This is an optimization exercise on Yosys and OpenROAD, whose aim is small area, not a production implementation. At most, simulation tests tie the RTL to the original design; equivalence was not proved. Some runs may be left out. An edit can pass the tests and still lose a function that they never use. The RTL of runs 1 and 6 to 8 was laid out without a check of its function.

**flow/design.v**
```verilog
module fir_filter (
    input CLK_Filter,
    input rst_n,
    input wire [7:0] filter_in,
    output reg [19:0] filter_out
);
  reg [7:0] d0;
  reg [7:0] d1;
  reg [7:0] d2;
  reg [7:0] d3;
  reg [7:0] d4;
  reg [7:0] d5;
  reg [7:0] d6;
  reg [7:0] d7;
  reg [7:0] d8;
  reg [7:0] d9;
  reg [7:0] d10;
  reg [7:0] d11;
  reg [7:0] d12;
  reg [7:0] d13;
  reg [7:0] d14;
  reg [7:0] d15;
  reg [7:0] d16;
  reg [7:0] d17;
  reg [7:0] d18;
  reg [7:0] d19;
  reg [7:0] d20;
  reg [7:0] d21;
  reg [7:0] d22;
  reg [7:0] d23;
  always @(posedge CLK_Filter or negedge rst_n) begin
    if (!rst_n) begin
      d0 <= 8'd0;
      d1 <= 8'd0;
      d2 <= 8'd0;
      d3 <= 8'd0;
      d4 <= 8'd0;
      d5 <= 8'd0;
      d6 <= 8'd0;
      d7 <= 8'd0;
      d8 <= 8'd0;
      d9 <= 8'd0;
      d10 <= 8'd0;
      d11 <= 8'd0;
      d12 <= 8'd0;
      d13 <= 8'd0;
      d14 <= 8'd0;
      d15 <= 8'd0;
      d16 <= 8'd0;
      d17 <= 8'd0;
      d18 <= 8'd0;
      d19 <= 8'd0;
      d20 <= 8'd0;
      d21 <= 8'd0;
      d22 <= 8'd0;
      d23 <= 8'd0;
    end else begin
      d0 <= filter_in;
      d1 <= d0;
      d2 <= d1;
      d3 <= d2;
      d4 <= d3;
      d5 <= d4;
      d6 <= d5;
      d7 <= d6;
      d8 <= d7;
      d9 <= d8;
      d10 <= d9;
      d11 <= d10;
      d12 <= d11;
      d13 <= d12;
      d14 <= d13;
      d15 <= d14;
      d16 <= d15;
      d17 <= d16;
      d18 <= d17;
      d19 <= d18;
      d20 <= d19;
      d21 <= d20;
      d22 <= d21;
      d23 <= d22;
    end
  end
  wire s0, c1;
  fir_ha us0 (.a(d3[0]), .b(d22[0]), .s(s0), .co(c1));
  wire s2, c3;
  fir_fa us2 (.a(d3[1]), .b(d22[1]), .ci(c1), .s(s2), .co(c3));
  wire s4, c5;
  fir_fa us4 (.a(d3[2]), .b(d22[2]), .ci(c3), .s(s4), .co(c5));
  wire s6, c7;
  fir_fa us6 (.a(d3[3]), .b(d22[3]), .ci(c5), .s(s6), .co(c7));
  wire s8, c9;
  fir_ha us8 (.a(d3[4]), .b(d22[4]), .s(s8), .co(c9));
  wire s10, c11;
  fir_fa us10 (.a(d3[5]), .b(d22[5]), .ci(c9), .s(s10), .co(c11));
  wire s12, c13;
  fir_fa us12 (.a(d3[6]), .b(d22[6]), .ci(c11), .s(s12), .co(c13));
  wire s14, c15;
  fir_fa us14 (.a(d3[7]), .b(d22[7]), .ci(c13), .s(s14), .co(c15));
  wire s16, c17;
  fir_ha us16 (.a(d5[0]), .b(d20[0]), .s(s16), .co(c17));
  wire s18, c19;
  fir_fa us18 (.a(d5[1]), .b(d20[1]), .ci(c17), .s(s18), .co(c19));
  wire s20, c21;
  fir_fa us20 (.a(d5[2]), .b(d20[2]), .ci(c19), .s(s20), .co(c21));
  wire s22, c23;
  fir_fa us22 (.a(d5[3]), .b(d20[3]), .ci(c21), .s(s22), .co(c23));
  wire s24, c25;
  fir_ha us24 (.a(d5[4]), .b(d20[4]), .s(s24), .co(c25));
  wire s26, c27;
  fir_fa us26 (.a(d5[5]), .b(d20[5]), .ci(c25), .s(s26), .co(c27));
  wire s28, c29;
  fir_fa us28 (.a(d5[6]), .b(d20[6]), .ci(c27), .s(s28), .co(c29));
  wire s30, c31;
  fir_fa us30 (.a(d5[7]), .b(d20[7]), .ci(c29), .s(s30), .co(c31));
  wire n32 = ~s16;
  wire n33 = ~s18;
  wire n34 = ~s20;
  wire n35 = ~s22;
  wire n36 = ~c23;
  wire n37 = ~s24;
  wire n38 = ~s26;
  wire n39 = ~s28;
  wire n40 = ~s30;
  wire n41 = ~c31;
  wire s42, c43;
  fir_ha us42 (.a(d6[0]), .b(d19[0]), .s(s42), .co(c43));
  wire s44, c45;
  fir_fa us44 (.a(d6[1]), .b(d19[1]), .ci(c43), .s(s44), .co(c45));
  wire s46, c47;
  fir_fa us46 (.a(d6[2]), .b(d19[2]), .ci(c45), .s(s46), .co(c47));
  wire s48, c49;
  fir_fa us48 (.a(d6[3]), .b(d19[3]), .ci(c47), .s(s48), .co(c49));
  wire s50, c51;
  fir_ha us50 (.a(d6[4]), .b(d19[4]), .s(s50), .co(c51));
  wire s52, c53;
  fir_fa us52 (.a(d6[5]), .b(d19[5]), .ci(c51), .s(s52), .co(c53));
  wire s54, c55;
  fir_fa us54 (.a(d6[6]), .b(d19[6]), .ci(c53), .s(s54), .co(c55));
  wire s56, c57;
  fir_fa us56 (.a(d6[7]), .b(d19[7]), .ci(c55), .s(s56), .co(c57));
  wire s58, c59;
  fir_ha us58 (.a(d7[0]), .b(d18[0]), .s(s58), .co(c59));
  wire s60, c61;
  fir_fa us60 (.a(d7[1]), .b(d18[1]), .ci(c59), .s(s60), .co(c61));
  wire s62, c63;
  fir_fa us62 (.a(d7[2]), .b(d18[2]), .ci(c61), .s(s62), .co(c63));
  wire s64, c65;
  fir_fa us64 (.a(d7[3]), .b(d18[3]), .ci(c63), .s(s64), .co(c65));
  wire s66, c67;
  fir_ha us66 (.a(d7[4]), .b(d18[4]), .s(s66), .co(c67));
  wire s68, c69;
  fir_fa us68 (.a(d7[5]), .b(d18[5]), .ci(c67), .s(s68), .co(c69));
  wire s70, c71;
  fir_fa us70 (.a(d7[6]), .b(d18[6]), .ci(c69), .s(s70), .co(c71));
  wire s72, c73;
  fir_fa us72 (.a(d7[7]), .b(d18[7]), .ci(c71), .s(s72), .co(c73));
  wire n74 = ~s58;
  wire n75 = ~s60;
  wire n76 = ~s62;
  wire n77 = ~s64;
  wire n78 = ~c65;
  wire n79 = ~s66;
  wire n80 = ~s68;
  wire n81 = ~s70;
  wire n82 = ~s72;
  wire n83 = ~c73;
  wire s84, c85;
  fir_ha us84 (.a(d8[0]), .b(d17[0]), .s(s84), .co(c85));
  wire s86, c87;
  fir_fa us86 (.a(d8[1]), .b(d17[1]), .ci(c85), .s(s86), .co(c87));
  wire s88, c89;
  fir_fa us88 (.a(d8[2]), .b(d17[2]), .ci(c87), .s(s88), .co(c89));
  wire s90, c91;
  fir_fa us90 (.a(d8[3]), .b(d17[3]), .ci(c89), .s(s90), .co(c91));
  wire s92, c93;
  fir_ha us92 (.a(d8[4]), .b(d17[4]), .s(s92), .co(c93));
  wire s94, c95;
  fir_fa us94 (.a(d8[5]), .b(d17[5]), .ci(c93), .s(s94), .co(c95));
  wire s96, c97;
  fir_fa us96 (.a(d8[6]), .b(d17[6]), .ci(c95), .s(s96), .co(c97));
  wire s98, c99;
  fir_fa us98 (.a(d8[7]), .b(d17[7]), .ci(c97), .s(s98), .co(c99));
  wire n100 = ~s84;
  wire n101 = ~s86;
  wire n102 = ~s88;
  wire n103 = ~s90;
  wire n104 = ~c91;
  wire n105 = ~s92;
  wire n106 = ~s94;
  wire n107 = ~s96;
  wire n108 = ~s98;
  wire n109 = ~c99;
  wire s110, c111;
  fir_ha us110 (.a(d9[0]), .b(d16[0]), .s(s110), .co(c111));
  wire s112, c113;
  fir_fa us112 (.a(d9[1]), .b(d16[1]), .ci(c111), .s(s112), .co(c113));
  wire s114, c115;
  fir_fa us114 (.a(d9[2]), .b(d16[2]), .ci(c113), .s(s114), .co(c115));
  wire s116, c117;
  fir_fa us116 (.a(d9[3]), .b(d16[3]), .ci(c115), .s(s116), .co(c117));
  wire s118, c119;
  fir_ha us118 (.a(d9[4]), .b(d16[4]), .s(s118), .co(c119));
  wire s120, c121;
  fir_fa us120 (.a(d9[5]), .b(d16[5]), .ci(c119), .s(s120), .co(c121));
  wire s122, c123;
  fir_fa us122 (.a(d9[6]), .b(d16[6]), .ci(c121), .s(s122), .co(c123));
  wire s124, c125;
  fir_fa us124 (.a(d9[7]), .b(d16[7]), .ci(c123), .s(s124), .co(c125));
  wire n126 = ~s110;
  wire n127 = ~s112;
  wire n128 = ~s114;
  wire n129 = ~s116;
  wire n130 = ~c117;
  wire n131 = ~s118;
  wire n132 = ~s120;
  wire n133 = ~s122;
  wire n134 = ~s124;
  wire n135 = ~c125;
  wire s136, c137;
  fir_ha us136 (.a(d10[0]), .b(d15[0]), .s(s136), .co(c137));
  wire s138, c139;
  fir_fa us138 (.a(d10[1]), .b(d15[1]), .ci(c137), .s(s138), .co(c139));
  wire s140, c141;
  fir_fa us140 (.a(d10[2]), .b(d15[2]), .ci(c139), .s(s140), .co(c141));
  wire s142, c143;
  fir_fa us142 (.a(d10[3]), .b(d15[3]), .ci(c141), .s(s142), .co(c143));
  wire s144, c145;
  fir_ha us144 (.a(d10[4]), .b(d15[4]), .s(s144), .co(c145));
  wire s146, c147;
  fir_fa us146 (.a(d10[5]), .b(d15[5]), .ci(c145), .s(s146), .co(c147));
  wire s148, c149;
  fir_fa us148 (.a(d10[6]), .b(d15[6]), .ci(c147), .s(s148), .co(c149));
  wire s150, c151;
  fir_fa us150 (.a(d10[7]), .b(d15[7]), .ci(c149), .s(s150), .co(c151));
  wire n152 = ~s136;
  wire n153 = ~s138;
  wire n154 = ~s140;
  wire n155 = ~s142;
  wire n156 = ~c143;
  wire n157 = ~s144;
  wire n158 = ~s146;
  wire n159 = ~s148;
  wire n160 = ~s150;
  wire n161 = ~c151;
  wire s162, c163;
  fir_ha us162 (.a(d11[0]), .b(d14[0]), .s(s162), .co(c163));
  wire s164, c165;
  fir_fa us164 (.a(d11[1]), .b(d14[1]), .ci(c163), .s(s164), .co(c165));
  wire s166, c167;
  fir_fa us166 (.a(d11[2]), .b(d14[2]), .ci(c165), .s(s166), .co(c167));
  wire s168, c169;
  fir_fa us168 (.a(d11[3]), .b(d14[3]), .ci(c167), .s(s168), .co(c169));
  wire s170, c171;
  fir_ha us170 (.a(d11[4]), .b(d14[4]), .s(s170), .co(c171));
  wire s172, c173;
  fir_fa us172 (.a(d11[5]), .b(d14[5]), .ci(c171), .s(s172), .co(c173));
  wire s174, c175;
  fir_fa us174 (.a(d11[6]), .b(d14[6]), .ci(c173), .s(s174), .co(c175));
  wire s176, c177;
  fir_fa us176 (.a(d11[7]), .b(d14[7]), .ci(c175), .s(s176), .co(c177));
  wire n178 = ~s162;
  wire n179 = ~s164;
  wire n180 = ~s166;
  wire n181 = ~s168;
  wire n182 = ~c169;
  wire n183 = ~s170;
  wire n184 = ~s172;
  wire n185 = ~s174;
  wire n186 = ~s176;
  wire n187 = ~c177;
  wire s188, c189;
  fir_fa us188 (.a(d2[0]), .b(d23[0]), .ci(s0), .s(s188), .co(c189));
  wire s190, c191;
  fir_fa us190 (.a(s162), .b(n100), .ci(n127), .s(s190), .co(c191));
  wire s192, c193;
  fir_fa us192 (.a(n153), .b(s188), .ci(s190), .s(s192), .co(c193));
  wire s194 = ~(d2[1] ^ d23[1]);
  wire c195 = d2[1] | d23[1];
  wire s196, c197;
  fir_fa us196 (.a(s194), .b(s42), .ci(n32), .s(s196), .co(c197));
  wire s198, c199;
  fir_fa us198 (.a(n74), .b(c189), .ci(s2), .s(s198), .co(c199));
  wire s200, c201;
  fir_fa us200 (.a(s164), .b(n101), .ci(s196), .s(s200), .co(c201));
  wire s202, c203;
  fir_fa us202 (.a(n128), .b(n154), .ci(c191), .s(s202), .co(c203));
  wire s204, c205;
  fir_fa us204 (.a(s198), .b(s200), .ci(c193), .s(s204), .co(c205));
  wire s206, c207;
  fir_fa us206 (.a(d2[2]), .b(d23[2]), .ci(c195), .s(s206), .co(c207));
  wire s208, c209;
  fir_fa us208 (.a(s0), .b(s42), .ci(n178), .s(s208), .co(c209));
  wire s210, c211;
  fir_fa us210 (.a(s206), .b(s44), .ci(c197), .s(s210), .co(c211));
  wire s212, c213;
  fir_fa us212 (.a(n33), .b(n75), .ci(s208), .s(s212), .co(c213));
  wire s214, c215;
  fir_fa us214 (.a(s4), .b(s166), .ci(c199), .s(s214), .co(c215));
  wire s216, c217;
  fir_fa us216 (.a(n102), .b(c201), .ci(s210), .s(s216), .co(c217));
  wire s218, c219;
  fir_fa us218 (.a(s212), .b(n129), .ci(n155), .s(s218), .co(c219));
  wire s220, c221;
  fir_fa us220 (.a(c203), .b(s214), .ci(s216), .s(s220), .co(c221));
  wire s222, c223;
  fir_fa us222 (.a(c205), .b(s218), .ci(s220), .s(s222), .co(c223));
  wire s224, c225;
  fir_fa us224 (.a(d2[3]), .b(d23[3]), .ci(d4[0]), .s(s224), .co(c225));
  wire s226, c227;
  fir_fa us226 (.a(d21[0]), .b(s84), .ci(n131), .s(s226), .co(c227));
  wire s228, c229;
  fir_fa us228 (.a(n152), .b(n157), .ci(s224), .s(s228), .co(c229));
  wire s230, c231;
  fir_fa us230 (.a(c207), .b(s2), .ci(s44), .s(s230), .co(c231));
  wire s232, c233;
  fir_fa us232 (.a(c209), .b(n179), .ci(s226), .s(s232), .co(c233));
  wire s234, c235;
  fir_fa us234 (.a(s228), .b(s46), .ci(c211), .s(s234), .co(c235));
  wire s236, c237;
  fir_fa us236 (.a(n34), .b(n76), .ci(s230), .s(s236), .co(c237));
  wire s238, c239;
  fir_fa us238 (.a(c213), .b(n130), .ci(n156), .s(s238), .co(c239));
  wire s240, c241;
  fir_fa us240 (.a(s232), .b(s6), .ci(s168), .s(s240), .co(c241));
  wire s242, c243;
  fir_fa us242 (.a(c215), .b(n103), .ci(c217), .s(s242), .co(c243));
  wire s244, c245;
  fir_fa us244 (.a(s234), .b(s236), .ci(c219), .s(s244), .co(c245));
  wire s246, c247;
  fir_fa us246 (.a(s238), .b(s240), .ci(c221), .s(s246), .co(c247));
  wire s248, c249;
  fir_fa us248 (.a(s242), .b(s244), .ci(c223), .s(s248), .co(c249));
  wire s250 = ~(d2[4] ^ d23[4]);
  wire c251 = d2[4] | d23[4];
  wire s252, c253;
  fir_fa us252 (.a(d4[1]), .b(d21[1]), .ci(s250), .s(s252), .co(c253));
  wire s254, c255;
  fir_fa us254 (.a(s8), .b(s16), .ci(s42), .s(s254), .co(c255));
  wire s256, c257;
  fir_fa us256 (.a(s110), .b(s170), .ci(n105), .s(s256), .co(c257));
  wire s258, c259;
  fir_fa us258 (.a(c225), .b(s252), .ci(s86), .s(s258), .co(c259));
  wire s260, c261;
  fir_fa us260 (.a(c227), .b(n132), .ci(n153), .s(s260), .co(c261));
  wire s262, c263;
  fir_fa us262 (.a(n158), .b(s254), .ci(c229), .s(s262), .co(c263));
  wire s264, c265;
  fir_fa us264 (.a(s256), .b(s4), .ci(s46), .s(s264), .co(c265));
  wire s266, c267;
  fir_fa us266 (.a(c231), .b(n180), .ci(s258), .s(s266), .co(c267));
  wire s268, c269;
  fir_fa us268 (.a(c233), .b(s260), .ci(c7), .s(s268), .co(c269));
  wire s270, c271;
  fir_fa us270 (.a(c169), .b(n104), .ci(s262), .s(s270), .co(c271));
  wire s272, c273;
  fir_fa us272 (.a(s48), .b(c235), .ci(n35), .s(s272), .co(c273));
  wire s274, c275;
  fir_fa us274 (.a(n77), .b(c237), .ci(s264), .s(s274), .co(c275));
  wire s276, c277;
  fir_fa us276 (.a(c239), .b(s266), .ci(c241), .s(s276), .co(c277));
  wire s278, c279;
  fir_fa us278 (.a(s268), .b(s270), .ci(c243), .s(s278), .co(c279));
  wire s280, c281;
  fir_fa us280 (.a(s272), .b(s274), .ci(c245), .s(s280), .co(c281));
  wire s282, c283;
  fir_fa us282 (.a(s276), .b(c247), .ci(s278), .s(s282), .co(c283));
  wire s284, c285;
  fir_fa us284 (.a(s280), .b(c249), .ci(s282), .s(s284), .co(c285));
  wire s286 = ~(d2[5] ^ d23[5]);
  wire c287 = d2[5] | d23[5];
  wire s288, c289;
  fir_fa us288 (.a(d4[2]), .b(d21[2]), .ci(c251), .s(s288), .co(c289));
  wire s290, c291;
  fir_fa us290 (.a(s286), .b(s50), .ci(s58), .s(s290), .co(c291));
  wire s292, c293;
  fir_fa us292 (.a(s84), .b(s110), .ci(n37), .s(s292), .co(c293));
  wire s294, c295;
  fir_fa us294 (.a(n79), .b(c253), .ci(c255), .s(s294), .co(c295));
  wire s296, c297;
  fir_fa us296 (.a(s288), .b(s10), .ci(s18), .s(s296), .co(c297));
  wire s298, c299;
  fir_fa us298 (.a(s44), .b(s112), .ci(s172), .s(s298), .co(c299));
  wire s300, c301;
  fir_fa us300 (.a(c257), .b(n106), .ci(s290), .s(s300), .co(c301));
  wire s302, c303;
  fir_fa us302 (.a(s292), .b(s88), .ci(c259), .s(s302), .co(c303));
  wire s304, c305;
  fir_fa us304 (.a(n133), .b(n154), .ci(n159), .s(s304), .co(c305));
  wire s306, c307;
  fir_fa us306 (.a(c261), .b(s294), .ci(s296), .s(s306), .co(c307));
  wire s308, c309;
  fir_fa us308 (.a(s298), .b(c263), .ci(c49), .s(s308), .co(c309));
  wire s310, c311;
  fir_fa us310 (.a(s300), .b(n36), .ci(n78), .s(s310), .co(c311));
  wire s312, c313;
  fir_fa us312 (.a(s6), .b(s48), .ci(c265), .s(s312), .co(c313));
  wire s314, c315;
  fir_fa us314 (.a(n181), .b(c267), .ci(s302), .s(s314), .co(c315));
  wire s316, c317;
  fir_fa us316 (.a(s304), .b(c269), .ci(s306), .s(s316), .co(c317));
  wire s318, c319;
  fir_fa us318 (.a(c271), .b(s308), .ci(c273), .s(s318), .co(c319));
  wire s320, c321;
  fir_fa us320 (.a(s310), .b(c275), .ci(s312), .s(s320), .co(c321));
  wire s322, c323;
  fir_fa us322 (.a(s314), .b(c277), .ci(s316), .s(s322), .co(c323));
  wire s324, c325;
  fir_fa us324 (.a(c279), .b(s318), .ci(s320), .s(s324), .co(c325));
  wire s326, c327;
  fir_fa us326 (.a(c281), .b(s322), .ci(c283), .s(s326), .co(c327));
  wire s328, c329;
  fir_fa us328 (.a(s324), .b(c285), .ci(s326), .s(s328), .co(c329));
  wire s330 = ~(d2[6] ^ d23[6]);
  wire c331 = d2[6] | d23[6];
  wire s332, c333;
  fir_fa us332 (.a(d4[3]), .b(d21[3]), .ci(d12[0]), .s(s332), .co(c333));
  wire s334, c335;
  fir_fa us334 (.a(d13[0]), .b(c287), .ci(s330), .s(s334), .co(c335));
  wire s336, c337;
  fir_fa us336 (.a(s8), .b(s50), .ci(s136), .s(s336), .co(c337));
  wire s338, c339;
  fir_fa us338 (.a(s162), .b(n183), .ci(s332), .s(s338), .co(c339));
  wire s340, c341;
  fir_fa us340 (.a(c289), .b(c291), .ci(s334), .s(s340), .co(c341));
  wire s342, c343;
  fir_fa us342 (.a(s52), .b(s60), .ci(s86), .s(s342), .co(c343));
  wire s344, c345;
  fir_fa us344 (.a(s112), .b(c293), .ci(n38), .s(s344), .co(c345));
  wire s346, c347;
  fir_fa us346 (.a(n80), .b(s336), .ci(s338), .s(s346), .co(c347));
  wire s348, c349;
  fir_fa us348 (.a(c295), .b(s12), .ci(s20), .s(s348), .co(c349));
  wire s350, c351;
  fir_fa us350 (.a(s46), .b(s114), .ci(s174), .s(s350), .co(c351));
  wire s352, c353;
  fir_fa us352 (.a(c297), .b(c299), .ci(n107), .s(s352), .co(c353));
  wire s354, c355;
  fir_fa us354 (.a(c301), .b(s340), .ci(s342), .s(s354), .co(c355));
  wire s356, c357;
  fir_fa us356 (.a(s344), .b(c7), .ci(c49), .s(s356), .co(c357));
  wire s358, c359;
  fir_fa us358 (.a(n182), .b(s90), .ci(c303), .s(s358), .co(c359));
  wire s360, c361;
  fir_fa us360 (.a(n134), .b(n155), .ci(n160), .s(s360), .co(c361));
  wire s362, c363;
  fir_fa us362 (.a(c305), .b(s346), .ci(c307), .s(s362), .co(c363));
  wire s364, c365;
  fir_fa us364 (.a(s348), .b(s350), .ci(s352), .s(s364), .co(c365));
  wire s366, c367;
  fir_fa us366 (.a(c309), .b(c311), .ci(s354), .s(s366), .co(c367));
  wire s368, c369;
  fir_fa us368 (.a(c313), .b(s356), .ci(c315), .s(s368), .co(c369));
  wire s370, c371;
  fir_fa us370 (.a(s358), .b(s360), .ci(c317), .s(s370), .co(c371));
  wire s372, c373;
  fir_fa us372 (.a(s362), .b(s364), .ci(c319), .s(s372), .co(c373));
  wire s374, c375;
  fir_fa us374 (.a(s366), .b(c321), .ci(s368), .s(s374), .co(c375));
  wire s376, c377;
  fir_fa us376 (.a(c323), .b(s370), .ci(s372), .s(s376), .co(c377));
  wire s378, c379;
  fir_fa us378 (.a(c325), .b(s374), .ci(c327), .s(s378), .co(c379));
  wire s380, c381;
  fir_fa us380 (.a(s376), .b(c329), .ci(s378), .s(s380), .co(c381));
  wire s382 = ~(d2[7] ^ d23[7]);
  wire c383 = d2[7] | d23[7];
  wire s384, c385;
  fir_fa us384 (.a(d4[4]), .b(d21[4]), .ci(d12[1]), .s(s384), .co(c385));
  wire s386, c387;
  fir_fa us386 (.a(d13[1]), .b(c331), .ci(s382), .s(s386), .co(c387));
  wire s388, c389;
  fir_fa us388 (.a(s92), .b(n157), .ci(c333), .s(s388), .co(c389));
  wire s390, c391;
  fir_fa us390 (.a(s384), .b(c335), .ci(c337), .s(s390), .co(c391));
  wire s392, c393;
  fir_fa us392 (.a(s386), .b(s10), .ci(s52), .s(s392), .co(c393));
  wire s394, c395;
  fir_fa us394 (.a(s138), .b(s164), .ci(n184), .s(s394), .co(c395));
  wire s396, c397;
  fir_fa us396 (.a(c339), .b(s388), .ci(c341), .s(s396), .co(c397));
  wire s398, c399;
  fir_fa us398 (.a(s54), .b(s62), .ci(s88), .s(s398), .co(c399));
  wire s400, c401;
  fir_fa us400 (.a(s114), .b(c343), .ci(n39), .s(s400), .co(c401));
  wire s402, c403;
  fir_fa us402 (.a(n81), .b(c345), .ci(s390), .s(s402), .co(c403));
  wire s404, c405;
  fir_fa us404 (.a(s392), .b(s394), .ci(c91), .s(s404), .co(c405));
  wire s406, c407;
  fir_fa us406 (.a(n135), .b(n156), .ci(n161), .s(s406), .co(c407));
  wire s408, c409;
  fir_fa us408 (.a(c347), .b(s14), .ci(s22), .s(s408), .co(c409));
  wire s410, c411;
  fir_fa us410 (.a(s48), .b(s116), .ci(s176), .s(s410), .co(c411));
  wire s412, c413;
  fir_fa us412 (.a(c349), .b(c351), .ci(n108), .s(s412), .co(c413));
  wire s414, c415;
  fir_fa us414 (.a(c353), .b(s396), .ci(c355), .s(s414), .co(c415));
  wire s416, c417;
  fir_fa us416 (.a(s398), .b(s400), .ci(c357), .s(s416), .co(c417));
  wire s418, c419;
  fir_fa us418 (.a(s402), .b(c359), .ci(s404), .s(s418), .co(c419));
  wire s420, c421;
  fir_fa us420 (.a(c361), .b(s406), .ci(c363), .s(s420), .co(c421));
  wire s422, c423;
  fir_fa us422 (.a(s408), .b(s410), .ci(c365), .s(s422), .co(c423));
  wire s424, c425;
  fir_fa us424 (.a(s412), .b(c367), .ci(s414), .s(s424), .co(c425));
  wire s426, c427;
  fir_fa us426 (.a(s416), .b(c369), .ci(s418), .s(s426), .co(c427));
  wire s428, c429;
  fir_fa us428 (.a(c371), .b(s420), .ci(s422), .s(s428), .co(c429));
  wire s430, c431;
  fir_fa us430 (.a(c373), .b(s424), .ci(c375), .s(s430), .co(c431));
  wire s432, c433;
  fir_fa us432 (.a(s426), .b(s428), .ci(c377), .s(s432), .co(c433));
  wire s434, c435;
  fir_fa us434 (.a(s430), .b(c379), .ci(s432), .s(s434), .co(c435));
  wire s436, c437;
  fir_fa us436 (.a(d4[5]), .b(d21[5]), .ci(d12[2]), .s(s436), .co(c437));
  wire s438, c439;
  fir_fa us438 (.a(d13[2]), .b(c383), .ci(s24), .s(s438), .co(c439));
  wire s440, c441;
  fir_fa us440 (.a(s50), .b(s118), .ci(c385), .s(s440), .co(c441));
  wire s442, c443;
  fir_fa us442 (.a(s436), .b(c387), .ci(s94), .s(s442), .co(c443));
  wire s444, c445;
  fir_fa us444 (.a(c389), .b(n158), .ci(s438), .s(s444), .co(c445));
  wire s446, c447;
  fir_fa us446 (.a(s440), .b(c391), .ci(s12), .s(s446), .co(c447));
  wire s448, c449;
  fir_fa us448 (.a(s54), .b(s140), .ci(s166), .s(s448), .co(c449));
  wire s450, c451;
  fir_fa us450 (.a(c393), .b(n185), .ci(c395), .s(s450), .co(c451));
  wire s452, c453;
  fir_fa us452 (.a(s442), .b(c15), .ci(c23), .s(s452), .co(c453));
  wire s454, c455;
  fir_fa us454 (.a(c49), .b(c117), .ci(c177), .s(s454), .co(c455));
  wire s456, c457;
  fir_fa us456 (.a(s444), .b(n109), .ci(c397), .s(s456), .co(c457));
  wire s458, c459;
  fir_fa us458 (.a(s56), .b(s64), .ci(s90), .s(s458), .co(c459));
  wire s460, c461;
  fir_fa us460 (.a(s116), .b(c399), .ci(n40), .s(s460), .co(c461));
  wire s462, c463;
  fir_fa us462 (.a(n82), .b(c401), .ci(c403), .s(s462), .co(c463));
  wire s464, c465;
  fir_fa us464 (.a(s446), .b(s448), .ci(s450), .s(s464), .co(c465));
  wire s466, c467;
  fir_fa us466 (.a(c405), .b(c407), .ci(c409), .s(s466), .co(c467));
  wire s468, c469;
  fir_fa us468 (.a(c411), .b(s452), .ci(s454), .s(s468), .co(c469));
  wire s470, c471;
  fir_fa us470 (.a(c413), .b(s456), .ci(c415), .s(s470), .co(c471));
  wire s472, c473;
  fir_fa us472 (.a(s458), .b(s460), .ci(c417), .s(s472), .co(c473));
  wire s474, c475;
  fir_fa us474 (.a(s462), .b(s464), .ci(c419), .s(s474), .co(c475));
  wire s476, c477;
  fir_fa us476 (.a(c421), .b(s466), .ci(s468), .s(s476), .co(c477));
  wire s478, c479;
  fir_fa us478 (.a(c423), .b(c425), .ci(s470), .s(s478), .co(c479));
  wire s480, c481;
  fir_fa us480 (.a(s472), .b(c427), .ci(s474), .s(s480), .co(c481));
  wire s482, c483;
  fir_fa us482 (.a(s476), .b(c429), .ci(s478), .s(s482), .co(c483));
  wire s484, c485;
  fir_fa us484 (.a(c431), .b(s480), .ci(c433), .s(s484), .co(c485));
  wire s486, c487;
  fir_fa us486 (.a(s482), .b(c435), .ci(s484), .s(s486), .co(c487));
  wire s488 = ~(d4[6] ^ d21[6]);
  wire c489 = d4[6] | d21[6];
  wire s490, c491;
  fir_fa us490 (.a(d12[3]), .b(d13[3]), .ci(s488), .s(s490), .co(c491));
  wire s492, c493;
  fir_fa us492 (.a(s66), .b(s92), .ci(s118), .s(s492), .co(c493));
  wire s494, c495;
  fir_fa us494 (.a(c437), .b(c439), .ci(s490), .s(s494), .co(c495));
  wire s496, c497;
  fir_fa us496 (.a(s26), .b(s52), .ci(s120), .s(s496), .co(c497));
  wire s498, c499;
  fir_fa us498 (.a(c441), .b(s492), .ci(s96), .s(s498), .co(c499));
  wire s500, c501;
  fir_fa us500 (.a(c443), .b(n159), .ci(c445), .s(s500), .co(c501));
  wire s502, c503;
  fir_fa us502 (.a(s494), .b(s496), .ci(c57), .s(s502), .co(c503));
  wire s504, c505;
  fir_fa us504 (.a(c65), .b(c91), .ci(c117), .s(s504), .co(c505));
  wire s506, c507;
  fir_fa us506 (.a(n41), .b(n83), .ci(s14), .s(s506), .co(c507));
  wire s508, c509;
  fir_fa us508 (.a(s56), .b(s142), .ci(s168), .s(s508), .co(c509));
  wire s510, c511;
  fir_fa us510 (.a(c447), .b(c449), .ci(n186), .s(s510), .co(c511));
  wire s512, c513;
  fir_fa us512 (.a(c451), .b(s498), .ci(c453), .s(s512), .co(c513));
  wire s514, c515;
  fir_fa us514 (.a(c455), .b(s500), .ci(c457), .s(s514), .co(c515));
  wire s516, c517;
  fir_fa us516 (.a(c459), .b(s502), .ci(s504), .s(s516), .co(c517));
  wire s518, c519;
  fir_fa us518 (.a(c461), .b(c463), .ci(s506), .s(s518), .co(c519));
  wire s520, c521;
  fir_fa us520 (.a(s508), .b(c465), .ci(s510), .s(s520), .co(c521));
  wire s522, c523;
  fir_fa us522 (.a(c467), .b(c469), .ci(s512), .s(s522), .co(c523));
  wire s524, c525;
  fir_fa us524 (.a(s514), .b(c471), .ci(s516), .s(s524), .co(c525));
  wire s526, c527;
  fir_fa us526 (.a(c473), .b(s518), .ci(s520), .s(s526), .co(c527));
  wire s528, c529;
  fir_fa us528 (.a(c475), .b(c477), .ci(s522), .s(s528), .co(c529));
  wire s530, c531;
  fir_fa us530 (.a(c479), .b(s524), .ci(s526), .s(s530), .co(c531));
  wire s532, c533;
  fir_fa us532 (.a(c481), .b(s528), .ci(c483), .s(s532), .co(c533));
  wire s534, c535;
  fir_fa us534 (.a(s530), .b(c485), .ci(s532), .s(s534), .co(c535));
  wire s536, c537;
  fir_fa us536 (.a(d4[7]), .b(d21[7]), .ci(d12[4]), .s(s536), .co(c537));
  wire s538, c539;
  fir_fa us538 (.a(d13[4]), .b(c489), .ci(s144), .s(s538), .co(c539));
  wire s540, c541;
  fir_fa us540 (.a(s170), .b(s536), .ci(c491), .s(s540), .co(c541));
  wire s542, c543;
  fir_fa us542 (.a(c493), .b(s68), .ci(s94), .s(s542), .co(c543));
  wire s544, c545;
  fir_fa us544 (.a(s120), .b(s538), .ci(c495), .s(s544), .co(c545));
  wire s546, c547;
  fir_fa us546 (.a(s540), .b(s28), .ci(s54), .s(s546), .co(c547));
  wire s548, c549;
  fir_fa us548 (.a(s122), .b(c497), .ci(s542), .s(s548), .co(c549));
  wire s550, c551;
  fir_fa us550 (.a(c15), .b(c57), .ci(c143), .s(s550), .co(c551));
  wire s552, c553;
  fir_fa us552 (.a(c169), .b(n187), .ci(s98), .s(s552), .co(c553));
  wire s554, c555;
  fir_fa us554 (.a(c499), .b(n160), .ci(c501), .s(s554), .co(c555));
  wire s556, c557;
  fir_fa us556 (.a(s544), .b(s546), .ci(c503), .s(s556), .co(c557));
  wire s558, c559;
  fir_fa us558 (.a(c505), .b(s548), .ci(c507), .s(s558), .co(c559));
  wire s560, c561;
  fir_fa us560 (.a(c509), .b(s550), .ci(c511), .s(s560), .co(c561));
  wire s562, c563;
  fir_fa us562 (.a(s552), .b(c513), .ci(s554), .s(s562), .co(c563));
  wire s564, c565;
  fir_fa us564 (.a(c515), .b(c517), .ci(s556), .s(s564), .co(c565));
  wire s566, c567;
  fir_fa us566 (.a(c519), .b(s558), .ci(c521), .s(s566), .co(c567));
  wire s568, c569;
  fir_fa us568 (.a(s560), .b(c523), .ci(s562), .s(s568), .co(c569));
  wire s570, c571;
  fir_fa us570 (.a(c525), .b(s564), .ci(c527), .s(s570), .co(c571));
  wire s572, c573;
  fir_fa us572 (.a(s566), .b(c529), .ci(s568), .s(s572), .co(c573));
  wire s574, c575;
  fir_fa us574 (.a(c531), .b(s570), .ci(s572), .s(s574), .co(c575));
  wire s576, c577;
  fir_fa us576 (.a(c533), .b(s574), .ci(c535), .s(s576), .co(c577));
  wire s578 = ~(d12[5] ^ d13[5]);
  wire c579 = d12[5] | d13[5];
  wire s580, c581;
  fir_fa us580 (.a(s578), .b(c537), .ci(c539), .s(s580), .co(c581));
  wire s582, c583;
  fir_fa us582 (.a(s146), .b(s172), .ci(c541), .s(s582), .co(c583));
  wire s584, c585;
  fir_fa us584 (.a(s70), .b(s96), .ci(s122), .s(s584), .co(c585));
  wire s586, c587;
  fir_fa us586 (.a(c543), .b(s580), .ci(c99), .s(s586), .co(c587));
  wire s588, c589;
  fir_fa us588 (.a(n161), .b(c545), .ci(s582), .s(s588), .co(c589));
  wire s590, c591;
  fir_fa us590 (.a(s30), .b(s56), .ci(s124), .s(s590), .co(c591));
  wire s592, c593;
  fir_fa us592 (.a(c547), .b(c549), .ci(s584), .s(s592), .co(c593));
  wire s594, c595;
  fir_fa us594 (.a(c551), .b(c553), .ci(s586), .s(s594), .co(c595));
  wire s596, c597;
  fir_fa us596 (.a(c555), .b(s588), .ci(s590), .s(s596), .co(c597));
  wire s598, c599;
  fir_fa us598 (.a(c557), .b(s592), .ci(c559), .s(s598), .co(c599));
  wire s600, c601;
  fir_fa us600 (.a(c561), .b(s594), .ci(c563), .s(s600), .co(c601));
  wire s602, c603;
  fir_fa us602 (.a(s596), .b(c565), .ci(s598), .s(s602), .co(c603));
  wire s604, c605;
  fir_fa us604 (.a(c567), .b(c569), .ci(s600), .s(s604), .co(c605));
  wire s606, c607;
  fir_fa us606 (.a(s602), .b(c571), .ci(c573), .s(s606), .co(c607));
  wire s608, c609;
  fir_fa us608 (.a(s604), .b(c575), .ci(s606), .s(s608), .co(c609));
  wire s610 = ~(d12[6] ^ d13[6]);
  wire c611 = d12[6] | d13[6];
  wire s612, c613;
  fir_fa us612 (.a(c579), .b(s610), .ci(c581), .s(s612), .co(c613));
  wire s614, c615;
  fir_fa us614 (.a(s148), .b(s174), .ci(c583), .s(s614), .co(c615));
  wire s616, c617;
  fir_fa us616 (.a(c31), .b(c57), .ci(c125), .s(s616), .co(c617));
  wire s618, c619;
  fir_fa us618 (.a(s72), .b(s98), .ci(s124), .s(s618), .co(c619));
  wire s620, c621;
  fir_fa us620 (.a(c585), .b(s612), .ci(c587), .s(s620), .co(c621));
  wire s622, c623;
  fir_fa us622 (.a(c589), .b(s614), .ci(c591), .s(s622), .co(c623));
  wire s624, c625;
  fir_fa us624 (.a(s616), .b(c593), .ci(s618), .s(s624), .co(c625));
  wire s626, c627;
  fir_fa us626 (.a(c595), .b(s620), .ci(c597), .s(s626), .co(c627));
  wire s628, c629;
  fir_fa us628 (.a(s622), .b(s624), .ci(c599), .s(s628), .co(c629));
  wire s630, c631;
  fir_fa us630 (.a(c601), .b(s626), .ci(c603), .s(s630), .co(c631));
  wire s632, c633;
  fir_fa us632 (.a(s628), .b(c605), .ci(s630), .s(s632), .co(c633));
  wire s634, c635;
  fir_fa us634 (.a(c607), .b(s632), .ci(c609), .s(s634), .co(c635));
  wire s636, c637;
  fir_fa us636 (.a(d12[7]), .b(d13[7]), .ci(c611), .s(s636), .co(c637));
  wire s638, c639;
  fir_fa us638 (.a(s636), .b(c73), .ci(c99), .s(s638), .co(c639));
  wire s640, c641;
  fir_fa us640 (.a(c125), .b(c613), .ci(s150), .s(s640), .co(c641));
  wire s642, c643;
  fir_fa us642 (.a(s176), .b(c615), .ci(c617), .s(s642), .co(c643));
  wire s644, c645;
  fir_fa us644 (.a(c619), .b(s638), .ci(s640), .s(s644), .co(c645));
  wire s646, c647;
  fir_fa us646 (.a(c621), .b(c623), .ci(s642), .s(s646), .co(c647));
  wire s648, c649;
  fir_fa us648 (.a(c625), .b(s644), .ci(c627), .s(s648), .co(c649));
  wire s650, c651;
  fir_fa us650 (.a(s646), .b(c629), .ci(s648), .s(s650), .co(c651));
  wire s652, c653;
  fir_fa us652 (.a(c631), .b(s650), .ci(c633), .s(s652), .co(c653));
  wire s654 = ~(c637 ^ c151);
  wire c655 = c637 | c151;
  wire s656, c657;
  fir_fa us656 (.a(c177), .b(s654), .ci(c639), .s(s656), .co(c657));
  wire s658, c659;
  fir_fa us658 (.a(c641), .b(c643), .ci(s656), .s(s658), .co(c659));
  wire s660, c661;
  fir_fa us660 (.a(c645), .b(c647), .ci(s658), .s(s660), .co(c661));
  wire s662, c663;
  fir_fa us662 (.a(c649), .b(s660), .ci(c651), .s(s662), .co(c663));
  wire s664 = ~(c655 ^ c657);
  wire c665 = c655 | c657;
  wire s666, c667;
  fir_fa us666 (.a(s664), .b(c659), .ci(c661), .s(s666), .co(c667));
  wire s668 = ~(c665 ^ c667);
  wire c669 = c665 | c667;
  wire s670, c671;
  fir_ha us670 (.a(n126), .b(n152), .s(s670), .co(c671));
  wire s672, c673;
  fir_ha us672 (.a(c671), .b(s192), .s(s672), .co(c673));
  wire s674, c675;
  fir_fa us674 (.a(s202), .b(c673), .ci(s204), .s(s674), .co(c675));
  wire s676, c677;
  fir_ha us676 (.a(c675), .b(s222), .s(s676), .co(c677));
  wire s678, c679;
  fir_fa us678 (.a(s246), .b(c677), .ci(s248), .s(s678), .co(c679));
  wire s680, c681;
  fir_ha us680 (.a(s284), .b(c679), .s(s680), .co(c681));
  wire s682, c683;
  fir_ha us682 (.a(c681), .b(s328), .s(s682), .co(c683));
  wire s684, c685;
  fir_ha us684 (.a(c683), .b(s380), .s(s684), .co(c685));
  wire s686, c687;
  fir_fa us686 (.a(c381), .b(s434), .ci(c685), .s(s686), .co(c687));
  wire s688, c689;
  fir_ha us688 (.a(c487), .b(s534), .s(s688), .co(c689));
  wire s690, c691;
  fir_ha us690 (.a(c689), .b(s576), .s(s690), .co(c691));
  wire o692 = s486 ^ c687;
  wire u693 = c687 & s486;
  wire o694 = s688 ^ u693;
  wire u695 = u693 & s688;
  wire o696 = s690 ^ u695;
  wire u697 = u695 & s690;
  wire k698 = c691 | u697;
  wire s699, c700;
  fir_ha us699 (.a(s608), .b(c577), .s(s699), .co(c700));
  wire s701, c702;
  fir_ha us701 (.a(c700), .b(s634), .s(s701), .co(c702));
  wire s703, c704;
  fir_fa us703 (.a(s652), .b(c635), .ci(c702), .s(s703), .co(c704));
  wire s705, c706;
  fir_fa us705 (.a(s662), .b(c653), .ci(c704), .s(s705), .co(c706));
  wire o707 = s699 ^ k698;
  wire u708 = k698 & s699;
  wire o709 = s701 ^ u708;
  wire u710 = u708 & s701;
  wire o711 = s703 ^ u710;
  wire u712 = u710 & s703;
  wire o713 = s705 ^ u712;
  wire u714 = u712 & s705;
  wire k715 = c706 | u714;
  wire s716, c717;
  fir_ha us716 (.a(s666), .b(c663), .s(s716), .co(c717));
  wire s718, c719;
  fir_ha us718 (.a(s668), .b(c717), .s(s718), .co(c719));
  wire s720 = ~(c669 ^ c719);
  wire c721 = c669 | c719;
  wire n722 = ~c721;
  wire o723 = s716 ^ k715;
  wire u724 = k715 & s716;
  wire o725 = s718 ^ u724;
  wire u726 = u724 & s718;
  wire o727 = s720 ^ u726;
  wire u728 = u726 & s720;
  wire o729 = n722 ^ u728;
  wire [19:0] y = {o729, o727, o725, o723, o713, o711, o709, o707, o696, o694, o692, s686, s684, s682, s680, s678, s676, s674, s672, s670};
  always @(posedge CLK_Filter or negedge rst_n) begin
    if (!rst_n) filter_out <= 20'd0;
    else filter_out <= y;
  end
endmodule
module fir_fa (input a, input b, input ci, output s, output co);
  assign s = a ^ b ^ ci;
  assign co = (a & b) | (a & ci) | (b & ci);
endmodule
module fir_ha (input a, input b, output s, output co);
  assign s = a ^ b;
  assign co = a & b;
endmodule
```
**flow/run.sh**
```bash
#!/bin/bash
# synth_recipe.tcl (not shown) runs the flow's synth.tcl, then flattens the netlist and writes it again
# the make line also repeats each setting of config.mk as NAME=value (left out here)
make -C /OpenROAD-flow-scripts/flow DESIGN_CONFIG=/design/flow/config.mk WORK_HOME=/design/flow/orfs CLKGATE_MAP_FILE= SYNTH_SCRIPT=/design/flow/synth_recipe.tcl finish
```
**flow/config.mk**
```make
export PLATFORM = sky130hd
export DESIGN_NAME = fir_filter
export DESIGN_NICKNAME = fir_filter
export VERILOG_FILES = /design/flow/design.v
export SDC_FILE = /design/flow/constraint.sdc
export NUM_CORES = 4
export LEC_CHECK = 0
export CAP_MARGIN = 20
export CORE_MARGIN = 2
export CORE_UTILIZATION = 40
export SLEW_MARGIN = 20
export SYNTH_HIERARCHICAL = 1
export SYNTH_MINIMUM_KEEP_SIZE = 0
```
**flow/constraint.sdc**
```tcl
create_clock -name core_clock -period 8.0 [get_ports {CLK_Filter}]
set_input_delay 1.6000 -clock core_clock [delete_from_list [all_inputs] [get_ports {CLK_Filter}]]
set_output_delay 1.6000 -clock core_clock [all_outputs]
set_load 0.01 [all_outputs]
```
==> run notes, run 1 <==
Synthesis:
- By area the synthesized netlist is led by sky130_fd_sc_hd__fa_1 47%, sky130_fd_sc_hd__dfrtp_1 44%, sky130_fd_sc_hd__ha_1 5.2%.
- The yosys synthesis warning count is 7.
- Counting flops and latches in the post-synthesis netlist gives 212.
- The largest area contributor in the netlist is sky130_fd_sc_hd__fa_1.
- Synthesis instantiated 6 different standard cells from the library.
- Synthesis handed over a netlist of 648 instances.
- The sequential share of the synthesized area is 0.442.
- The cell area after technology mapping is 0.0120 sq mm.
- Of the post-synthesis cell area, the dominant cell type holds 0.472.
- A synthesized cell averages 18.5 sq um.

Setup path:
- The reg-to-reg startpoint is d9[0]$_DFF_PN0_.
- Across all register-to-register paths, the minimum setup slack is 0.27 ns.
- The launch point of the worst path is d9[0]$_DFF_PN0_.
- The data required time of the critical path is 8.41 ns.
- Measured in cells, the most critical reg-to-reg path has a length of 22.
- The most frequent cell on the critical path is sky130_fd_sc_hd__fa_1.
- The critical-path cell with the highest stage delay is sky130_fd_sc_hd__fa_1.
- The type of origin of the critical path is a flop.
- The largest fanout on the critical path is 2.
- The number of buffers and inverters on the critical path is 1.
- The critical path arrival is 8.14 ns.
- The endpoint class of the critical path is a flop.
- For this run, the slowest stage of the critical path takes 0.51 ns.
- The critical path in this run is classified as reg -> reg.
- The cell depth of the worst setup path is 22.
- Among cell families on the critical path, the largest total delay comes from adder cells.
- The critical path goes through ha_1 -> fa_2 -> fa_2 -> fa_1 -> buf_4 -> fa_1 -> fa_2 -> fa_1 -> fa_1 -> fa_1 -> fa_2 -> fa_1 -> fa_1 -> ha_1 -> fa_1 -> fa_1 -> ha_1 -> or2_1 -> ha_1 -> ha_1 -> ha_1 -> xor2_1.

Run status:
- The flow ran to the end and the layout has no timing, DRC or antenna violations.

Timing:
- The total count of max-transition violations in the final report is 0.
- In the final timing run, aggregate negative setup slack is 0 ns.
- The share of the clock period used by the worst path is 0.966.
- The count of final hold-check violations is 0.
- The worst slew slack as a fraction of its limit is 0.490.
- Setup slack closes at 0.269 ns.
- At the pin with the least slew margin, the transition time is 0.765 ns.
- The maximum achievable frequency is 129 MHz.
- Setup violations remaining at the end of the flow were counted as 0.
- The minimum clock period is 7.73 ns.

Place:
- Prior to clock tree synthesis, the placed netlist has a worst setup slack of -0.0501 ns.
- The HPWL after detailed placement is 21.1 mm.
- Routability-driven placement finished with a final weighted congestion of 0.890.

Hold path:
- The class of the most critical hold timing path is reg -> reg.
- The startpoint of the most critical hold path is d0[3]$_DFF_PN0_.
- The worst hold path stage count is 0.

Die:
- The die covers 0.0314 sq mm.
- The initial cell density of the core is 0.406.
- The core footprint is 0.0296 sq mm.
- 30 I/O pins were placed.

Job:
- The number of max-cap violations is 0.

Detailed routing:
- The uppermost layer routed is met4.
- In the routed design, unresolved DRC markers number 0.
- The initial detailed-routing violation count is 277.
- Summing over every cut layer, the via total after detailed routing is 5245.
- The number of iterations in the first detailed-routing pass is 4.
- After detailed routing, the number of vias per cell comes to 4.53.
- The total met3 wirelength after detailed routing is 841 um.
- Summed over all nets, wire length on met2 after detailed routing comes to 12.9 mm.
- The final layout contains routed wiring with a total length of 25.0 mm.
- After detailed routing, the average wire length per cell comes to 21.5 um.
- The remaining number of nets flagged by the antenna check after routing is 0.
- The met1 routed wirelength after detailed routing is 10.3 mm.

Global routing:
- The remaining global-route overflow is 0.
- Entering global routing, the biggest net connects 102 pins.
- The via count of the first global-routing pass was 6808.
- The wire length of the first global-routing pass is 40.3 mm.
- The number of antenna violations at the first check in global routing is 0.
- The global-route usage over all layers is 0.177.

Clock tree:
- The number of clock buffers added by TritonCTS is 25.
- TritonCTS built the clock tree.
- For this design, the sink count on the clock tree is 212.
- The number of H-tree levels is 1.
- In this run the deepest clock path goes through 3 buffers.
- The clock latency of the later-clocked register in the worst-skew pair is 0.53 ns.
- The clock transition at the registers of the reported paths is 0.06 ns.
- The cell sitting at the root of the clock tree is a sky130_fd_sc_hd__clkbuf_16.

Finish:
- The area growth from synthesis to layout is 18.6%.
- The register name with the most flops is filter_out.
- The antenna cell count is 0.
- The library cells used most frequently in the layout, excluding fill and tap cells, are 212 x sky130_fd_sc_hd__fa_1, 212 x sky130_fd_sc_hd__dfrtp_1, 97 x sky130_fd_sc_hd__inv_1, 71 x sky130_fd_sc_hd__fa_2, 46 x sky130_fd_sc_hd__buf_4.
- Of the cells placed in the final design, the portion with a size suffix greater than 1 is 0.225.
- The number of nets in the layout is 1093.
- After filler insertion, the fill cell instance count of the layout stands at 2513.
- The register with the most flip-flops in the layout has 20 of them.
[run 1: routing by layer]
| metal | vias up | track usage |
|---|---|---|
| met1 | 2971 | 0.242 |
| met5 | - | 0 |
| met4 | 0 | 0.0558 |
| li1 | 2138 | - |
| met2 | 91 | 0.299 |
| met3 | 45 | 0.0213 |
[run 1: synth_stat cells]
master	count
sky130_fd_sc_hd__dfrtp_1	212
sky130_fd_sc_hd__fa_1	283
sky130_fd_sc_hd__ha_1	50
sky130_fd_sc_hd__inv_1	100
sky130_fd_sc_hd__or2_1	2
sky130_fd_sc_hd__xor2_1	1
[run 1: per-module statistics from Yosys (local to each module, per instance)]
| module | times used | cells inside | flops+latches | cell area [sq um] |
|---|---|---|---|---|
| fir_filter | 1 | 337 | 212 | 5980 |
| fir_fa | 283 | 1 | 0 | 20.0 |
| fir_ha | 28 | 1 | 0 | 12.5 |
[run 1: final cells by class]
class / instances / area, sq um / area share
multi-input combinational: 336 / 6530 / 0.459
sequential: 212 / 5310 / 0.373
clock buffer: 33 / 726 / 0.0510
timing repair buffer: 75 / 641 / 0.0450
tap: 390 / 488 / 0.0343
inverter: 100 / 375 / 0.0264
clock inverter: 13 / 165 / 0.0116
[run 1: stage by stage]
step                      instance area [sq um]  cells  hold WS, ns
after detailed placement                  13100   1108        0.336
after global routing                      14200   1159        0.357
after CTS                                 14000   1155        0.350
final                                     14200   1159        0.345
after global placement                    13100   1108        0.335
after floorplan                           12000    648        0.331
[run 1: worst register-to-register path: cells and delay by family (launching register included)]
family / cells / cell delay, ns
adders and majority gates: 19 / 6.64
DFF: 1 / 0.39
and+or+nand+nor: 1 / 0.24
buffers and inverters: 1 / 0.17
xor gates and xnor gates: 1 / 0.16
[run 1: logic make-up after synthesis]
logic type               synth area share
XOR/XNOR                         0.000730
flip-flops                          0.442
AND/OR/NAND/NOR                   0.00104
buffers and inverters              0.0313
adder cells (fa/ha/maj)             0.525
[run 1: final timing paths]
| path | to |
|---|---|
| worst max-delay path | filter_out[19]$_DFF_PN0_ |
| worst max register to register | filter_out[19]$_DFF_PN0_ |
| max in group asynchronous | d14[6]$_DFF_PN0_ |
| worst min register to register | d1[3]$_DFF_PN0_ |
| worst min-delay path | d1[3]$_DFF_PN0_ |
| min in group asynchronous | filter_out[10]$_DFF_PN0_ |
[run 1: timing repair]
item | 4_1_cts | 5_1_grt
gates cloned | 0 | 0
endpoints found under the setup margin | 2 | 3
endpoints found under the hold margin | 0 | 0
hold buffers | 0 | 0
pin swaps | 1 | 17
gates resized for setup | 11 | 70
setup buffers | 1 | 4
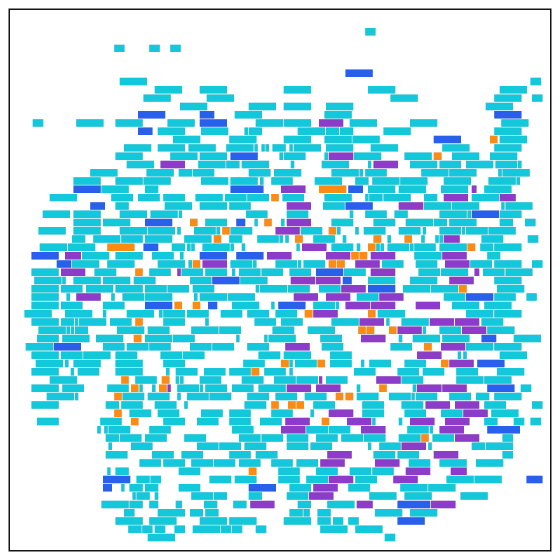
*Cells by drive strength, run 1*
Key: drive 2 = purple [cells 81, most used fa_2]; drive 3 to 4 = orange [cells 52, most used buf_4]; drive 1 or less = cyan [cells 596]; drive 6 and up = blue [cells 40, most used clkbuf_16]

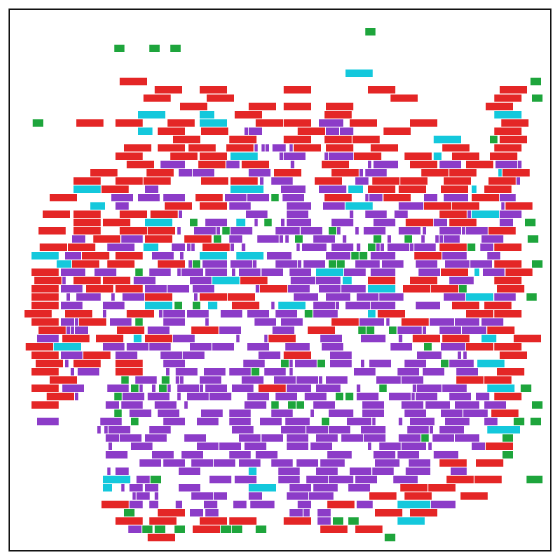
*Placed cells, one colour a class, run 1*
Key: clock drivers and dummy loads = cyan [cells 46, share of their area 6.5%]; all other logic = purple [cells 436, share of their area 50%]; other buffers and delay cells = green [cells 75, share of their area 4.7%]; flip-flops = red [cells 212, share of their area 39%]
site row count: 63
Util after Layout: 0.481
sequential share of cell area: 0.373
Final Cell Area: 0.0142 sq mm

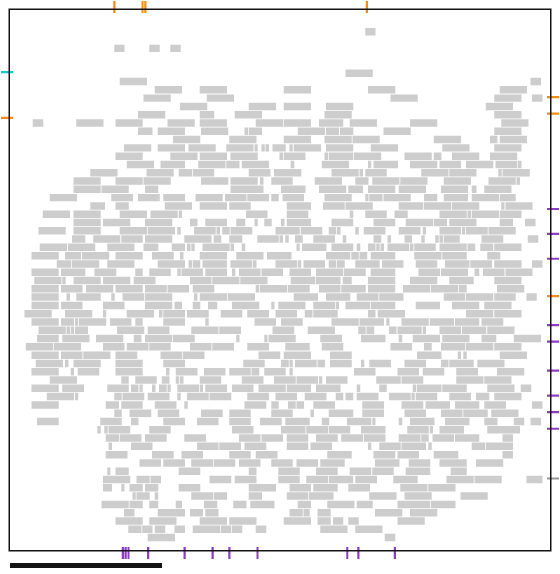
*I/O pins on the die edge, run 1*
Scale bar: 50 um. Pins as bars across the die edge, other pins in grey.
Key: filter_in = orange [pins 8, direction input, edge 4 top, 3 right, 1 left]; CLK_Filter = cyan [pins 1, direction input, edge left]; filter_out = purple [pins 20, direction output, edge 11 bottom, 9 right]
All pins by edge: 13 right, 11 bottom, 4 top, 2 left.
Buffers on Ports: 29
die height: 177 um
die width: 177 um

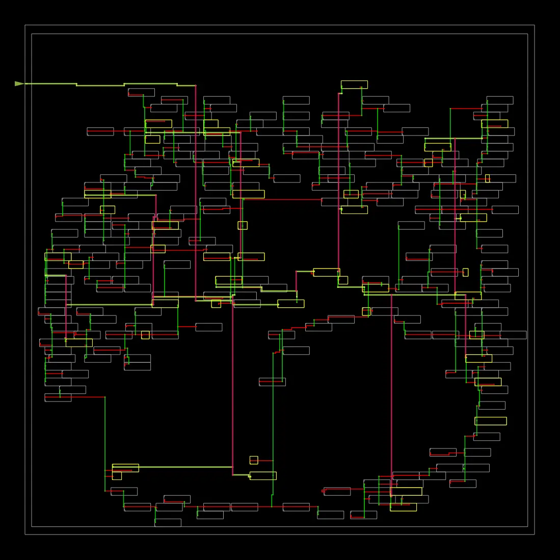
*The clock network, run 1*
total number of sequential cells: 212
clock skew after layout: 0.0177 ns

### Signal wires by layer, run 1

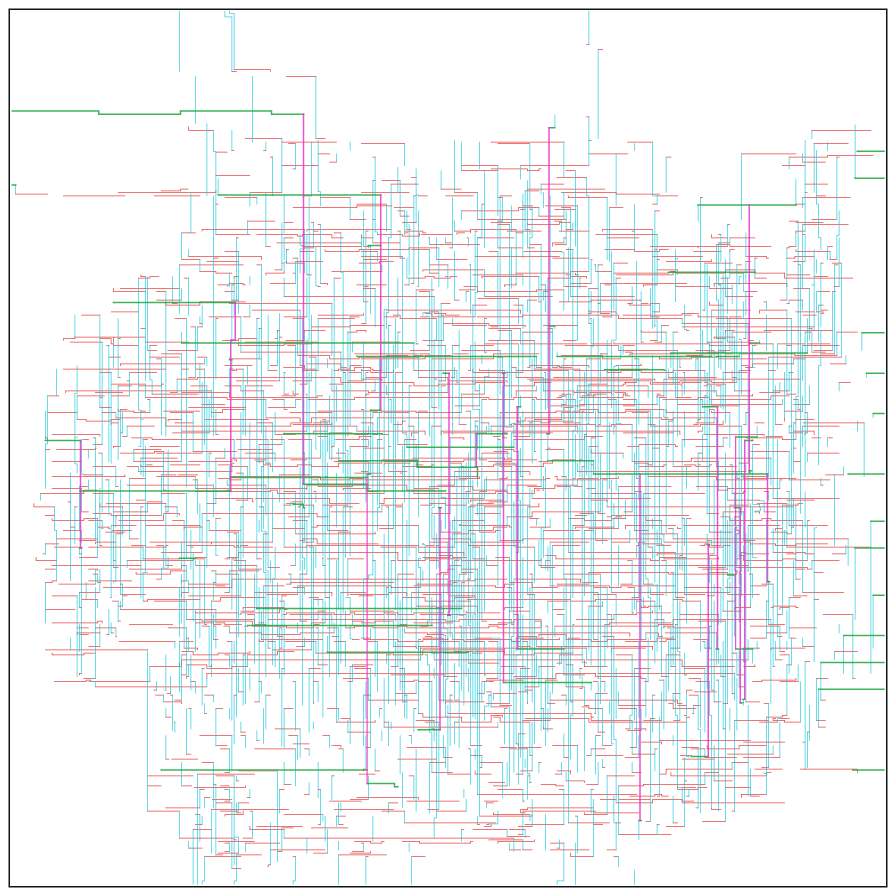

==> run 2: a larger rewrite; changed files in full <==
==> flow/design.v <==
module fir_filter (
    input CLK_Filter,
    input rst_n,
    input wire [7:0] filter_in,
    output reg [19:0] filter_out
);
  reg [7:0] d0;
  reg [7:0] d1;
  reg [7:0] d2;
  reg [7:0] d3;
  reg [7:0] d4;
  reg [7:0] d5;
  reg [7:0] d6;
  reg [7:0] d7;
  reg [7:0] d8;
  reg [7:0] d9;
  reg [7:0] d10;
  reg [7:0] d11;
  reg [7:0] d12;
  reg [7:0] d13;
  reg [7:0] d14;
  reg [7:0] d15;
  reg [7:0] d16;
  reg [7:0] d17;
  reg [7:0] d18;
  reg [7:0] d19;
  reg [7:0] d20;
  reg [7:0] d21;
  reg [7:0] d22;
  reg [7:0] d23;
  always @(posedge CLK_Filter or negedge rst_n) begin
    if (!rst_n) begin
      d0 <= 8'd0;
      d1 <= 8'd0;
      d2 <= 8'd0;
      d3 <= 8'd0;
      d4 <= 8'd0;
      d5 <= 8'd0;
      d6 <= 8'd0;
      d7 <= 8'd0;
      d8 <= 8'd0;
      d9 <= 8'd0;
      d10 <= 8'd0;
      d11 <= 8'd0;
      d12 <= 8'd0;
      d13 <= 8'd0;
      d14 <= 8'd0;
      d15 <= 8'd0;
      d16 <= 8'd0;
      d17 <= 8'd0;
      d18 <= 8'd0;
      d19 <= 8'd0;
      d20 <= 8'd0;
      d21 <= 8'd0;
      d22 <= 8'd0;
      d23 <= 8'd0;
    end else begin
      d0 <= filter_in;
      d1 <= d0;
      d2 <= d1;
      d3 <= d2;
      d4 <= d3;
      d5 <= d4;
      d6 <= d5;
      d7 <= d6;
      d8 <= d7;
      d9 <= d8;
      d10 <= d9;
      d11 <= d10;
      d12 <= d11;
      d13 <= d12;
      d14 <= d13;
      d15 <= d14;
      d16 <= d15;
      d17 <= d16;
      d18 <= d17;
      d19 <= d18;
      d20 <= d19;
      d21 <= d20;
      d22 <= d21;
      d23 <= d22;
    end
  end
  wire s0, c1;
  fir_ha us0 (.a(d3[0]), .b(d22[0]), .s(s0), .co(c1));
  wire s2, c3;
  fir_fa us2 (.a(d3[1]), .b(d22[1]), .ci(c1), .s(s2), .co(c3));
  wire s4, c5;
  fir_fa us4 (.a(d3[2]), .b(d22[2]), .ci(c3), .s(s4), .co(c5));
  wire s6, c7;
  fir_ha us6 (.a(d3[3]), .b(d22[3]), .s(s6), .co(c7));
  wire s8, c9;
  fir_fa us8 (.a(d3[4]), .b(d22[4]), .ci(c7), .s(s8), .co(c9));
  wire s10, c11;
  fir_fa us10 (.a(d3[5]), .b(d22[5]), .ci(c9), .s(s10), .co(c11));
  wire s12, c13;
  fir_fa us12 (.a(d3[6]), .b(d22[6]), .ci(c11), .s(s12), .co(c13));
  wire s14, c15;
  fir_fa us14 (.a(d3[7]), .b(d22[7]), .ci(c13), .s(s14), .co(c15));
  wire s16, c17;
  fir_ha us16 (.a(d5[0]), .b(d20[0]), .s(s16), .co(c17));
  wire s18, c19;
  fir_fa us18 (.a(d5[1]), .b(d20[1]), .ci(c17), .s(s18), .co(c19));
  wire s20, c21;
  fir_fa us20 (.a(d5[2]), .b(d20[2]), .ci(c19), .s(s20), .co(c21));
  wire s22, c23;
  fir_ha us22 (.a(d5[3]), .b(d20[3]), .s(s22), .co(c23));
  wire s24, c25;
  fir_fa us24 (.a(d5[4]), .b(d20[4]), .ci(c23), .s(s24), .co(c25));
  wire s26, c27;
  fir_fa us26 (.a(d5[5]), .b(d20[5]), .ci(c25), .s(s26), .co(c27));
  wire s28, c29;
  fir_fa us28 (.a(d5[6]), .b(d20[6]), .ci(c27), .s(s28), .co(c29));
  wire s30, c31;
  fir_fa us30 (.a(d5[7]), .b(d20[7]), .ci(c29), .s(s30), .co(c31));
  wire n32 = ~s16;
  wire n33 = ~s18;
  wire n34 = ~s20;
  wire n35 = ~c21;
  wire n36 = ~s22;
  wire n37 = ~s24;
  wire n38 = ~s26;
  wire n39 = ~s28;
  wire n40 = ~s30;
  wire n41 = ~c31;
  wire s42, c43;
  fir_ha us42 (.a(d6[0]), .b(d19[0]), .s(s42), .co(c43));
  wire s44, c45;
  fir_fa us44 (.a(d6[1]), .b(d19[1]), .ci(c43), .s(s44), .co(c45));
  wire s46, c47;
  fir_fa us46 (.a(d6[2]), .b(d19[2]), .ci(c45), .s(s46), .co(c47));
  wire s48, c49;
  fir_ha us48 (.a(d6[3]), .b(d19[3]), .s(s48), .co(c49));
  wire s50, c51;
  fir_fa us50 (.a(d6[4]), .b(d19[4]), .ci(c49), .s(s50), .co(c51));
  wire s52, c53;
  fir_fa us52 (.a(d6[5]), .b(d19[5]), .ci(c51), .s(s52), .co(c53));
  wire s54, c55;
  fir_fa us54 (.a(d6[6]), .b(d19[6]), .ci(c53), .s(s54), .co(c55));
  wire s56, c57;
  fir_fa us56 (.a(d6[7]), .b(d19[7]), .ci(c55), .s(s56), .co(c57));
  wire s58, c59;
  fir_ha us58 (.a(d7[0]), .b(d18[0]), .s(s58), .co(c59));
  wire s60, c61;
  fir_fa us60 (.a(d7[1]), .b(d18[1]), .ci(c59), .s(s60), .co(c61));
  wire s62, c63;
  fir_fa us62 (.a(d7[2]), .b(d18[2]), .ci(c61), .s(s62), .co(c63));
  wire s64, c65;
  fir_ha us64 (.a(d7[3]), .b(d18[3]), .s(s64), .co(c65));
  wire s66, c67;
  fir_fa us66 (.a(d7[4]), .b(d18[4]), .ci(c65), .s(s66), .co(c67));
  wire s68, c69;
  fir_fa us68 (.a(d7[5]), .b(d18[5]), .ci(c67), .s(s68), .co(c69));
  wire s70, c71;
  fir_fa us70 (.a(d7[6]), .b(d18[6]), .ci(c69), .s(s70), .co(c71));
  wire s72, c73;
  fir_fa us72 (.a(d7[7]), .b(d18[7]), .ci(c71), .s(s72), .co(c73));
  wire n74 = ~s58;
  wire n75 = ~s60;
  wire n76 = ~s62;
  wire n77 = ~c63;
  wire n78 = ~s64;
  wire n79 = ~s66;
  wire n80 = ~s68;
  wire n81 = ~s70;
  wire n82 = ~s72;
  wire n83 = ~c73;
  wire s84, c85;
  fir_ha us84 (.a(d8[0]), .b(d17[0]), .s(s84), .co(c85));
  wire s86, c87;
  fir_fa us86 (.a(d8[1]), .b(d17[1]), .ci(c85), .s(s86), .co(c87));
  wire s88, c89;
  fir_fa us88 (.a(d8[2]), .b(d17[2]), .ci(c87), .s(s88), .co(c89));
  wire s90, c91;
  fir_ha us90 (.a(d8[3]), .b(d17[3]), .s(s90), .co(c91));
  wire s92, c93;
  fir_fa us92 (.a(d8[4]), .b(d17[4]), .ci(c91), .s(s92), .co(c93));
  wire s94, c95;
  fir_fa us94 (.a(d8[5]), .b(d17[5]), .ci(c93), .s(s94), .co(c95));
  wire s96, c97;
  fir_fa us96 (.a(d8[6]), .b(d17[6]), .ci(c95), .s(s96), .co(c97));
  wire s98, c99;
  fir_fa us98 (.a(d8[7]), .b(d17[7]), .ci(c97), .s(s98), .co(c99));
  wire n100 = ~s84;
  wire n101 = ~s86;
  wire n102 = ~s88;
  wire n103 = ~c89;
  wire n104 = ~s90;
  wire n105 = ~s92;
  wire n106 = ~s94;
  wire n107 = ~s96;
  wire n108 = ~s98;
  wire n109 = ~c99;
  wire s110, c111;
  fir_ha us110 (.a(d9[0]), .b(d16[0]), .s(s110), .co(c111));
  wire s112, c113;
  fir_fa us112 (.a(d9[1]), .b(d16[1]), .ci(c111), .s(s112), .co(c113));
  wire s114, c115;
  fir_fa us114 (.a(d9[2]), .b(d16[2]), .ci(c113), .s(s114), .co(c115));
  wire s116, c117;
  fir_ha us116 (.a(d9[3]), .b(d16[3]), .s(s116), .co(c117));
  wire s118, c119;
  fir_fa us118 (.a(d9[4]), .b(d16[4]), .ci(c117), .s(s118), .co(c119));
  wire s120, c121;
  fir_fa us120 (.a(d9[5]), .b(d16[5]), .ci(c119), .s(s120), .co(c121));
  wire s122, c123;
  fir_fa us122 (.a(d9[6]), .b(d16[6]), .ci(c121), .s(s122), .co(c123));
  wire s124, c125;
  fir_fa us124 (.a(d9[7]), .b(d16[7]), .ci(c123), .s(s124), .co(c125));
  wire n126 = ~s110;
  wire n127 = ~s112;
  wire n128 = ~s114;
  wire n129 = ~c115;
  wire n130 = ~s116;
  wire n131 = ~s118;
  wire n132 = ~s120;
  wire n133 = ~s122;
  wire n134 = ~s124;
  wire n135 = ~c125;
  wire s136, c137;
  fir_ha us136 (.a(d10[0]), .b(d15[0]), .s(s136), .co(c137));
  wire s138, c139;
  fir_fa us138 (.a(d10[1]), .b(d15[1]), .ci(c137), .s(s138), .co(c139));
  wire s140, c141;
  fir_fa us140 (.a(d10[2]), .b(d15[2]), .ci(c139), .s(s140), .co(c141));
  wire s142, c143;
  fir_ha us142 (.a(d10[3]), .b(d15[3]), .s(s142), .co(c143));
  wire s144, c145;
  fir_fa us144 (.a(d10[4]), .b(d15[4]), .ci(c143), .s(s144), .co(c145));
  wire s146, c147;
  fir_fa us146 (.a(d10[5]), .b(d15[5]), .ci(c145), .s(s146), .co(c147));
  wire s148, c149;
  fir_fa us148 (.a(d10[6]), .b(d15[6]), .ci(c147), .s(s148), .co(c149));
  wire s150, c151;
  fir_fa us150 (.a(d10[7]), .b(d15[7]), .ci(c149), .s(s150), .co(c151));
  wire n152 = ~s136;
  wire n153 = ~s138;
  wire n154 = ~s140;
  wire n155 = ~c141;
  wire n156 = ~s142;
  wire n157 = ~s144;
  wire n158 = ~s146;
  wire n159 = ~s148;
  wire n160 = ~s150;
  wire n161 = ~c151;
  wire s162, c163;
  fir_ha us162 (.a(d11[0]), .b(d14[0]), .s(s162), .co(c163));
  wire s164, c165;
  fir_fa us164 (.a(d11[1]), .b(d14[1]), .ci(c163), .s(s164), .co(c165));
  wire s166, c167;
  fir_fa us166 (.a(d11[2]), .b(d14[2]), .ci(c165), .s(s166), .co(c167));
  wire s168, c169;
  fir_ha us168 (.a(d11[3]), .b(d14[3]), .s(s168), .co(c169));
  wire s170, c171;
  fir_fa us170 (.a(d11[4]), .b(d14[4]), .ci(c169), .s(s170), .co(c171));
  wire s172, c173;
  fir_fa us172 (.a(d11[5]), .b(d14[5]), .ci(c171), .s(s172), .co(c173));
  wire s174, c175;
  fir_fa us174 (.a(d11[6]), .b(d14[6]), .ci(c173), .s(s174), .co(c175));
  wire s176, c177;
  fir_fa us176 (.a(d11[7]), .b(d14[7]), .ci(c175), .s(s176), .co(c177));
  wire n178 = ~s162;
  wire n179 = ~s164;
  wire n180 = ~s166;
  wire n181 = ~c167;
  wire n182 = ~s168;
  wire n183 = ~s170;
  wire n184 = ~s172;
  wire n185 = ~s174;
  wire n186 = ~s176;
  wire n187 = ~c177;
  wire s188, c189;
  fir_fa us188 (.a(d2[0]), .b(d23[0]), .ci(s0), .s(s188), .co(c189));
  wire s190, c191;
  fir_fa us190 (.a(s162), .b(n100), .ci(n127), .s(s190), .co(c191));
  wire s192, c193;
  fir_fa us192 (.a(n153), .b(s188), .ci(s190), .s(s192), .co(c193));
  wire s194 = ~(d2[1] ^ d23[1]);
  wire c195 = d2[1] | d23[1];
  wire s196, c197;
  fir_fa us196 (.a(s194), .b(s42), .ci(n32), .s(s196), .co(c197));
  wire s198, c199;
  fir_fa us198 (.a(n74), .b(c189), .ci(s2), .s(s198), .co(c199));
  wire s200, c201;
  fir_fa us200 (.a(s164), .b(n101), .ci(s196), .s(s200), .co(c201));
  wire s202, c203;
  fir_fa us202 (.a(n128), .b(n154), .ci(c191), .s(s202), .co(c203));
  wire s204, c205;
  fir_fa us204 (.a(s198), .b(s200), .ci(c193), .s(s204), .co(c205));
  wire s206, c207;
  fir_fa us206 (.a(d2[2]), .b(d23[2]), .ci(c195), .s(s206), .co(c207));
  wire s208, c209;
  fir_fa us208 (.a(s0), .b(s42), .ci(n130), .s(s208), .co(c209));
  wire s210, c211;
  fir_fa us210 (.a(n156), .b(n178), .ci(s206), .s(s210), .co(c211));
  wire s212, c213;
  fir_fa us212 (.a(s44), .b(c197), .ci(n33), .s(s212), .co(c213));
  wire s214, c215;
  fir_fa us214 (.a(n75), .b(s208), .ci(n129), .s(s214), .co(c215));
  wire s216, c217;
  fir_fa us216 (.a(n155), .b(s4), .ci(s166), .s(s216), .co(c217));
  wire s218, c219;
  fir_fa us218 (.a(c199), .b(n102), .ci(s210), .s(s218), .co(c219));
  wire s220, c221;
  fir_fa us220 (.a(c201), .b(s212), .ci(c203), .s(s220), .co(c221));
  wire s222, c223;
  fir_fa us222 (.a(s214), .b(s216), .ci(s218), .s(s222), .co(c223));
  wire s224, c225;
  fir_fa us224 (.a(c205), .b(s220), .ci(s222), .s(s224), .co(c225));
  wire s226, c227;
  fir_fa us226 (.a(d2[3]), .b(d23[3]), .ci(d4[0]), .s(s226), .co(c227));
  wire s228, c229;
  fir_fa us228 (.a(d21[0]), .b(s6), .ci(s84), .s(s228), .co(c229));
  wire s230, c231;
  fir_fa us230 (.a(s168), .b(n104), .ci(n152), .s(s230), .co(c231));
  wire s232, c233;
  fir_fa us232 (.a(s226), .b(c207), .ci(s2), .s(s232), .co(c233));
  wire s234, c235;
  fir_fa us234 (.a(s44), .b(c209), .ci(n131), .s(s234), .co(c235));
  wire s236, c237;
  fir_fa us236 (.a(n157), .b(n179), .ci(s228), .s(s236), .co(c237));
  wire s238, c239;
  fir_fa us238 (.a(s230), .b(c5), .ci(c167), .s(s238), .co(c239));
  wire s240, c241;
  fir_fa us240 (.a(n103), .b(c211), .ci(s46), .s(s240), .co(c241));
  wire s242, c243;
  fir_fa us242 (.a(n34), .b(n76), .ci(c213), .s(s242), .co(c243));
  wire s244, c245;
  fir_fa us244 (.a(s232), .b(s234), .ci(s236), .s(s244), .co(c245));
  wire s246, c247;
  fir_fa us246 (.a(c215), .b(c217), .ci(s238), .s(s246), .co(c247));
  wire s248, c249;
  fir_fa us248 (.a(c219), .b(s240), .ci(s242), .s(s248), .co(c249));
  wire s250, c251;
  fir_fa us250 (.a(s244), .b(c221), .ci(s246), .s(s250), .co(c251));
  wire s252, c253;
  fir_fa us252 (.a(c223), .b(s248), .ci(s250), .s(s252), .co(c253));
  wire s254, c255;
  fir_fa us254 (.a(d2[4]), .b(d23[4]), .ci(d4[1]), .s(s254), .co(c255));
  wire s256, c257;
  fir_fa us256 (.a(d21[1]), .b(s16), .ci(s42), .s(s256), .co(c257));
  wire s258, c259;
  fir_fa us258 (.a(s48), .b(s110), .ci(n36), .s(s258), .co(c259));
  wire s260, c261;
  fir_fa us260 (.a(n78), .b(c227), .ci(s254), .s(s260), .co(c261));
  wire s262, c263;
  fir_fa us262 (.a(c229), .b(s8), .ci(s86), .s(s262), .co(c263));
  wire s264, c265;
  fir_fa us264 (.a(s170), .b(c231), .ci(n105), .s(s264), .co(c265));
  wire s266, c267;
  fir_fa us266 (.a(n153), .b(s256), .ci(s258), .s(s266), .co(c267));
  wire s268, c269;
  fir_fa us268 (.a(c47), .b(n35), .ci(n77), .s(s268), .co(c269));
  wire s270, c271;
  fir_fa us270 (.a(s260), .b(s4), .ci(s46), .s(s270), .co(c271));
  wire s272, c273;
  fir_fa us272 (.a(c233), .b(n132), .ci(n158), .s(s272), .co(c273));
  wire s274, c275;
  fir_fa us274 (.a(n180), .b(c235), .ci(c237), .s(s274), .co(c275));
  wire s276, c277;
  fir_fa us276 (.a(s262), .b(s264), .ci(c239), .s(s276), .co(c277));
  wire s278, c279;
  fir_fa us278 (.a(s266), .b(c241), .ci(c243), .s(s278), .co(c279));
  wire s280, c281;
  fir_fa us280 (.a(s268), .b(s270), .ci(s272), .s(s280), .co(c281));
  wire s282, c283;
  fir_fa us282 (.a(c245), .b(s274), .ci(c247), .s(s282), .co(c283));
  wire s284, c285;
  fir_fa us284 (.a(s276), .b(c249), .ci(s278), .s(s284), .co(c285));
  wire s286, c287;
  fir_fa us286 (.a(s280), .b(c251), .ci(s282), .s(s286), .co(c287));
  wire s288, c289;
  fir_fa us288 (.a(s284), .b(c253), .ci(s286), .s(s288), .co(c289));
  wire s290, c291;
  fir_fa us290 (.a(d2[5]), .b(d23[5]), .ci(d4[2]), .s(s290), .co(c291));
  wire s292, c293;
  fir_fa us292 (.a(d21[2]), .b(s6), .ci(s48), .s(s292), .co(c293));
  wire s294, c295;
  fir_fa us294 (.a(s58), .b(s84), .ci(s110), .s(s294), .co(c295));
  wire s296, c297;
  fir_fa us296 (.a(n182), .b(c255), .ci(s290), .s(s296), .co(c297));
  wire s298, c299;
  fir_fa us298 (.a(c257), .b(s18), .ci(s44), .s(s298), .co(c299));
  wire s300, c301;
  fir_fa us300 (.a(s50), .b(s112), .ci(c259), .s(s300), .co(c301));
  wire s302, c303;
  fir_fa us302 (.a(n37), .b(n79), .ci(s292), .s(s302), .co(c303));
  wire s304, c305;
  fir_fa us304 (.a(s294), .b(c261), .ci(c5), .s(s304), .co(c305));
  wire s306, c307;
  fir_fa us306 (.a(c47), .b(n181), .ci(s296), .s(s306), .co(c307));
  wire s308, c309;
  fir_fa us308 (.a(s10), .b(s88), .ci(s172), .s(s308), .co(c309));
  wire s310, c311;
  fir_fa us310 (.a(c263), .b(n106), .ci(n154), .s(s310), .co(c311));
  wire s312, c313;
  fir_fa us312 (.a(c265), .b(s298), .ci(c267), .s(s312), .co(c313));
  wire s314, c315;
  fir_fa us314 (.a(s300), .b(s302), .ci(c269), .s(s314), .co(c315));
  wire s316, c317;
  fir_fa us316 (.a(c271), .b(s304), .ci(n133), .s(s316), .co(c317));
  wire s318, c319;
  fir_fa us318 (.a(n159), .b(c273), .ci(s306), .s(s318), .co(c319));
  wire s320, c321;
  fir_fa us320 (.a(c275), .b(s308), .ci(s310), .s(s320), .co(c321));
  wire s322, c323;
  fir_fa us322 (.a(c277), .b(s312), .ci(c279), .s(s322), .co(c323));
  wire s324, c325;
  fir_fa us324 (.a(s314), .b(c281), .ci(s316), .s(s324), .co(c325));
  wire s326, c327;
  fir_fa us326 (.a(s318), .b(s320), .ci(c283), .s(s326), .co(c327));
  wire s328, c329;
  fir_fa us328 (.a(c285), .b(s322), .ci(s324), .s(s328), .co(c329));
  wire s330, c331;
  fir_fa us330 (.a(c287), .b(s326), .ci(s328), .s(s330), .co(c331));
  wire s332, c333;
  fir_fa us332 (.a(d2[6]), .b(d23[6]), .ci(d4[3]), .s(s332), .co(c333));
  wire s334, c335;
  fir_fa us334 (.a(d21[3]), .b(d12[0]), .ci(d13[0]), .s(s334), .co(c335));
  wire s336, c337;
  fir_fa us336 (.a(s90), .b(s136), .ci(s162), .s(s336), .co(c337));
  wire s338, c339;
  fir_fa us338 (.a(n156), .b(c291), .ci(s332), .s(s338), .co(c339));
  wire s340, c341;
  fir_fa us340 (.a(s334), .b(c293), .ci(c295), .s(s340), .co(c341));
  wire s342, c343;
  fir_fa us342 (.a(s8), .b(s50), .ci(s60), .s(s342), .co(c343));
  wire s344, c345;
  fir_fa us344 (.a(s86), .b(s112), .ci(n183), .s(s344), .co(c345));
  wire s346, c347;
  fir_fa us346 (.a(s336), .b(c297), .ci(c89), .s(s346), .co(c347));
  wire s348, c349;
  fir_fa us348 (.a(n155), .b(s338), .ci(s20), .s(s348), .co(c349));
  wire s350, c351;
  fir_fa us350 (.a(s46), .b(s52), .ci(s114), .s(s350), .co(c351));
  wire s352, c353;
  fir_fa us352 (.a(c299), .b(c301), .ci(n38), .s(s352), .co(c353));
  wire s354, c355;
  fir_fa us354 (.a(n80), .b(c303), .ci(s340), .s(s354), .co(c355));
  wire s356, c357;
  fir_fa us356 (.a(s342), .b(s344), .ci(c305), .s(s356), .co(c357));
  wire s358, c359;
  fir_fa us358 (.a(c307), .b(s12), .ci(s174), .s(s358), .co(c359));
  wire s360, c361;
  fir_fa us360 (.a(c309), .b(s346), .ci(n107), .s(s360), .co(c361));
  wire s362, c363;
  fir_fa us362 (.a(c311), .b(s348), .ci(s350), .s(s362), .co(c363));
  wire s364, c365;
  fir_fa us364 (.a(c313), .b(s352), .ci(s354), .s(s364), .co(c365));
  wire s366, c367;
  fir_fa us366 (.a(c315), .b(s356), .ci(n134), .s(s366), .co(c367));
  wire s368, c369;
  fir_fa us368 (.a(n160), .b(c317), .ci(c319), .s(s368), .co(c369));
  wire s370, c371;
  fir_fa us370 (.a(s358), .b(c321), .ci(s360), .s(s370), .co(c371));
  wire s372, c373;
  fir_fa us372 (.a(s362), .b(s364), .ci(c323), .s(s372), .co(c373));
  wire s374, c375;
  fir_fa us374 (.a(c325), .b(s366), .ci(s368), .s(s374), .co(c375));
  wire s376, c377;
  fir_fa us376 (.a(s370), .b(c327), .ci(s372), .s(s376), .co(c377));
  wire s378, c379;
  fir_fa us378 (.a(c329), .b(s374), .ci(s376), .s(s378), .co(c379));
  wire s380 = ~(d2[7] ^ d23[7]);
  wire c381 = d2[7] | d23[7];
  wire s382, c383;
  fir_fa us382 (.a(d4[4]), .b(d21[4]), .ci(d12[1]), .s(s382), .co(c383));
  wire s384, c385;
  fir_fa us384 (.a(d13[1]), .b(s380), .ci(s22), .s(s384), .co(c385));
  wire s386, c387;
  fir_fa us386 (.a(s48), .b(s116), .ci(c333), .s(s386), .co(c387));
  wire s388, c389;
  fir_fa us388 (.a(c335), .b(s382), .ci(c337), .s(s388), .co(c389));
  wire s390, c391;
  fir_fa us390 (.a(s92), .b(s138), .ci(s164), .s(s390), .co(c391));
  wire s392, c393;
  fir_fa us392 (.a(n157), .b(s384), .ci(c339), .s(s392), .co(c393));
  wire s394, c395;
  fir_fa us394 (.a(s386), .b(c21), .ci(c47), .s(s394), .co(c395));
  wire s396, c397;
  fir_fa us396 (.a(c115), .b(c341), .ci(s10), .s(s396), .co(c397));
  wire s398, c399;
  fir_fa us398 (.a(s52), .b(s62), .ci(s88), .s(s398), .co(c399));
  wire s400, c401;
  fir_fa us400 (.a(s114), .b(c343), .ci(n184), .s(s400), .co(c401));
  wire s402, c403;
  fir_fa us402 (.a(c345), .b(s388), .ci(s390), .s(s402), .co(c403));
  wire s404, c405;
  fir_fa us404 (.a(c347), .b(s392), .ci(s54), .s(s404), .co(c405));
  wire s406, c407;
  fir_fa us406 (.a(c349), .b(c351), .ci(s394), .s(s406), .co(c407));
  wire s408, c409;
  fir_fa us408 (.a(n39), .b(n81), .ci(c353), .s(s408), .co(c409));
  wire s410, c411;
  fir_fa us410 (.a(c355), .b(s396), .ci(s398), .s(s410), .co(c411));
  wire s412, c413;
  fir_fa us412 (.a(s400), .b(c357), .ci(n135), .s(s412), .co(c413));
  wire s414, c415;
  fir_fa us414 (.a(n161), .b(s402), .ci(s14), .s(s414), .co(c415));
  wire s416, c417;
  fir_fa us416 (.a(s176), .b(c359), .ci(n108), .s(s416), .co(c417));
  wire s418, c419;
  fir_fa us418 (.a(c361), .b(c363), .ci(s404), .s(s418), .co(c419));
  wire s420, c421;
  fir_fa us420 (.a(s406), .b(s408), .ci(c365), .s(s420), .co(c421));
  wire s422, c423;
  fir_fa us422 (.a(s410), .b(c367), .ci(s412), .s(s422), .co(c423));
  wire s424, c425;
  fir_fa us424 (.a(c369), .b(s414), .ci(c371), .s(s424), .co(c425));
  wire s426, c427;
  fir_fa us426 (.a(s416), .b(s418), .ci(s420), .s(s426), .co(c427));
  wire s428, c429;
  fir_fa us428 (.a(c373), .b(s422), .ci(c375), .s(s428), .co(c429));
  wire s430, c431;
  fir_fa us430 (.a(s424), .b(s426), .ci(c377), .s(s430), .co(c431));
  wire s432, c433;
  fir_fa us432 (.a(s428), .b(c379), .ci(s430), .s(s432), .co(c433));
  wire s434 = ~(d4[5] ^ d21[5]);
  wire c435 = d4[5] | d21[5];
  wire s436, c437;
  fir_fa us436 (.a(d12[2]), .b(d13[2]), .ci(c381), .s(s436), .co(c437));
  wire s438, c439;
  fir_fa us438 (.a(s434), .b(s64), .ci(s90), .s(s438), .co(c439));
  wire s440, c441;
  fir_fa us440 (.a(s116), .b(c383), .ci(c385), .s(s440), .co(c441));
  wire s442, c443;
  fir_fa us442 (.a(s436), .b(s24), .ci(s50), .s(s442), .co(c443));
  wire s444, c445;
  fir_fa us444 (.a(s118), .b(c387), .ci(s438), .s(s444), .co(c445));
  wire s446, c447;
  fir_fa us446 (.a(c63), .b(c89), .ci(c115), .s(s446), .co(c447));
  wire s448, c449;
  fir_fa us448 (.a(c389), .b(s94), .ci(s140), .s(s448), .co(c449));
  wire s450, c451;
  fir_fa us450 (.a(s166), .b(c391), .ci(n158), .s(s450), .co(c451));
  wire s452, c453;
  fir_fa us452 (.a(s440), .b(s442), .ci(c393), .s(s452), .co(c453));
  wire s454, c455;
  fir_fa us454 (.a(c395), .b(s444), .ci(s12), .s(s454), .co(c455));
  wire s456, c457;
  fir_fa us456 (.a(s54), .b(c397), .ci(c399), .s(s456), .co(c457));
  wire s458, c459;
  fir_fa us458 (.a(s446), .b(n185), .ci(c401), .s(s458), .co(c459));
  wire s460, c461;
  fir_fa us460 (.a(c403), .b(s448), .ci(s450), .s(s460), .co(c461));
  wire s462, c463;
  fir_fa us462 (.a(c15), .b(c177), .ci(n109), .s(s462), .co(c463));
  wire s464, c465;
  fir_fa us464 (.a(s452), .b(s56), .ci(c405), .s(s464), .co(c465));
  wire s466, c467;
  fir_fa us466 (.a(c407), .b(n40), .ci(n82), .s(s466), .co(c467));
  wire s468, c469;
  fir_fa us468 (.a(c409), .b(c411), .ci(s454), .s(s468), .co(c469));
  wire s470, c471;
  fir_fa us470 (.a(s456), .b(s458), .ci(c413), .s(s470), .co(c471));
  wire s472, c473;
  fir_fa us472 (.a(s460), .b(c415), .ci(c417), .s(s472), .co(c473));
  wire s474, c475;
  fir_fa us474 (.a(s462), .b(c419), .ci(s464), .s(s474), .co(c475));
  wire s476, c477;
  fir_fa us476 (.a(s466), .b(c421), .ci(s468), .s(s476), .co(c477));
  wire s478, c479;
  fir_fa us478 (.a(c423), .b(s470), .ci(c425), .s(s478), .co(c479));
  wire s480, c481;
  fir_fa us480 (.a(s472), .b(s474), .ci(c427), .s(s480), .co(c481));
  wire s482, c483;
  fir_fa us482 (.a(s476), .b(c429), .ci(s478), .s(s482), .co(c483));
  wire s484, c485;
  fir_fa us484 (.a(s480), .b(c431), .ci(s482), .s(s484), .co(c485));
  wire s486 = ~(d4[6] ^ d21[6]);
  wire c487 = d4[6] | d21[6];
  wire s488, c489;
  fir_fa us488 (.a(d12[3]), .b(d13[3]), .ci(c435), .s(s488), .co(c489));
  wire s490, c491;
  fir_fa us490 (.a(s486), .b(s142), .ci(s168), .s(s490), .co(c491));
  wire s492, c493;
  fir_fa us492 (.a(c437), .b(c439), .ci(s488), .s(s492), .co(c493));
  wire s494, c495;
  fir_fa us494 (.a(s66), .b(s92), .ci(s118), .s(s494), .co(c495));
  wire s496, c497;
  fir_fa us496 (.a(s490), .b(c141), .ci(c167), .s(s496), .co(c497));
  wire s498, c499;
  fir_fa us498 (.a(c441), .b(s26), .ci(s52), .s(s498), .co(c499));
  wire s500, c501;
  fir_fa us500 (.a(s120), .b(c443), .ci(c445), .s(s500), .co(c501));
  wire s502, c503;
  fir_fa us502 (.a(s492), .b(s494), .ci(c447), .s(s502), .co(c503));
  wire s504, c505;
  fir_fa us504 (.a(s96), .b(c449), .ci(s496), .s(s504), .co(c505));
  wire s506, c507;
  fir_fa us506 (.a(n159), .b(c451), .ci(s498), .s(s506), .co(c507));
  wire s508, c509;
  fir_fa us508 (.a(c453), .b(c57), .ci(s500), .s(s508), .co(c509));
  wire s510, c511;
  fir_fa us510 (.a(n41), .b(n83), .ci(s14), .s(s510), .co(c511));
  wire s512, c513;
  fir_fa us512 (.a(s56), .b(c455), .ci(c457), .s(s512), .co(c513));
  wire s514, c515;
  fir_fa us514 (.a(s502), .b(n186), .ci(c459), .s(s514), .co(c515));
  wire s516, c517;
  fir_fa us516 (.a(s504), .b(c461), .ci(c463), .s(s516), .co(c517));
  wire s518, c519;
  fir_fa us518 (.a(s506), .b(c465), .ci(s508), .s(s518), .co(c519));
  wire s520, c521;
  fir_fa us520 (.a(c467), .b(c469), .ci(s510), .s(s520), .co(c521));
  wire s522, c523;
  fir_fa us522 (.a(s512), .b(s514), .ci(c471), .s(s522), .co(c523));
  wire s524, c525;
  fir_fa us524 (.a(c473), .b(s516), .ci(c475), .s(s524), .co(c525));
  wire s526, c527;
  fir_fa us526 (.a(s518), .b(c477), .ci(s520), .s(s526), .co(c527));
  wire s528, c529;
  fir_fa us528 (.a(s522), .b(c479), .ci(s524), .s(s528), .co(c529));
  wire s530, c531;
  fir_fa us530 (.a(c481), .b(s526), .ci(c483), .s(s530), .co(c531));
  wire s532, c533;
  fir_fa us532 (.a(s528), .b(c485), .ci(s530), .s(s532), .co(c533));
  wire s534, c535;
  fir_fa us534 (.a(d4[7]), .b(d21[7]), .ci(d12[4]), .s(s534), .co(c535));
  wire s536, c537;
  fir_fa us536 (.a(d13[4]), .b(c487), .ci(s534), .s(s536), .co(c537));
  wire s538, c539;
  fir_fa us538 (.a(c489), .b(c491), .ci(s144), .s(s538), .co(c539));
  wire s540, c541;
  fir_fa us540 (.a(s170), .b(s536), .ci(c493), .s(s540), .co(c541));
  wire s542, c543;
  fir_fa us542 (.a(s68), .b(s94), .ci(s120), .s(s542), .co(c543));
  wire s544, c545;
  fir_fa us544 (.a(c495), .b(s538), .ci(c497), .s(s544), .co(c545));
  wire s546, c547;
  fir_fa us546 (.a(s28), .b(s54), .ci(s122), .s(s546), .co(c547));
  wire s548, c549;
  fir_fa us548 (.a(c499), .b(c501), .ci(s540), .s(s548), .co(c549));
  wire s550, c551;
  fir_fa us550 (.a(s542), .b(c15), .ci(c57), .s(s550), .co(c551));
  wire s552, c553;
  fir_fa us552 (.a(c503), .b(n187), .ci(s98), .s(s552), .co(c553));
  wire s554, c555;
  fir_fa us554 (.a(c505), .b(s544), .ci(n160), .s(s554), .co(c555));
  wire s556, c557;
  fir_fa us556 (.a(c507), .b(s546), .ci(c509), .s(s556), .co(c557));
  wire s558, c559;
  fir_fa us558 (.a(s548), .b(c511), .ci(c513), .s(s558), .co(c559));
  wire s560, c561;
  fir_fa us560 (.a(s550), .b(c515), .ci(s552), .s(s560), .co(c561));
  wire s562, c563;
  fir_fa us562 (.a(s554), .b(c517), .ci(c519), .s(s562), .co(c563));
  wire s564, c565;
  fir_fa us564 (.a(s556), .b(c521), .ci(s558), .s(s564), .co(c565));
  wire s566, c567;
  fir_fa us566 (.a(c523), .b(s560), .ci(c525), .s(s566), .co(c567));
  wire s568, c569;
  fir_fa us568 (.a(s562), .b(c527), .ci(s564), .s(s568), .co(c569));
  wire s570, c571;
  fir_fa us570 (.a(c529), .b(s566), .ci(s568), .s(s570), .co(c571));
  wire s572, c573;
  fir_fa us572 (.a(c531), .b(s570), .ci(c533), .s(s572), .co(c573));
  wire s574 = ~(d12[5] ^ d13[5]);
  wire c575 = d12[5] | d13[5];
  wire s576, c577;
  fir_fa us576 (.a(s574), .b(c535), .ci(c537), .s(s576), .co(c577));
  wire s578, c579;
  fir_fa us578 (.a(s146), .b(s172), .ci(c539), .s(s578), .co(c579));
  wire s580, c581;
  fir_fa us580 (.a(s576), .b(c541), .ci(s70), .s(s580), .co(c581));
  wire s582, c583;
  fir_fa us582 (.a(s96), .b(s122), .ci(c543), .s(s582), .co(c583));
  wire s584, c585;
  fir_fa us584 (.a(s578), .b(c99), .ci(c545), .s(s584), .co(c585));
  wire s586, c587;
  fir_fa us586 (.a(n161), .b(s30), .ci(s56), .s(s586), .co(c587));
  wire s588, c589;
  fir_fa us588 (.a(s124), .b(c547), .ci(c549), .s(s588), .co(c589));
  wire s590, c591;
  fir_fa us590 (.a(s580), .b(s582), .ci(c551), .s(s590), .co(c591));
  wire s592, c593;
  fir_fa us592 (.a(c553), .b(s584), .ci(c555), .s(s592), .co(c593));
  wire s594, c595;
  fir_fa us594 (.a(s586), .b(c557), .ci(s588), .s(s594), .co(c595));
  wire s596, c597;
  fir_fa us596 (.a(c559), .b(s590), .ci(c561), .s(s596), .co(c597));
  wire s598, c599;
  fir_fa us598 (.a(s592), .b(c563), .ci(s594), .s(s598), .co(c599));
  wire s600, c601;
  fir_fa us600 (.a(c565), .b(s596), .ci(c567), .s(s600), .co(c601));
  wire s602, c603;
  fir_fa us602 (.a(s598), .b(c569), .ci(s600), .s(s602), .co(c603));
  wire s604, c605;
  fir_fa us604 (.a(c571), .b(s602), .ci(c573), .s(s604), .co(c605));
  wire s606 = ~(d12[6] ^ d13[6]);
  wire c607 = d12[6] | d13[6];
  wire s608, c609;
  fir_fa us608 (.a(c575), .b(s606), .ci(c577), .s(s608), .co(c609));
  wire s610, c611;
  fir_fa us610 (.a(s148), .b(s174), .ci(c579), .s(s610), .co(c611));
  wire s612, c613;
  fir_fa us612 (.a(c31), .b(c57), .ci(c125), .s(s612), .co(c613));
  wire s614, c615;
  fir_fa us614 (.a(s608), .b(s72), .ci(s98), .s(s614), .co(c615));
  wire s616, c617;
  fir_fa us616 (.a(s124), .b(c581), .ci(c583), .s(s616), .co(c617));
  wire s618, c619;
  fir_fa us618 (.a(s610), .b(c585), .ci(c587), .s(s618), .co(c619));
  wire s620, c621;
  fir_fa us620 (.a(s612), .b(c589), .ci(s614), .s(s620), .co(c621));
  wire s622, c623;
  fir_fa us622 (.a(s616), .b(c591), .ci(c593), .s(s622), .co(c623));
  wire s624, c625;
  fir_fa us624 (.a(s618), .b(c595), .ci(s620), .s(s624), .co(c625));
  wire s626, c627;
  fir_fa us626 (.a(c597), .b(s622), .ci(c599), .s(s626), .co(c627));
  wire s628, c629;
  fir_fa us628 (.a(s624), .b(c601), .ci(s626), .s(s628), .co(c629));
  wire s630, c631;
  fir_fa us630 (.a(c603), .b(s628), .ci(c605), .s(s630), .co(c631));
  wire s632, c633;
  fir_fa us632 (.a(d12[7]), .b(d13[7]), .ci(c607), .s(s632), .co(c633));
  wire s634, c635;
  fir_fa us634 (.a(s632), .b(c609), .ci(c73), .s(s634), .co(c635));
  wire s636, c637;
  fir_fa us636 (.a(c99), .b(c125), .ci(s150), .s(s636), .co(c637));
  wire s638, c639;
  fir_fa us638 (.a(s176), .b(c611), .ci(c613), .s(s638), .co(c639));
  wire s640, c641;
  fir_fa us640 (.a(c615), .b(c617), .ci(s634), .s(s640), .co(c641));
  wire s642, c643;
  fir_fa us642 (.a(s636), .b(c619), .ci(s638), .s(s642), .co(c643));
  wire s644, c645;
  fir_fa us644 (.a(c621), .b(s640), .ci(c623), .s(s644), .co(c645));
  wire s646, c647;
  fir_fa us646 (.a(s642), .b(c625), .ci(s644), .s(s646), .co(c647));
  wire s648, c649;
  fir_fa us648 (.a(c627), .b(s646), .ci(c629), .s(s648), .co(c649));
  wire s650 = ~(c633 ^ c151);
  wire c651 = c633 | c151;
  wire s652, c653;
  fir_fa us652 (.a(c177), .b(s650), .ci(c635), .s(s652), .co(c653));
  wire s654, c655;
  fir_fa us654 (.a(c637), .b(c639), .ci(c641), .s(s654), .co(c655));
  wire s656, c657;
  fir_fa us656 (.a(s652), .b(c643), .ci(s654), .s(s656), .co(c657));
  wire s658, c659;
  fir_fa us658 (.a(c645), .b(s656), .ci(c647), .s(s658), .co(c659));
  wire s660 = ~(c651 ^ c653);
  wire c661 = c651 | c653;
  wire s662, c663;
  fir_fa us662 (.a(s660), .b(c655), .ci(c657), .s(s662), .co(c663));
  wire s664 = ~(c661 ^ c663);
  wire c665 = c661 | c663;
  wire s666, c667;
  fir_ha us666 (.a(n126), .b(n152), .s(s666), .co(c667));
  wire s668, c669;
  fir_ha us668 (.a(c667), .b(s192), .s(s668), .co(c669));
  wire s670, c671;
  fir_fa us670 (.a(s202), .b(c669), .ci(s204), .s(s670), .co(c671));
  wire s672, c673;
  fir_ha us672 (.a(c671), .b(s224), .s(s672), .co(c673));
  wire s674, c675;
  fir_fa us674 (.a(c225), .b(c673), .ci(s252), .s(s674), .co(c675));
  wire s676, c677;
  fir_ha us676 (.a(s288), .b(c675), .s(s676), .co(c677));
  wire s678, c679;
  fir_fa us678 (.a(c289), .b(s330), .ci(c677), .s(s678), .co(c679));
  wire s680, c681;
  fir_fa us680 (.a(c331), .b(s378), .ci(c679), .s(s680), .co(c681));
  wire s682, c683;
  fir_ha us682 (.a(s432), .b(c681), .s(s682), .co(c683));
  wire s684, c685;
  fir_fa us684 (.a(c433), .b(s484), .ci(c683), .s(s684), .co(c685));
  wire s686, c687;
  fir_ha us686 (.a(s648), .b(c631), .s(s686), .co(c687));
  wire o688 = s532 ^ c685;
  wire u689 = c685 & s532;
  wire o690 = s572 ^ u689;
  wire u691 = u689 & s572;
  wire o692 = s604 ^ u691;
  wire u693 = u691 & s604;
  wire o694 = s630 ^ u693;
  wire u695 = u693 & s630;
  wire o696 = s686 ^ u695;
  wire u697 = u695 & s686;
  wire k698 = c687 | u697;
  wire s699, c700;
  fir_ha us699 (.a(s658), .b(c649), .s(s699), .co(c700));
  wire s701, c702;
  fir_fa us701 (.a(s662), .b(c659), .ci(c700), .s(s701), .co(c702));
  wire s703, c704;
  fir_ha us703 (.a(s664), .b(c702), .s(s703), .co(c704));
  wire s705 = ~(c665 ^ c704);
  wire c706 = c665 | c704;
  wire n707 = ~c706;
  wire o708 = s699 ^ k698;
  wire u709 = k698 & s699;
  wire o710 = s701 ^ u709;
  wire u711 = u709 & s701;
  wire o712 = s703 ^ u711;
  wire u713 = u711 & s703;
  wire o714 = s705 ^ u713;
  wire u715 = u713 & s705;
  wire o716 = n707 ^ u715;
  wire [19:0] y = {o716, o714, o712, o710, o708, o696, o694, o692, o690, o688, s684, s682, s680, s678, s676, s674, s672, s670, s668, s666};
  always @(posedge CLK_Filter or negedge rst_n) begin
    if (!rst_n) filter_out <= 20'd0;
    else filter_out <= y;
  end
endmodule
module fir_fa (input a, input b, input ci, output s, output co);
  assign s = a ^ b ^ ci;
  assign co = (a & b) | (a & ci) | (b & ci);
endmodule
module fir_ha (input a, input b, output s, output co);
  assign s = a ^ b;
  assign co = a & b;
endmodule
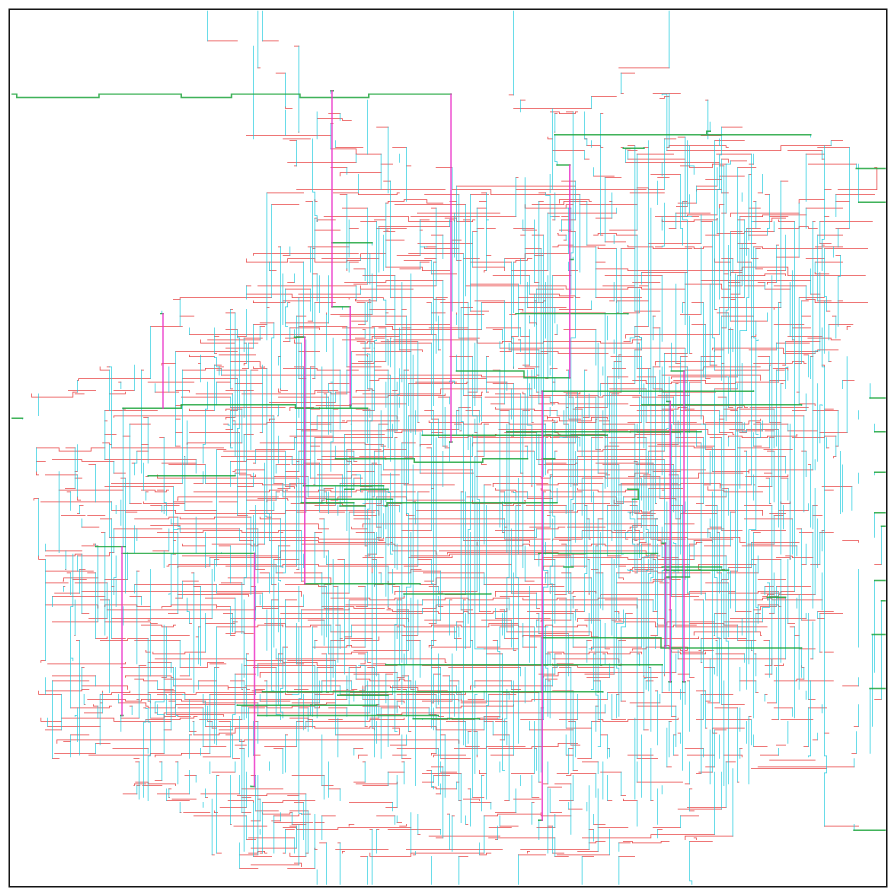
*Signal wires by layer, run 2*
Key: met3 = green [wire length 1010 um]; met1 = red [wire length 10900 um]; met4 = magenta [wire length 552 um]; met2 = cyan [wire length 13100 um]
total number of vias: 5146
routed length per instance: 22.3 um
total detailed-routing wirelength: 25.5 mm
total routing usage reported by global routing: 0.181

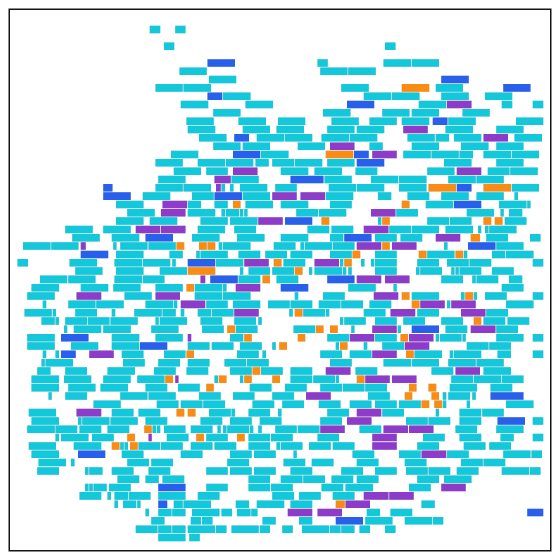
*Cells by drive strength, run 2*
area growth from synthesis to final layout: 18.7%
worst setup slack after layout: 0.299 ns
Repair and plain buffers: 82

==> run 2 against run 1 <==
  * Sequential share of layout area increased by 0.30 points
  * Largest cell class unchanged
  * Still clean
  * Maximum frequency increased by 0.39%
  * Worst hold slack worse by 0.0020 ns
==> run notes, run 2 <==
Run status:
- The flow ran to the end and the layout has no timing, DRC or antenna violations.

Place:
- At the end of routability-driven placement, the weighted congestion stood at 0.870.
- Buffers placed on the I/O ports in this run total 29.
- Once placement finished, the instance area stood at 0.0131 sq mm.
- The HPWL after detailed placement is 21.6 mm.

Finish:
- The flip-flop count of the largest register, all copies and words added is 20.
- After routing the design area is 0.0141 sq mm.
- Leaving out fill and tap cells, the most frequent cell in the layout is sky130_fd_sc_hd__fa_1.
- The ratio of cells with drive above 1 in the final layout is 0.217.
- The fill cell instance count of the final layout is 2507.
- The register name with the most flops is filter_out.
- The number of nets in the layout is 1078.
- The antenna cell count is 0.
- In the layout the commonest cells are 224 x sky130_fd_sc_hd__fa_1, 212 x sky130_fd_sc_hd__dfrtp_1, 89 x sky130_fd_sc_hd__inv_1, 60 x sky130_fd_sc_hd__fa_2, 53 x sky130_fd_sc_hd__buf_4.

Setup path:
- The endpoint of the most critical register-to-register path is filter_out[19]$_DFF_PN0_.
- At the worst endpoint, the arrival time is 8.10 ns.
- The reg-to-reg startpoint is d10[3]$_DFF_PN0_.
- The launch point of the worst path is d10[3]$_DFF_PN0_.
- The worst register-to-register path has a setup slack of 0.30 ns.
- The path type of the worst setup path is reg -> reg.
- For the worst flop-to-flop path, the logic depth is 23.
- The type of origin of the critical path is a flop.
- The endpoint class of the critical path is a flop.
- The data required time of the critical path is 8.40 ns.
- Along the worst path, the maximum fanout reaches 2.

Hold path:
- The min-delay analysis places its worst path in the category reg -> reg.
- The sink of the worst hold path is d1[2]$_DFF_PN0_.
- The startpoint of the most critical hold path is d0[2]$_DFF_PN0_.
- The worst hold path stage count is 0.

Synthesis:
- The most used flip-flop cell after synthesis is sky130_fd_sc_hd__dfrtp_1.
- The biggest area contributor in the post-synthesis netlist is sky130_fd_sc_hd__fa_1.
- The share of Yosys cell area claimed by the top area cell type is 0.478.
- The sequential share of the synthesized area is 0.446.
- The number of instances in the synthesized netlist is 633.
- The average cell area after synthesis is 18.8 sq um.
- The synthesized design contains 212 register bits.
- The most frequently used cell type in the post-synthesis netlist is sky130_fd_sc_hd__fa_1.
- In this run, distinct cell masters in the synthesized netlist total 6.
- The share of async-settable or async-resettable flops after synthesis is 1.00.
- The cell area after technology mapping is 0.0119 sq mm.
- Yosys printed 7 warnings.
- By count the netlist is led by 284 x sky130_fd_sc_hd__fa_1, 212 x sky130_fd_sc_hd__dfrtp_1, 92 x sky130_fd_sc_hd__inv_1.
- Sorting the synthesized cells by area gives the leading types as sky130_fd_sc_hd__fa_1 48%, sky130_fd_sc_hd__dfrtp_1 45%, sky130_fd_sc_hd__ha_1 4.5%.
- The number of flops mapped to enable cells by yosys is 0.

Global routing:
- The via count of the first global-routing pass was 6691.
- The wire length of the first global-routing pass is 40.7 mm.
- The number of antenna violations at the first check in global routing was 0.
- The maximum number of pins on one net before global-route repair is 78.
- Global routing finished with a remaining overflow of 0.

Detailed routing:
- The initial detailed-routing violation count is 264.
- Dividing the detail-routed via count by the number of cells gives 4.49.
- The number of remaining DRC errors is 0.
- The first detailed-routing pass took 4 iterations.
- The remaining number of nets flagged by the antenna check after routing is 0.

Timing:
- The setup-violating endpoint count in the final report is 0.
- In the finished design, the share of the clock period the worst path needs comes to 0.963.
- Adding up every negative setup slack in the final design gives 0 ns.
- For this run, the top clock speed supported by timing is 130 MHz.
- The minimum clock period is 7.70 ns.
- The total count of max-transition violations in the final report was 0.
- The final hold slack is 0.343 ns.
- The count of final hold-check violations is 0.
- The slew at the pin closest to its max-slew limit is 0.907 ns.
- Setup repair after global routing left no endpoint under its margin.
- In this run the tightest slew margin relative to its limit is 0.395.

Clock tree:
- The number of H-tree levels is 1.
- CTS placed an instance of sky130_fd_sc_hd__clkbuf_16 at the clock tree root.
- Clock-pin slew was measured on the worst setup and hold paths at 0.06 ns.
- The CTS tree is built.
- The clock latency of the later-clocked register in the worst-skew pair is 0.52 ns.
- In this run, post-CTS hold repair placed 0 buffers.
- Counting along the longest clock path gives a buffer depth of 3.

Die:
- In this run the vertical extent of the chip is 176 um.
- For this configuration, the core starts out at a cell density of 0.403.
- The width of the chip is 176 um.
- For this design the top-level I/O count stands at 30.
- The cell row count is 63.
- The area of the die is 0.0311 sq mm.
- The core footprint is 0.0295 sq mm.

Job:
- The number of max-cap violations is 0.
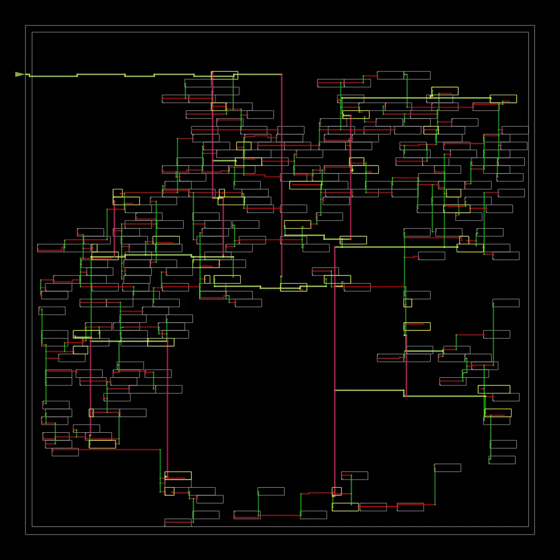
*The clock network, run 2*
clock skew after layout: 0.0171 ns
clock buffers created by TritonCTS: 24
number of clock sinks seen by CTS: 212
CLK BUF: 32

## run 2: stage by stage
| step | instances | worst slack, ns | util |
|---|---|---|---|
| floorplan | 633 | 0.272 | - |
| CTS | 1145 | 0.00200 | 0.473 |
| global placement | 1103 | -0.0807 | 0.443 |
| finish | 1147 | 0.299 | 0.479 |
| detailed placement | 1103 | -0.156 | 0.443 |
| global route | 1147 | 0.00776 | 0.479 |
## run 2: per-module statistics from Yosys, one instance, submodules excluded
module / copies in the design / flip-flops and latches
fir_ha: 24 / 0
fir_filter: 1 / 212
fir_fa: 284 / 0
## run 2: final cells by class
type,instances,area (sq um),share of cell area
clock buffers,32,712,0.0504
well taps,390,488,0.0346
repair buffers,82,693,0.0491
multi-input cells,329,6450,0.457
clock inverters,10,118,0.00833
flip-flops and latches,212,5310,0.376
inverters,92,345,0.0245
## run 2: worst max-delay path by stage
stage	end	slack, ns	depth (start not counted)
floorplan	filter_out[19]$_DFF_PN0_	0.27	22
global placement	filter_out[19]$_DFF_PN0_	-0.08	23
detailed placement	filter_out[19]$_DFF_PN0_	-0.16	23
CTS	filter_out[19]$_DFF_PN0_	0.002	23
global route	filter_out[19]$_DFF_PN0_	0.008	25
finish	filter_out[19]$_DFF_PN0_	0.30	23
## run 2: critical path: stages (launching register included)
cell	delay (ns)
sky130_fd_sc_hd__dfrtp_1	0.40
sky130_fd_sc_hd__ha_1	0.23
sky130_fd_sc_hd__fa_2	0.55
sky130_fd_sc_hd__inv_1	0.11
sky130_fd_sc_hd__fa_2	0.41
sky130_fd_sc_hd__fa_2	0.37
sky130_fd_sc_hd__fa_2	0.41
sky130_fd_sc_hd__fa_2	0.39
sky130_fd_sc_hd__fa_1	0.39
sky130_fd_sc_hd__fa_1	0.46
sky130_fd_sc_hd__fa_1	0.39
sky130_fd_sc_hd__fa_1	0.46
sky130_fd_sc_hd__fa_2	0.35
sky130_fd_sc_hd__fa_2	0.34
sky130_fd_sc_hd__fa_2	0.35
sky130_fd_sc_hd__fa_1	0.45
sky130_fd_sc_hd__ha_1	0.22
sky130_fd_sc_hd__ha_1	0.17
sky130_fd_sc_hd__or2_1	0.24
sky130_fd_sc_hd__ha_1	0.19
sky130_fd_sc_hd__ha_1	0.18
sky130_fd_sc_hd__ha_1	0.18
sky130_fd_sc_hd__ha_1	0.18
sky130_fd_sc_hd__xor2_1	0.16
## run 2: per-layer routing
| layer | GRT usage | vias to the layer above | wire length (um) |
|---|---|---|---|
| li1 | - | 2101 | - |
| met2 | 0.303 | 106 | 13100 |
| met1 | 0.252 | 2910 | 10900 |
| met3 | 0.0293 | 29 | 1010 |
| met4 | 0.0410 | 0 | 552 |
| met5 | 0 | - | 0 |
## run 2: repair_timing
action                                  4_1_cts  5_1_grt
pin swaps                                     3        8
gates resized for setup                      17       53
endpoints found under the setup margin        2        2
setup buffers                                 0        2
hold endpoints to repair                      0        0
cloned                                        0        0
## run 2: kinds of logic after synthesis
logic type	count (synthesis)	synth area share
AND/OR/NAND/NOR	1	0.000527
buffers and inverters	92	0.0290
flip-flops	212	0.446
XOR/XNOR	1	0.000737
adder cells (fa/ha/maj)	327	0.523
### Placed cells, one colour a class, run 2

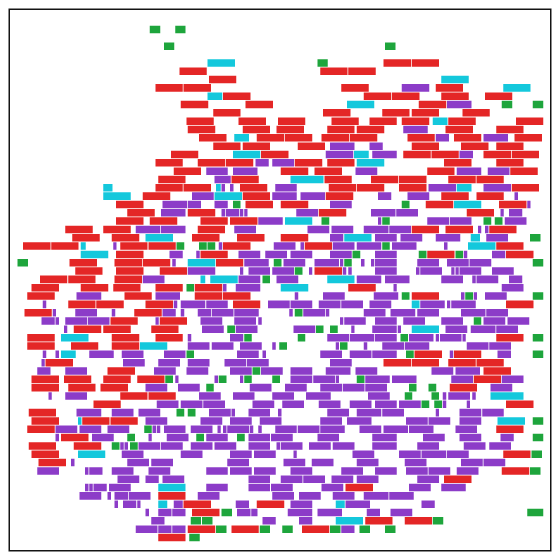

==> run 3, diff against run 2 <==
--- a/flow/config.mk
+++ b/flow/config.mk
@@ -9,3 +9,5 @@
 export CORE_MARGIN = 2
-export CORE_UTILIZATION = 40
+export CORE_UTILIZATION = 60
+export CTS_BUF_LIST = sky130_fd_sc_hd__clkbuf_4
+export GPL_TIMING_DRIVEN = 0
 export SLEW_MARGIN = 20
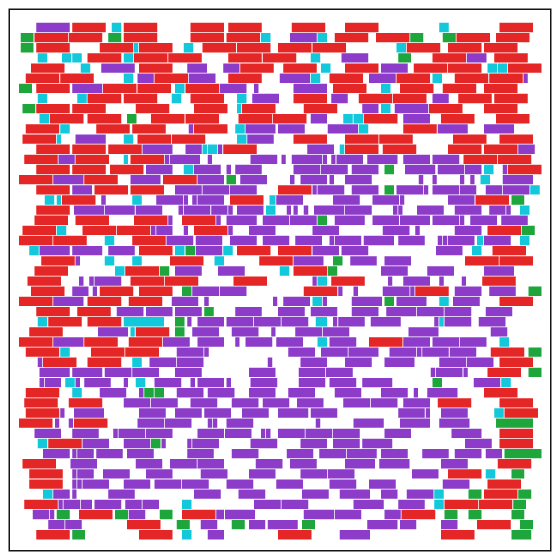
*Placed cells, one colour a class, run 3*
Core Region: 0.0195 sq mm
Util after Layout: 0.696

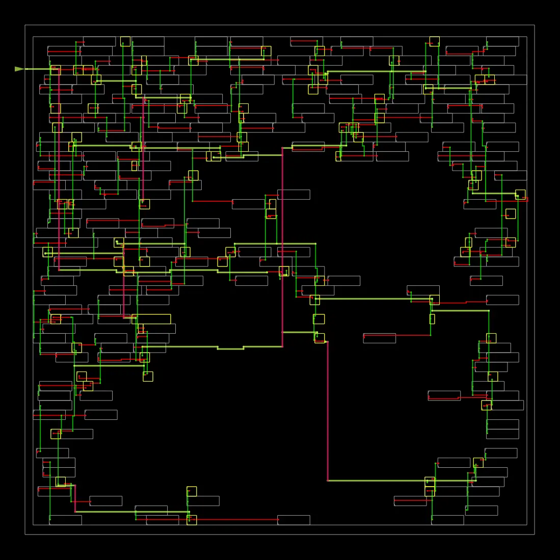
*The clock network, run 3*
clock skew after layout: 0.0338 ns

==> run 3 against run 2 <==
  * Worst setup slack lost 0.035 ns
  * Register-to-register slack lost 0.04 ns
  * Final area decreased by 4.0%
  * Via count rose by 0.76%
  * Critical path depth rose by 2
  * Routed wire length down 6.7%
  * Clock-buffer cell count is 42 higher
  * Critical path type unchanged
  * Highest routed layer unchanged
==> run notes, run 3 <==
Detailed routing:
- The count of nets left with antenna violations once routing finished came out at 0.
- The number of remaining DRC errors is 0.
- In this run, the number of DRC markers left after iteration 0 of detailed routing was 218.
- The routed layout has 5185 vias.
- The post-detailed-route via-to-cell ratio is 5.01.
- The detail-routed net length per standard cell is 23.0 um.
- The pre-antenna-repair detailed-routing pass consisted of 4 iterations.
- The final routed wirelength across all metal layers is 23.8 mm.

Clock tree:
- TritonCTS created 53 clock buffers.
- After clock tree synthesis, the flow added hold-fix buffers numbering 0.
- The later pin in the worst-skew pair is clocked with a latency of 0.66 ns.
- The maximum root-to-sink buffer count is 3.
- The clock transition at the registers of the reported paths is 0.06 ns.
- The number of H-tree levels is 2.
- The root buffer cell is sky130_fd_sc_hd__clkbuf_4.
- The CTS tree is built.
- Clock tree synthesis found a total of 212 sinks.

Synthesis:
- The most frequently used cell type in the post-synthesis netlist is sky130_fd_sc_hd__fa_1.
- During synthesis, Yosys emitted a total of 7 warnings.
- The largest area contributor in the netlist is sky130_fd_sc_hd__fa_1.
- The sequential share of the synthesized area is 0.446.
- In the synthesized netlist the dominant register cell turns out to be sky130_fd_sc_hd__dfrtp_1.
- By area the synthesized netlist is led by sky130_fd_sc_hd__fa_1 48%, sky130_fd_sc_hd__dfrtp_1 45%, sky130_fd_sc_hd__ha_1 4.5%.
- The number of flip-flops and latches in the synthesized netlist is 212.
- The distinct cell type count of the synthesized netlist is 6.
- The average cell area after synthesis is 18.8 sq um.
- Of the post-synthesis cell area, the dominant cell type holds 0.478.
- The share of async-settable or async-resettable flops after synthesis is 1.00.
- The synthesized design contains 0 enable-type register cells.
- The commonest cells after synthesis are 284 x sky130_fd_sc_hd__fa_1, 212 x sky130_fd_sc_hd__dfrtp_1, 92 x sky130_fd_sc_hd__inv_1.
- The cell area after technology mapping is 0.0119 sq mm.
- Synthesis handed over a netlist of 633 instances.

Finish:
- In the final layout, the share of cells above drive strength 1 is 0.217.
- The sequential cell area in the final layout is 0.00531 sq mm.
- In the layout the commonest cells are 227 x sky130_fd_sc_hd__fa_1, 212 x sky130_fd_sc_hd__dfrtp_1, 89 x sky130_fd_sc_hd__inv_1, 74 x sky130_fd_sc_hd__clkbuf_4, 57 x sky130_fd_sc_hd__fa_2.
- Ranked by flip-flop count, first place goes to filter_out.
- The flip-flop count of the largest register, all copies and words added is 20.
- The signed area change from the synthesized netlist to the final layout is 13.9%.
- The filler cells instantiated in the layout total 1283.
- The multi-input combinational cells in the finished layout cover a total of 0.00644 sq mm.
- The most common library cell in the layout ignoring fill and taps is sky130_fd_sc_hd__fa_1.
- The number of nets in the layout is 1074.

Global routing:
- The number of antenna violations at the first check in global routing is 1.
- The via count of the first global-routing pass is 6567.
- Entering global routing, the biggest net connects 81 pins.
- The global-route usage over all layers is 0.259.
- Global routing finished with a remaining overflow of 0.
- The first global-routing pass estimated 37.4 mm of wire.

Job:
- The number of max-cap violations is 0.

Die:
- The area of the die is 0.0210 sq mm.
- The cell row count is 51.
- The initial cell density of the core is 0.611.
- For this design the top-level I/O count stands at 30.

Timing:
- The total count of max-transition violations in the final report was 0.
- Setup violations remaining at the end of the flow were counted as 0.
- Setup slack on the critical path of the routed design comes to 0.264 ns.
- The share of the clock period used by the worst path is 0.967.
- The worst path in the final design needs a cycle of 7.74 ns, including I/O delays and setup.
- The maximum achievable frequency is 129 MHz.
- The worst slew slack as a fraction of its limit is 0.677.
- The count of final hold-check violations is 0.
- The slew at the pin closest to its max-slew limit is 0.484 ns.

Place:
- OpenSTA, run right after detailed placement, puts the worst setup slack at -0.267 ns.
- The congestion estimate from routability-driven global placement came to 0.924.
- The post-detailed-placement half-perimeter wirelength is 19.9 mm.
- In this run the tool buffered the top-level ports with 29 buffer cells.

Run status:
- The run finished with no timing, DRC or antenna violations.

Setup path:
- The worst register-to-register path has a depth of 25.
- The path type of the worst setup path is reg -> reg.
- In this run the worst path has a maximum fanout of 2.
- Data on the critical path is required at its endpoint by 8.55 ns.
- For this run, the slowest stage of the critical path takes 0.54 ns.
- The type of origin of the critical path is a flop.
- On the critical path, the stage with the largest delay is an instance of sky130_fd_sc_hd__fa_1.
- At the worst endpoint, the arrival time is 8.29 ns.
- Tracing the worst setup path back leads to its startpoint at d11[0]$_DFF_PN0_.
- Among the stages of the critical path, the cell type that occurs most often is sky130_fd_sc_hd__ha_1.
- The register-to-register setup slack is 0.26 ns.
- In this run the critical register-to-register path is launched from d11[0]$_DFF_PN0_.
- STA classifies the critical path endpoint as a flop.

Hold path:
- In this run the worst hold path is classified as reg -> reg.
- In this run the most critical hold path is launched from d0[6]$_DFF_PN0_.
- The worst hold path passes through 0 cells.
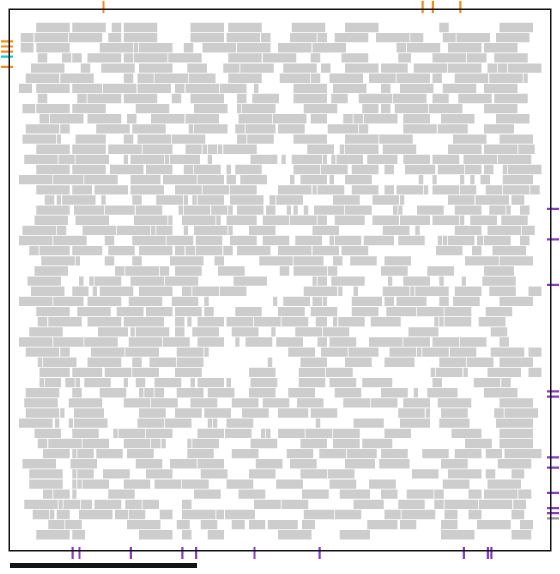
*I/O pins on the die edge, run 3*
Scale bar: 50 um. Pins as bars across the die edge, other pins in grey.
die width: 145 um
die height: 145 um

run 3: cell counts after synthesis:
Identical to the previous run, type by type.
run 3: cell type report:
class | instances | share of cell area
Multi-Input combinational cell | 329 | 0.475
Tap cell | 265 | 0.0245
Timing Repair Buffer | 49 | 0.0358
Sequential cell | 212 | 0.392
Antenna cell | 1 | 0.000185
Clock buffer | 74 | 0.0410
Clock inverter | 13 | 0.00610
Inverter | 92 | 0.0255
run 3: logic make-up after synthesis:
logic type | Yosys count | share of synthesized area
adders and majority gates | 327 | 0.523
DFF | 212 | 0.446
buffers and inverters | 92 | 0.0290
and+or+nand+nor | 1 | 0.000527
xor gates and xnor gates | 1 | 0.000737
run 3: timing repair:
| action | 4_1_cts | 5_1_grt |
|---|---|---|
| endpoints found under the setup margin | 3 | 2 |
| setup buffers | 12 | 6 |
| pin swaps | 13 | 11 |
| gates resized for setup | 39 | 31 |
| hold endpoints to repair | 0 | 0 |
run 3: critical path, delay by kind of cell, from the launching register on:
kind	cells	cell delay [ns]
flops	1	0.40
simple gates	1	0.24
xor+xnor	1	0.16
fa+ha+maj	22	6.66
buf+inv	1	0.17
run 3: routing by layer:
metal	track usage	up-vias	wire length (um)
li1	-	2113	-
met2	0.438	111	12900
met4	0.0812	0	591
met3	0.0573	34	1130
met1	0.344	2927	9180
met5	0	-	0
run 3: worst paths after layout:
kind / endpoint
hold reg to reg: d1[6]$_DFF_PN0_
hold / removal: d1[6]$_DFF_PN0_
min in group asynchronous: filter_out[9]$_DFF_PN0_
setup reg to reg: filter_out[19]$_DFF_PN0_
max in group asynchronous: d15[1]$_DFF_PN0_
setup / recovery: filter_out[19]$_DFF_PN0_
run 3: stage by stage:
stage | hold WS [ns] | area [sq um] | utilization | TNS, ns | cells
final | 0.347 | 13500 | 0.696 | 0 | 1035
after global routing | 0.351 | 13500 | 0.696 | -0.0198 | 1035
after CTS | 0.341 | 13400 | 0.689 | 0 | 1028
after detailed placement | 0.336 | 12600 | 0.646 | -0.458 | 929
after global placement | 0.332 | 12500 | 0.643 | -627.19 | 927
after floorplan | 0.331 | 11900 | - | 0 | 633
run 3: modules after synthesis, one instance, submodules excluded:
module	cells	flops+latches
fir_ha	1	0
fir_filter	325	212
fir_fa	1	0
### Cells by drive strength, run 3

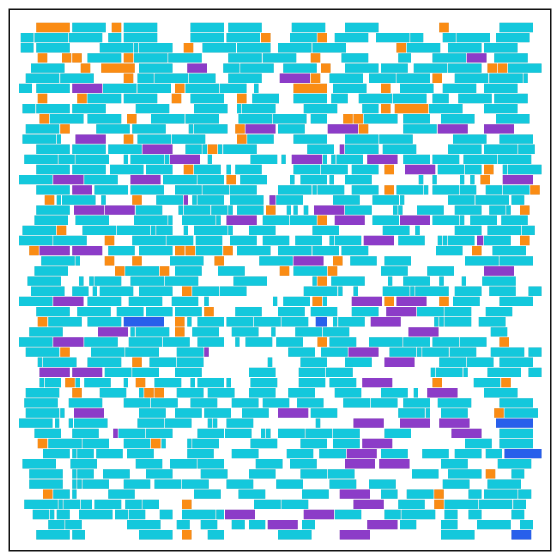

==> run 4, diff against run 3 <==
--- a/flow/config.mk
+++ b/flow/config.mk
@@ -10,3 +10,4 @@
 export CORE_UTILIZATION = 60
-export CTS_BUF_LIST = sky130_fd_sc_hd__clkbuf_4
+export CTS_BUF_LIST = sky130_fd_sc_hd__clkbuf_8
+export CTS_CLUSTER_SIZE = 40
 export GPL_TIMING_DRIVEN = 0
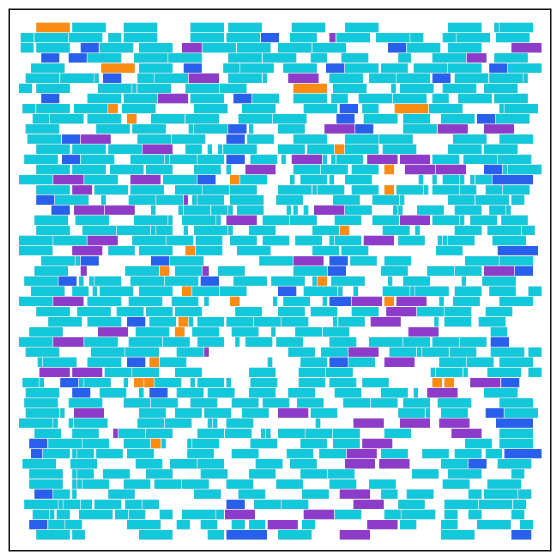
*Cells by drive strength, run 4*
Key: drive 6 and up = blue [cells 55, most used clkbuf_8]; drive 1 or less = cyan [cells 600, most used fa_1]; drive 3 to 4 = orange [cells 25, most used buf_4]; drive 2 = purple [cells 67, most used fa_2]

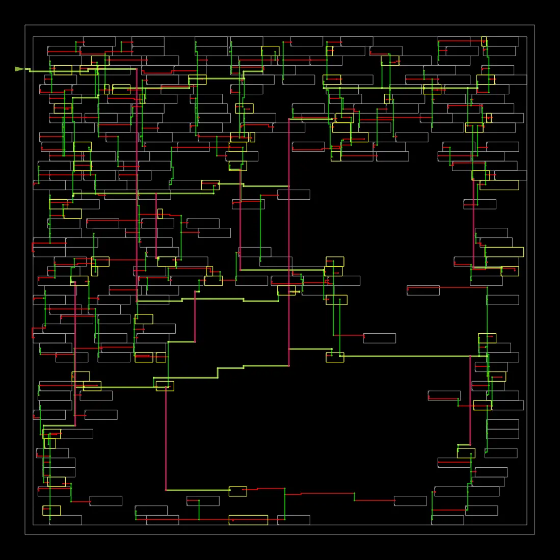
*The clock network, run 4*
CLK BUF: 47
clock skew after layout: 0.0304 ns
clock buffers created by TritonCTS: 36
worst-skew pair later-pin latency: 0.55 ns

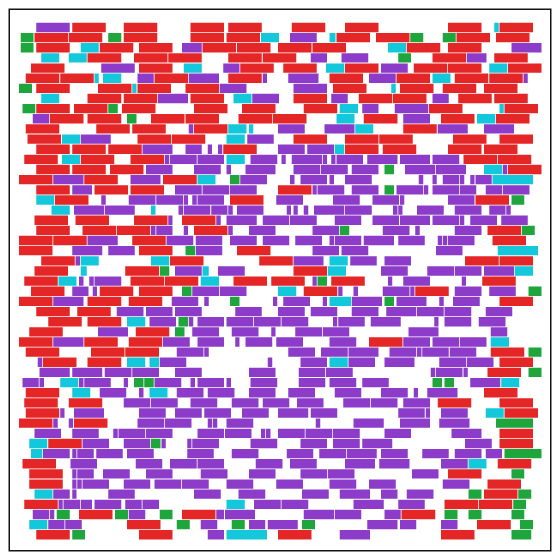
*Placed cells, one colour a class, run 4*
site row count: 51
Util after Layout: 0.706
Final Cell Area: 0.0137 sq mm
sequential share of cell area: 0.386

==> run 4 against run 3 <==
  * Die area stayed put
==> run notes, run 4 <==
Run status:
- The flow ran to the end and the layout has no timing, DRC or antenna violations.

Finish:
- The count of cells in the finished layout, fillers not included, comes to 1012.
- Leaving out fill and tap cells, the most frequent cell in the layout is sky130_fd_sc_hd__fa_1.
- The library cells used most frequently in the layout, excluding fill and tap cells, are 226 x sky130_fd_sc_hd__fa_1, 212 x sky130_fd_sc_hd__dfrtp_1, 96 x sky130_fd_sc_hd__inv_1, 58 x sky130_fd_sc_hd__fa_2, 47 x sky130_fd_sc_hd__clkbuf_8.
- The ratio of cells with drive above 1 in the final layout is 0.197.
- From synthesis to final layout, the design area changed by 15.5%.
- The net count of the finished layout is 1058.
- The register name with the most flops is filter_out.
- The register with the most flip-flops in the layout has 20 of them.

Synthesis:
- The synthesized netlist contains 6 unique library cells.
- Yosys printed 7 warnings.
- The biggest area contributor in the post-synthesis netlist is sky130_fd_sc_hd__fa_1.
- Ranked by instance count, the synthesized netlist is headed by 284 x sky130_fd_sc_hd__fa_1, 212 x sky130_fd_sc_hd__dfrtp_1, 92 x sky130_fd_sc_hd__inv_1.
- The share of Yosys cell area claimed by the top area cell type is 0.478.
- Yosys mapped a number of flops with a built-in enable equal to 0.
- The sequential share of the synthesized area is 0.446.
- The number of instances in the synthesized netlist is 633.
- Summing every instance area after synthesis gives 0.0119 sq mm.
- The average cell area after synthesis is 18.8 sq um.
- The most used flip-flop cell after synthesis is sky130_fd_sc_hd__dfrtp_1.
- In the post-synthesis netlist, the biggest area contributors are sky130_fd_sc_hd__fa_1 48%, sky130_fd_sc_hd__dfrtp_1 45%, sky130_fd_sc_hd__ha_1 4.5%.
- The number of flip-flops and latches in the synthesized netlist is 212.
- The most frequently used cell type in the post-synthesis netlist is sky130_fd_sc_hd__fa_1.
- After synthesis, the share of flip-flops with an asynchronous set or reset is 1.00.

Timing:
- Across all hold checks on the routed design, the worst slack comes to 0.348 ns.
- The setup-violating endpoint count in the final report is 0.
- Setup repair after global routing could not meet its margin everywhere.
- Of the available clock period, the critical path in the final layout requires 0.968.
- The total count of max-transition violations in the final report is 0.
- The slew at the pin closest to its max-slew limit is 0.480 ns.
- In this run the tightest slew margin relative to its limit is 0.680.
- Once routing completed, OpenROAD measured the worst setup slack at 0.255 ns.
- The count of final hold-check violations is 0.

Die:
- The vertical die dimension is 145 um.
- In this run the standard cell core region covers 0.0195 sq mm.
- The area of the die is 0.0210 sq mm.
- The width of the chip is 145 um.
- The top-level I/O count is 30.

Global routing:
- The via count of the first global-routing pass is 6508.
- The remaining global-route overflow is 0.
- The wire length of the first global-routing pass is 37.6 mm.
- The maximum number of pins on one net before global-route repair is 81.
- The number of antenna violations at the first check in global routing is 0.
- For this run, the total global-route usage over all layers was measured as 0.262.

Detailed routing:
- The final routed wirelength across all metal layers is 24.0 mm.
- The detailed route wirelength on metal2 is 13.0 mm.
- Across all layers, the routed design uses 5140 vias.
- The initial detailed-routing violation count is 203.
- In the routed layout, each cell is associated on average with a via count of 5.08.
- The detail-routed net length per standard cell is 23.7 um.
- In the final routing, the length of wire on met1 measures 9.37 mm.
- The uppermost layer routed is met4.
- For this run, design rule violations remaining after detail routing come to 0.
- The total met3 wirelength after detailed routing is 930 um.
- The first detailed-routing pass took 4 iterations.
- The remaining number of nets flagged by the antenna check after routing is 0.

Clock tree:
- After clock tree synthesis, the clock-pin slew on the worst setup and hold paths is 0.06 ns.
- For this design, the sink count on the clock tree is 212.
- TritonCTS built the clock tree.
- The tree is rooted in a sky130_fd_sc_hd__clkbuf_8.
- The count of hold buffers inserted by post-cts repair is 0.
- The maximum root-to-sink buffer count is 3.
- In this run the number of H-tree levels came out at 2.

Setup path:
- The type of origin of the critical path is a flop.
- The depth of the most critical reg-to-reg path is 21.
- The data required time of the critical path is 8.43 ns.
- Data on the critical path arrives at its endpoint at 8.18 ns.
- The largest fanout on the critical path is 2.
- The endpoint class of the critical path is a flop.
- The endpoint of the most critical register-to-register path is filter_out[19]$_DFF_PN0_.
- The worst setup path is of the reg -> reg kind.
- The register-to-register setup slack is 0.25 ns.

Hold path:
- The worst hold path begins at d1[7]$_DFF_PN0_.
- The path with the worst hold slack has its endpoint at d2[7]$_DFF_PN0_.
- The worst hold path stage count is 0.

Place:
- The minimum setup slack after placement is -0.267 ns.
- In this run, placement finished with an instance count of 929.
- The weighted congestion reported at the end of routability-driven placement is 0.924.
- The number of I/O port buffers is 29.
- The post-detailed-placement half-perimeter wirelength is 19.9 mm.
- The standard cell area after detailed placement is 0.0126 sq mm.

Job:
- Max-cap violations in this run came to 0.
[run 4: repair_timing]
action,4_1_cts,5_1_grt
pin swaps,12,9
resized for setup,41,30
endpoints found under the setup margin,3,3
buffers inserted,11,8
[run 4: kinds of logic (layout without fill, tap and decap cells)]
kind of cell | count (synthesis) | count (layout) | synth area share
xor+xnor | 1 | 1 | 0.000737
buf+inv | 92 | 206 | 0.0290
fa+ha+maj | 327 | 327 | 0.523
simple gates | 1 | 1 | 0.000527
flops | 212 | 212 | 0.446
[run 4: per-module statistics from Yosys, one instance, submodules excluded]
| module | copies in the design | flip-flops and latches | cells | area, sq um |
|---|---|---|---|---|
| fir_fa | 284 | 0 | 1 | 20.0 |
| fir_filter | 1 | 212 | 325 | 5900 |
| fir_ha | 24 | 0 | 1 | 12.5 |
[run 4: cell type report]
type                       instances  area, sq um
timing repair buffer              50          493
fill                            1255         5730
inverter                          92          345
clock buffer                      47          647
clock inverter                    17          171
sequential                       212         5310
tap                              265          332
multi-input combinational        329         6440
[run 4: worst max-delay path by stage]
| stage | start | endpoint | cells after the start |
|---|---|---|---|
| floorplan | d3[3]$_DFF_PN0_ | filter_out[19]$_DFF_PN0_ | 22 |
| global placement | rst_n | d0[5]$_DFF_PN0_ | 1 |
| detailed placement | d9[3]$_DFF_PN0_ | filter_out[19]$_DFF_PN0_ | 23 |
| CTS | d11[0]$_DFF_PN0_ | filter_out[19]$_DFF_PN0_ | 23 |
| global route | d11[0]$_DFF_PN0_ | filter_out[19]$_DFF_PN0_ | 25 |
| finish | d7[0]$_DFF_PN0_ | filter_out[19]$_DFF_PN0_ | 21 |
[run 4: per-layer routing]
metal	vias up	track usage
li1	2069	-
met1	2928	0.350
met2	105	0.444
met3	38	0.0444
met4	0	0.0904
met5	-	0
[run 4: through the flow]
step                      TNS [ns]
final                            0
after global routing       -0.0292
after CTS                        0
after detailed placement    -0.458
after global placement     -627.19
after floorplan                  0
[run 4: critical path, stage by stage (launching register included)]
cell and delay (ns):
sky130_fd_sc_hd__dfrtp_1 0.39, sky130_fd_sc_hd__ha_1 0.37, sky130_fd_sc_hd__fa_1 0.48, sky130_fd_sc_hd__fa_1 0.43, sky130_fd_sc_hd__fa_1 0.51, sky130_fd_sc_hd__fa_1 0.46, sky130_fd_sc_hd__fa_1 0.43, sky130_fd_sc_hd__fa_1 0.42
sky130_fd_sc_hd__fa_1 0.56, sky130_fd_sc_hd__fa_1 0.45, sky130_fd_sc_hd__fa_1 0.47, sky130_fd_sc_hd__fa_2 0.37, sky130_fd_sc_hd__fa_2 0.35, sky130_fd_sc_hd__fa_2 0.34, sky130_fd_sc_hd__ha_1 0.28, sky130_fd_sc_hd__ha_1 0.19
sky130_fd_sc_hd__or2_1 0.24, sky130_fd_sc_hd__ha_1 0.19, sky130_fd_sc_hd__ha_1 0.19, sky130_fd_sc_hd__ha_1 0.18, sky130_fd_sc_hd__ha_1 0.19, sky130_fd_sc_hd__xor2_1 0.16
### I/O pins on the die edge, run 4

Scale bar: 50 um. Pins as bars across the die edge, other pins in grey.
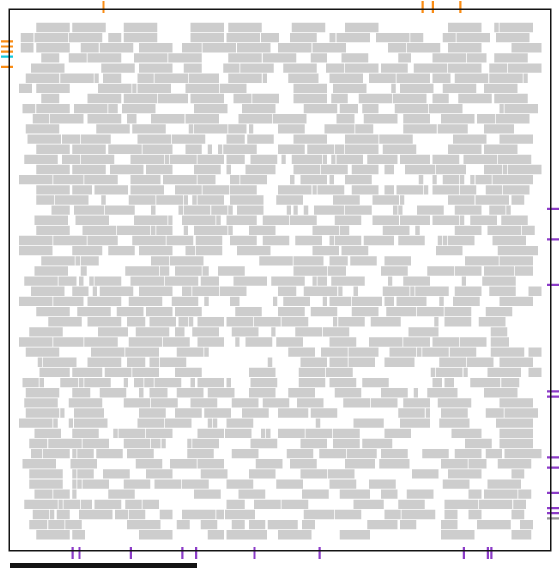

==> run 5, diff against run 4 <==
--- a/flow/config.mk
+++ b/flow/config.mk
@@ -10,4 +10,5 @@
 export CORE_UTILIZATION = 60
-export CTS_BUF_LIST = sky130_fd_sc_hd__clkbuf_8
-export CTS_CLUSTER_SIZE = 40
+export CTS_BUF_LIST = sky130_fd_sc_hd__clkbuf_8 sky130_fd_sc_hd__clkbuf_16
+export CTS_CLUSTER_DIAMETER = 150
+export CTS_CLUSTER_SIZE = 30
 export GPL_TIMING_DRIVEN = 0
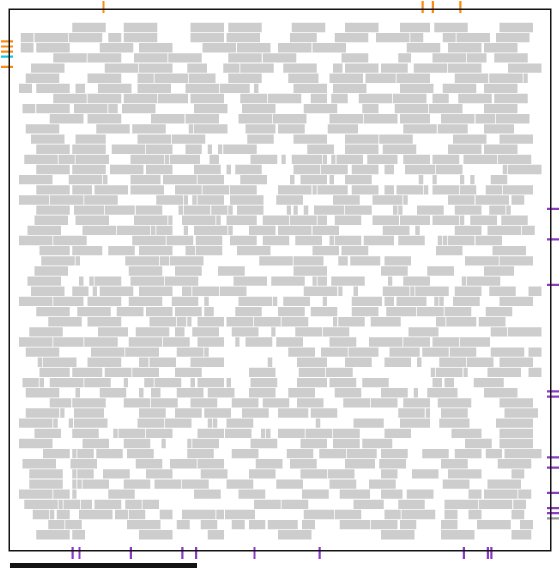
*I/O pins on the die edge, run 5*
Scale bar: 50 um. Pins as bars across the die edge, other pins in grey.
Key: filter_in = orange [pins 8, direction input, edge 4 top, 4 left]; CLK_Filter = cyan [pins 1, direction input, edge left]; filter_out = purple [pins 20, direction output, edge 10 right, 10 bottom]
All pins by edge: 11 right, 10 bottom, 5 left, 4 top.

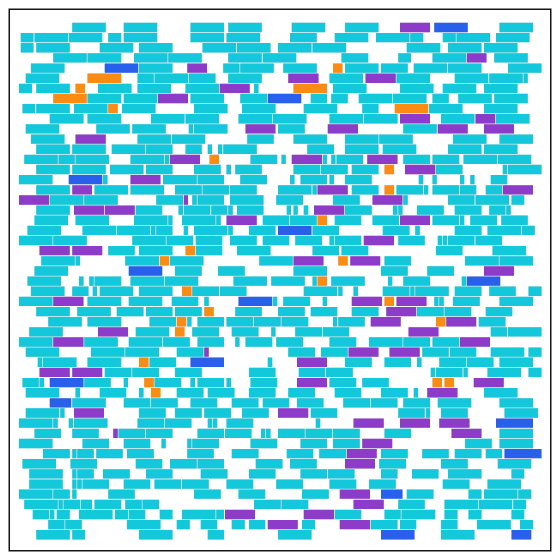
*Cells by drive strength, run 5*
worst setup slack after layout: 0.253 ns
area growth from synthesis to final layout: 11.6%
Final Cell Area: 0.0133 sq mm
Repair and plain buffers: 53

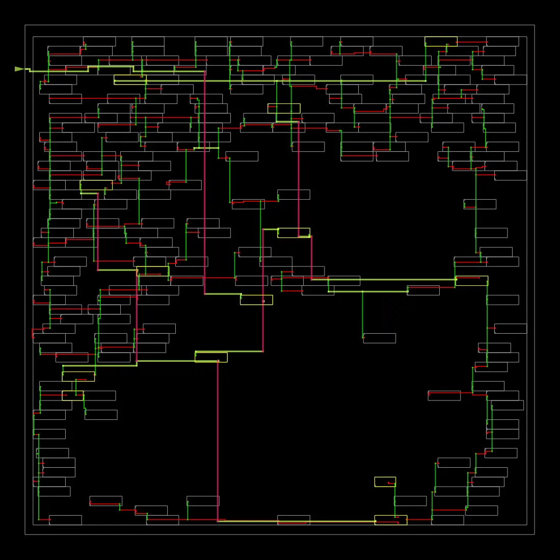
*The clock network, run 5*
clock buffers created by TritonCTS: 11
clock skew after layout: 0.0250 ns

==> run 5 against run 4 <==
  * Still clean
  * Utilization shrank 2.4 points
  * Critical path type unchanged
  * Non-clock buffer count grew 3
  * Largest cell class unchanged
  * Clock-buffer cell count shrank 36
==> run notes, run 5 <==
Run status:
- The flow ran to the end and the layout has no timing, DRC or antenna violations.

Synthesis:
- The yosys synthesis warning count is 7.
- Ranked by total cell area, the synthesized netlist is headed by sky130_fd_sc_hd__fa_1 48%, sky130_fd_sc_hd__dfrtp_1 45%, sky130_fd_sc_hd__ha_1 4.5%.
- The number of flops mapped to enable cells by yosys is 0.
- Of the post-synthesis cell area, the dominant cell type holds 0.478.
- Of the total synthesized cell area, the portion taken by AND, OR, NAND and NOR gates is 0.000526.
- Of the synthesized area, sequential elements account for 0.446.
- After synthesis, the share of flip-flops with an asynchronous set or reset is 1.00.
- In the synthesized netlist the dominant register cell turns out to be sky130_fd_sc_hd__dfrtp_1.
- The cell area after technology mapping is 0.0119 sq mm.
- In the synthesized netlist, the number of instances is 633.
- In this run the mean area of a mapped cell was 18.8 sq um.
- In this run, synthesis produced a sequential element count of 212.
- By count the netlist is led by 284 x sky130_fd_sc_hd__fa_1, 212 x sky130_fd_sc_hd__dfrtp_1, 92 x sky130_fd_sc_hd__inv_1.
- Of the total synthesized cell area, the portion taken by XOR and XNOR cells is 0.000737.
- The adder and majority gate portion of the synthesized area is 0.523.
- The most frequently used cell type in the post-synthesis netlist is sky130_fd_sc_hd__fa_1.
- After synthesis, the share of cell area in mux cells is 0.
- In this run, distinct cell masters in the synthesized netlist total 6.
- The complex-gate fraction of the synthesized area is 0.
- The largest family of logic cells by synthesized area is adder cells.
- The largest area contributor in the netlist is sky130_fd_sc_hd__fa_1.

Timing:
- Final hold analysis gives a worst-case slack of 0.358 ns.
- The count of final hold-check violations came to 0.
- The share of the clock period used by the worst path is 0.968.
- The minimum clock period is 7.75 ns.
- The total count of max-transition violations in the final report was 0.
- The setup-violating endpoint count in the final report is 0.
- The slew at the pin closest to its max-slew limit is 0.475 ns.
- Static timing analysis puts the maximum clock frequency at 129 MHz.
- After routing, the total negative slack on setup checks comes to 0 ns.
- In this run the tightest slew margin relative to its limit is 0.683.

Clock tree:
- The clock reaches the later pin of the worst-skew pair after 0.48 ns.
- The count of clock tree sinks is 212.
- CTS built an H-tree with a depth of 1.
- The count of hold buffers inserted by post-cts repair is 0.
- The CTS tree is built.
- In this run the deepest clock path goes through 3 buffers.
- The root buffer cell is sky130_fd_sc_hd__clkbuf_16.
- Clock-pin slew was measured on the worst setup and hold paths at 0.10 ns.

Detailed routing:
- After detailed routing, the number of vias per cell comes to 5.16.
- The routed design has 23.3 mm of wire.
- The remaining number of nets flagged by the antenna check after routing is 0.
- The detail-routed net length per standard cell is 24.2 um.
- The initial detailed-routing violation count is 208.
- The number of iterations in the first detailed-routing pass is 4.
- For this run, design rule violations remaining after detail routing come to 0.
- The via count is 4970.

Setup path:
- The path type of the worst setup path is reg -> reg.
- The endpoint of the most critical register-to-register path is filter_out[19]$_DFF_PN0_.
- STA classifies the critical path endpoint as a flop.
- For flop-to-flop paths, the worst setup slack is 0.25 ns.
- The launch point of the worst path is d8[3]$_DFF_PN0_.
- Data on the critical path arrives at its endpoint at 8.11 ns.
- The data required time of the critical path is 8.37 ns.
- Measured in cells, the most critical reg-to-reg path has a length of 23.
- In this run the critical register-to-register path is launched from d8[3]$_DFF_PN0_.
- STA classifies the critical path startpoint as a flop.
- Of all nets on the critical path, the largest fanout is 2.

Finish:
- The register with the most flip-flops in the final layout is filter_out.
- The ratio of cells with drive above 1 in the final layout is 0.162.
- For this run, the number of standard cells in the final layout without fillers is 964.
- The sequential cell area in the final layout is 0.00531 sq mm.
- The filler cells instantiated in the layout total 1302.
- The antenna cell count is 0.
- Summing all multi-input logic gate instances after layout gives 0.00646 sq mm.
- The number of nets in the layout is 1036.
- The most common library cell in the layout ignoring fill and taps is sky130_fd_sc_hd__fa_1.
- The flip-flop count of the largest register, all copies and words added is 20.
- In the layout the commonest cells are 220 x sky130_fd_sc_hd__fa_1, 212 x sky130_fd_sc_hd__dfrtp_1, 89 x sky130_fd_sc_hd__inv_1, 64 x sky130_fd_sc_hd__fa_2, 35 x sky130_fd_sc_hd__ha_1.

Job:
- The number of max-cap violations is 0.

Hold path:
- For hold timing, the worst endpoint is d2[6]$_DFF_PN0_.
- The startpoint of the most critical hold path is d1[6]$_DFF_PN0_.
- The class of the most critical hold timing path is reg -> reg.
- The worst hold path passes through 0 cells.

Global routing:
- The remaining global-route overflow is 0.
- The number of antenna violations at the first check in global routing came to 0.
- The first global-routing pass estimated 36.6 mm of wire.
- Entering global routing, the biggest net connects 81 pins.
- The via count of the first global-routing pass is 6216.
- The global-route usage over all layers is 0.253.

Die:
- The die is 145 um wide.
- The floorplan step defined a core boundary enclosing 0.0195 sq mm.
- 30 I/O pins were placed.
- The area of the die is 0.0210 sq mm.
- The cell row count is 51.
- The initial utilization of the core area, before any placement, comes to 0.611.
- From bottom edge to top edge, the die measures 145 um.

Place:
- The number of placed cells counting well taps is 929.
- The number of I/O port buffers is 29.
- The congestion estimate from routability-driven global placement came to 0.924.
- The post-detailed-placement half-perimeter wirelength is 19.9 mm.
[run 5: cell types whose count changed in the layout (fill, tap and decap cells not counted), moves of 3 or more]
cell and change:
sky130_fd_sc_hd__clkbuf_16 +11, sky130_fd_sc_hd__fa_1 -6, sky130_fd_sc_hd__clkinv_2 -3, sky130_fd_sc_hd__fa_2 +6, sky130_fd_sc_hd__buf_4 +3, sky130_fd_sc_hd__inv_1 -7, sky130_fd_sc_hd__bufinv_16 -3, sky130_fd_sc_hd__clkbuf_8 -47
[run 5: cell type report]
type	count	share of cell area
inverters	92	0.0260
repair buffers	53	0.0389
clock buffers	11	0.0208
clock inverters	2	0.00245
well taps	265	0.0250
multi-input cells	329	0.487
flip-flops and latches	212	0.400
[run 5: worst max path at each step]
stage,to,slack (ns),cells after the start
floorplan,filter_out[19]$_DFF_PN0_,0.27,22
global placement,d0[5]$_DFF_PN0_,-2.97,1
detailed placement,filter_out[19]$_DFF_PN0_,-0.27,23
CTS,filter_out[19]$_DFF_PN0_,0.003,23
global route,filter_out[19]$_DFF_PN0_,-0.02,25
finish,filter_out[19]$_DFF_PN0_,0.25,23
[run 5: routing by layer]
metal	share of wire	track usage	wire, um	vias to the layer above
li1	-	-	-	1999
met1	0.40	0.353	9360	2853
met2	0.54	0.435	12500	85
met3	0.033	0.0286	764	33
met4	0.028	0.0695	659	0
met5	0	0	0	-
[run 5: cell families after synthesis]
family                     count (synthesis)
adders and majority gates                327
xor gates and xnor gates                   1
buffers and inverters                     92
and+or+nand+nor                            1
DFF                                      212
[run 5: critical path, cell delays in order, from the launching register on]
cell and delay (ns):
sky130_fd_sc_hd__dfrtp_1 0.43, sky130_fd_sc_hd__ha_4 0.18, sky130_fd_sc_hd__fa_2 0.35, sky130_fd_sc_hd__fa_2 0.60
sky130_fd_sc_hd__inv_1 0.08, sky130_fd_sc_hd__fa_1 0.51, sky130_fd_sc_hd__fa_2 0.42, sky130_fd_sc_hd__fa_2 0.37
sky130_fd_sc_hd__fa_2 0.34, sky130_fd_sc_hd__fa_1 0.52, sky130_fd_sc_hd__fa_2 0.45, sky130_fd_sc_hd__fa_2 0.36
sky130_fd_sc_hd__fa_2 0.37, sky130_fd_sc_hd__fa_2 0.34, sky130_fd_sc_hd__fa_2 0.35, sky130_fd_sc_hd__fa_2 0.34
sky130_fd_sc_hd__ha_1 0.28, sky130_fd_sc_hd__ha_1 0.19, sky130_fd_sc_hd__or2_1 0.24, sky130_fd_sc_hd__ha_1 0.19
sky130_fd_sc_hd__ha_1 0.19, sky130_fd_sc_hd__ha_1 0.18, sky130_fd_sc_hd__ha_1 0.19, sky130_fd_sc_hd__xor2_1 0.16
[run 5: per-module statistics from Yosys (local to each module, per instance)]
module      times used  cells  flops+latches
fir_fa             284      1              0
fir_ha              24      1              0
fir_filter           1    325            212
[run 5: repair_timing]
action	4_1_cts	5_1_grt
gates cloned	0	0
resized for setup	50	28
setup endpoints to repair	3	3
pin swaps	19	12
buffers inserted	15	7
[run 5: metrics by stage]
| step | setup slack, ns | instance area [sq um] | util |
|---|---|---|---|
| floorplan | 0.272 | 11900 | - |
| global placement | -2.97 | 12500 | 0.643 |
| detailed placement | -0.267 | 12600 | 0.646 |
| CTS | 0.00323 | 13100 | 0.675 |
| global route | -0.0153 | 13300 | 0.682 |
| finish | 0.253 | 13300 | 0.682 |
### Signal wires by layer, run 5

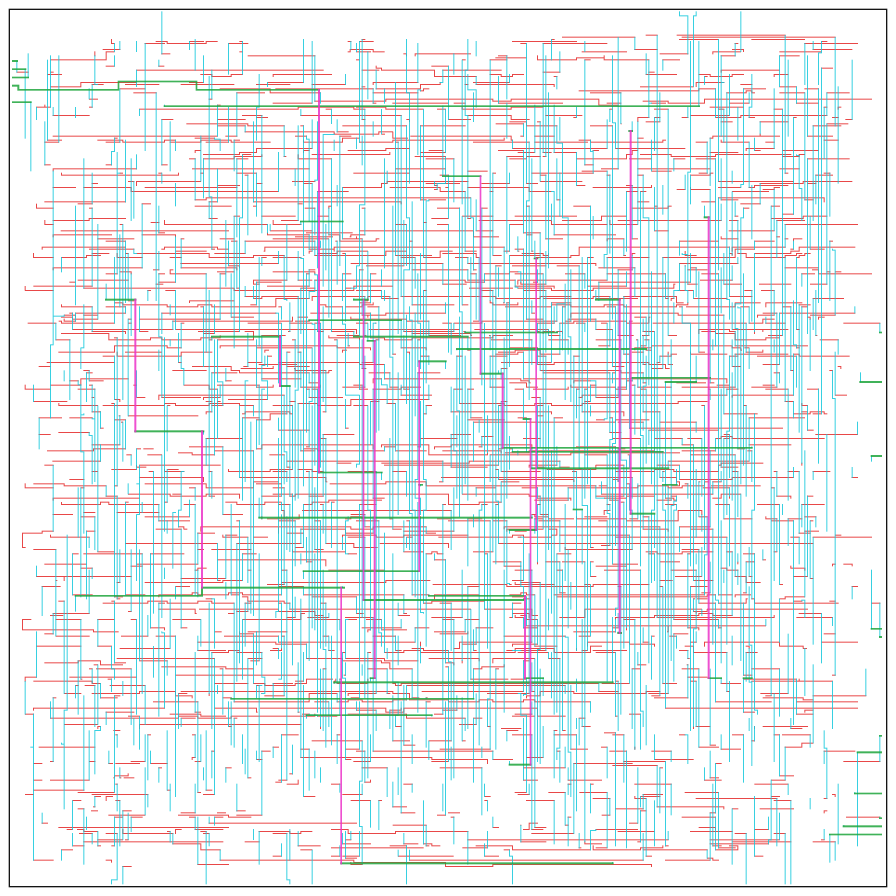

## Run 6: files that changed since run 5, shown whole
removed: flow/run.sh
==> flow/design.v <==
module fir_filter (
    input CLK_Filter,
    input rst_n,
    input wire [7:0] filter_in,
    output wire [19:0] filter_out
);
  reg [7:0] d0;
  reg [7:0] d1;
  reg [7:0] d2;
  reg [7:0] d3;
  reg [7:0] d4;
  reg [7:0] d5;
  reg [7:0] d6;
  reg [7:0] d7;
  reg [7:0] d8;
  reg [7:0] d9;
  reg [7:0] d10;
  reg [7:0] d11;
  reg [7:0] d12;
  reg [7:0] d13;
  reg [7:0] d14;
  reg [7:0] d15;
  reg [7:0] d16;
  reg [7:0] d17;
  reg [7:0] d18;
  reg [7:0] d19;
  reg [7:0] d20;
  reg [7:0] d21;
  reg [7:0] d22;
  reg [7:0] d23;
  reg [1:0] st;
  always @(posedge CLK_Filter or negedge rst_n) begin
    if (!rst_n) st <= 2'd0;
    else st <= {st[1] | st[0], st[1] | ~st[0]};
  end
  wire en = st[1] & st[0];
  wire [7:0] en8 = {8{en}};
  always @(posedge CLK_Filter) begin
    d0 <= filter_in;
    d1 <= d0;
    d2 <= d1;
    d3 <= ~(d2 & en8);
    d4 <= d3;
    d5 <= d4;
    d6 <= ~(d5 | ~en8);
    d7 <= d6;
    d8 <= d7;
    d9 <= ~(d8 & en8);
    d10 <= d9;
    d11 <= d10;
    d12 <= ~(d11 | ~en8);
    d13 <= d12;
    d14 <= ~(d13 & en8);
    d15 <= d14;
    d16 <= d15;
    d17 <= ~(d16 | ~en8);
    d18 <= d17;
    d19 <= d18;
    d20 <= ~(d19 & en8);
    d21 <= d20;
    d22 <= d21;
    d23 <= ~(d22 | ~en8);
  end
  wire s0, c1;
  fir_ha us0 (.a(d3[0]), .b(d22[0]), .s(s0), .co(c1));
  wire s2, c3;
  fir_fa us2 (.a(d3[1]), .b(d22[1]), .ci(c1), .s(s2), .co(c3));
  wire s4, c5;
  fir_fa us4 (.a(d3[2]), .b(d22[2]), .ci(c3), .s(s4), .co(c5));
  wire s6, c7;
  fir_fa us6 (.a(d3[3]), .b(d22[3]), .ci(c5), .s(s6), .co(c7));
  wire s8, c9;
  fir_fa us8 (.a(d3[4]), .b(d22[4]), .ci(c7), .s(s8), .co(c9));
  wire s10, c11;
  fir_fa us10 (.a(d3[5]), .b(d22[5]), .ci(c9), .s(s10), .co(c11));
  wire s12, c13;
  fir_fa us12 (.a(d3[6]), .b(d22[6]), .ci(c11), .s(s12), .co(c13));
  wire s14, c15;
  fir_fa us14 (.a(d3[7]), .b(d22[7]), .ci(c13), .s(s14), .co(c15));
  wire s16, c17;
  fir_ha us16 (.a(d5[0]), .b(d20[0]), .s(s16), .co(c17));
  wire s18, c19;
  fir_fa us18 (.a(d5[1]), .b(d20[1]), .ci(c17), .s(s18), .co(c19));
  wire s20, c21;
  fir_fa us20 (.a(d5[2]), .b(d20[2]), .ci(c19), .s(s20), .co(c21));
  wire s22, c23;
  fir_fa us22 (.a(d5[3]), .b(d20[3]), .ci(c21), .s(s22), .co(c23));
  wire s24, c25;
  fir_fa us24 (.a(d5[4]), .b(d20[4]), .ci(c23), .s(s24), .co(c25));
  wire s26, c27;
  fir_fa us26 (.a(d5[5]), .b(d20[5]), .ci(c25), .s(s26), .co(c27));
  wire s28, c29;
  fir_fa us28 (.a(d5[6]), .b(d20[6]), .ci(c27), .s(s28), .co(c29));
  wire s30, c31;
  fir_fa us30 (.a(d5[7]), .b(d20[7]), .ci(c29), .s(s30), .co(c31));
  wire s32, c33;
  fir_fa us32 (.a(d6[0]), .b(d19[0]), .ci(1'b1), .s(s32), .co(c33));
  wire s34, c35;
  fir_fa us34 (.a(d6[1]), .b(d19[1]), .ci(c33), .s(s34), .co(c35));
  wire s36, c37;
  fir_fa us36 (.a(d6[2]), .b(d19[2]), .ci(c35), .s(s36), .co(c37));
  wire s38, c39;
  fir_fa us38 (.a(d6[3]), .b(d19[3]), .ci(c37), .s(s38), .co(c39));
  wire s40, c41;
  fir_fa us40 (.a(d6[4]), .b(d19[4]), .ci(c39), .s(s40), .co(c41));
  wire s42, c43;
  fir_fa us42 (.a(d6[5]), .b(d19[5]), .ci(c41), .s(s42), .co(c43));
  wire s44, c45;
  fir_fa us44 (.a(d6[6]), .b(d19[6]), .ci(c43), .s(s44), .co(c45));
  wire s46, c47;
  fir_fa us46 (.a(d6[7]), .b(d19[7]), .ci(c45), .s(s46), .co(c47));
  wire s48, c49;
  fir_fa us48 (.a(d7[0]), .b(d18[0]), .ci(1'b1), .s(s48), .co(c49));
  wire s50, c51;
  fir_fa us50 (.a(d7[1]), .b(d18[1]), .ci(c49), .s(s50), .co(c51));
  wire s52, c53;
  fir_fa us52 (.a(d7[2]), .b(d18[2]), .ci(c51), .s(s52), .co(c53));
  wire s54, c55;
  fir_fa us54 (.a(d7[3]), .b(d18[3]), .ci(c53), .s(s54), .co(c55));
  wire s56, c57;
  fir_fa us56 (.a(d7[4]), .b(d18[4]), .ci(c55), .s(s56), .co(c57));
  wire s58, c59;
  fir_fa us58 (.a(d7[5]), .b(d18[5]), .ci(c57), .s(s58), .co(c59));
  wire s60, c61;
  fir_fa us60 (.a(d7[6]), .b(d18[6]), .ci(c59), .s(s60), .co(c61));
  wire s62, c63;
  fir_fa us62 (.a(d7[7]), .b(d18[7]), .ci(c61), .s(s62), .co(c63));
  wire s64, c65;
  fir_fa us64 (.a(d8[0]), .b(d17[0]), .ci(1'b1), .s(s64), .co(c65));
  wire s66, c67;
  fir_fa us66 (.a(d8[1]), .b(d17[1]), .ci(c65), .s(s66), .co(c67));
  wire s68, c69;
  fir_fa us68 (.a(d8[2]), .b(d17[2]), .ci(c67), .s(s68), .co(c69));
  wire s70, c71;
  fir_fa us70 (.a(d8[3]), .b(d17[3]), .ci(c69), .s(s70), .co(c71));
  wire s72, c73;
  fir_fa us72 (.a(d8[4]), .b(d17[4]), .ci(c71), .s(s72), .co(c73));
  wire s74, c75;
  fir_fa us74 (.a(d8[5]), .b(d17[5]), .ci(c73), .s(s74), .co(c75));
  wire s76, c77;
  fir_fa us76 (.a(d8[6]), .b(d17[6]), .ci(c75), .s(s76), .co(c77));
  wire s78, c79;
  fir_fa us78 (.a(d8[7]), .b(d17[7]), .ci(c77), .s(s78), .co(c79));
  wire s80, c81;
  fir_ha us80 (.a(d9[0]), .b(d16[0]), .s(s80), .co(c81));
  wire s82, c83;
  fir_fa us82 (.a(d9[1]), .b(d16[1]), .ci(c81), .s(s82), .co(c83));
  wire s84, c85;
  fir_fa us84 (.a(d9[2]), .b(d16[2]), .ci(c83), .s(s84), .co(c85));
  wire s86, c87;
  fir_fa us86 (.a(d9[3]), .b(d16[3]), .ci(c85), .s(s86), .co(c87));
  wire s88, c89;
  fir_fa us88 (.a(d9[4]), .b(d16[4]), .ci(c87), .s(s88), .co(c89));
  wire s90, c91;
  fir_fa us90 (.a(d9[5]), .b(d16[5]), .ci(c89), .s(s90), .co(c91));
  wire s92, c93;
  fir_fa us92 (.a(d9[6]), .b(d16[6]), .ci(c91), .s(s92), .co(c93));
  wire s94, c95;
  fir_fa us94 (.a(d9[7]), .b(d16[7]), .ci(c93), .s(s94), .co(c95));
  wire s96, c97;
  fir_ha us96 (.a(d10[0]), .b(d15[0]), .s(s96), .co(c97));
  wire s98, c99;
  fir_fa us98 (.a(d10[1]), .b(d15[1]), .ci(c97), .s(s98), .co(c99));
  wire s100, c101;
  fir_fa us100 (.a(d10[2]), .b(d15[2]), .ci(c99), .s(s100), .co(c101));
  wire s102, c103;
  fir_fa us102 (.a(d10[3]), .b(d15[3]), .ci(c101), .s(s102), .co(c103));
  wire s104, c105;
  fir_fa us104 (.a(d10[4]), .b(d15[4]), .ci(c103), .s(s104), .co(c105));
  wire s106, c107;
  fir_fa us106 (.a(d10[5]), .b(d15[5]), .ci(c105), .s(s106), .co(c107));
  wire s108, c109;
  fir_fa us108 (.a(d10[6]), .b(d15[6]), .ci(c107), .s(s108), .co(c109));
  wire s110, c111;
  fir_fa us110 (.a(d10[7]), .b(d15[7]), .ci(c109), .s(s110), .co(c111));
  wire s112, c113;
  fir_ha us112 (.a(d11[0]), .b(d14[0]), .s(s112), .co(c113));
  wire s114, c115;
  fir_fa us114 (.a(d11[1]), .b(d14[1]), .ci(c113), .s(s114), .co(c115));
  wire s116, c117;
  fir_fa us116 (.a(d11[2]), .b(d14[2]), .ci(c115), .s(s116), .co(c117));
  wire s118, c119;
  fir_fa us118 (.a(d11[3]), .b(d14[3]), .ci(c117), .s(s118), .co(c119));
  wire s120, c121;
  fir_fa us120 (.a(d11[4]), .b(d14[4]), .ci(c119), .s(s120), .co(c121));
  wire s122, c123;
  fir_fa us122 (.a(d11[5]), .b(d14[5]), .ci(c121), .s(s122), .co(c123));
  wire s124, c125;
  fir_fa us124 (.a(d11[6]), .b(d14[6]), .ci(c123), .s(s124), .co(c125));
  wire s126, c127;
  fir_fa us126 (.a(d11[7]), .b(d14[7]), .ci(c125), .s(s126), .co(c127));
  wire s128, c129;
  fir_fa us128 (.a(s0), .b(s112), .ci(s64), .s(s128), .co(c129));
  wire n130 = ~s128;
  wire s131, c132;
  fir_fa us131 (.a(s48), .b(s2), .ci(s114), .s(s131), .co(c132));
  wire s133, c134;
  fir_fa us133 (.a(s66), .b(c129), .ci(s131), .s(s133), .co(c134));
  wire n135 = ~s133;
  wire s136, c137;
  fir_fa us136 (.a(s0), .b(s50), .ci(s4), .s(s136), .co(c137));
  wire s138, c139;
  fir_fa us138 (.a(s116), .b(c132), .ci(s68), .s(s138), .co(c139));
  wire s140, c141;
  fir_fa us140 (.a(c134), .b(s136), .ci(s138), .s(s140), .co(c141));
  wire n142 = ~s140;
  wire s143, c144;
  fir_fa us143 (.a(d4[0]), .b(d21[0]), .ci(s2), .s(s143), .co(c144));
  wire s145, c146;
  fir_fa us145 (.a(s143), .b(s52), .ci(s6), .s(s145), .co(c146));
  wire s147, c148;
  fir_fa us147 (.a(s118), .b(c137), .ci(s70), .s(s147), .co(c148));
  wire s149, c150;
  fir_fa us149 (.a(c139), .b(s145), .ci(c141), .s(s149), .co(c150));
  wire n151 = ~s147;
  wire n152 = ~s149;
  wire s153, c154;
  fir_fa us153 (.a(d4[1]), .b(d21[1]), .ci(s16), .s(s153), .co(c154));
  wire s155, c156;
  fir_fa us155 (.a(s80), .b(s153), .ci(s4), .s(s155), .co(c156));
  wire s157, c158;
  fir_fa us157 (.a(c144), .b(s155), .ci(s54), .s(s157), .co(c158));
  wire s159, c160;
  fir_fa us159 (.a(s8), .b(s120), .ci(c146), .s(s159), .co(c160));
  wire s161, c162;
  fir_fa us161 (.a(s72), .b(c148), .ci(s157), .s(s161), .co(c162));
  wire s163, c164;
  fir_fa us163 (.a(s159), .b(c150), .ci(s161), .s(s163), .co(c164));
  wire n165 = ~s163;
  wire s166, c167;
  fir_fa us166 (.a(d4[2]), .b(d21[2]), .ci(s80), .s(s166), .co(c167));
  wire s168, c169;
  fir_fa us168 (.a(c154), .b(s18), .ci(s82), .s(s168), .co(c169));
  wire s170, c171;
  fir_fa us170 (.a(s166), .b(s168), .ci(s6), .s(s170), .co(c171));
  wire s172, c173;
  fir_fa us172 (.a(c156), .b(s170), .ci(s56), .s(s172), .co(c173));
  wire s174, c175;
  fir_fa us174 (.a(c158), .b(s10), .ci(s122), .s(s174), .co(c175));
  wire s176, c177;
  fir_fa us176 (.a(c160), .b(s74), .ci(c162), .s(s176), .co(c177));
  wire s178, c179;
  fir_fa us178 (.a(s172), .b(s174), .ci(c164), .s(s178), .co(c179));
  wire n180 = ~s176;
  wire n181 = ~s178;
  wire s182, c183;
  fir_fa us182 (.a(d4[3]), .b(d21[3]), .ci(s96), .s(s182), .co(c183));
  wire s184, c185;
  fir_fa us184 (.a(s112), .b(c167), .ci(s82), .s(s184), .co(c185));
  wire s186, c187;
  fir_fa us186 (.a(s182), .b(s20), .ci(s84), .s(s186), .co(c187));
  wire s188, c189;
  fir_fa us188 (.a(c169), .b(s184), .ci(s186), .s(s188), .co(c189));
  wire s190, c191;
  fir_fa us190 (.a(s8), .b(c171), .ci(s188), .s(s190), .co(c191));
  wire s192, c193;
  fir_fa us192 (.a(s58), .b(c173), .ci(s190), .s(s192), .co(c193));
  wire s194, c195;
  fir_fa us194 (.a(s12), .b(s124), .ci(c175), .s(s194), .co(c195));
  wire s196, c197;
  fir_fa us196 (.a(s76), .b(c177), .ci(s192), .s(s196), .co(c197));
  wire s198, c199;
  fir_fa us198 (.a(s194), .b(c179), .ci(s196), .s(s198), .co(c199));
  wire n200 = ~s198;
  wire s201, c202;
  fir_fa us201 (.a(d4[4]), .b(d21[4]), .ci(c183), .s(s201), .co(c202));
  wire s203, c204;
  fir_fa us203 (.a(s98), .b(s114), .ci(s84), .s(s203), .co(c204));
  wire s205, c206;
  fir_fa us205 (.a(c185), .b(s201), .ci(s22), .s(s205), .co(c206));
  wire s207, c208;
  fir_fa us207 (.a(s86), .b(c187), .ci(s203), .s(s207), .co(c208));
  wire s209, c210;
  fir_fa us209 (.a(c189), .b(s205), .ci(s207), .s(s209), .co(c210));
  wire s211, c212;
  fir_fa us211 (.a(s10), .b(c191), .ci(s209), .s(s211), .co(c212));
  wire s213, c214;
  fir_fa us213 (.a(s60), .b(c193), .ci(c195), .s(s213), .co(c214));
  wire s215, c216;
  fir_fa us215 (.a(s14), .b(s126), .ci(s211), .s(s215), .co(c216));
  wire s217, c218;
  fir_fa us217 (.a(s78), .b(c197), .ci(s213), .s(s217), .co(c218));
  wire s219, c220;
  fir_fa us219 (.a(s215), .b(c199), .ci(s217), .s(s219), .co(c220));
  wire n221 = ~s219;
  wire s222, c223;
  fir_fa us222 (.a(d4[5]), .b(d21[5]), .ci(c202), .s(s222), .co(c223));
  wire s224, c225;
  fir_fa us224 (.a(s100), .b(s116), .ci(s86), .s(s224), .co(c225));
  wire s226, c227;
  fir_fa us226 (.a(c204), .b(s222), .ci(s24), .s(s226), .co(c227));
  wire s228, c229;
  fir_fa us228 (.a(s88), .b(c206), .ci(c208), .s(s228), .co(c229));
  wire s230, c231;
  fir_fa us230 (.a(s224), .b(s226), .ci(c210), .s(s230), .co(c231));
  wire s232, c233;
  fir_fa us232 (.a(s228), .b(s12), .ci(c15), .s(s232), .co(c233));
  wire s234, c235;
  fir_fa us234 (.a(c127), .b(c212), .ci(s230), .s(s234), .co(c235));
  wire s236, c237;
  fir_fa us236 (.a(c79), .b(s62), .ci(c214), .s(s236), .co(c237));
  wire s238, c239;
  fir_fa us238 (.a(s232), .b(c216), .ci(s234), .s(s238), .co(c239));
  wire s240, c241;
  fir_fa us240 (.a(s236), .b(c218), .ci(s238), .s(s240), .co(c241));
  wire n242 = ~c220;
  wire n243 = ~s240;
  wire s244, c245;
  fir_fa us244 (.a(d4[6]), .b(d21[6]), .ci(c223), .s(s244), .co(c245));
  wire s246, c247;
  fir_fa us246 (.a(s102), .b(s118), .ci(s88), .s(s246), .co(c247));
  wire s248, c249;
  fir_fa us248 (.a(c225), .b(s244), .ci(s26), .s(s248), .co(c249));
  wire s250, c251;
  fir_fa us250 (.a(s90), .b(c227), .ci(c229), .s(s250), .co(c251));
  wire s252, c253;
  fir_fa us252 (.a(s246), .b(s248), .ci(c231), .s(s252), .co(c253));
  wire s254, c255;
  fir_fa us254 (.a(s250), .b(s14), .ci(c63), .s(s254), .co(c255));
  wire s256, c257;
  fir_fa us256 (.a(c233), .b(c235), .ci(s252), .s(s256), .co(c257));
  wire s258, c259;
  fir_fa us258 (.a(s254), .b(c237), .ci(s256), .s(s258), .co(c259));
  wire s260, c261;
  fir_fa us260 (.a(c239), .b(s258), .ci(c241), .s(s260), .co(c261));
  wire n262 = ~s260;
  wire s263, c264;
  fir_fa us263 (.a(d4[7]), .b(d21[7]), .ci(c245), .s(s263), .co(c264));
  wire s265, c266;
  fir_fa us265 (.a(s104), .b(s120), .ci(s90), .s(s265), .co(c266));
  wire s267, c268;
  fir_fa us267 (.a(c247), .b(s263), .ci(s28), .s(s267), .co(c268));
  wire s269, c270;
  fir_fa us269 (.a(s92), .b(c249), .ci(c251), .s(s269), .co(c270));
  wire s271, c272;
  fir_fa us271 (.a(s265), .b(c15), .ci(s267), .s(s271), .co(c272));
  wire s273, c274;
  fir_fa us273 (.a(c253), .b(s269), .ci(c255), .s(s273), .co(c274));
  wire s275, c276;
  fir_fa us275 (.a(s271), .b(c257), .ci(s273), .s(s275), .co(c276));
  wire s277, c278;
  fir_fa us277 (.a(c259), .b(s275), .ci(c261), .s(s277), .co(c278));
  wire n279 = ~s277;
  wire s280, c281;
  fir_fa us280 (.a(c264), .b(s106), .ci(s122), .s(s280), .co(c281));
  wire s282, c283;
  fir_fa us282 (.a(s92), .b(c266), .ci(s280), .s(s282), .co(c283));
  wire s284, c285;
  fir_fa us284 (.a(c268), .b(s30), .ci(s94), .s(s284), .co(c285));
  wire s286, c287;
  fir_fa us286 (.a(c270), .b(s282), .ci(c272), .s(s286), .co(c287));
  wire s288, c289;
  fir_fa us288 (.a(s284), .b(c274), .ci(s286), .s(s288), .co(c289));
  wire s290, c291;
  fir_fa us290 (.a(c276), .b(s288), .ci(c278), .s(s290), .co(c291));
  wire n292 = ~s290;
  wire s293, c294;
  fir_fa us293 (.a(s108), .b(s124), .ci(c281), .s(s293), .co(c294));
  wire s295, c296;
  fir_fa us295 (.a(c31), .b(c95), .ci(s94), .s(s295), .co(c296));
  wire s297, c298;
  fir_fa us297 (.a(c283), .b(s293), .ci(c285), .s(s297), .co(c298));
  wire s299, c300;
  fir_fa us299 (.a(s295), .b(c287), .ci(s297), .s(s299), .co(c300));
  wire s301, c302;
  fir_fa us301 (.a(c289), .b(s299), .ci(c291), .s(s301), .co(c302));
  wire n303 = ~s301;
  wire s304, c305;
  fir_fa us304 (.a(c95), .b(c294), .ci(s110), .s(s304), .co(c305));
  wire s306, c307;
  fir_fa us306 (.a(s126), .b(c296), .ci(s304), .s(s306), .co(c307));
  wire s308, c309;
  fir_fa us308 (.a(c298), .b(s306), .ci(c300), .s(s308), .co(c309));
  wire n310 = ~c302;
  wire n311 = ~s308;
  wire s312, c313;
  fir_fa us312 (.a(c111), .b(c127), .ci(c305), .s(s312), .co(c313));
  wire s314, c315;
  fir_fa us314 (.a(c307), .b(s312), .ci(c309), .s(s314), .co(c315));
  wire n316 = ~s314;
  wire n317 = ~c313;
  wire n318 = ~c315;
  wire s319, c320;
  fir_fa us319 (.a(d2[0]), .b(d23[0]), .ci(s82), .s(s319), .co(c320));
  wire s321, c322;
  fir_fa us321 (.a(s98), .b(n130), .ci(s319), .s(s321), .co(c322));
  wire s323, c324;
  fir_fa us323 (.a(d2[1]), .b(d23[1]), .ci(s16), .s(s323), .co(c324));
  wire s325, c326;
  fir_fa us325 (.a(s32), .b(s323), .ci(s84), .s(s325), .co(c326));
  wire s327, c328;
  fir_fa us327 (.a(s100), .b(c320), .ci(c322), .s(s327), .co(c328));
  wire s329, c330;
  fir_fa us329 (.a(s325), .b(n135), .ci(s327), .s(s329), .co(c330));
  wire s331, c332;
  fir_fa us331 (.a(d2[2]), .b(d23[2]), .ci(s112), .s(s331), .co(c332));
  wire s333, c334;
  fir_fa us333 (.a(s32), .b(c324), .ci(s18), .s(s333), .co(c334));
  wire s335, c336;
  fir_fa us335 (.a(s331), .b(s34), .ci(s333), .s(s335), .co(c336));
  wire s337, c338;
  fir_fa us337 (.a(s86), .b(s102), .ci(c326), .s(s337), .co(c338));
  wire s339, c340;
  fir_fa us339 (.a(s335), .b(c328), .ci(s337), .s(s339), .co(c340));
  wire s341, c342;
  fir_fa us341 (.a(n142), .b(c330), .ci(s339), .s(s341), .co(c342));
  wire s343, c344;
  fir_fa us343 (.a(d2[3]), .b(d23[3]), .ci(s96), .s(s343), .co(c344));
  wire s345, c346;
  fir_fa us345 (.a(s64), .b(c332), .ci(s114), .s(s345), .co(c346));
  wire s347, c348;
  fir_fa us347 (.a(s343), .b(s34), .ci(s20), .s(s347), .co(c348));
  wire s349, c350;
  fir_fa us349 (.a(c334), .b(s345), .ci(s36), .s(s349), .co(c350));
  wire s351, c352;
  fir_fa us351 (.a(c336), .b(s347), .ci(s349), .s(s351), .co(c352));
  wire s353, c354;
  fir_fa us353 (.a(s88), .b(s104), .ci(c338), .s(s353), .co(c354));
  wire s355, c356;
  fir_fa us355 (.a(n151), .b(s351), .ci(c340), .s(s355), .co(c356));
  wire s357, c358;
  fir_fa us357 (.a(s353), .b(n152), .ci(c342), .s(s357), .co(c358));
  wire s359, c360;
  fir_fa us359 (.a(d2[4]), .b(d23[4]), .ci(s32), .s(s359), .co(c360));
  wire s361, c362;
  fir_fa us361 (.a(c344), .b(s98), .ci(s66), .s(s361), .co(c362));
  wire s363, c364;
  fir_fa us363 (.a(s359), .b(s116), .ci(c346), .s(s363), .co(c364));
  wire s365, c366;
  fir_fa us365 (.a(s36), .b(s361), .ci(s22), .s(s365), .co(c366));
  wire s367, c368;
  fir_fa us367 (.a(c348), .b(s363), .ci(s38), .s(s367), .co(c368));
  wire s369, c370;
  fir_fa us369 (.a(c350), .b(s365), .ci(c352), .s(s369), .co(c370));
  wire s371, c372;
  fir_fa us371 (.a(s367), .b(s90), .ci(s106), .s(s371), .co(c372));
  wire s373, c374;
  fir_fa us373 (.a(c354), .b(s369), .ci(c356), .s(s373), .co(c374));
  wire s375, c376;
  fir_fa us375 (.a(s371), .b(n165), .ci(c358), .s(s375), .co(c376));
  wire s377, c378;
  fir_fa us377 (.a(d2[5]), .b(d23[5]), .ci(s48), .s(s377), .co(c378));
  wire s379, c380;
  fir_fa us379 (.a(s64), .b(s34), .ci(c360), .s(s379), .co(c380));
  wire s381, c382;
  fir_fa us381 (.a(s377), .b(s100), .ci(s68), .s(s381), .co(c382));
  wire s383, c384;
  fir_fa us383 (.a(c362), .b(s379), .ci(s118), .s(s383), .co(c384));
  wire s385, c386;
  fir_fa us385 (.a(c364), .b(s38), .ci(s381), .s(s385), .co(c386));
  wire s387, c388;
  fir_fa us387 (.a(s24), .b(c366), .ci(s383), .s(s387), .co(c388));
  wire s389, c390;
  fir_fa us389 (.a(s40), .b(c368), .ci(s385), .s(s389), .co(c390));
  wire s391, c392;
  fir_fa us391 (.a(s387), .b(c370), .ci(s92), .s(s391), .co(c392));
  wire s393, c394;
  fir_fa us393 (.a(s108), .b(c372), .ci(s389), .s(s393), .co(c394));
  wire s395, c396;
  fir_fa us395 (.a(n180), .b(c374), .ci(s391), .s(s395), .co(c396));
  wire s397, c398;
  fir_fa us397 (.a(s393), .b(n181), .ci(c376), .s(s397), .co(c398));
  wire s399, c400;
  fir_fa us399 (.a(d2[6]), .b(d23[6]), .ci(d12[0]), .s(s399), .co(c400));
  wire s401, c402;
  fir_fa us401 (.a(d13[0]), .b(s399), .ci(s50), .s(s401), .co(c402));
  wire s403, c404;
  fir_fa us403 (.a(s66), .b(c378), .ci(s36), .s(s403), .co(c404));
  wire s405, c406;
  fir_fa us405 (.a(c380), .b(s401), .ci(s102), .s(s405), .co(c406));
  wire s407, c408;
  fir_fa us407 (.a(s70), .b(c382), .ci(s403), .s(s407), .co(c408));
  wire s409, c410;
  fir_fa us409 (.a(s120), .b(c384), .ci(s405), .s(s409), .co(c410));
  wire s411, c412;
  fir_fa us411 (.a(s40), .b(c386), .ci(s26), .s(s411), .co(c412));
  wire s413, c414;
  fir_fa us413 (.a(s407), .b(c388), .ci(s42), .s(s413), .co(c414));
  wire s415, c416;
  fir_fa us415 (.a(s409), .b(c390), .ci(s411), .s(s415), .co(c416));
  wire s417, c418;
  fir_fa us417 (.a(s413), .b(c392), .ci(s94), .s(s417), .co(c418));
  wire s419, c420;
  fir_fa us419 (.a(s110), .b(c394), .ci(s415), .s(s419), .co(c420));
  wire s421, c422;
  fir_fa us421 (.a(c396), .b(s417), .ci(s419), .s(s421), .co(c422));
  wire s423, c424;
  fir_fa us423 (.a(c398), .b(n200), .ci(s421), .s(s423), .co(c424));
  wire s425, c426;
  fir_fa us425 (.a(d2[7]), .b(d23[7]), .ci(d12[1]), .s(s425), .co(c426));
  wire s427, c428;
  fir_fa us427 (.a(d13[1]), .b(c400), .ci(s425), .s(s427), .co(c428));
  wire s429, c430;
  fir_fa us429 (.a(s427), .b(s52), .ci(s68), .s(s429), .co(c430));
  wire s431, c432;
  fir_fa us431 (.a(c402), .b(s38), .ci(c404), .s(s431), .co(c432));
  wire s433, c434;
  fir_fa us433 (.a(s429), .b(s104), .ci(c406), .s(s433), .co(c434));
  wire s435, c436;
  fir_fa us435 (.a(s72), .b(c408), .ci(s431), .s(s435), .co(c436));
  wire s437, c438;
  fir_fa us437 (.a(s122), .b(c410), .ci(s433), .s(s437), .co(c438));
  wire s439, c440;
  fir_fa us439 (.a(s42), .b(s28), .ci(c412), .s(s439), .co(c440));
  wire s441, c442;
  fir_fa us441 (.a(s435), .b(s44), .ci(c414), .s(s441), .co(c442));
  wire s443, c444;
  fir_fa us443 (.a(s437), .b(c95), .ci(c111), .s(s443), .co(c444));
  wire s445, c446;
  fir_fa us445 (.a(c416), .b(s439), .ci(s441), .s(s445), .co(c446));
  wire s447, c448;
  fir_fa us447 (.a(c418), .b(s443), .ci(c420), .s(s447), .co(c448));
  wire s449, c450;
  fir_fa us449 (.a(s445), .b(c422), .ci(s447), .s(s449), .co(c450));
  wire s451, c452;
  fir_fa us451 (.a(n221), .b(c424), .ci(s449), .s(s451), .co(c452));
  wire s453, c454;
  fir_fa us453 (.a(d12[2]), .b(d13[2]), .ci(1'b1), .s(s453), .co(c454));
  wire s455, c456;
  fir_fa us455 (.a(c426), .b(s453), .ci(c428), .s(s455), .co(c456));
  wire s457, c458;
  fir_fa us457 (.a(s455), .b(s54), .ci(s70), .s(s457), .co(c458));
  wire s459, c460;
  fir_fa us459 (.a(c430), .b(s40), .ci(c432), .s(s459), .co(c460));
  wire s461, c462;
  fir_fa us461 (.a(s457), .b(s106), .ci(c434), .s(s461), .co(c462));
  wire s463, c464;
  fir_fa us463 (.a(s74), .b(c436), .ci(s459), .s(s463), .co(c464));
  wire s465, c466;
  fir_fa us465 (.a(s124), .b(c438), .ci(s461), .s(s465), .co(c466));
  wire s467, c468;
  fir_fa us467 (.a(s44), .b(c440), .ci(s30), .s(s467), .co(c468));
  wire s469, c470;
  fir_fa us469 (.a(s463), .b(s46), .ci(c442), .s(s469), .co(c470));
  wire s471, c472;
  fir_fa us471 (.a(c444), .b(s465), .ci(s467), .s(s471), .co(c472));
  wire s473, c474;
  fir_fa us473 (.a(c446), .b(s469), .ci(c448), .s(s473), .co(c474));
  wire s475, c476;
  fir_fa us475 (.a(s471), .b(n242), .ci(s473), .s(s475), .co(c476));
  wire s477, c478;
  fir_fa us477 (.a(c450), .b(n243), .ci(s475), .s(s477), .co(c478));
  wire s479, c480;
  fir_fa us479 (.a(d12[3]), .b(d13[3]), .ci(1'b1), .s(s479), .co(c480));
  wire s481, c482;
  fir_fa us481 (.a(c454), .b(s479), .ci(c456), .s(s481), .co(c482));
  wire s483, c484;
  fir_fa us483 (.a(s481), .b(s56), .ci(s72), .s(s483), .co(c484));
  wire s485, c486;
  fir_fa us485 (.a(c458), .b(s42), .ci(c460), .s(s485), .co(c486));
  wire s487, c488;
  fir_fa us487 (.a(s483), .b(s108), .ci(c462), .s(s487), .co(c488));
  wire s489, c490;
  fir_fa us489 (.a(s76), .b(c31), .ci(c464), .s(s489), .co(c490));
  wire s491, c492;
  fir_fa us491 (.a(s485), .b(s126), .ci(c47), .s(s491), .co(c492));
  wire s493, c494;
  fir_fa us493 (.a(c466), .b(s487), .ci(s46), .s(s493), .co(c494));
  wire s495, c496;
  fir_fa us495 (.a(c468), .b(s489), .ci(c470), .s(s495), .co(c496));
  wire s497, c498;
  fir_fa us497 (.a(s491), .b(s493), .ci(c472), .s(s497), .co(c498));
  wire s499, c500;
  fir_fa us499 (.a(s495), .b(c474), .ci(s497), .s(s499), .co(c500));
  wire s501, c502;
  fir_fa us501 (.a(c476), .b(s499), .ci(n262), .s(s501), .co(c502));
  wire s503, c504;
  fir_fa us503 (.a(d12[4]), .b(d13[4]), .ci(c480), .s(s503), .co(c504));
  wire s505, c506;
  fir_fa us505 (.a(s503), .b(c482), .ci(s58), .s(s505), .co(c506));
  wire s507, c508;
  fir_fa us507 (.a(s74), .b(c484), .ci(s44), .s(s507), .co(c508));
  wire s509, c510;
  fir_fa us509 (.a(c486), .b(c127), .ci(s505), .s(s509), .co(c510));
  wire s511, c512;
  fir_fa us511 (.a(c488), .b(s110), .ci(c47), .s(s511), .co(c512));
  wire s513, c514;
  fir_fa us513 (.a(s78), .b(c490), .ci(s507), .s(s513), .co(c514));
  wire s515, c516;
  fir_fa us515 (.a(c492), .b(s509), .ci(c494), .s(s515), .co(c516));
  wire s517, c518;
  fir_fa us517 (.a(s511), .b(s513), .ci(c496), .s(s517), .co(c518));
  wire s519, c520;
  fir_fa us519 (.a(s515), .b(c498), .ci(s517), .s(s519), .co(c520));
  wire s521, c522;
  fir_fa us521 (.a(c500), .b(s519), .ci(n279), .s(s521), .co(c522));
  wire s523, c524;
  fir_fa us523 (.a(d12[5]), .b(d13[5]), .ci(1'b1), .s(s523), .co(c524));
  wire s525, c526;
  fir_fa us525 (.a(s523), .b(c504), .ci(s60), .s(s525), .co(c526));
  wire s527, c528;
  fir_fa us527 (.a(s76), .b(c506), .ci(c111), .s(s527), .co(c528));
  wire s529, c530;
  fir_fa us529 (.a(c79), .b(s46), .ci(c508), .s(s529), .co(c530));
  wire s531, c532;
  fir_fa us531 (.a(c510), .b(s525), .ci(s527), .s(s531), .co(c532));
  wire s533, c534;
  fir_fa us533 (.a(c512), .b(c514), .ci(s529), .s(s533), .co(c534));
  wire s535, c536;
  fir_fa us535 (.a(s531), .b(c516), .ci(s533), .s(s535), .co(c536));
  wire s537, c538;
  fir_fa us537 (.a(c518), .b(s535), .ci(c520), .s(s537), .co(c538));
  wire s539, c540;
  fir_fa us539 (.a(s537), .b(c522), .ci(n292), .s(s539), .co(c540));
  wire s541, c542;
  fir_fa us541 (.a(d12[6]), .b(d13[6]), .ci(1'b1), .s(s541), .co(c542));
  wire s543, c544;
  fir_fa us543 (.a(c524), .b(s541), .ci(c47), .s(s543), .co(c544));
  wire s545, c546;
  fir_fa us545 (.a(s62), .b(s78), .ci(c526), .s(s545), .co(c546));
  wire s547, c548;
  fir_fa us547 (.a(c528), .b(c530), .ci(s543), .s(s547), .co(c548));
  wire s549, c550;
  fir_fa us549 (.a(s545), .b(c532), .ci(c534), .s(s549), .co(c550));
  wire s551, c552;
  fir_fa us551 (.a(s547), .b(c536), .ci(s549), .s(s551), .co(c552));
  wire s553, c554;
  fir_fa us553 (.a(s551), .b(c538), .ci(n303), .s(s553), .co(c554));
  wire s555, c556;
  fir_fa us555 (.a(d12[7]), .b(d13[7]), .ci(c542), .s(s555), .co(c556));
  wire s557, c558;
  fir_fa us557 (.a(s555), .b(c63), .ci(c79), .s(s557), .co(c558));
  wire s559, c560;
  fir_fa us559 (.a(c544), .b(c546), .ci(s557), .s(s559), .co(c560));
  wire s561, c562;
  fir_fa us561 (.a(c548), .b(s559), .ci(c550), .s(s561), .co(c562));
  wire s563, c564;
  fir_fa us563 (.a(n311), .b(s561), .ci(c552), .s(s563), .co(c564));
  wire s565, c566;
  fir_fa us565 (.a(s563), .b(n310), .ci(c554), .s(s565), .co(c566));
  wire s567, c568;
  fir_fa us567 (.a(c556), .b(c558), .ci(1'b1), .s(s567), .co(c568));
  wire s569, c570;
  fir_fa us569 (.a(s567), .b(c560), .ci(c562), .s(s569), .co(c570));
  wire s571, c572;
  fir_fa us571 (.a(n316), .b(c564), .ci(s569), .s(s571), .co(c572));
  wire s573, c574;
  fir_fa us573 (.a(c568), .b(n317), .ci(1'b1), .s(s573), .co(c574));
  wire s575, c576;
  fir_fa us575 (.a(s573), .b(n318), .ci(c570), .s(s575), .co(c576));
  wire s577, c578;
  fir_fa us577 (.a(c574), .b(c576), .ci(1'b1), .s(s577), .co(c578));
  wire s579, c580;
  fir_ha us579 (.a(s80), .b(s96), .s(s579), .co(c580));
  wire s581, c582;
  fir_ha us581 (.a(c580), .b(s321), .s(s581), .co(c582));
  wire s583, c584;
  fir_ha us583 (.a(c582), .b(s329), .s(s583), .co(c584));
  wire s585, c586;
  fir_ha us585 (.a(c584), .b(s341), .s(s585), .co(c586));
  wire s587, c588;
  fir_fa us587 (.a(s355), .b(c586), .ci(s357), .s(s587), .co(c588));
  wire s589, c590;
  fir_fa us589 (.a(s373), .b(c588), .ci(s375), .s(s589), .co(c590));
  wire s591, c592;
  fir_fa us591 (.a(s395), .b(s397), .ci(c590), .s(s591), .co(c592));
  wire s593, c594;
  fir_ha us593 (.a(c592), .b(s423), .s(s593), .co(c594));
  wire s595, c596;
  fir_ha us595 (.a(c452), .b(s477), .s(s595), .co(c596));
  wire s597, c598;
  fir_ha us597 (.a(c478), .b(s501), .s(s597), .co(c598));
  wire s599, c600;
  fir_ha us599 (.a(c502), .b(s521), .s(s599), .co(c600));
  wire s601, c602;
  fir_ha us601 (.a(c540), .b(s553), .s(s601), .co(c602));
  wire s603, c604;
  fir_ha us603 (.a(s571), .b(c566), .s(s603), .co(c604));
  wire s605, c606;
  fir_ha us605 (.a(s575), .b(c572), .s(s605), .co(c606));
  wire n607 = ~c578;
  wire a608 = s451 & c594;
  wire g609 = c598 | (s597 & c596);
  wire a610 = s597 & s595;
  wire a611 = s539 & c600;
  wire a612 = s539 & s599;
  wire a613 = s565 & c602;
  wire a614 = s565 & s601;
  wire g615 = c606 | (s605 & c604);
  wire a616 = s605 & s603;
  wire a617 = n607 & s577;
  wire g618 = c596 | (s595 & a608);
  wire g619 = g609 | (a610 & a608);
  wire g620 = c602 | (s601 & a611);
  wire a621 = s601 & a612;
  wire g622 = a613 | (a614 & a611);
  wire a623 = a614 & a612;
  wire a624 = s577 & g615;
  wire a625 = s577 & a616;
  wire g626 = c578 | (a617 & g615);
  wire a627 = a617 & a616;
  wire g628 = c600 | (s599 & g619);
  wire g629 = a611 | (a612 & g619);
  wire g630 = g620 | (a621 & g619);
  wire g631 = g622 | (a623 & g619);
  wire a632 = 1'b1 & g626;
  wire a633 = 1'b1 & a627;
  wire g634 = c604 | (s603 & g631);
  wire g635 = g615 | (a616 & g631);
  wire g636 = a624 | (a625 & g631);
  wire g637 = g626 | (a627 & g631);
  wire g638 = a632 | (a633 & g631);
  wire o639 = s451 ^ c594;
  wire o640 = s595 ^ a608;
  wire o641 = s597 ^ g618;
  wire o642 = s599 ^ g619;
  wire o643 = s539 ^ g628;
  wire o644 = s601 ^ g629;
  wire o645 = s565 ^ g630;
  wire o646 = s603 ^ g631;
  wire o647 = s605 ^ g634;
  wire o648 = s577 ^ g635;
  wire o649 = n607 ^ g636;
  wire o650 = 1'b1 ^ g637;
  wire [19:0] y = {o650, o649, o648, o647, o646, o645, o644, o643, o642, o641, o640, o639, s593, s591, s589, s587, s585, s583, s581, s579};
  reg en2;
  always @(posedge CLK_Filter or negedge rst_n) begin
    if (!rst_n) en2 <= 1'b0;
    else en2 <= en;
  end
  reg [19:0] q;
  always @(posedge CLK_Filter) q <= y;
  assign filter_out = q & {20{en2}};
endmodule
module fir_fa (input a, input b, input ci, output s, output co);
  assign s = a ^ b ^ ci;
  assign co = (a & b) | (a & ci) | (b & ci);
endmodule
module fir_ha (input a, input b, output s, output co);
  assign s = a ^ b;
  assign co = a & b;
endmodule
==> flow/flow/run.sh <==
#!/bin/bash
# The standard ORFS flow (standard.sh) with two arguments changed:
# the port buffers use the smallest buffer cell, and the clock tree is built
# from smaller clusters of smaller buffers, without dummy loads.
set -euo pipefail
bash standard.sh \
  'BUFFER_PORTS_ARGS=-buffer_cell sky130_fd_sc_hd__buf_1' \
  'CTS_ARGS=-sink_clustering_enable -repair_clock_nets -sink_clustering_size 16 -sink_clustering_max_diameter 80 -sink_buffer_max_cap_derate 1.0 -buf_list {sky130_fd_sc_hd__clkbuf_8} -dont_use_dummy_load' \
  finish > standard.log 2>&1
==> flow/standard.sh <==
#!/bin/bash
# synth_recipe.tcl (not shown) runs the flow's synth.tcl, then flattens the netlist and writes it again
# the make line also repeats each setting of config.mk as NAME=value (left out here)
make -C /OpenROAD-flow-scripts/flow DESIGN_CONFIG=/design/flow/config.mk WORK_HOME=/design/flow/orfs CLKGATE_MAP_FILE= SYNTH_SCRIPT=/design/flow/synth_recipe.tcl "${@:-finish}"
==> flow/config.mk <==
export PLATFORM = sky130hd
export DESIGN_NAME = fir_filter
export DESIGN_NICKNAME = fir_filter
export VERILOG_FILES = /design/flow/design.v
export SDC_FILE = /design/flow/constraint.sdc
export NUM_CORES = 4
export LEC_CHECK = 0
export CAP_MARGIN = 20
export CORE_MARGIN = 2
export CORE_UTILIZATION = 75
export GPL_TIMING_DRIVEN = 0
export SLEW_MARGIN = 20
export SYNTH_HIERARCHICAL = 1
export SYNTH_MINIMUM_KEEP_SIZE = 0
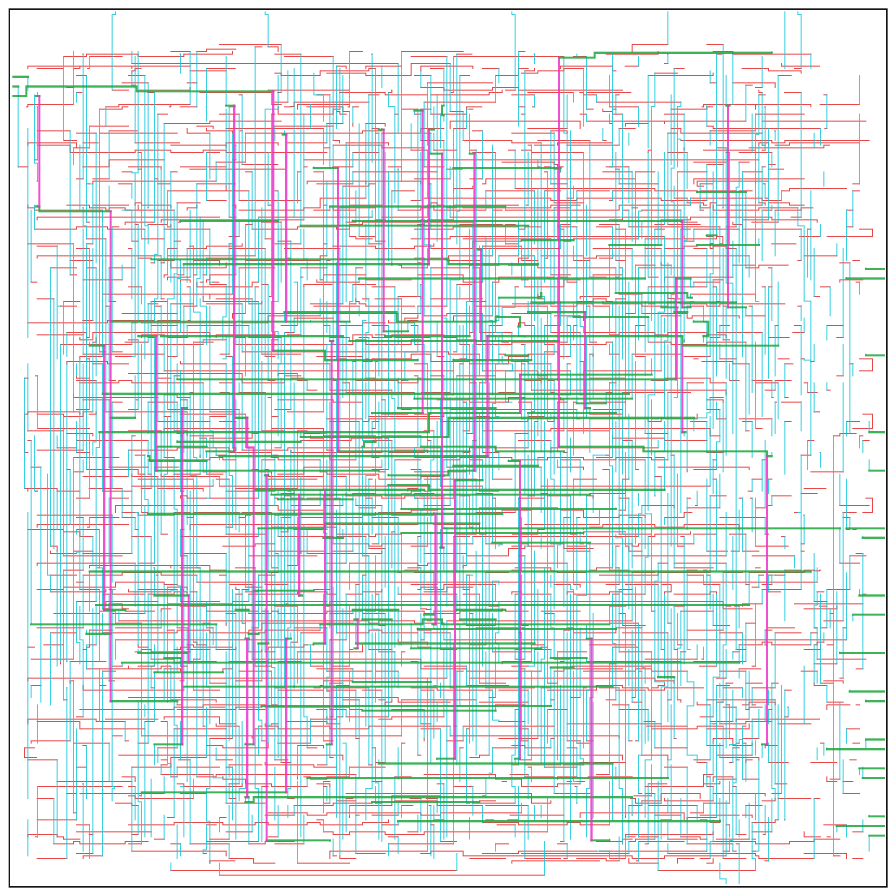
*Signal wires by layer, run 6*
Key: met2 = cyan [wire length 12800 um]; met4 = magenta [wire length 1120 um]; met3 = green [wire length 2560 um]; met1 = red [wire length 8900 um]

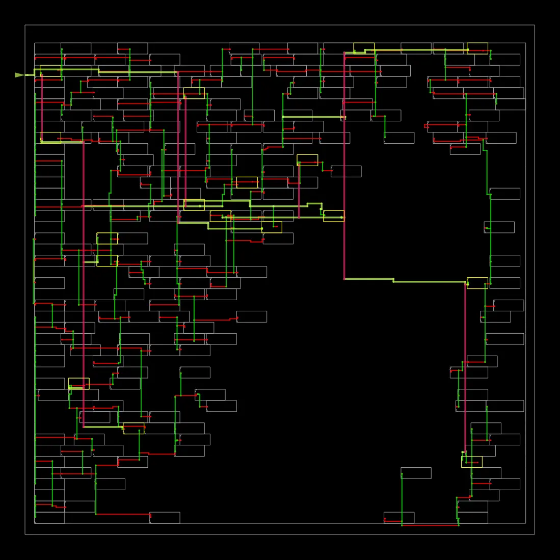
*The clock network, run 6*
number of clock sinks seen by CTS: 215
CLK BUF: 17
clock buffers created by TritonCTS: 17
clock skew after layout: 0.0348 ns

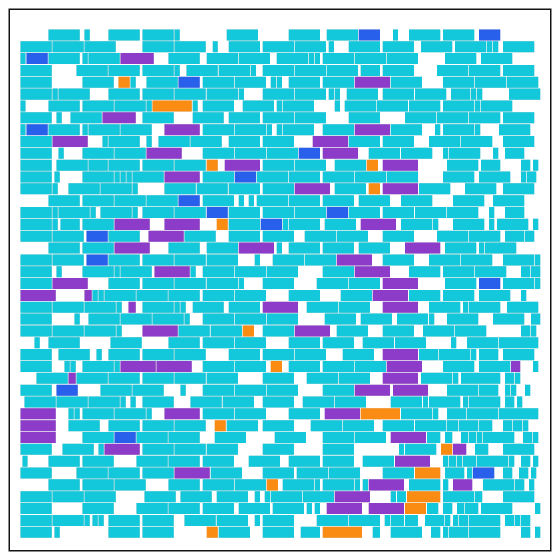
*Cells by drive strength, run 6*
Key: drive 1 or less = cyan [cells 633, most used fa_1]; drive 6 and up = blue [cells 17, most used clkbuf_8]; drive 3 to 4 = orange [cells 17, most used buf_4]; drive 2 = purple [cells 58, most used fa_2]

==> run 6 against run 5 <==
  * The layout now fails its checks (setup timing)
  * Clock skew grew 0.0098 ns
  * Critical path depth unchanged
  * Worst setup slack got worse by 0.38 ns
==> run notes, run 6 <==
Setup path:
- The endpoint of the most critical register-to-register path is q[17]$_DFF_P_.
- The depth of the most critical reg-to-reg path is 23.
- On the critical path the largest part of the delay comes from adder cells.
- The delay contributed by the slowest stage of the critical path is 0.58 ns.
- The slowest stage of the critical path is the sky130_fd_sc_hd__fa_2 cell.
- At the worst endpoint, the required time is 8.40 ns.
- The largest fanout on the critical path is 3.
- The number of buffers and inverters on the critical path is 1.
- By instance count, the cell type seen most on the critical path is sky130_fd_sc_hd__fa_2.
- The critical path starts at d11[0]$_DFF_P_.
- Walking the worst path, the cells encountered are ha_1 -> fa_2 -> fa_1 -> fa_2 -> fa_2 -> fa_2 -> fa_2 -> fa_2 -> fa_2 -> fa_1 -> fa_2 -> fa_2 -> fa_2 -> fa_2 -> fa_1 -> inv_1 -> fa_2 -> fa_2 -> ha_4 -> nand4_4 -> o211ai_1 -> or2_1 -> xor2_1.
- The critical path arrival is 8.52 ns.
- The path type of the worst setup path is reg -> reg.
- The register-to-register setup slack is -0.12 ns.

Clock tree:
- The clock latency of the later-clocked register in the worst-skew pair is 0.50 ns.
- The clock passes through at most 3 buffers.
- The count of hold buffers inserted by post-cts repair is 0.
- After clock tree synthesis, the clock-pin slew on the worst setup and hold paths is 0.09 ns.
- The CTS tree is built.

Global routing:
- The global-route usage over all layers is 0.352.
- The number of antenna violations at the first check in global routing is 0.
- The first global-routing pass estimated 36.5 mm of wire.
- Entering global routing, the biggest net connects 17 pins.
- The via count of the first global-routing pass is 6404.
- For this run the aggregate overflow at the end of global routing stands at 0.

Synthesis:
- The number of flops mapped to enable cells by yosys is 0.
- Sorting the synthesized cells by area gives the leading types as sky130_fd_sc_hd__fa_1 51%, sky130_fd_sc_hd__dfxtp_1 39%, sky130_fd_sc_hd__ha_1 2.3%.
- Of all cell types, the one taking the most synthesized area is sky130_fd_sc_hd__fa_1.
- In this run the cell area of the synthesized design comes to 0.0108 sq mm.
- By count the netlist is led by 277 x sky130_fd_sc_hd__fa_1, 212 x sky130_fd_sc_hd__dfxtp_1, 36 x sky130_fd_sc_hd__nand2_1.
- The distinct cell type count of the synthesized netlist is 25.
- A synthesized cell averages 16.4 sq um.
- The share of Yosys cell area claimed by the top area cell type is 0.513.
- Counting every instance in the synthesized netlist gives 659.
- The sequential share of the synthesized area is 0.400.
- The yosys synthesis warning count is 7.
- The number of flip-flops and latches in the synthesized netlist is 215.
- Counting flops with an async set or reset pin after synthesis yields a share of 0.0140.
- By instance count, the leading cell after synthesis is sky130_fd_sc_hd__fa_1.

Job:
- The number of max-cap violations is 0.

Detailed routing:
- The detail-routed net length per standard cell is 28.1 um.
- The count of nets left with antenna violations once routing finished came out at 0.
- The post-detailed-route via-to-cell ratio is 5.88.
- Before antenna repair, the detailed router went through 5 iterations.
- The initial detailed-routing violation count is 349.
- After detailed routing, the number of remaining DRC violations is 0.
- The via count is 5322.

Timing:
- For the pin with the worst max-slew slack, the measured transition is 0.755 ns.
- In the finished design, the share of the clock period the worst path needs comes to 1.02.
- Derived from the worst setup path, the maximum achievable clock frequency is 123 MHz.
- The worst slew slack as a fraction of its limit is 0.497.
- The count of final hold-check violations is 0.
- The final critical-path setup slack is -0.125 ns.
- The setup-violating endpoint count in the final report is 3.
- The worst path in the final design needs a cycle of 8.12 ns, including I/O delays and setup.
- The total count of max-transition violations in the final report was 0.

Finish:
- The number of antenna diodes in the final layout is 0.
- The flip-flop count of the largest register, all copies and words added is 20.
- The sequential cell area in the final layout is 0.00432 sq mm.
- The register with the most flip-flops in the final layout is q.
- At the end of the flow, the number of nets in the layout was 1034.
- In the final layout, the share of cells above drive strength 1 is 0.127.
- The area growth from synthesis to layout is 8.12%.
- Leaving out fill and tap cells, the most frequent cell in the layout is sky130_fd_sc_hd__fa_1.
- The library cells used most frequently in the layout, excluding fill and tap cells, are 227 x sky130_fd_sc_hd__fa_1, 210 x sky130_fd_sc_hd__dfxtp_1, 50 x sky130_fd_sc_hd__fa_2, 36 x sky130_fd_sc_hd__nand2_1, 35 x sky130_fd_sc_hd__nor2_1.
- The filler cells instantiated in the layout total 635.

Place:
- Detailed placement finished with a half-perimeter wire length of 19.2 mm.
- Routability-driven placement finished with a final weighted congestion of 0.893.
- Input and output buffers added on the ports amount to 29.

Die:
- The initialized floorplan defines 43 standard-cell rows.
- The initial cell density of the core is 0.773.
- In this run the vertical extent of the chip is 124 um.
- The die is 124 um wide.
- The area of the die is 0.0154 sq mm.
- The top-level I/O count is 30.

Run status:
- The flow ran to the end, but the layout failed its checks.
- The reasons given for failing layout checks are setup timing.

Hold path:
- The class of the most critical hold timing path is reg -> reg.
-- run 6: layout make-up --
type | count | area share
Multi-Input combinational cell | 423 | 0.565
Sequential cell | 215 | 0.370
Clock buffer | 17 | 0.0200
Tap cell | 180 | 0.0193
Timing Repair Buffer | 40 | 0.0164
Inverter | 22 | 0.00707
Buffer | 8 | 0.00289
-- run 6: per-stage QoR --
step	std cells	area (sq um)	utilization
after CTS	900	11600	0.829
after floorplan	668	10900	-
final	905	11700	0.835
after detailed placement	877	11200	0.801
after global routing	905	11700	0.835
after global placement	877	11200	0.801
-- run 6: cell families after synthesis --
family / count (synthesis) / synth area share
AO/OA/AOI/OAI: 9 / 0.00567
AND/OR/NAND/NOR: 100 / 0.0417
other: 1 / 0.000347
adder cells (fa/ha/maj): 297 / 0.536
XOR/XNOR: 7 / 0.00567
flip-flops: 215 / 0.400
buffers and inverters: 30 / 0.0108
-- run 6: repair_timing --
item,4_1_cts,5_1_grt
endpoints found under the setup margin,5,5
pin swaps,22,6
resized for setup,44,12
buffers inserted,6,5
-- run 6: worst min-delay path by stage --
stage	slack (ns)	startpoint	cells after the start	to
after global placement	0.31	d0[6]$_DFF_P_	0	d1[6]$_DFF_P_
after CTS	0.34	d0[2]$_DFF_P_	0	d1[2]$_DFF_P_
after global routing	0.34	d0[5]$_DFF_P_	0	d1[5]$_DFF_P_
after floorplan	0.31	d0[0]$_DFF_P_	0	d1[0]$_DFF_P_
final	0.33	d0[5]$_DFF_P_	0	d1[5]$_DFF_P_
after detailed placement	0.31	d0[3]$_DFF_P_	0	d1[3]$_DFF_P_
-- run 6: worst reg2reg max path, stage by stage (launching register included) --
cell and delay [ns]:
sky130_fd_sc_hd__dfxtp_1 0.35, sky130_fd_sc_hd__ha_1 0.23, sky130_fd_sc_hd__fa_2 0.36, sky130_fd_sc_hd__fa_1 0.44
sky130_fd_sc_hd__fa_2 0.39, sky130_fd_sc_hd__fa_2 0.36, sky130_fd_sc_hd__fa_2 0.39, sky130_fd_sc_hd__fa_2 0.38
sky130_fd_sc_hd__fa_2 0.47, sky130_fd_sc_hd__fa_2 0.58, sky130_fd_sc_hd__fa_1 0.44, sky130_fd_sc_hd__fa_2 0.38
sky130_fd_sc_hd__fa_2 0.36, sky130_fd_sc_hd__fa_2 0.35, sky130_fd_sc_hd__fa_2 0.35, sky130_fd_sc_hd__fa_1 0.48
sky130_fd_sc_hd__inv_1 0.05, sky130_fd_sc_hd__fa_2 0.34, sky130_fd_sc_hd__fa_2 0.38, sky130_fd_sc_hd__ha_4 0.31
sky130_fd_sc_hd__nand4_4 0.10, sky130_fd_sc_hd__o211ai_1 0.21, sky130_fd_sc_hd__or2_1 0.18, sky130_fd_sc_hd__xor2_1 0.17
-- run 6: per-module statistics from Yosys (local to each module, per instance) --
module,cell area [sq um],copies in the design,flops+latches
fir_fa,20.0,277,0
fir_ha,12.5,16,0
fir_filter,5060,1,215
-- run 6: per-layer routing --
metal,vias up,global-route usage,share of wire
met2,267,0.587,0.51
met1,2849,0.442,0.35
met3,79,0.110,0.10
li1,2127,-,-
met4,0,0.129,0.044
met5,-,0,0
### Placed cells, one colour a class, run 6

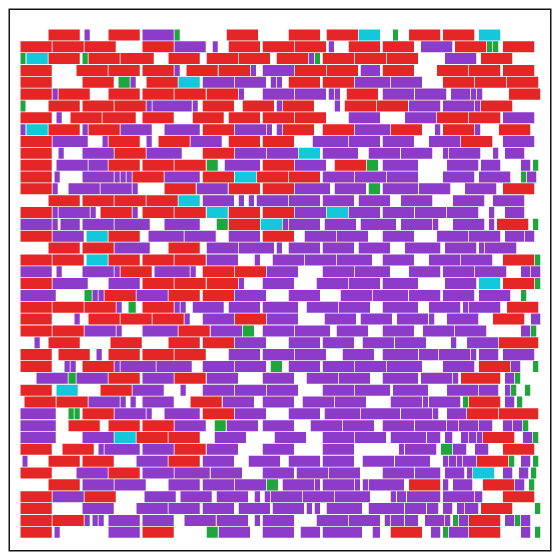

--- run 7 (changed files replaced; the others as in run 6) ---
==> flow/design.v <==
module fir_filter (
    input CLK_Filter,
    input rst_n,
    input wire [7:0] filter_in,
    output wire [19:0] filter_out
);
  reg [7:0] d0;
  reg [7:0] d1;
  reg [7:0] d2;
  reg [7:0] d3;
  reg [7:0] d4;
  reg [7:0] d5;
  reg [7:0] d6;
  reg [7:0] d7;
  reg [7:0] d8;
  reg [7:0] d9;
  reg [7:0] d10;
  reg [7:0] d11;
  reg [7:0] d12;
  reg [7:0] d13;
  reg [7:0] d14;
  reg [7:0] d15;
  reg [7:0] d16;
  reg [7:0] d17;
  reg [7:0] d18;
  reg [7:0] d19;
  reg [7:0] d20;
  reg [7:0] d21;
  reg [7:0] d22;
  reg [7:0] d23;
  reg [7:0] d24;
  reg [19:0] q;
  reg [1:0] st;
  always @(posedge CLK_Filter or negedge rst_n) begin
    if (!rst_n) st <= 2'd0;
    else st <= {st[1] | st[0], st[1] | ~st[0]};
  end
  wire en = st[1] & st[0];
  wire [7:0] en8 = {8{en}};
  always @(posedge CLK_Filter) begin
    d0 <= filter_in;
    d1 <= d0;
    d2 <= d1;
    d3 <= ~(d2 & en8);
    d4 <= d3;
    d5 <= d4;
    d6 <= ~(d5 | ~en8);
    d7 <= d6;
    d8 <= d7;
    d9 <= ~(d8 & en8);
    d10 <= d9;
    d11 <= d10;
    d12 <= ~(d11 | ~en8);
    d13 <= d12;
    d14 <= ~(d13 & en8);
    d15 <= ~(d14 | ~en8);
    d16 <= d15;
    d17 <= d16;
    d18 <= ~(d17 & en8);
    d19 <= d18;
    d20 <= d19;
    d21 <= ~(d20 | ~en8);
    d22 <= d21;
    d23 <= d22;
    d24 <= ~(d23 & en8);
  end
  wire s0, c1;
  fir_ha us0 (.a(d4[0]), .b(d22[0]), .s(s0), .co(c1));
  wire s2, c3;
  fir_fa us2 (.a(d4[1]), .b(d22[1]), .ci(c1), .s(s2), .co(c3));
  wire s4, c5;
  fir_fa us4 (.a(d4[2]), .b(d22[2]), .ci(c3), .s(s4), .co(c5));
  wire s6, c7;
  fir_fa us6 (.a(d4[3]), .b(d22[3]), .ci(c5), .s(s6), .co(c7));
  wire s8, c9;
  fir_fa us8 (.a(d4[4]), .b(d22[4]), .ci(c7), .s(s8), .co(c9));
  wire s10, c11;
  fir_fa us10 (.a(d4[5]), .b(d22[5]), .ci(c9), .s(s10), .co(c11));
  wire s12, c13;
  fir_fa us12 (.a(d4[6]), .b(d22[6]), .ci(c11), .s(s12), .co(c13));
  wire s14, c15;
  fir_fa us14 (.a(d4[7]), .b(d22[7]), .ci(c13), .s(s14), .co(c15));
  wire s16, c17;
  fir_ha us16 (.a(d5[0]), .b(d21[0]), .s(s16), .co(c17));
  wire s18, c19;
  fir_fa us18 (.a(d5[1]), .b(d21[1]), .ci(c17), .s(s18), .co(c19));
  wire s20, c21;
  fir_fa us20 (.a(d5[2]), .b(d21[2]), .ci(c19), .s(s20), .co(c21));
  wire s22, c23;
  fir_fa us22 (.a(d5[3]), .b(d21[3]), .ci(c21), .s(s22), .co(c23));
  wire s24, c25;
  fir_fa us24 (.a(d5[4]), .b(d21[4]), .ci(c23), .s(s24), .co(c25));
  wire s26, c27;
  fir_fa us26 (.a(d5[5]), .b(d21[5]), .ci(c25), .s(s26), .co(c27));
  wire s28, c29;
  fir_fa us28 (.a(d5[6]), .b(d21[6]), .ci(c27), .s(s28), .co(c29));
  wire s30, c31;
  fir_fa us30 (.a(d5[7]), .b(d21[7]), .ci(c29), .s(s30), .co(c31));
  wire s32, c33;
  fir_ha us32 (.a(d8[0]), .b(d18[0]), .s(s32), .co(c33));
  wire s34, c35;
  fir_fa us34 (.a(d8[1]), .b(d18[1]), .ci(c33), .s(s34), .co(c35));
  wire s36, c37;
  fir_fa us36 (.a(d8[2]), .b(d18[2]), .ci(c35), .s(s36), .co(c37));
  wire s38, c39;
  fir_fa us38 (.a(d8[3]), .b(d18[3]), .ci(c37), .s(s38), .co(c39));
  wire s40, c41;
  fir_fa us40 (.a(d8[4]), .b(d18[4]), .ci(c39), .s(s40), .co(c41));
  wire s42, c43;
  fir_fa us42 (.a(d8[5]), .b(d18[5]), .ci(c41), .s(s42), .co(c43));
  wire s44, c45;
  fir_fa us44 (.a(d8[6]), .b(d18[6]), .ci(c43), .s(s44), .co(c45));
  wire s46, c47;
  fir_fa us46 (.a(d8[7]), .b(d18[7]), .ci(c45), .s(s46), .co(c47));
  wire s48, c49;
  fir_ha us48 (.a(d9[0]), .b(d17[0]), .s(s48), .co(c49));
  wire s50, c51;
  fir_fa us50 (.a(d9[1]), .b(d17[1]), .ci(c49), .s(s50), .co(c51));
  wire s52, c53;
  fir_fa us52 (.a(d9[2]), .b(d17[2]), .ci(c51), .s(s52), .co(c53));
  wire s54, c55;
  fir_fa us54 (.a(d9[3]), .b(d17[3]), .ci(c53), .s(s54), .co(c55));
  wire s56, c57;
  fir_fa us56 (.a(d9[4]), .b(d17[4]), .ci(c55), .s(s56), .co(c57));
  wire s58, c59;
  fir_fa us58 (.a(d9[5]), .b(d17[5]), .ci(c57), .s(s58), .co(c59));
  wire s60, c61;
  fir_fa us60 (.a(d9[6]), .b(d17[6]), .ci(c59), .s(s60), .co(c61));
  wire s62, c63;
  fir_fa us62 (.a(d9[7]), .b(d17[7]), .ci(c61), .s(s62), .co(c63));
  wire s64, c65;
  fir_ha us64 (.a(d11[0]), .b(d15[0]), .s(s64), .co(c65));
  wire s66, c67;
  fir_fa us66 (.a(d11[1]), .b(d15[1]), .ci(c65), .s(s66), .co(c67));
  wire s68, c69;
  fir_fa us68 (.a(d11[2]), .b(d15[2]), .ci(c67), .s(s68), .co(c69));
  wire s70, c71;
  fir_fa us70 (.a(d11[3]), .b(d15[3]), .ci(c69), .s(s70), .co(c71));
  wire s72, c73;
  fir_fa us72 (.a(d11[4]), .b(d15[4]), .ci(c71), .s(s72), .co(c73));
  wire s74, c75;
  fir_fa us74 (.a(d11[5]), .b(d15[5]), .ci(c73), .s(s74), .co(c75));
  wire s76, c77;
  fir_fa us76 (.a(d11[6]), .b(d15[6]), .ci(c75), .s(s76), .co(c77));
  wire s78, c79;
  fir_fa us78 (.a(d11[7]), .b(d15[7]), .ci(c77), .s(s78), .co(c79));
  wire s80, c81;
  fir_ha us80 (.a(d12[0]), .b(d14[0]), .s(s80), .co(c81));
  wire s82, c83;
  fir_fa us82 (.a(d12[1]), .b(d14[1]), .ci(c81), .s(s82), .co(c83));
  wire s84, c85;
  fir_fa us84 (.a(d12[2]), .b(d14[2]), .ci(c83), .s(s84), .co(c85));
  wire s86, c87;
  fir_fa us86 (.a(d12[3]), .b(d14[3]), .ci(c85), .s(s86), .co(c87));
  wire s88, c89;
  fir_fa us88 (.a(d12[4]), .b(d14[4]), .ci(c87), .s(s88), .co(c89));
  wire s90, c91;
  fir_fa us90 (.a(d12[5]), .b(d14[5]), .ci(c89), .s(s90), .co(c91));
  wire s92, c93;
  fir_fa us92 (.a(d12[6]), .b(d14[6]), .ci(c91), .s(s92), .co(c93));
  wire s94, c95;
  fir_fa us94 (.a(d12[7]), .b(d14[7]), .ci(c93), .s(s94), .co(c95));
  wire n96 = ~s0;
  wire n97 = ~s2;
  wire n98 = ~s4;
  wire n99 = ~s6;
  wire n100 = ~s8;
  wire n101 = ~s10;
  wire n102 = ~s12;
  wire n103 = ~s14;
  wire n104 = ~c15;
  wire s105, c106;
  fir_fa us105 (.a(s80), .b(n96), .ci(1'b1), .s(s105), .co(c106));
  wire s107, c108;
  fir_fa us107 (.a(s82), .b(n97), .ci(c106), .s(s107), .co(c108));
  wire s109, c110;
  fir_fa us109 (.a(s84), .b(n98), .ci(c108), .s(s109), .co(c110));
  wire s111, c112;
  fir_fa us111 (.a(s86), .b(n99), .ci(c110), .s(s111), .co(c112));
  wire s113, c114;
  fir_fa us113 (.a(s88), .b(n100), .ci(c112), .s(s113), .co(c114));
  wire s115, c116;
  fir_fa us115 (.a(s90), .b(n101), .ci(c114), .s(s115), .co(c116));
  wire s117, c118;
  fir_fa us117 (.a(s92), .b(n102), .ci(c116), .s(s117), .co(c118));
  wire s119, c120;
  fir_fa us119 (.a(s94), .b(n103), .ci(c118), .s(s119), .co(c120));
  wire s121, c122;
  fir_fa us121 (.a(c95), .b(n104), .ci(c120), .s(s121), .co(c122));
  wire n123 = ~s48;
  wire n124 = ~s64;
  wire s125, c126;
  fir_fa us125 (.a(s64), .b(s50), .ci(s66), .s(s125), .co(c126));
  wire n127 = ~s125;
  wire s128, c129;
  fir_fa us128 (.a(s16), .b(s66), .ci(s52), .s(s128), .co(c129));
  wire s130, c131;
  fir_fa us130 (.a(s68), .b(c126), .ci(s128), .s(s130), .co(c131));
  wire n132 = ~s130;
  wire s133, c134;
  fir_fa us133 (.a(d3[0]), .b(d23[0]), .ci(s16), .s(s133), .co(c134));
  wire s135, c136;
  fir_fa us135 (.a(s64), .b(s18), .ci(s133), .s(s135), .co(c136));
  wire s137, c138;
  fir_fa us137 (.a(s68), .b(s135), .ci(s54), .s(s137), .co(c138));
  wire s139, c140;
  fir_fa us139 (.a(s70), .b(c129), .ci(c131), .s(s139), .co(c140));
  wire n141 = ~s137;
  wire n142 = ~s139;
  wire s143, c144;
  fir_fa us143 (.a(d3[1]), .b(d23[1]), .ci(d10[0]), .s(s143), .co(c144));
  wire s145, c146;
  fir_fa us145 (.a(d16[0]), .b(s48), .ci(s143), .s(s145), .co(c146));
  wire s147, c148;
  fir_fa us147 (.a(c134), .b(s18), .ci(s66), .s(s147), .co(c148));
  wire s149, c150;
  fir_fa us149 (.a(s145), .b(s20), .ci(c136), .s(s149), .co(c150));
  wire s151, c152;
  fir_fa us151 (.a(s147), .b(s70), .ci(s149), .s(s151), .co(c152));
  wire s153, c154;
  fir_fa us153 (.a(s56), .b(s72), .ci(c138), .s(s153), .co(c154));
  wire s155, c156;
  fir_fa us155 (.a(s151), .b(c140), .ci(s153), .s(s155), .co(c156));
  wire n157 = ~s155;
  wire s158, c159;
  fir_fa us158 (.a(d3[2]), .b(d23[2]), .ci(d10[1]), .s(s158), .co(c159));
  wire s160, c161;
  fir_fa us160 (.a(d16[1]), .b(c144), .ci(s158), .s(s160), .co(c161));
  wire s162, c163;
  fir_fa us162 (.a(s50), .b(c146), .ci(s160), .s(s162), .co(c163));
  wire s164, c165;
  fir_fa us164 (.a(s20), .b(s68), .ci(c148), .s(s164), .co(c165));
  wire s166, c167;
  fir_fa us166 (.a(s22), .b(s162), .ci(c150), .s(s166), .co(c167));
  wire s168, c169;
  fir_fa us168 (.a(s164), .b(s72), .ci(c152), .s(s168), .co(c169));
  wire s170, c171;
  fir_fa us170 (.a(s166), .b(s58), .ci(s74), .s(s170), .co(c171));
  wire s172, c173;
  fir_fa us172 (.a(c154), .b(s168), .ci(c156), .s(s172), .co(c173));
  wire n174 = ~s170;
  wire n175 = ~s172;
  wire s176, c177;
  fir_fa us176 (.a(d3[3]), .b(d23[3]), .ci(d10[2]), .s(s176), .co(c177));
  wire s178, c179;
  fir_fa us178 (.a(d16[2]), .b(c159), .ci(s176), .s(s178), .co(c179));
  wire s180, c181;
  fir_fa us180 (.a(c161), .b(s178), .ci(s52), .s(s180), .co(c181));
  wire s182, c183;
  fir_fa us182 (.a(c163), .b(s22), .ci(s70), .s(s182), .co(c183));
  wire s184, c185;
  fir_fa us184 (.a(c165), .b(s180), .ci(s24), .s(s184), .co(c185));
  wire s186, c187;
  fir_fa us186 (.a(c167), .b(s182), .ci(s74), .s(s186), .co(c187));
  wire s188, c189;
  fir_fa us188 (.a(s184), .b(c169), .ci(s60), .s(s188), .co(c189));
  wire s190, c191;
  fir_fa us190 (.a(s76), .b(c171), .ci(s186), .s(s190), .co(c191));
  wire s192, c193;
  fir_fa us192 (.a(c173), .b(s188), .ci(s190), .s(s192), .co(c193));
  wire n194 = ~s192;
  wire s195, c196;
  fir_fa us195 (.a(d3[4]), .b(d23[4]), .ci(d10[3]), .s(s195), .co(c196));
  wire s197, c198;
  fir_fa us197 (.a(d16[3]), .b(c177), .ci(s195), .s(s197), .co(c198));
  wire s199, c200;
  fir_fa us199 (.a(c179), .b(s197), .ci(s54), .s(s199), .co(c200));
  wire s201, c202;
  fir_fa us201 (.a(c181), .b(s24), .ci(s72), .s(s201), .co(c202));
  wire s203, c204;
  fir_fa us203 (.a(c183), .b(s199), .ci(s26), .s(s203), .co(c204));
  wire s205, c206;
  fir_fa us205 (.a(c185), .b(s201), .ci(s76), .s(s205), .co(c206));
  wire s207, c208;
  fir_fa us207 (.a(c187), .b(s203), .ci(c189), .s(s207), .co(c208));
  wire s209, c210;
  fir_fa us209 (.a(s62), .b(s78), .ci(c191), .s(s209), .co(c210));
  wire s211, c212;
  fir_fa us211 (.a(s205), .b(s207), .ci(s209), .s(s211), .co(c212));
  wire n213 = ~c193;
  wire n214 = ~s211;
  wire s215, c216;
  fir_fa us215 (.a(d3[5]), .b(d23[5]), .ci(d10[4]), .s(s215), .co(c216));
  wire s217, c218;
  fir_fa us217 (.a(d16[4]), .b(c196), .ci(s215), .s(s217), .co(c218));
  wire s219, c220;
  fir_fa us219 (.a(c198), .b(s217), .ci(s56), .s(s219), .co(c220));
  wire s221, c222;
  fir_fa us221 (.a(c200), .b(s26), .ci(s74), .s(s221), .co(c222));
  wire s223, c224;
  fir_fa us223 (.a(c202), .b(s219), .ci(s28), .s(s223), .co(c224));
  wire s225, c226;
  fir_fa us225 (.a(c204), .b(s221), .ci(c63), .s(s225), .co(c226));
  wire s227, c228;
  fir_fa us227 (.a(c79), .b(c206), .ci(s78), .s(s227), .co(c228));
  wire s229, c230;
  fir_fa us229 (.a(s223), .b(c208), .ci(s225), .s(s229), .co(c230));
  wire s231, c232;
  fir_fa us231 (.a(c210), .b(s227), .ci(s229), .s(s231), .co(c232));
  wire n233 = ~c212;
  wire n234 = ~s231;
  wire s235, c236;
  fir_fa us235 (.a(d3[6]), .b(d23[6]), .ci(d10[5]), .s(s235), .co(c236));
  wire s237, c238;
  fir_fa us237 (.a(d16[5]), .b(c216), .ci(s235), .s(s237), .co(c238));
  wire s239, c240;
  fir_fa us239 (.a(c218), .b(s237), .ci(s58), .s(s239), .co(c240));
  wire s241, c242;
  fir_fa us241 (.a(c220), .b(s28), .ci(s76), .s(s241), .co(c242));
  wire s243, c244;
  fir_fa us243 (.a(c222), .b(s239), .ci(c79), .s(s243), .co(c244));
  wire s245, c246;
  fir_fa us245 (.a(c224), .b(s30), .ci(s241), .s(s245), .co(c246));
  wire s247, c248;
  fir_fa us247 (.a(c226), .b(c228), .ci(s243), .s(s247), .co(c248));
  wire s249, c250;
  fir_fa us249 (.a(s245), .b(c230), .ci(s247), .s(s249), .co(c250));
  wire n251 = ~c232;
  wire n252 = ~s249;
  wire s253, c254;
  fir_fa us253 (.a(d3[7]), .b(d23[7]), .ci(d10[6]), .s(s253), .co(c254));
  wire s255, c256;
  fir_fa us255 (.a(d16[6]), .b(c236), .ci(s253), .s(s255), .co(c256));
  wire s257, c258;
  fir_fa us257 (.a(c238), .b(s255), .ci(s60), .s(s257), .co(c258));
  wire s259, c260;
  fir_fa us259 (.a(c240), .b(c31), .ci(c242), .s(s259), .co(c260));
  wire s261, c262;
  fir_fa us261 (.a(s30), .b(s78), .ci(s257), .s(s261), .co(c262));
  wire s263, c264;
  fir_fa us263 (.a(c244), .b(c246), .ci(s259), .s(s263), .co(c264));
  wire s265, c266;
  fir_fa us265 (.a(s261), .b(c248), .ci(s263), .s(s265), .co(c266));
  wire n267 = ~c250;
  wire n268 = ~s265;
  wire s269, c270;
  fir_fa us269 (.a(d10[7]), .b(d16[7]), .ci(c254), .s(s269), .co(c270));
  wire s271, c272;
  fir_fa us271 (.a(c256), .b(s269), .ci(c31), .s(s271), .co(c272));
  wire s273, c274;
  fir_fa us273 (.a(c79), .b(c258), .ci(s62), .s(s273), .co(c274));
  wire s275, c276;
  fir_fa us275 (.a(c260), .b(s271), .ci(c262), .s(s275), .co(c276));
  wire s277, c278;
  fir_fa us277 (.a(s273), .b(c264), .ci(s275), .s(s277), .co(c278));
  wire n279 = ~c266;
  wire n280 = ~s277;
  wire s281, c282;
  fir_fa us281 (.a(c270), .b(c63), .ci(c272), .s(s281), .co(c282));
  wire s283, c284;
  fir_fa us283 (.a(c274), .b(s281), .ci(c276), .s(s283), .co(c284));
  wire n285 = ~c278;
  wire n286 = ~s283;
  wire n287 = ~c282;
  wire n288 = ~c284;
  wire s289, c290;
  fir_fa us289 (.a(q[0]), .b(n123), .ci(n124), .s(s289), .co(c290));
  wire s291, c292;
  fir_fa us291 (.a(q[1]), .b(d2[0]), .ci(d24[0]), .s(s291), .co(c292));
  wire s293, c294;
  fir_fa us293 (.a(s32), .b(s291), .ci(c290), .s(s293), .co(c294));
  wire s295, c296;
  fir_fa us295 (.a(s105), .b(s293), .ci(n127), .s(s295), .co(c296));
  wire s297, c298;
  fir_fa us297 (.a(q[2]), .b(d2[1]), .ci(1'b1), .s(s297), .co(c298));
  wire s299, c300;
  fir_fa us299 (.a(d24[1]), .b(c292), .ci(s297), .s(s299), .co(c300));
  wire s301, c302;
  fir_fa us301 (.a(s34), .b(s105), .ci(s299), .s(s301), .co(c302));
  wire s303, c304;
  fir_fa us303 (.a(c294), .b(s107), .ci(s301), .s(s303), .co(c304));
  wire s305, c306;
  fir_fa us305 (.a(c296), .b(s303), .ci(n132), .s(s305), .co(c306));
  wire s307, c308;
  fir_fa us307 (.a(q[3]), .b(d2[2]), .ci(1'b1), .s(s307), .co(c308));
  wire s309, c310;
  fir_fa us309 (.a(d24[2]), .b(c298), .ci(s307), .s(s309), .co(c310));
  wire s311, c312;
  fir_fa us311 (.a(c300), .b(s309), .ci(s36), .s(s311), .co(c312));
  wire s313, c314;
  fir_fa us313 (.a(s107), .b(c302), .ci(s311), .s(s313), .co(c314));
  wire s315, c316;
  fir_fa us315 (.a(s109), .b(c304), .ci(n141), .s(s315), .co(c316));
  wire s317, c318;
  fir_fa us317 (.a(s313), .b(n142), .ci(c306), .s(s317), .co(c318));
  wire s319, c320;
  fir_fa us319 (.a(q[4]), .b(d2[3]), .ci(d24[3]), .s(s319), .co(c320));
  wire s321, c322;
  fir_fa us321 (.a(d6[0]), .b(d20[0]), .ci(d7[0]), .s(s321), .co(c322));
  wire s323, c324;
  fir_fa us323 (.a(d19[0]), .b(s32), .ci(c308), .s(s323), .co(c324));
  wire s325, c326;
  fir_fa us325 (.a(s319), .b(s321), .ci(c310), .s(s325), .co(c326));
  wire s327, c328;
  fir_fa us327 (.a(s323), .b(s325), .ci(s38), .s(s327), .co(c328));
  wire s329, c330;
  fir_fa us329 (.a(c312), .b(s109), .ci(c314), .s(s329), .co(c330));
  wire s331, c332;
  fir_fa us331 (.a(s327), .b(s111), .ci(c316), .s(s331), .co(c332));
  wire s333, c334;
  fir_fa us333 (.a(s329), .b(n157), .ci(c318), .s(s333), .co(c334));
  wire s335, c336;
  fir_fa us335 (.a(q[5]), .b(d2[4]), .ci(d24[4]), .s(s335), .co(c336));
  wire s337, c338;
  fir_fa us337 (.a(d6[1]), .b(d20[1]), .ci(d7[1]), .s(s337), .co(c338));
  wire s339, c340;
  fir_fa us339 (.a(d19[1]), .b(c320), .ci(c322), .s(s339), .co(c340));
  wire s341, c342;
  fir_fa us341 (.a(s335), .b(s337), .ci(s34), .s(s341), .co(c342));
  wire s343, c344;
  fir_fa us343 (.a(c324), .b(s339), .ci(s341), .s(s343), .co(c344));
  wire s345, c346;
  fir_fa us345 (.a(c326), .b(s343), .ci(s40), .s(s345), .co(c346));
  wire s347, c348;
  fir_fa us347 (.a(c328), .b(s111), .ci(c330), .s(s347), .co(c348));
  wire s349, c350;
  fir_fa us349 (.a(s345), .b(s113), .ci(n174), .s(s349), .co(c350));
  wire s351, c352;
  fir_fa us351 (.a(c332), .b(s347), .ci(c334), .s(s351), .co(c352));
  wire s353, c354;
  fir_fa us353 (.a(n175), .b(s349), .ci(s351), .s(s353), .co(c354));
  wire s355, c356;
  fir_fa us355 (.a(q[6]), .b(d2[5]), .ci(1'b1), .s(s355), .co(c356));
  wire s357, c358;
  fir_fa us357 (.a(d24[5]), .b(d6[2]), .ci(d20[2]), .s(s357), .co(c358));
  wire s359, c360;
  fir_fa us359 (.a(d7[2]), .b(d19[2]), .ci(c336), .s(s359), .co(c360));
  wire s361, c362;
  fir_fa us361 (.a(c338), .b(s355), .ci(s357), .s(s361), .co(c362));
  wire s363, c364;
  fir_fa us363 (.a(c340), .b(s359), .ci(s361), .s(s363), .co(c364));
  wire s365, c366;
  fir_fa us365 (.a(s36), .b(c342), .ci(s363), .s(s365), .co(c366));
  wire s367, c368;
  fir_fa us367 (.a(c344), .b(s365), .ci(s42), .s(s367), .co(c368));
  wire s369, c370;
  fir_fa us369 (.a(c346), .b(s113), .ci(c348), .s(s369), .co(c370));
  wire s371, c372;
  fir_fa us371 (.a(s367), .b(s115), .ci(c350), .s(s371), .co(c372));
  wire s373, c374;
  fir_fa us373 (.a(s369), .b(c352), .ci(s371), .s(s373), .co(c374));
  wire s375, c376;
  fir_fa us375 (.a(n194), .b(c354), .ci(s373), .s(s375), .co(c376));
  wire s377, c378;
  fir_fa us377 (.a(q[7]), .b(d2[6]), .ci(d24[6]), .s(s377), .co(c378));
  wire s379, c380;
  fir_fa us379 (.a(d6[3]), .b(d20[3]), .ci(d7[3]), .s(s379), .co(c380));
  wire s381, c382;
  fir_fa us381 (.a(d19[3]), .b(c356), .ci(c358), .s(s381), .co(c382));
  wire s383, c384;
  fir_fa us383 (.a(s377), .b(s379), .ci(c360), .s(s383), .co(c384));
  wire s385, c386;
  fir_fa us385 (.a(c362), .b(s381), .ci(s383), .s(s385), .co(c386));
  wire s387, c388;
  fir_fa us387 (.a(c364), .b(s38), .ci(s385), .s(s387), .co(c388));
  wire s389, c390;
  fir_fa us389 (.a(c366), .b(s387), .ci(s44), .s(s389), .co(c390));
  wire s391, c392;
  fir_fa us391 (.a(c368), .b(s115), .ci(c370), .s(s391), .co(c392));
  wire s393, c394;
  fir_fa us393 (.a(s389), .b(s117), .ci(c372), .s(s393), .co(c394));
  wire s395, c396;
  fir_fa us395 (.a(s391), .b(n213), .ci(c374), .s(s395), .co(c396));
  wire s397, c398;
  fir_fa us397 (.a(s393), .b(n214), .ci(c376), .s(s397), .co(c398));
  wire s399, c400;
  fir_fa us399 (.a(q[8]), .b(d2[7]), .ci(d24[7]), .s(s399), .co(c400));
  wire s401, c402;
  fir_fa us401 (.a(d6[4]), .b(d20[4]), .ci(d7[4]), .s(s401), .co(c402));
  wire s403, c404;
  fir_fa us403 (.a(d19[4]), .b(c378), .ci(c380), .s(s403), .co(c404));
  wire s405, c406;
  fir_fa us405 (.a(s399), .b(s401), .ci(c382), .s(s405), .co(c406));
  wire s407, c408;
  fir_fa us407 (.a(s403), .b(c384), .ci(s405), .s(s407), .co(c408));
  wire s409, c410;
  fir_fa us409 (.a(c386), .b(s407), .ci(s40), .s(s409), .co(c410));
  wire s411, c412;
  fir_fa us411 (.a(c388), .b(s409), .ci(c390), .s(s411), .co(c412));
  wire s413, c414;
  fir_fa us413 (.a(s46), .b(s117), .ci(c392), .s(s413), .co(c414));
  wire s415, c416;
  fir_fa us415 (.a(s411), .b(s119), .ci(c394), .s(s415), .co(c416));
  wire s417, c418;
  fir_fa us417 (.a(s413), .b(n233), .ci(c396), .s(s417), .co(c418));
  wire s419, c420;
  fir_fa us419 (.a(s415), .b(n234), .ci(c398), .s(s419), .co(c420));
  wire s421, c422;
  fir_fa us421 (.a(q[9]), .b(d6[5]), .ci(d20[5]), .s(s421), .co(c422));
  wire s423, c424;
  fir_fa us423 (.a(d7[5]), .b(d19[5]), .ci(c400), .s(s423), .co(c424));
  wire s425, c426;
  fir_fa us425 (.a(c402), .b(s421), .ci(c404), .s(s425), .co(c426));
  wire s427, c428;
  fir_fa us427 (.a(s423), .b(c406), .ci(s425), .s(s427), .co(c428));
  wire s429, c430;
  fir_fa us429 (.a(c408), .b(s427), .ci(s42), .s(s429), .co(c430));
  wire s431, c432;
  fir_fa us431 (.a(c410), .b(s429), .ci(c47), .s(s431), .co(c432));
  wire s433, c434;
  fir_fa us433 (.a(c412), .b(s431), .ci(s119), .s(s433), .co(c434));
  wire s435, c436;
  fir_fa us435 (.a(c414), .b(s121), .ci(s433), .s(s435), .co(c436));
  wire s437, c438;
  fir_fa us437 (.a(c416), .b(n251), .ci(n252), .s(s437), .co(c438));
  wire s439, c440;
  fir_fa us439 (.a(s435), .b(c418), .ci(s437), .s(s439), .co(c440));
  wire s441, c442;
  fir_fa us441 (.a(q[10]), .b(d6[6]), .ci(d20[6]), .s(s441), .co(c442));
  wire s443, c444;
  fir_fa us443 (.a(d7[6]), .b(d19[6]), .ci(c422), .s(s443), .co(c444));
  wire s445, c446;
  fir_fa us445 (.a(s441), .b(c424), .ci(s443), .s(s445), .co(c446));
  wire s447, c448;
  fir_fa us447 (.a(c426), .b(s445), .ci(c428), .s(s447), .co(c448));
  wire s449, c450;
  fir_fa us449 (.a(s447), .b(s44), .ci(c430), .s(s449), .co(c450));
  wire s451, c452;
  fir_fa us451 (.a(s449), .b(c432), .ci(c122), .s(s451), .co(c452));
  wire s453, c454;
  fir_fa us453 (.a(s121), .b(c434), .ci(n267), .s(s453), .co(c454));
  wire s455, c456;
  fir_fa us455 (.a(s451), .b(c436), .ci(n268), .s(s455), .co(c456));
  wire s457, c458;
  fir_fa us457 (.a(c438), .b(s453), .ci(s455), .s(s457), .co(c458));
  wire s459, c460;
  fir_fa us459 (.a(q[11]), .b(d6[7]), .ci(d20[7]), .s(s459), .co(c460));
  wire s461, c462;
  fir_fa us461 (.a(d7[7]), .b(d19[7]), .ci(c442), .s(s461), .co(c462));
  wire s463, c464;
  fir_fa us463 (.a(s459), .b(c444), .ci(s461), .s(s463), .co(c464));
  wire s465, c466;
  fir_fa us465 (.a(c446), .b(s463), .ci(c448), .s(s465), .co(c466));
  wire s467, c468;
  fir_fa us467 (.a(s465), .b(c450), .ci(s46), .s(s467), .co(c468));
  wire s469, c470;
  fir_fa us469 (.a(s467), .b(c122), .ci(c452), .s(s469), .co(c470));
  wire s471, c472;
  fir_fa us471 (.a(n279), .b(n280), .ci(s469), .s(s471), .co(c472));
  wire s473, c474;
  fir_fa us473 (.a(c454), .b(c456), .ci(s471), .s(s473), .co(c474));
  wire s475, c476;
  fir_fa us475 (.a(q[12]), .b(c460), .ci(c462), .s(s475), .co(c476));
  wire s477, c478;
  fir_fa us477 (.a(c464), .b(s475), .ci(c466), .s(s477), .co(c478));
  wire s479, c480;
  fir_fa us479 (.a(c47), .b(s477), .ci(c468), .s(s479), .co(c480));
  wire s481, c482;
  fir_fa us481 (.a(s479), .b(n286), .ci(n285), .s(s481), .co(c482));
  wire s483, c484;
  fir_fa us483 (.a(c470), .b(s481), .ci(c472), .s(s483), .co(c484));
  wire s485, c486;
  fir_fa us485 (.a(q[13]), .b(c476), .ci(c478), .s(s485), .co(c486));
  wire s487, c488;
  fir_fa us487 (.a(s485), .b(n287), .ci(c480), .s(s487), .co(c488));
  wire s489, c490;
  fir_fa us489 (.a(s487), .b(n288), .ci(c482), .s(s489), .co(c490));
  wire s491, c492;
  fir_fa us491 (.a(q[14]), .b(c486), .ci(c488), .s(s491), .co(c492));
  wire s493, c494;
  fir_ha us493 (.a(q[15]), .b(c492), .s(s493), .co(c494));
  wire s495, c496;
  fir_ha us495 (.a(q[16]), .b(c494), .s(s495), .co(c496));
  wire s497, c498;
  fir_ha us497 (.a(q[17]), .b(c496), .s(s497), .co(c498));
  wire s499, c500;
  fir_ha us499 (.a(q[18]), .b(c498), .s(s499), .co(c500));
  wire s501, c502;
  fir_fa us501 (.a(q[19]), .b(c500), .ci(1'b1), .s(s501), .co(c502));
  wire s503, c504;
  fir_ha us503 (.a(s315), .b(s317), .s(s503), .co(c504));
  wire s505, c506;
  fir_fa us505 (.a(s331), .b(c504), .ci(s333), .s(s505), .co(c506));
  wire s507, c508;
  fir_ha us507 (.a(c506), .b(s353), .s(s507), .co(c508));
  wire s509, c510;
  fir_ha us509 (.a(c508), .b(s375), .s(s509), .co(c510));
  wire s511, c512;
  fir_fa us511 (.a(s395), .b(c510), .ci(s397), .s(s511), .co(c512));
  wire s513, c514;
  fir_fa us513 (.a(s417), .b(s419), .ci(c512), .s(s513), .co(c514));
  wire s515, c516;
  fir_fa us515 (.a(c420), .b(s439), .ci(c514), .s(s515), .co(c516));
  wire s517, c518;
  fir_ha us517 (.a(c440), .b(s457), .s(s517), .co(c518));
  wire s519, c520;
  fir_ha us519 (.a(c458), .b(s473), .s(s519), .co(c520));
  wire s521, c522;
  fir_ha us521 (.a(c474), .b(s483), .s(s521), .co(c522));
  wire s523, c524;
  fir_ha us523 (.a(s489), .b(c484), .s(s523), .co(c524));
  wire s525, c526;
  fir_ha us525 (.a(s491), .b(c490), .s(s525), .co(c526));
  wire n527 = ~s493;
  wire n528 = ~s495;
  wire n529 = ~s497;
  wire n530 = ~s499;
  wire g531 = c518 | (s517 & c516);
  wire g532 = c522 | (s521 & c520);
  wire a533 = s521 & s519;
  wire g534 = c526 | (s525 & c524);
  wire a535 = s525 & s523;
  wire g536 = s495 | (n528 & s493);
  wire a537 = n528 & n527;
  wire g538 = s499 | (n530 & s497);
  wire a539 = n530 & n529;
  wire g540 = c520 | (s519 & g531);
  wire g541 = g532 | (a533 & g531);
  wire g542 = s493 | (n527 & g534);
  wire a543 = n527 & a535;
  wire g544 = g536 | (a537 & g534);
  wire a545 = a537 & a535;
  wire a546 = s501 & g538;
  wire a547 = s501 & a539;
  wire g548 = c524 | (s523 & g541);
  wire g549 = g534 | (a535 & g541);
  wire g550 = g542 | (a543 & g541);
  wire g551 = g544 | (a545 & g541);
  wire g552 = s497 | (n529 & g551);
  wire g553 = g538 | (a539 & g551);
  wire g554 = a546 | (a547 & g551);
  wire o555 = s517 ^ c516;
  wire o556 = s519 ^ g531;
  wire o557 = s521 ^ g540;
  wire o558 = s523 ^ g541;
  wire o559 = s525 ^ g548;
  wire o560 = n527 ^ g549;
  wire o561 = n528 ^ g550;
  wire o562 = n529 ^ g551;
  wire o563 = n530 ^ g552;
  wire o564 = s501 ^ g553;
  wire [19:0] y = {o564, o563, o562, o561, o560, o559, o558, o557, o556, o555, s515, s513, s511, s509, s507, s505, s503, s305, s295, s289};
  always @(posedge CLK_Filter or negedge rst_n) begin
    if (!rst_n) q <= 20'd0;
    else q <= y & {20{en}};
  end
  assign filter_out = q;
endmodule
module fir_fa (input a, input b, input ci, output s, output co);
  assign s = a ^ b ^ ci;
  assign co = (a & b) | (a & ci) | (b & ci);
endmodule
module fir_ha (input a, input b, output s, output co);
  assign s = a ^ b;
  assign co = a & b;
endmodule
==> flow/flow/run.sh <==
#!/bin/bash
# The standard ORFS flow (standard.sh) with two arguments changed:
# the port buffers use the smallest buffer cell, and the clock tree is built
# from smaller clusters of smaller buffers, without dummy loads.
set -euo pipefail
bash standard.sh \
  'BUFFER_PORTS_ARGS=-buffer_cell sky130_fd_sc_hd__buf_1' \
  'CTS_ARGS=-sink_clustering_enable -repair_clock_nets -sink_clustering_size 10 -sink_clustering_max_diameter 60 -sink_buffer_max_cap_derate 1.0 -buf_list {sky130_fd_sc_hd__clkbuf_4} -dont_use_dummy_load' \
  finish > standard.log 2>&1
==> flow/config.mk <==
export PLATFORM = sky130hd
export DESIGN_NAME = fir_filter
export DESIGN_NICKNAME = fir_filter
export VERILOG_FILES = /design/flow/design.v
export SDC_FILE = /design/flow/constraint.sdc
export NUM_CORES = 4
export LEC_CHECK = 0
export CAP_MARGIN = 20
export CORE_MARGIN = 2
export CORE_UTILIZATION = 70
export GPL_TIMING_DRIVEN = 0
export SLEW_MARGIN = 20
export SYNTH_HIERARCHICAL = 1
export SYNTH_MINIMUM_KEEP_SIZE = 0
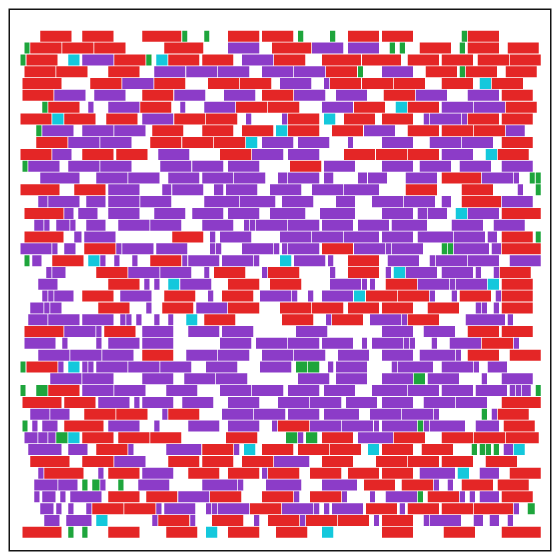
*Placed cells, one colour a class, run 7*
Core Region: 0.0140 sq mm
Util after Layout: 0.772
sequential share of cell area: 0.420
site row count: 43

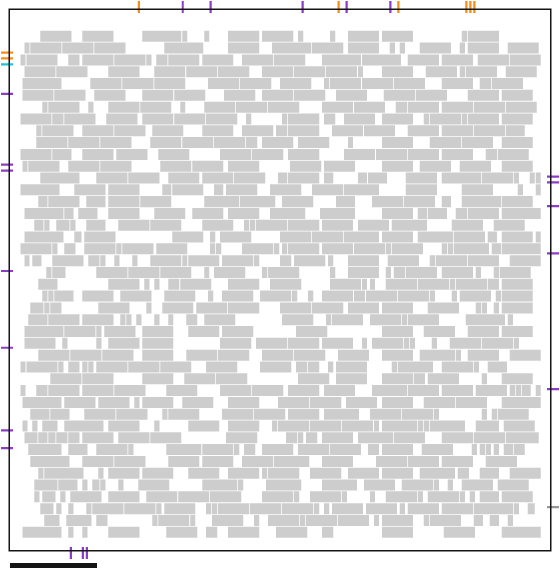
*I/O pins on the die edge, run 7*
Scale bar: 20 um. Pins as bars across the die edge, other pins in grey.
Key: filter_out = purple [pins 20, direction output, edge 7 left, 5 right, 5 top, 3 bottom]; filter_in = orange [pins 8, direction input, edge 6 top, 2 left]; CLK_Filter = cyan [pins 1, direction input, edge left]

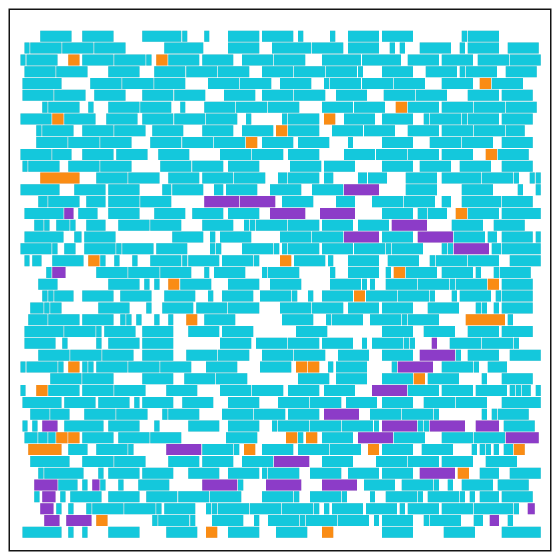
*Cells by drive strength, run 7*
Key: drive 1 or less = cyan [cells 629, most used fa_1]; drive 3 to 4 = orange [cells 36, most used clkbuf_4]; drive 2 = purple [cells 36, most used fa_2]

==> run 7 against run 6 <==
  * Now clean on timing, DRC and antenna
  * Utilization is 6.4 points lower
  * Flip-flop and latch count increased by 7
  * Critical path depth unchanged
  * Critical endpoint is now q[18]$_DFF_PN0_
  * Largest cell class unchanged
==> run notes, run 7 <==
Place:
- The standard cell area after detailed placement is 0.0105 sq mm.
- The number of I/O port buffers is 29.
- The post-detailed-placement half-perimeter wirelength is 16.1 mm.
- The number of placed cells counting well taps is 848.
- At the end of routability-driven placement, the weighted congestion stood at 0.869.
- OpenSTA, run right after detailed placement, puts the worst setup slack at -0.351 ns.

Detailed routing:
- The initial detailed-routing violation count is 148.
- Using the TritonRoute via totals, the vias-per-cell ratio works out to 5.25.
- The detail-routed net length per standard cell is 21.4 um.
- The number of remaining DRC errors is 0.
- The routed design has 18.9 mm of wire.
- The remaining number of nets flagged by the antenna check after routing is 0.
- The number of iterations in the first detailed-routing pass is 4.
- The via count is 4627.

Clock tree:
- For this design, the CTS-stage hold fixing added 0 buffers.
- The tree is rooted in a sky130_fd_sc_hd__clkbuf_4.
- The number of clock buffers inserted by TritonCTS is 26.
- The clock latency of the later-clocked register in the worst-skew pair is 0.65 ns.
- The clock transition at the registers of the reported paths is 0.11 ns.
- In this run the number of H-tree levels came out at 1.
- The maximum root-to-sink buffer count is 3.
- The count of clock tree sinks is 222.
- The CTS tree is built.

Finish:
- In the layout the commonest cells are 207 x sky130_fd_sc_hd__fa_1, 199 x sky130_fd_sc_hd__dfxtp_1, 43 x sky130_fd_sc_hd__nand2_1, 41 x sky130_fd_sc_hd__nor2_1, 33 x sky130_fd_sc_hd__inv_1.
- The final cell area excluding filler cells is 0.0108 sq mm.
- The register name with the most flops is q.
- 0 antenna diodes ended up in the layout.
- The flip-flop count of the largest register, all copies and words added is 20.
- The most common library cell in the layout ignoring fill and taps is sky130_fd_sc_hd__fa_1.
- The ratio of cells with drive above 1 in the final layout is 0.103.
- The finished layout holds 881 standard cells, fillers aside.
- The number of nets in the layout is 964.
- The fill cell instance count of the final layout is 839.
- The area growth from synthesis to layout is 6.82%.

Timing:
- The maximum achievable frequency is 128 MHz.
- The share of the clock period used by the worst path is 0.974.
- The total count of max-transition violations in the final report is 0.
- The worst slew slack as a fraction of its limit is 0.516.
- The count of final hold-check violations came to 0.
- Once routing completed, OpenROAD measured the worst setup slack at 0.209 ns.
- The worst path needs 7.79 ns of the cycle, external delays included.
- The slew at the pin closest to its max-slew limit is 0.726 ns.
- The clock arrives with 0.0718 ns of skew.
- Summed over all failing endpoints, the final setup total negative slack is 0 ns.
- The setup-violating endpoint count in the final report is 0.
- Setup repair after global routing could not meet its margin everywhere.

Setup path:
- The critical-path cell with the highest stage delay is sky130_fd_sc_hd__fa_2.
- The critical path arrival is 8.23 ns.
- STA classifies the critical path endpoint as a flop.
- Along the worst path, the maximum fanout reaches 3.
- STA classifies the critical path startpoint as a flop.
- The critical path is of the reg -> reg type.
- The signal on the critical path passes through ha_1 -> fa_2 -> fa_2 -> fa_2 -> fa_2 -> fa_1 -> fa_1 -> inv_1 -> fa_2 -> fa_2 -> fa_2 -> fa_2 -> fa_2 -> fa_1 -> fa_2 -> fa_2 -> ha_4 -> o211ai_1 -> a21oi_2 -> nor4_4 -> ha_2 -> xnor2_2 -> nor2_1.
- The data required time of the critical path is 8.44 ns.
- The most frequent cell on the critical path is sky130_fd_sc_hd__fa_2.
- The setup check on the worst reg-to-reg path leaves a slack of 0.21 ns.
- The delay contributed by the slowest stage of the critical path is 0.57 ns.

Synthesis:
- The number of instances in the synthesized netlist is 635.
- In this run the mean area of a mapped cell was 16.0 sq um.
- The sequential share of the synthesized area is 0.449.
- The share of synthesized area in the top cell type comes to 0.452.
- Among all flip-flop cells after synthesis, the most frequent one is sky130_fd_sc_hd__dfxtp_1.
- The most frequently used cell type in the post-synthesis netlist is sky130_fd_sc_hd__fa_1.
- The largest area contributor in the netlist is sky130_fd_sc_hd__fa_1.
- In this run the cell area of the synthesized design comes to 0.0101 sq mm.
- Sorting the synthesized cells by area gives the leading types as sky130_fd_sc_hd__fa_1 45%, sky130_fd_sc_hd__dfxtp_1 39%, sky130_fd_sc_hd__dfrtp_1 5.4%.
- Counting distinct cell types in the post-synthesis netlist gives 26.
- Counting flops and latches in the post-synthesis netlist gives 222.
- In the synthesized netlist the async set-or-reset flop fraction comes to 0.0991.
- By count the netlist is led by 229 x sky130_fd_sc_hd__fa_1, 200 x sky130_fd_sc_hd__dfxtp_1, 43 x sky130_fd_sc_hd__nand2_1.
- The yosys synthesis warning count is 7.
- The synthesized design contains 0 enable-type register cells.

Global routing:
- The global-route usage over all layers is 0.279.
- Entering global routing, the biggest net connects 23 pins.
- The via count of the first global-routing pass is 5787.
- The first global-routing pass estimated 31.8 mm of wire.
- The number of antenna violations at the first check in global routing is 0.
- Summed over all layers, the global routing overflow is 0.

Hold path:
- The class of the most critical hold timing path is reg -> reg.

Run status:
- The flow ran to the end and the layout has no timing, DRC or antenna violations.

Die:
- The area of the die is 0.0155 sq mm.
- In this run the count of I/O pins placed on the die edge is 30.
- Measured along the x axis, the die boundary spans 124 um.
- The vertical die dimension is 124 um.
- The initial cell density of the core is 0.722.

Job:
- The number of max-cap violations is 0.
run 7: cell count changes after synthesis, moves of 7 or more:
cell	delta
sky130_fd_sc_hd__inv_1	+12
sky130_fd_sc_hd__fa_1	-48
sky130_fd_sc_hd__and2_1	-19
sky130_fd_sc_hd__nand2_1	+7
sky130_fd_sc_hd__dfrtp_1	+19
sky130_fd_sc_hd__dfxtp_1	-12
sky130_fd_sc_hd__and3_1	+13
run 7: worst max-delay path, delay by kind of cell (launching register included):
| family | cells | cell delay [ns] |
|---|---|---|
| simple gates | 2 | 0.38 |
| flops | 1 | 0.34 |
| xor+xnor | 1 | 0.11 |
| compound gates | 2 | 0.38 |
| buf+inv | 1 | 0.06 |
| fa+ha+maj | 17 | 6.33 |
run 7: final timing paths:
check                                  end            from  depth (start not counted)
setup / recovery           q[18]$_DFF_PN0_  d11[0]$_DFF_P_                         23
hold / removal              d11[6]$_DFF_P_  d10[6]$_DFF_P_                          0
setup reg to reg           q[18]$_DFF_PN0_  d11[0]$_DFF_P_                         23
hold reg to reg             d11[6]$_DFF_P_  d10[6]$_DFF_P_                          0
max in group asynchronous  q[18]$_DFF_PN0_           rst_n                          1
min in group asynchronous  st[0]$_DFF_PN0_           rst_n                          1
run 7: final cells by class:
class | instances | area [sq um] | area share
multi-input cells | 372 | 5530 | 0.510
flip-flops and latches | 222 | 4560 | 0.420
well taps | 180 | 225 | 0.0208
clock buffers | 26 | 195 | 0.0180
repair buffers | 36 | 163 | 0.0150
inverters | 34 | 128 | 0.0118
plain buffers | 11 | 42.5 | 0.00393
run 7: per-layer routing:
metal,share of wire,GRT usage
met2,0.56,0.493
met4,0.041,0.104
met5,0,0
met1,0.37,0.353
met3,0.029,0.0412
run 7: metrics by stage:
| step | hold slack, ns | utilization |
|---|---|---|
| after floorplan | 0.310 | - |
| after global placement | 0.310 | 0.747 |
| after detailed placement | 0.312 | 0.747 |
| after CTS | 0.304 | 0.766 |
| after global routing | 0.303 | 0.772 |
| final | 0.304 | 0.772 |
run 7: repair_timing:
action | in CTS | in global routing
setup endpoints to repair | 5 | 7
setup buffers | 5 | 2
gates resized for setup | 11 | 19
pin swaps | 8 | 14
endpoints found under the hold margin | 0 | 0
run 7: per-module statistics from Yosys, one instance, submodules excluded:
module / flip-flops and latches / cells / copies in the design
fir_fa: 0 / 1 / 229
fir_filter: 222 / 388 / 1
fir_ha: 0 / 1 / 18
run 7: cell families after synthesis:
family	synth area share
AO/OA/AOI/OAI	0.00506
XOR/XNOR	0.00345
adder cells (fa/ha/maj)	0.479
buffers and inverters	0.0168
flip-flops	0.449
other	0.000370
AND/OR/NAND/NOR	0.0463
### The clock network, run 7

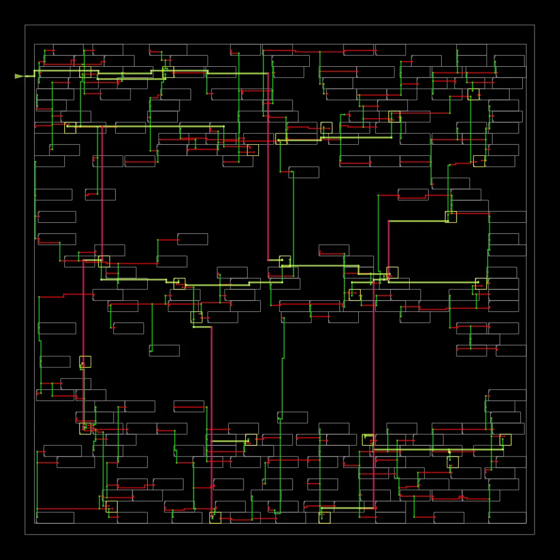

--- run 8: outline of the changes from run 7 ---
flow/design.v: 646 -> 768 lines; modules unchanged: 2
  fir_filter: edited, 638 -> 760 lines
==> flow/run.sh (new file) <==
#!/bin/bash
# synth_recipe.tcl (not shown) runs the flow's synth.tcl, then flattens the netlist and writes it again
# the make line also repeats each setting of config.mk as NAME=value (left out here)
make -C /OpenROAD-flow-scripts/flow DESIGN_CONFIG=/design/flow/config.mk WORK_HOME=/design/flow/orfs CLKGATE_MAP_FILE= SYNTH_SCRIPT=/design/flow/synth_recipe.tcl finish
--- a/flow/config.mk
+++ b/flow/config.mk
@@ -8,6 +8,5 @@
 export CAP_MARGIN = 20
 export CORE_MARGIN = 2
-export CORE_UTILIZATION = 70
-export GPL_TIMING_DRIVEN = 0
+export CORE_UTILIZATION = 40
 export SLEW_MARGIN = 20
 export SYNTH_HIERARCHICAL = 1
removed: flow/flow/run.sh
removed: flow/standard.sh
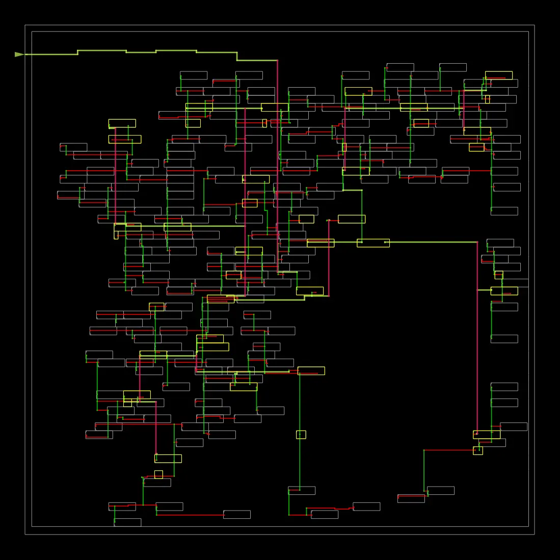
*The clock network, run 8*
CLK BUF: 35
worst-skew pair later-pin latency: 0.53 ns

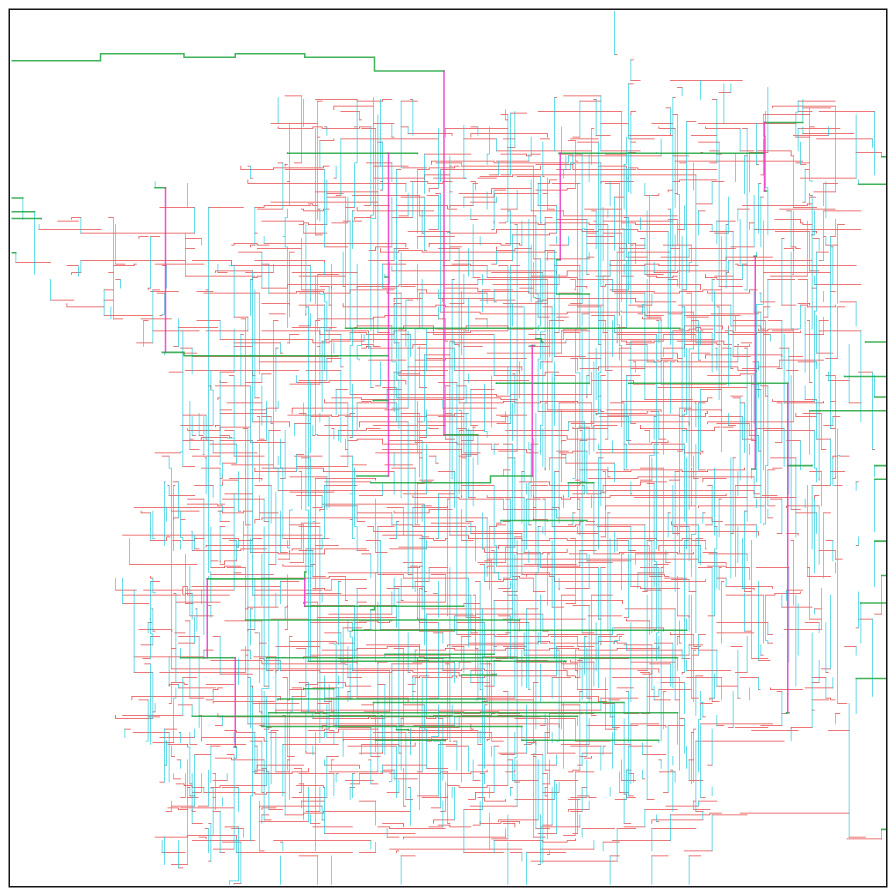
*Signal wires by layer, run 8*
routed length per instance: 20.6 um
total number of vias: 4967

==> run 8 against run 7 <==
  * The layout now fails its checks (setup timing)
  * Clock skew down 0.048 ns
  * Critical path type unchanged
  * First-iteration DRC count up 47%
  * Critical endpoint is now filter_out[19]$_DFF_PN0_
  * Final area up 29%
  * Highest routed layer unchanged
  * Worst hold slack better by 0.042 ns
  * Non-clock buffer count up 51
==> run notes, run 8 <==
Run status:
- The run finished, with violations left.
- The reasons given for failing layout checks are setup timing.

Finish:
- The area taken by multi-input logic gates is 0.00621 sq mm.
- Of the cells placed in the final design, the portion with a size suffix greater than 1 is 0.278.
- The fill cell instance count of the final layout is 2420.
- The top cell types in the final layout, fill and taps aside, are 212 x sky130_fd_sc_hd__dfrtp_1, 191 x sky130_fd_sc_hd__fa_1, 80 x sky130_fd_sc_hd__fa_2, 76 x sky130_fd_sc_hd__inv_1, 68 x sky130_fd_sc_hd__buf_4.
- The net count of the finished layout is 1044.
- Leaving out fill and tap cells, the most frequent cell in the layout is sky130_fd_sc_hd__dfrtp_1.
- The sequential cell area in the final layout is 0.00531 sq mm.
- The register with the most flip-flops in the layout has 20 of them.
- The register with the most flip-flops in the final layout is filter_out.
- Compared with the post-synthesis result, the final layout area differs by 21.4%.

Global routing:
- The first global-routing pass estimated 37.5 mm of wire.
- The via count of the first global-routing pass is 6398.
- The number of antenna violations at the first check in global routing came to 0.
- The global-route usage over all layers is 0.169.
- Global routing finished with a remaining overflow of 0.
- Entering global routing, the biggest net connects 83 pins.

Timing:
- The routed design could run at a clock period as short as 8.30 ns.
- The final critical-path setup slack is -0.303 ns.
- At the pin with the least slew margin, the transition time is 0.895 ns.
- The clock tree skew after final layout is 0.0233 ns.
- Of the available clock period, the critical path in the final layout requires 1.04.
- The count of final hold-check violations was 0.
- The total count of max-transition violations in the final report is 0.
- For this run, the top clock speed supported by timing is 120 MHz.
- The setup-violating endpoint count in the final report is 3.
- Setup repair after global routing could not meet its margin everywhere.
- The worst pin sits at a relative slew slack of 0.403.

Synthesis:
- The Yosys step of the flow raised 7 warnings.
- The most frequently used cell type in the post-synthesis netlist is sky130_fd_sc_hd__fa_1.
- By area the synthesized netlist is led by sky130_fd_sc_hd__fa_1 47%, sky130_fd_sc_hd__dfrtp_1 46%, sky130_fd_sc_hd__ha_1 3.9%.
- The number of flip-flops and latches in the synthesized netlist is 212.
- The share of Yosys cell area claimed by the top area cell type is 0.472.
- The largest area contributor in the netlist is sky130_fd_sc_hd__fa_1.
- The commonest cells after synthesis are 271 x sky130_fd_sc_hd__fa_1, 212 x sky130_fd_sc_hd__dfrtp_1, 82 x sky130_fd_sc_hd__inv_1.
- The number of instances in the synthesized netlist is 603.
- The number of flops mapped to enable cells by yosys is 0.
- The synthesized netlist contains 6 unique library cells.
- The most used flip-flop cell after synthesis is sky130_fd_sc_hd__dfrtp_1.
- Of the synthesized area, sequential elements account for 0.461.
- The average instance in the mapped netlist occupies 19.1 sq um.
- The share of async-settable or async-resettable flops after synthesis is 1.00.
- The cell area that synthesis handed to floorplanning was 0.0115 sq mm.

Clock tree:
- The count of clock tree sinks is 212.
- In this run the clock root is driven by a sky130_fd_sc_hd__clkbuf_16.
- TritonCTS created 24 clock buffers.
- The number of H-tree levels is 1.
- The CTS tree is built.
- No sink is reached through more buffers than the 3 on the longest clock path.
- After clock tree synthesis, the clock-pin slew on the worst setup and hold paths is 0.06 ns.
- The count of hold buffers inserted by post-cts repair is 0.
- The post-CTS repair timing setup buffer count is 0.

Setup path:
- The critical-path cell with the highest stage delay is sky130_fd_sc_hd__fa_2.
- The endpoint of the most critical setup path is filter_out[19]$_DFF_PN0_.
- The critical path arrival is 8.73 ns.
- STA classifies the critical path startpoint as a flop.
- The endpoint of the most critical register-to-register path is filter_out[19]$_DFF_PN0_.
- The cell depth of the worst setup path is 24.
- For this run, the slowest stage of the critical path takes 0.67 ns.
- STA classifies the critical path endpoint as a flop.
- Counting stages on the worst path, the most repeated cell is sky130_fd_sc_hd__fa_2.
- The path type of the worst setup path is reg -> reg.
- In this run the critical register-to-register path is launched from d3[0]$_DFF_PN0_.
- Counting cells, the worst reg-to-reg path comes to 24.
- The launch point of the worst path is d3[0]$_DFF_PN0_.
- The critical path goes through ha_1 -> fa_2 -> fa_2 -> fa_2 -> fa_2 -> fa_2 -> fa_2 -> fa_2 -> fa_2 -> fa_1 -> fa_1 -> fa_1 -> fa_2 -> fa_2 -> ha_4 -> fa_1 -> ha_2 -> or2_4 -> ha_4 -> ha_4 -> ha_4 -> ha_4 -> ha_4 -> xor2_1.
- The register-to-register setup slack is -0.30 ns.
- Of all nets on the critical path, the largest fanout is 2.
- The cell family contributing the most delay on the critical path is adder cells.
- Data on the critical path is required at its endpoint by 8.42 ns.
- The number of buffers and inverters on the critical path is 0.

Detailed routing:
- The number of remaining DRC errors is 0.
- The post-detailed-route via-to-cell ratio is 4.40.
- Summed over all layers, the routed wires come to 23.3 mm.
- The remaining number of nets flagged by the antenna check after routing is 0.
- For this block, the initial DRC count from the detailed router was 217.
- The first detailed-routing pass took 4 iterations.

Place:
- The post-detailed-placement half-perimeter wirelength is 20.0 mm.
- At the end of routability-driven placement, the weighted congestion stood at 0.871.
- The minimum setup slack after placement is -0.609 ns.
- The number of I/O port buffers is 29.

Die:
- The area of the die is 0.0301 sq mm.
- The top-level I/O count is 30.
- From bottom edge to top edge, the die measures 174 um.
- The die is 174 um wide.
- The initial cell density of the core is 0.403.

Job:
- The number of max-cap violations is 0.

Hold path:
- The class of the most critical hold timing path is reg -> reg.
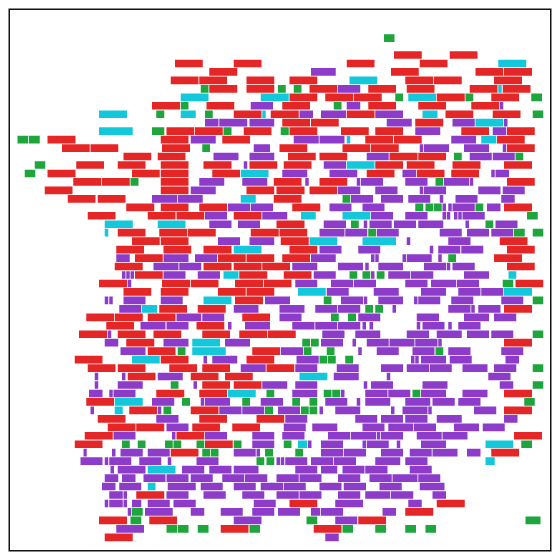
*Placed cells, one colour a class, run 8*
Key: other buffers and delay cells = green [cells 98, share of their area 6.1%]; all other logic = purple [cells 391, share of their area 48%]; flip-flops = red [cells 212, share of their area 39%]; clock drivers and dummy loads = cyan [cells 43, share of their area 6.2%]
site row count: 62
Core Region: 0.0285 sq mm
Final Cell Area: 0.0140 sq mm
Util after Layout: 0.489

## run 8: cell types whose count changed after synthesis, sizes merged, moves of 13 or more
cell   before  now
fa        229  271
inv        34   82
dfrtp      22  212
dfxtp     200    0
ha         22   36
nand2      43    0
nor2       41    0
and3       13    0
## run 8: how the worst min path moves through the flow
stage | from | end | cells after the start
2_1_floorplan | d0[0]$_DFF_PN0_ | d1[0]$_DFF_PN0_ | 0
3_3_place_gp | d0[3]$_DFF_PN0_ | d1[3]$_DFF_PN0_ | 0
3_5_place_dp | d0[4]$_DFF_PN0_ | d1[4]$_DFF_PN0_ | 0
4_1_cts | d0[6]$_DFF_PN0_ | d1[6]$_DFF_PN0_ | 0
5_1_grt | d1[5]$_DFF_PN0_ | d2[5]$_DFF_PN0_ | 0
6_report | d0[6]$_DFF_PN0_ | d1[6]$_DFF_PN0_ | 0
## run 8: logic make-up after synthesis
group	after synthesis	share of synthesized area
buf+inv	82	0.0268
fa+ha+maj	307	0.511
simple gates	1	0.000544
xor+xnor	1	0.000762
flops	212	0.461
## run 8: repair_timing
item	4_1_cts	5_1_grt
resized for setup	40	5
pin swaps	17	1
setup endpoints to repair	5	4
endpoints found under the hold margin	0	0
## run 8: through the flow
| step | cell area, sq um | utilization | hold WS, ns | setup TNS [ns] | std cells |
|---|---|---|---|---|---|
| finish | 14000 | 0.489 | 0.345 | -0.567 | 1129 |
| global route | 14000 | 0.489 | 0.353 | -1.08 | 1128 |
| CTS | 13900 | 0.488 | 0.346 | -0.748 | 1128 |
| detailed placement | 13000 | 0.455 | 0.335 | -1.71 | 1085 |
| global placement | 13000 | 0.455 | 0.335 | -1.54 | 1085 |
| floorplan | 11700 | - | 0.331 | -0.0636 | 603 |
## run 8: metal layers
layer	up-vias	routed length (um)	GRT usage	share of wire
li1	2047	-	-	-
met1	2803	10100	0.241	0.43
met2	90	11700	0.274	0.50
met3	27	1180	0.0360	0.051
met4	0	375	0.0350	0.016
met5	-	0	0	0
## run 8: per-module statistics from Yosys, one instance, submodules excluded
module / cells / flip-flops and latches
fir_filter: 316 / 212
fir_fa: 1 / 0
fir_ha: 1 / 0
## run 8: final cells by class
cell class | instances | area share
Antenna cell | 1 | 0.000179
Clock buffer | 35 | 0.0510
Clock inverter | 8 | 0.00932
Inverter | 82 | 0.0220
Multi-Input combinational cell | 309 | 0.445
Sequential cell | 212 | 0.380
Tap cell | 384 | 0.0344
Timing Repair Buffer | 98 | 0.0584
## run 8: worst reg2reg max path, stage by stage, from the launching register on
cell and delay [ns]:
sky130_fd_sc_hd__dfrtp_1 0.39, sky130_fd_sc_hd__ha_1 0.23, sky130_fd_sc_hd__fa_2 0.34, sky130_fd_sc_hd__fa_2 0.36, sky130_fd_sc_hd__fa_2 0.41, sky130_fd_sc_hd__fa_2 0.38, sky130_fd_sc_hd__fa_2 0.37, sky130_fd_sc_hd__fa_2 0.67
sky130_fd_sc_hd__fa_2 0.49, sky130_fd_sc_hd__fa_2 0.38, sky130_fd_sc_hd__fa_1 0.56, sky130_fd_sc_hd__fa_1 0.43, sky130_fd_sc_hd__fa_1 0.47, sky130_fd_sc_hd__fa_2 0.38, sky130_fd_sc_hd__fa_2 0.36, sky130_fd_sc_hd__ha_4 0.17
sky130_fd_sc_hd__fa_1 0.46, sky130_fd_sc_hd__ha_2 0.20, sky130_fd_sc_hd__or2_4 0.24, sky130_fd_sc_hd__ha_4 0.17, sky130_fd_sc_hd__ha_4 0.16, sky130_fd_sc_hd__ha_4 0.16, sky130_fd_sc_hd__ha_4 0.16, sky130_fd_sc_hd__ha_4 0.15
sky130_fd_sc_hd__xor2_1 0.14

re-timing with driven ports:
The results above use ideal ports. As a check the final layouts listed here were re-extracted and re-timed, cells and wires unchanged.
Step 1 sets driving cells, clkbuf_16 on the clock port and buf_2 on the other inputs (assumed; they add their load-dependent delay and slew).
Step 2 times the ports against the registers' clock, not the clock port: input delays grow and output delays shrink by t, the midpoint of the rising clock arrivals with the driver on.
Three values: no drivers, after step 1, after step 2; two values: the first two.
run	t (ns)	setup WS [ns]	worst setup path at the end	slew at the worst register clock pin (ns)	worst data-port slew with drivers (ns)
run 1	0.572	0.269 / 0.269 / 0.269	register to register	0.07 / 0.07	0.05
run 2	0.556	0.299 / 0.299 / 0.299	register to register	0.06 / 0.06	0.05
run 3	0.684	0.264 / 0.264 / 0.264	register to register	0.08 / 0.08	0.05
run 4	0.577	0.255 / 0.255 / 0.255	register to register	0.07 / 0.07	0.05
run 5	0.515	0.253 / 0.253 / 0.253	register to register	0.11 / 0.11	0.05
run 6	0.520	-0.125 / -0.125 / -0.125	register to register	0.10 / 0.10	0.03
run 7	0.652	0.209 / 0.209 / 0.209	register to register	0.12 / 0.12	0.03
run 8	0.572	-0.303 / -0.303 / -0.303	register to register	0.06 / 0.06	0.04
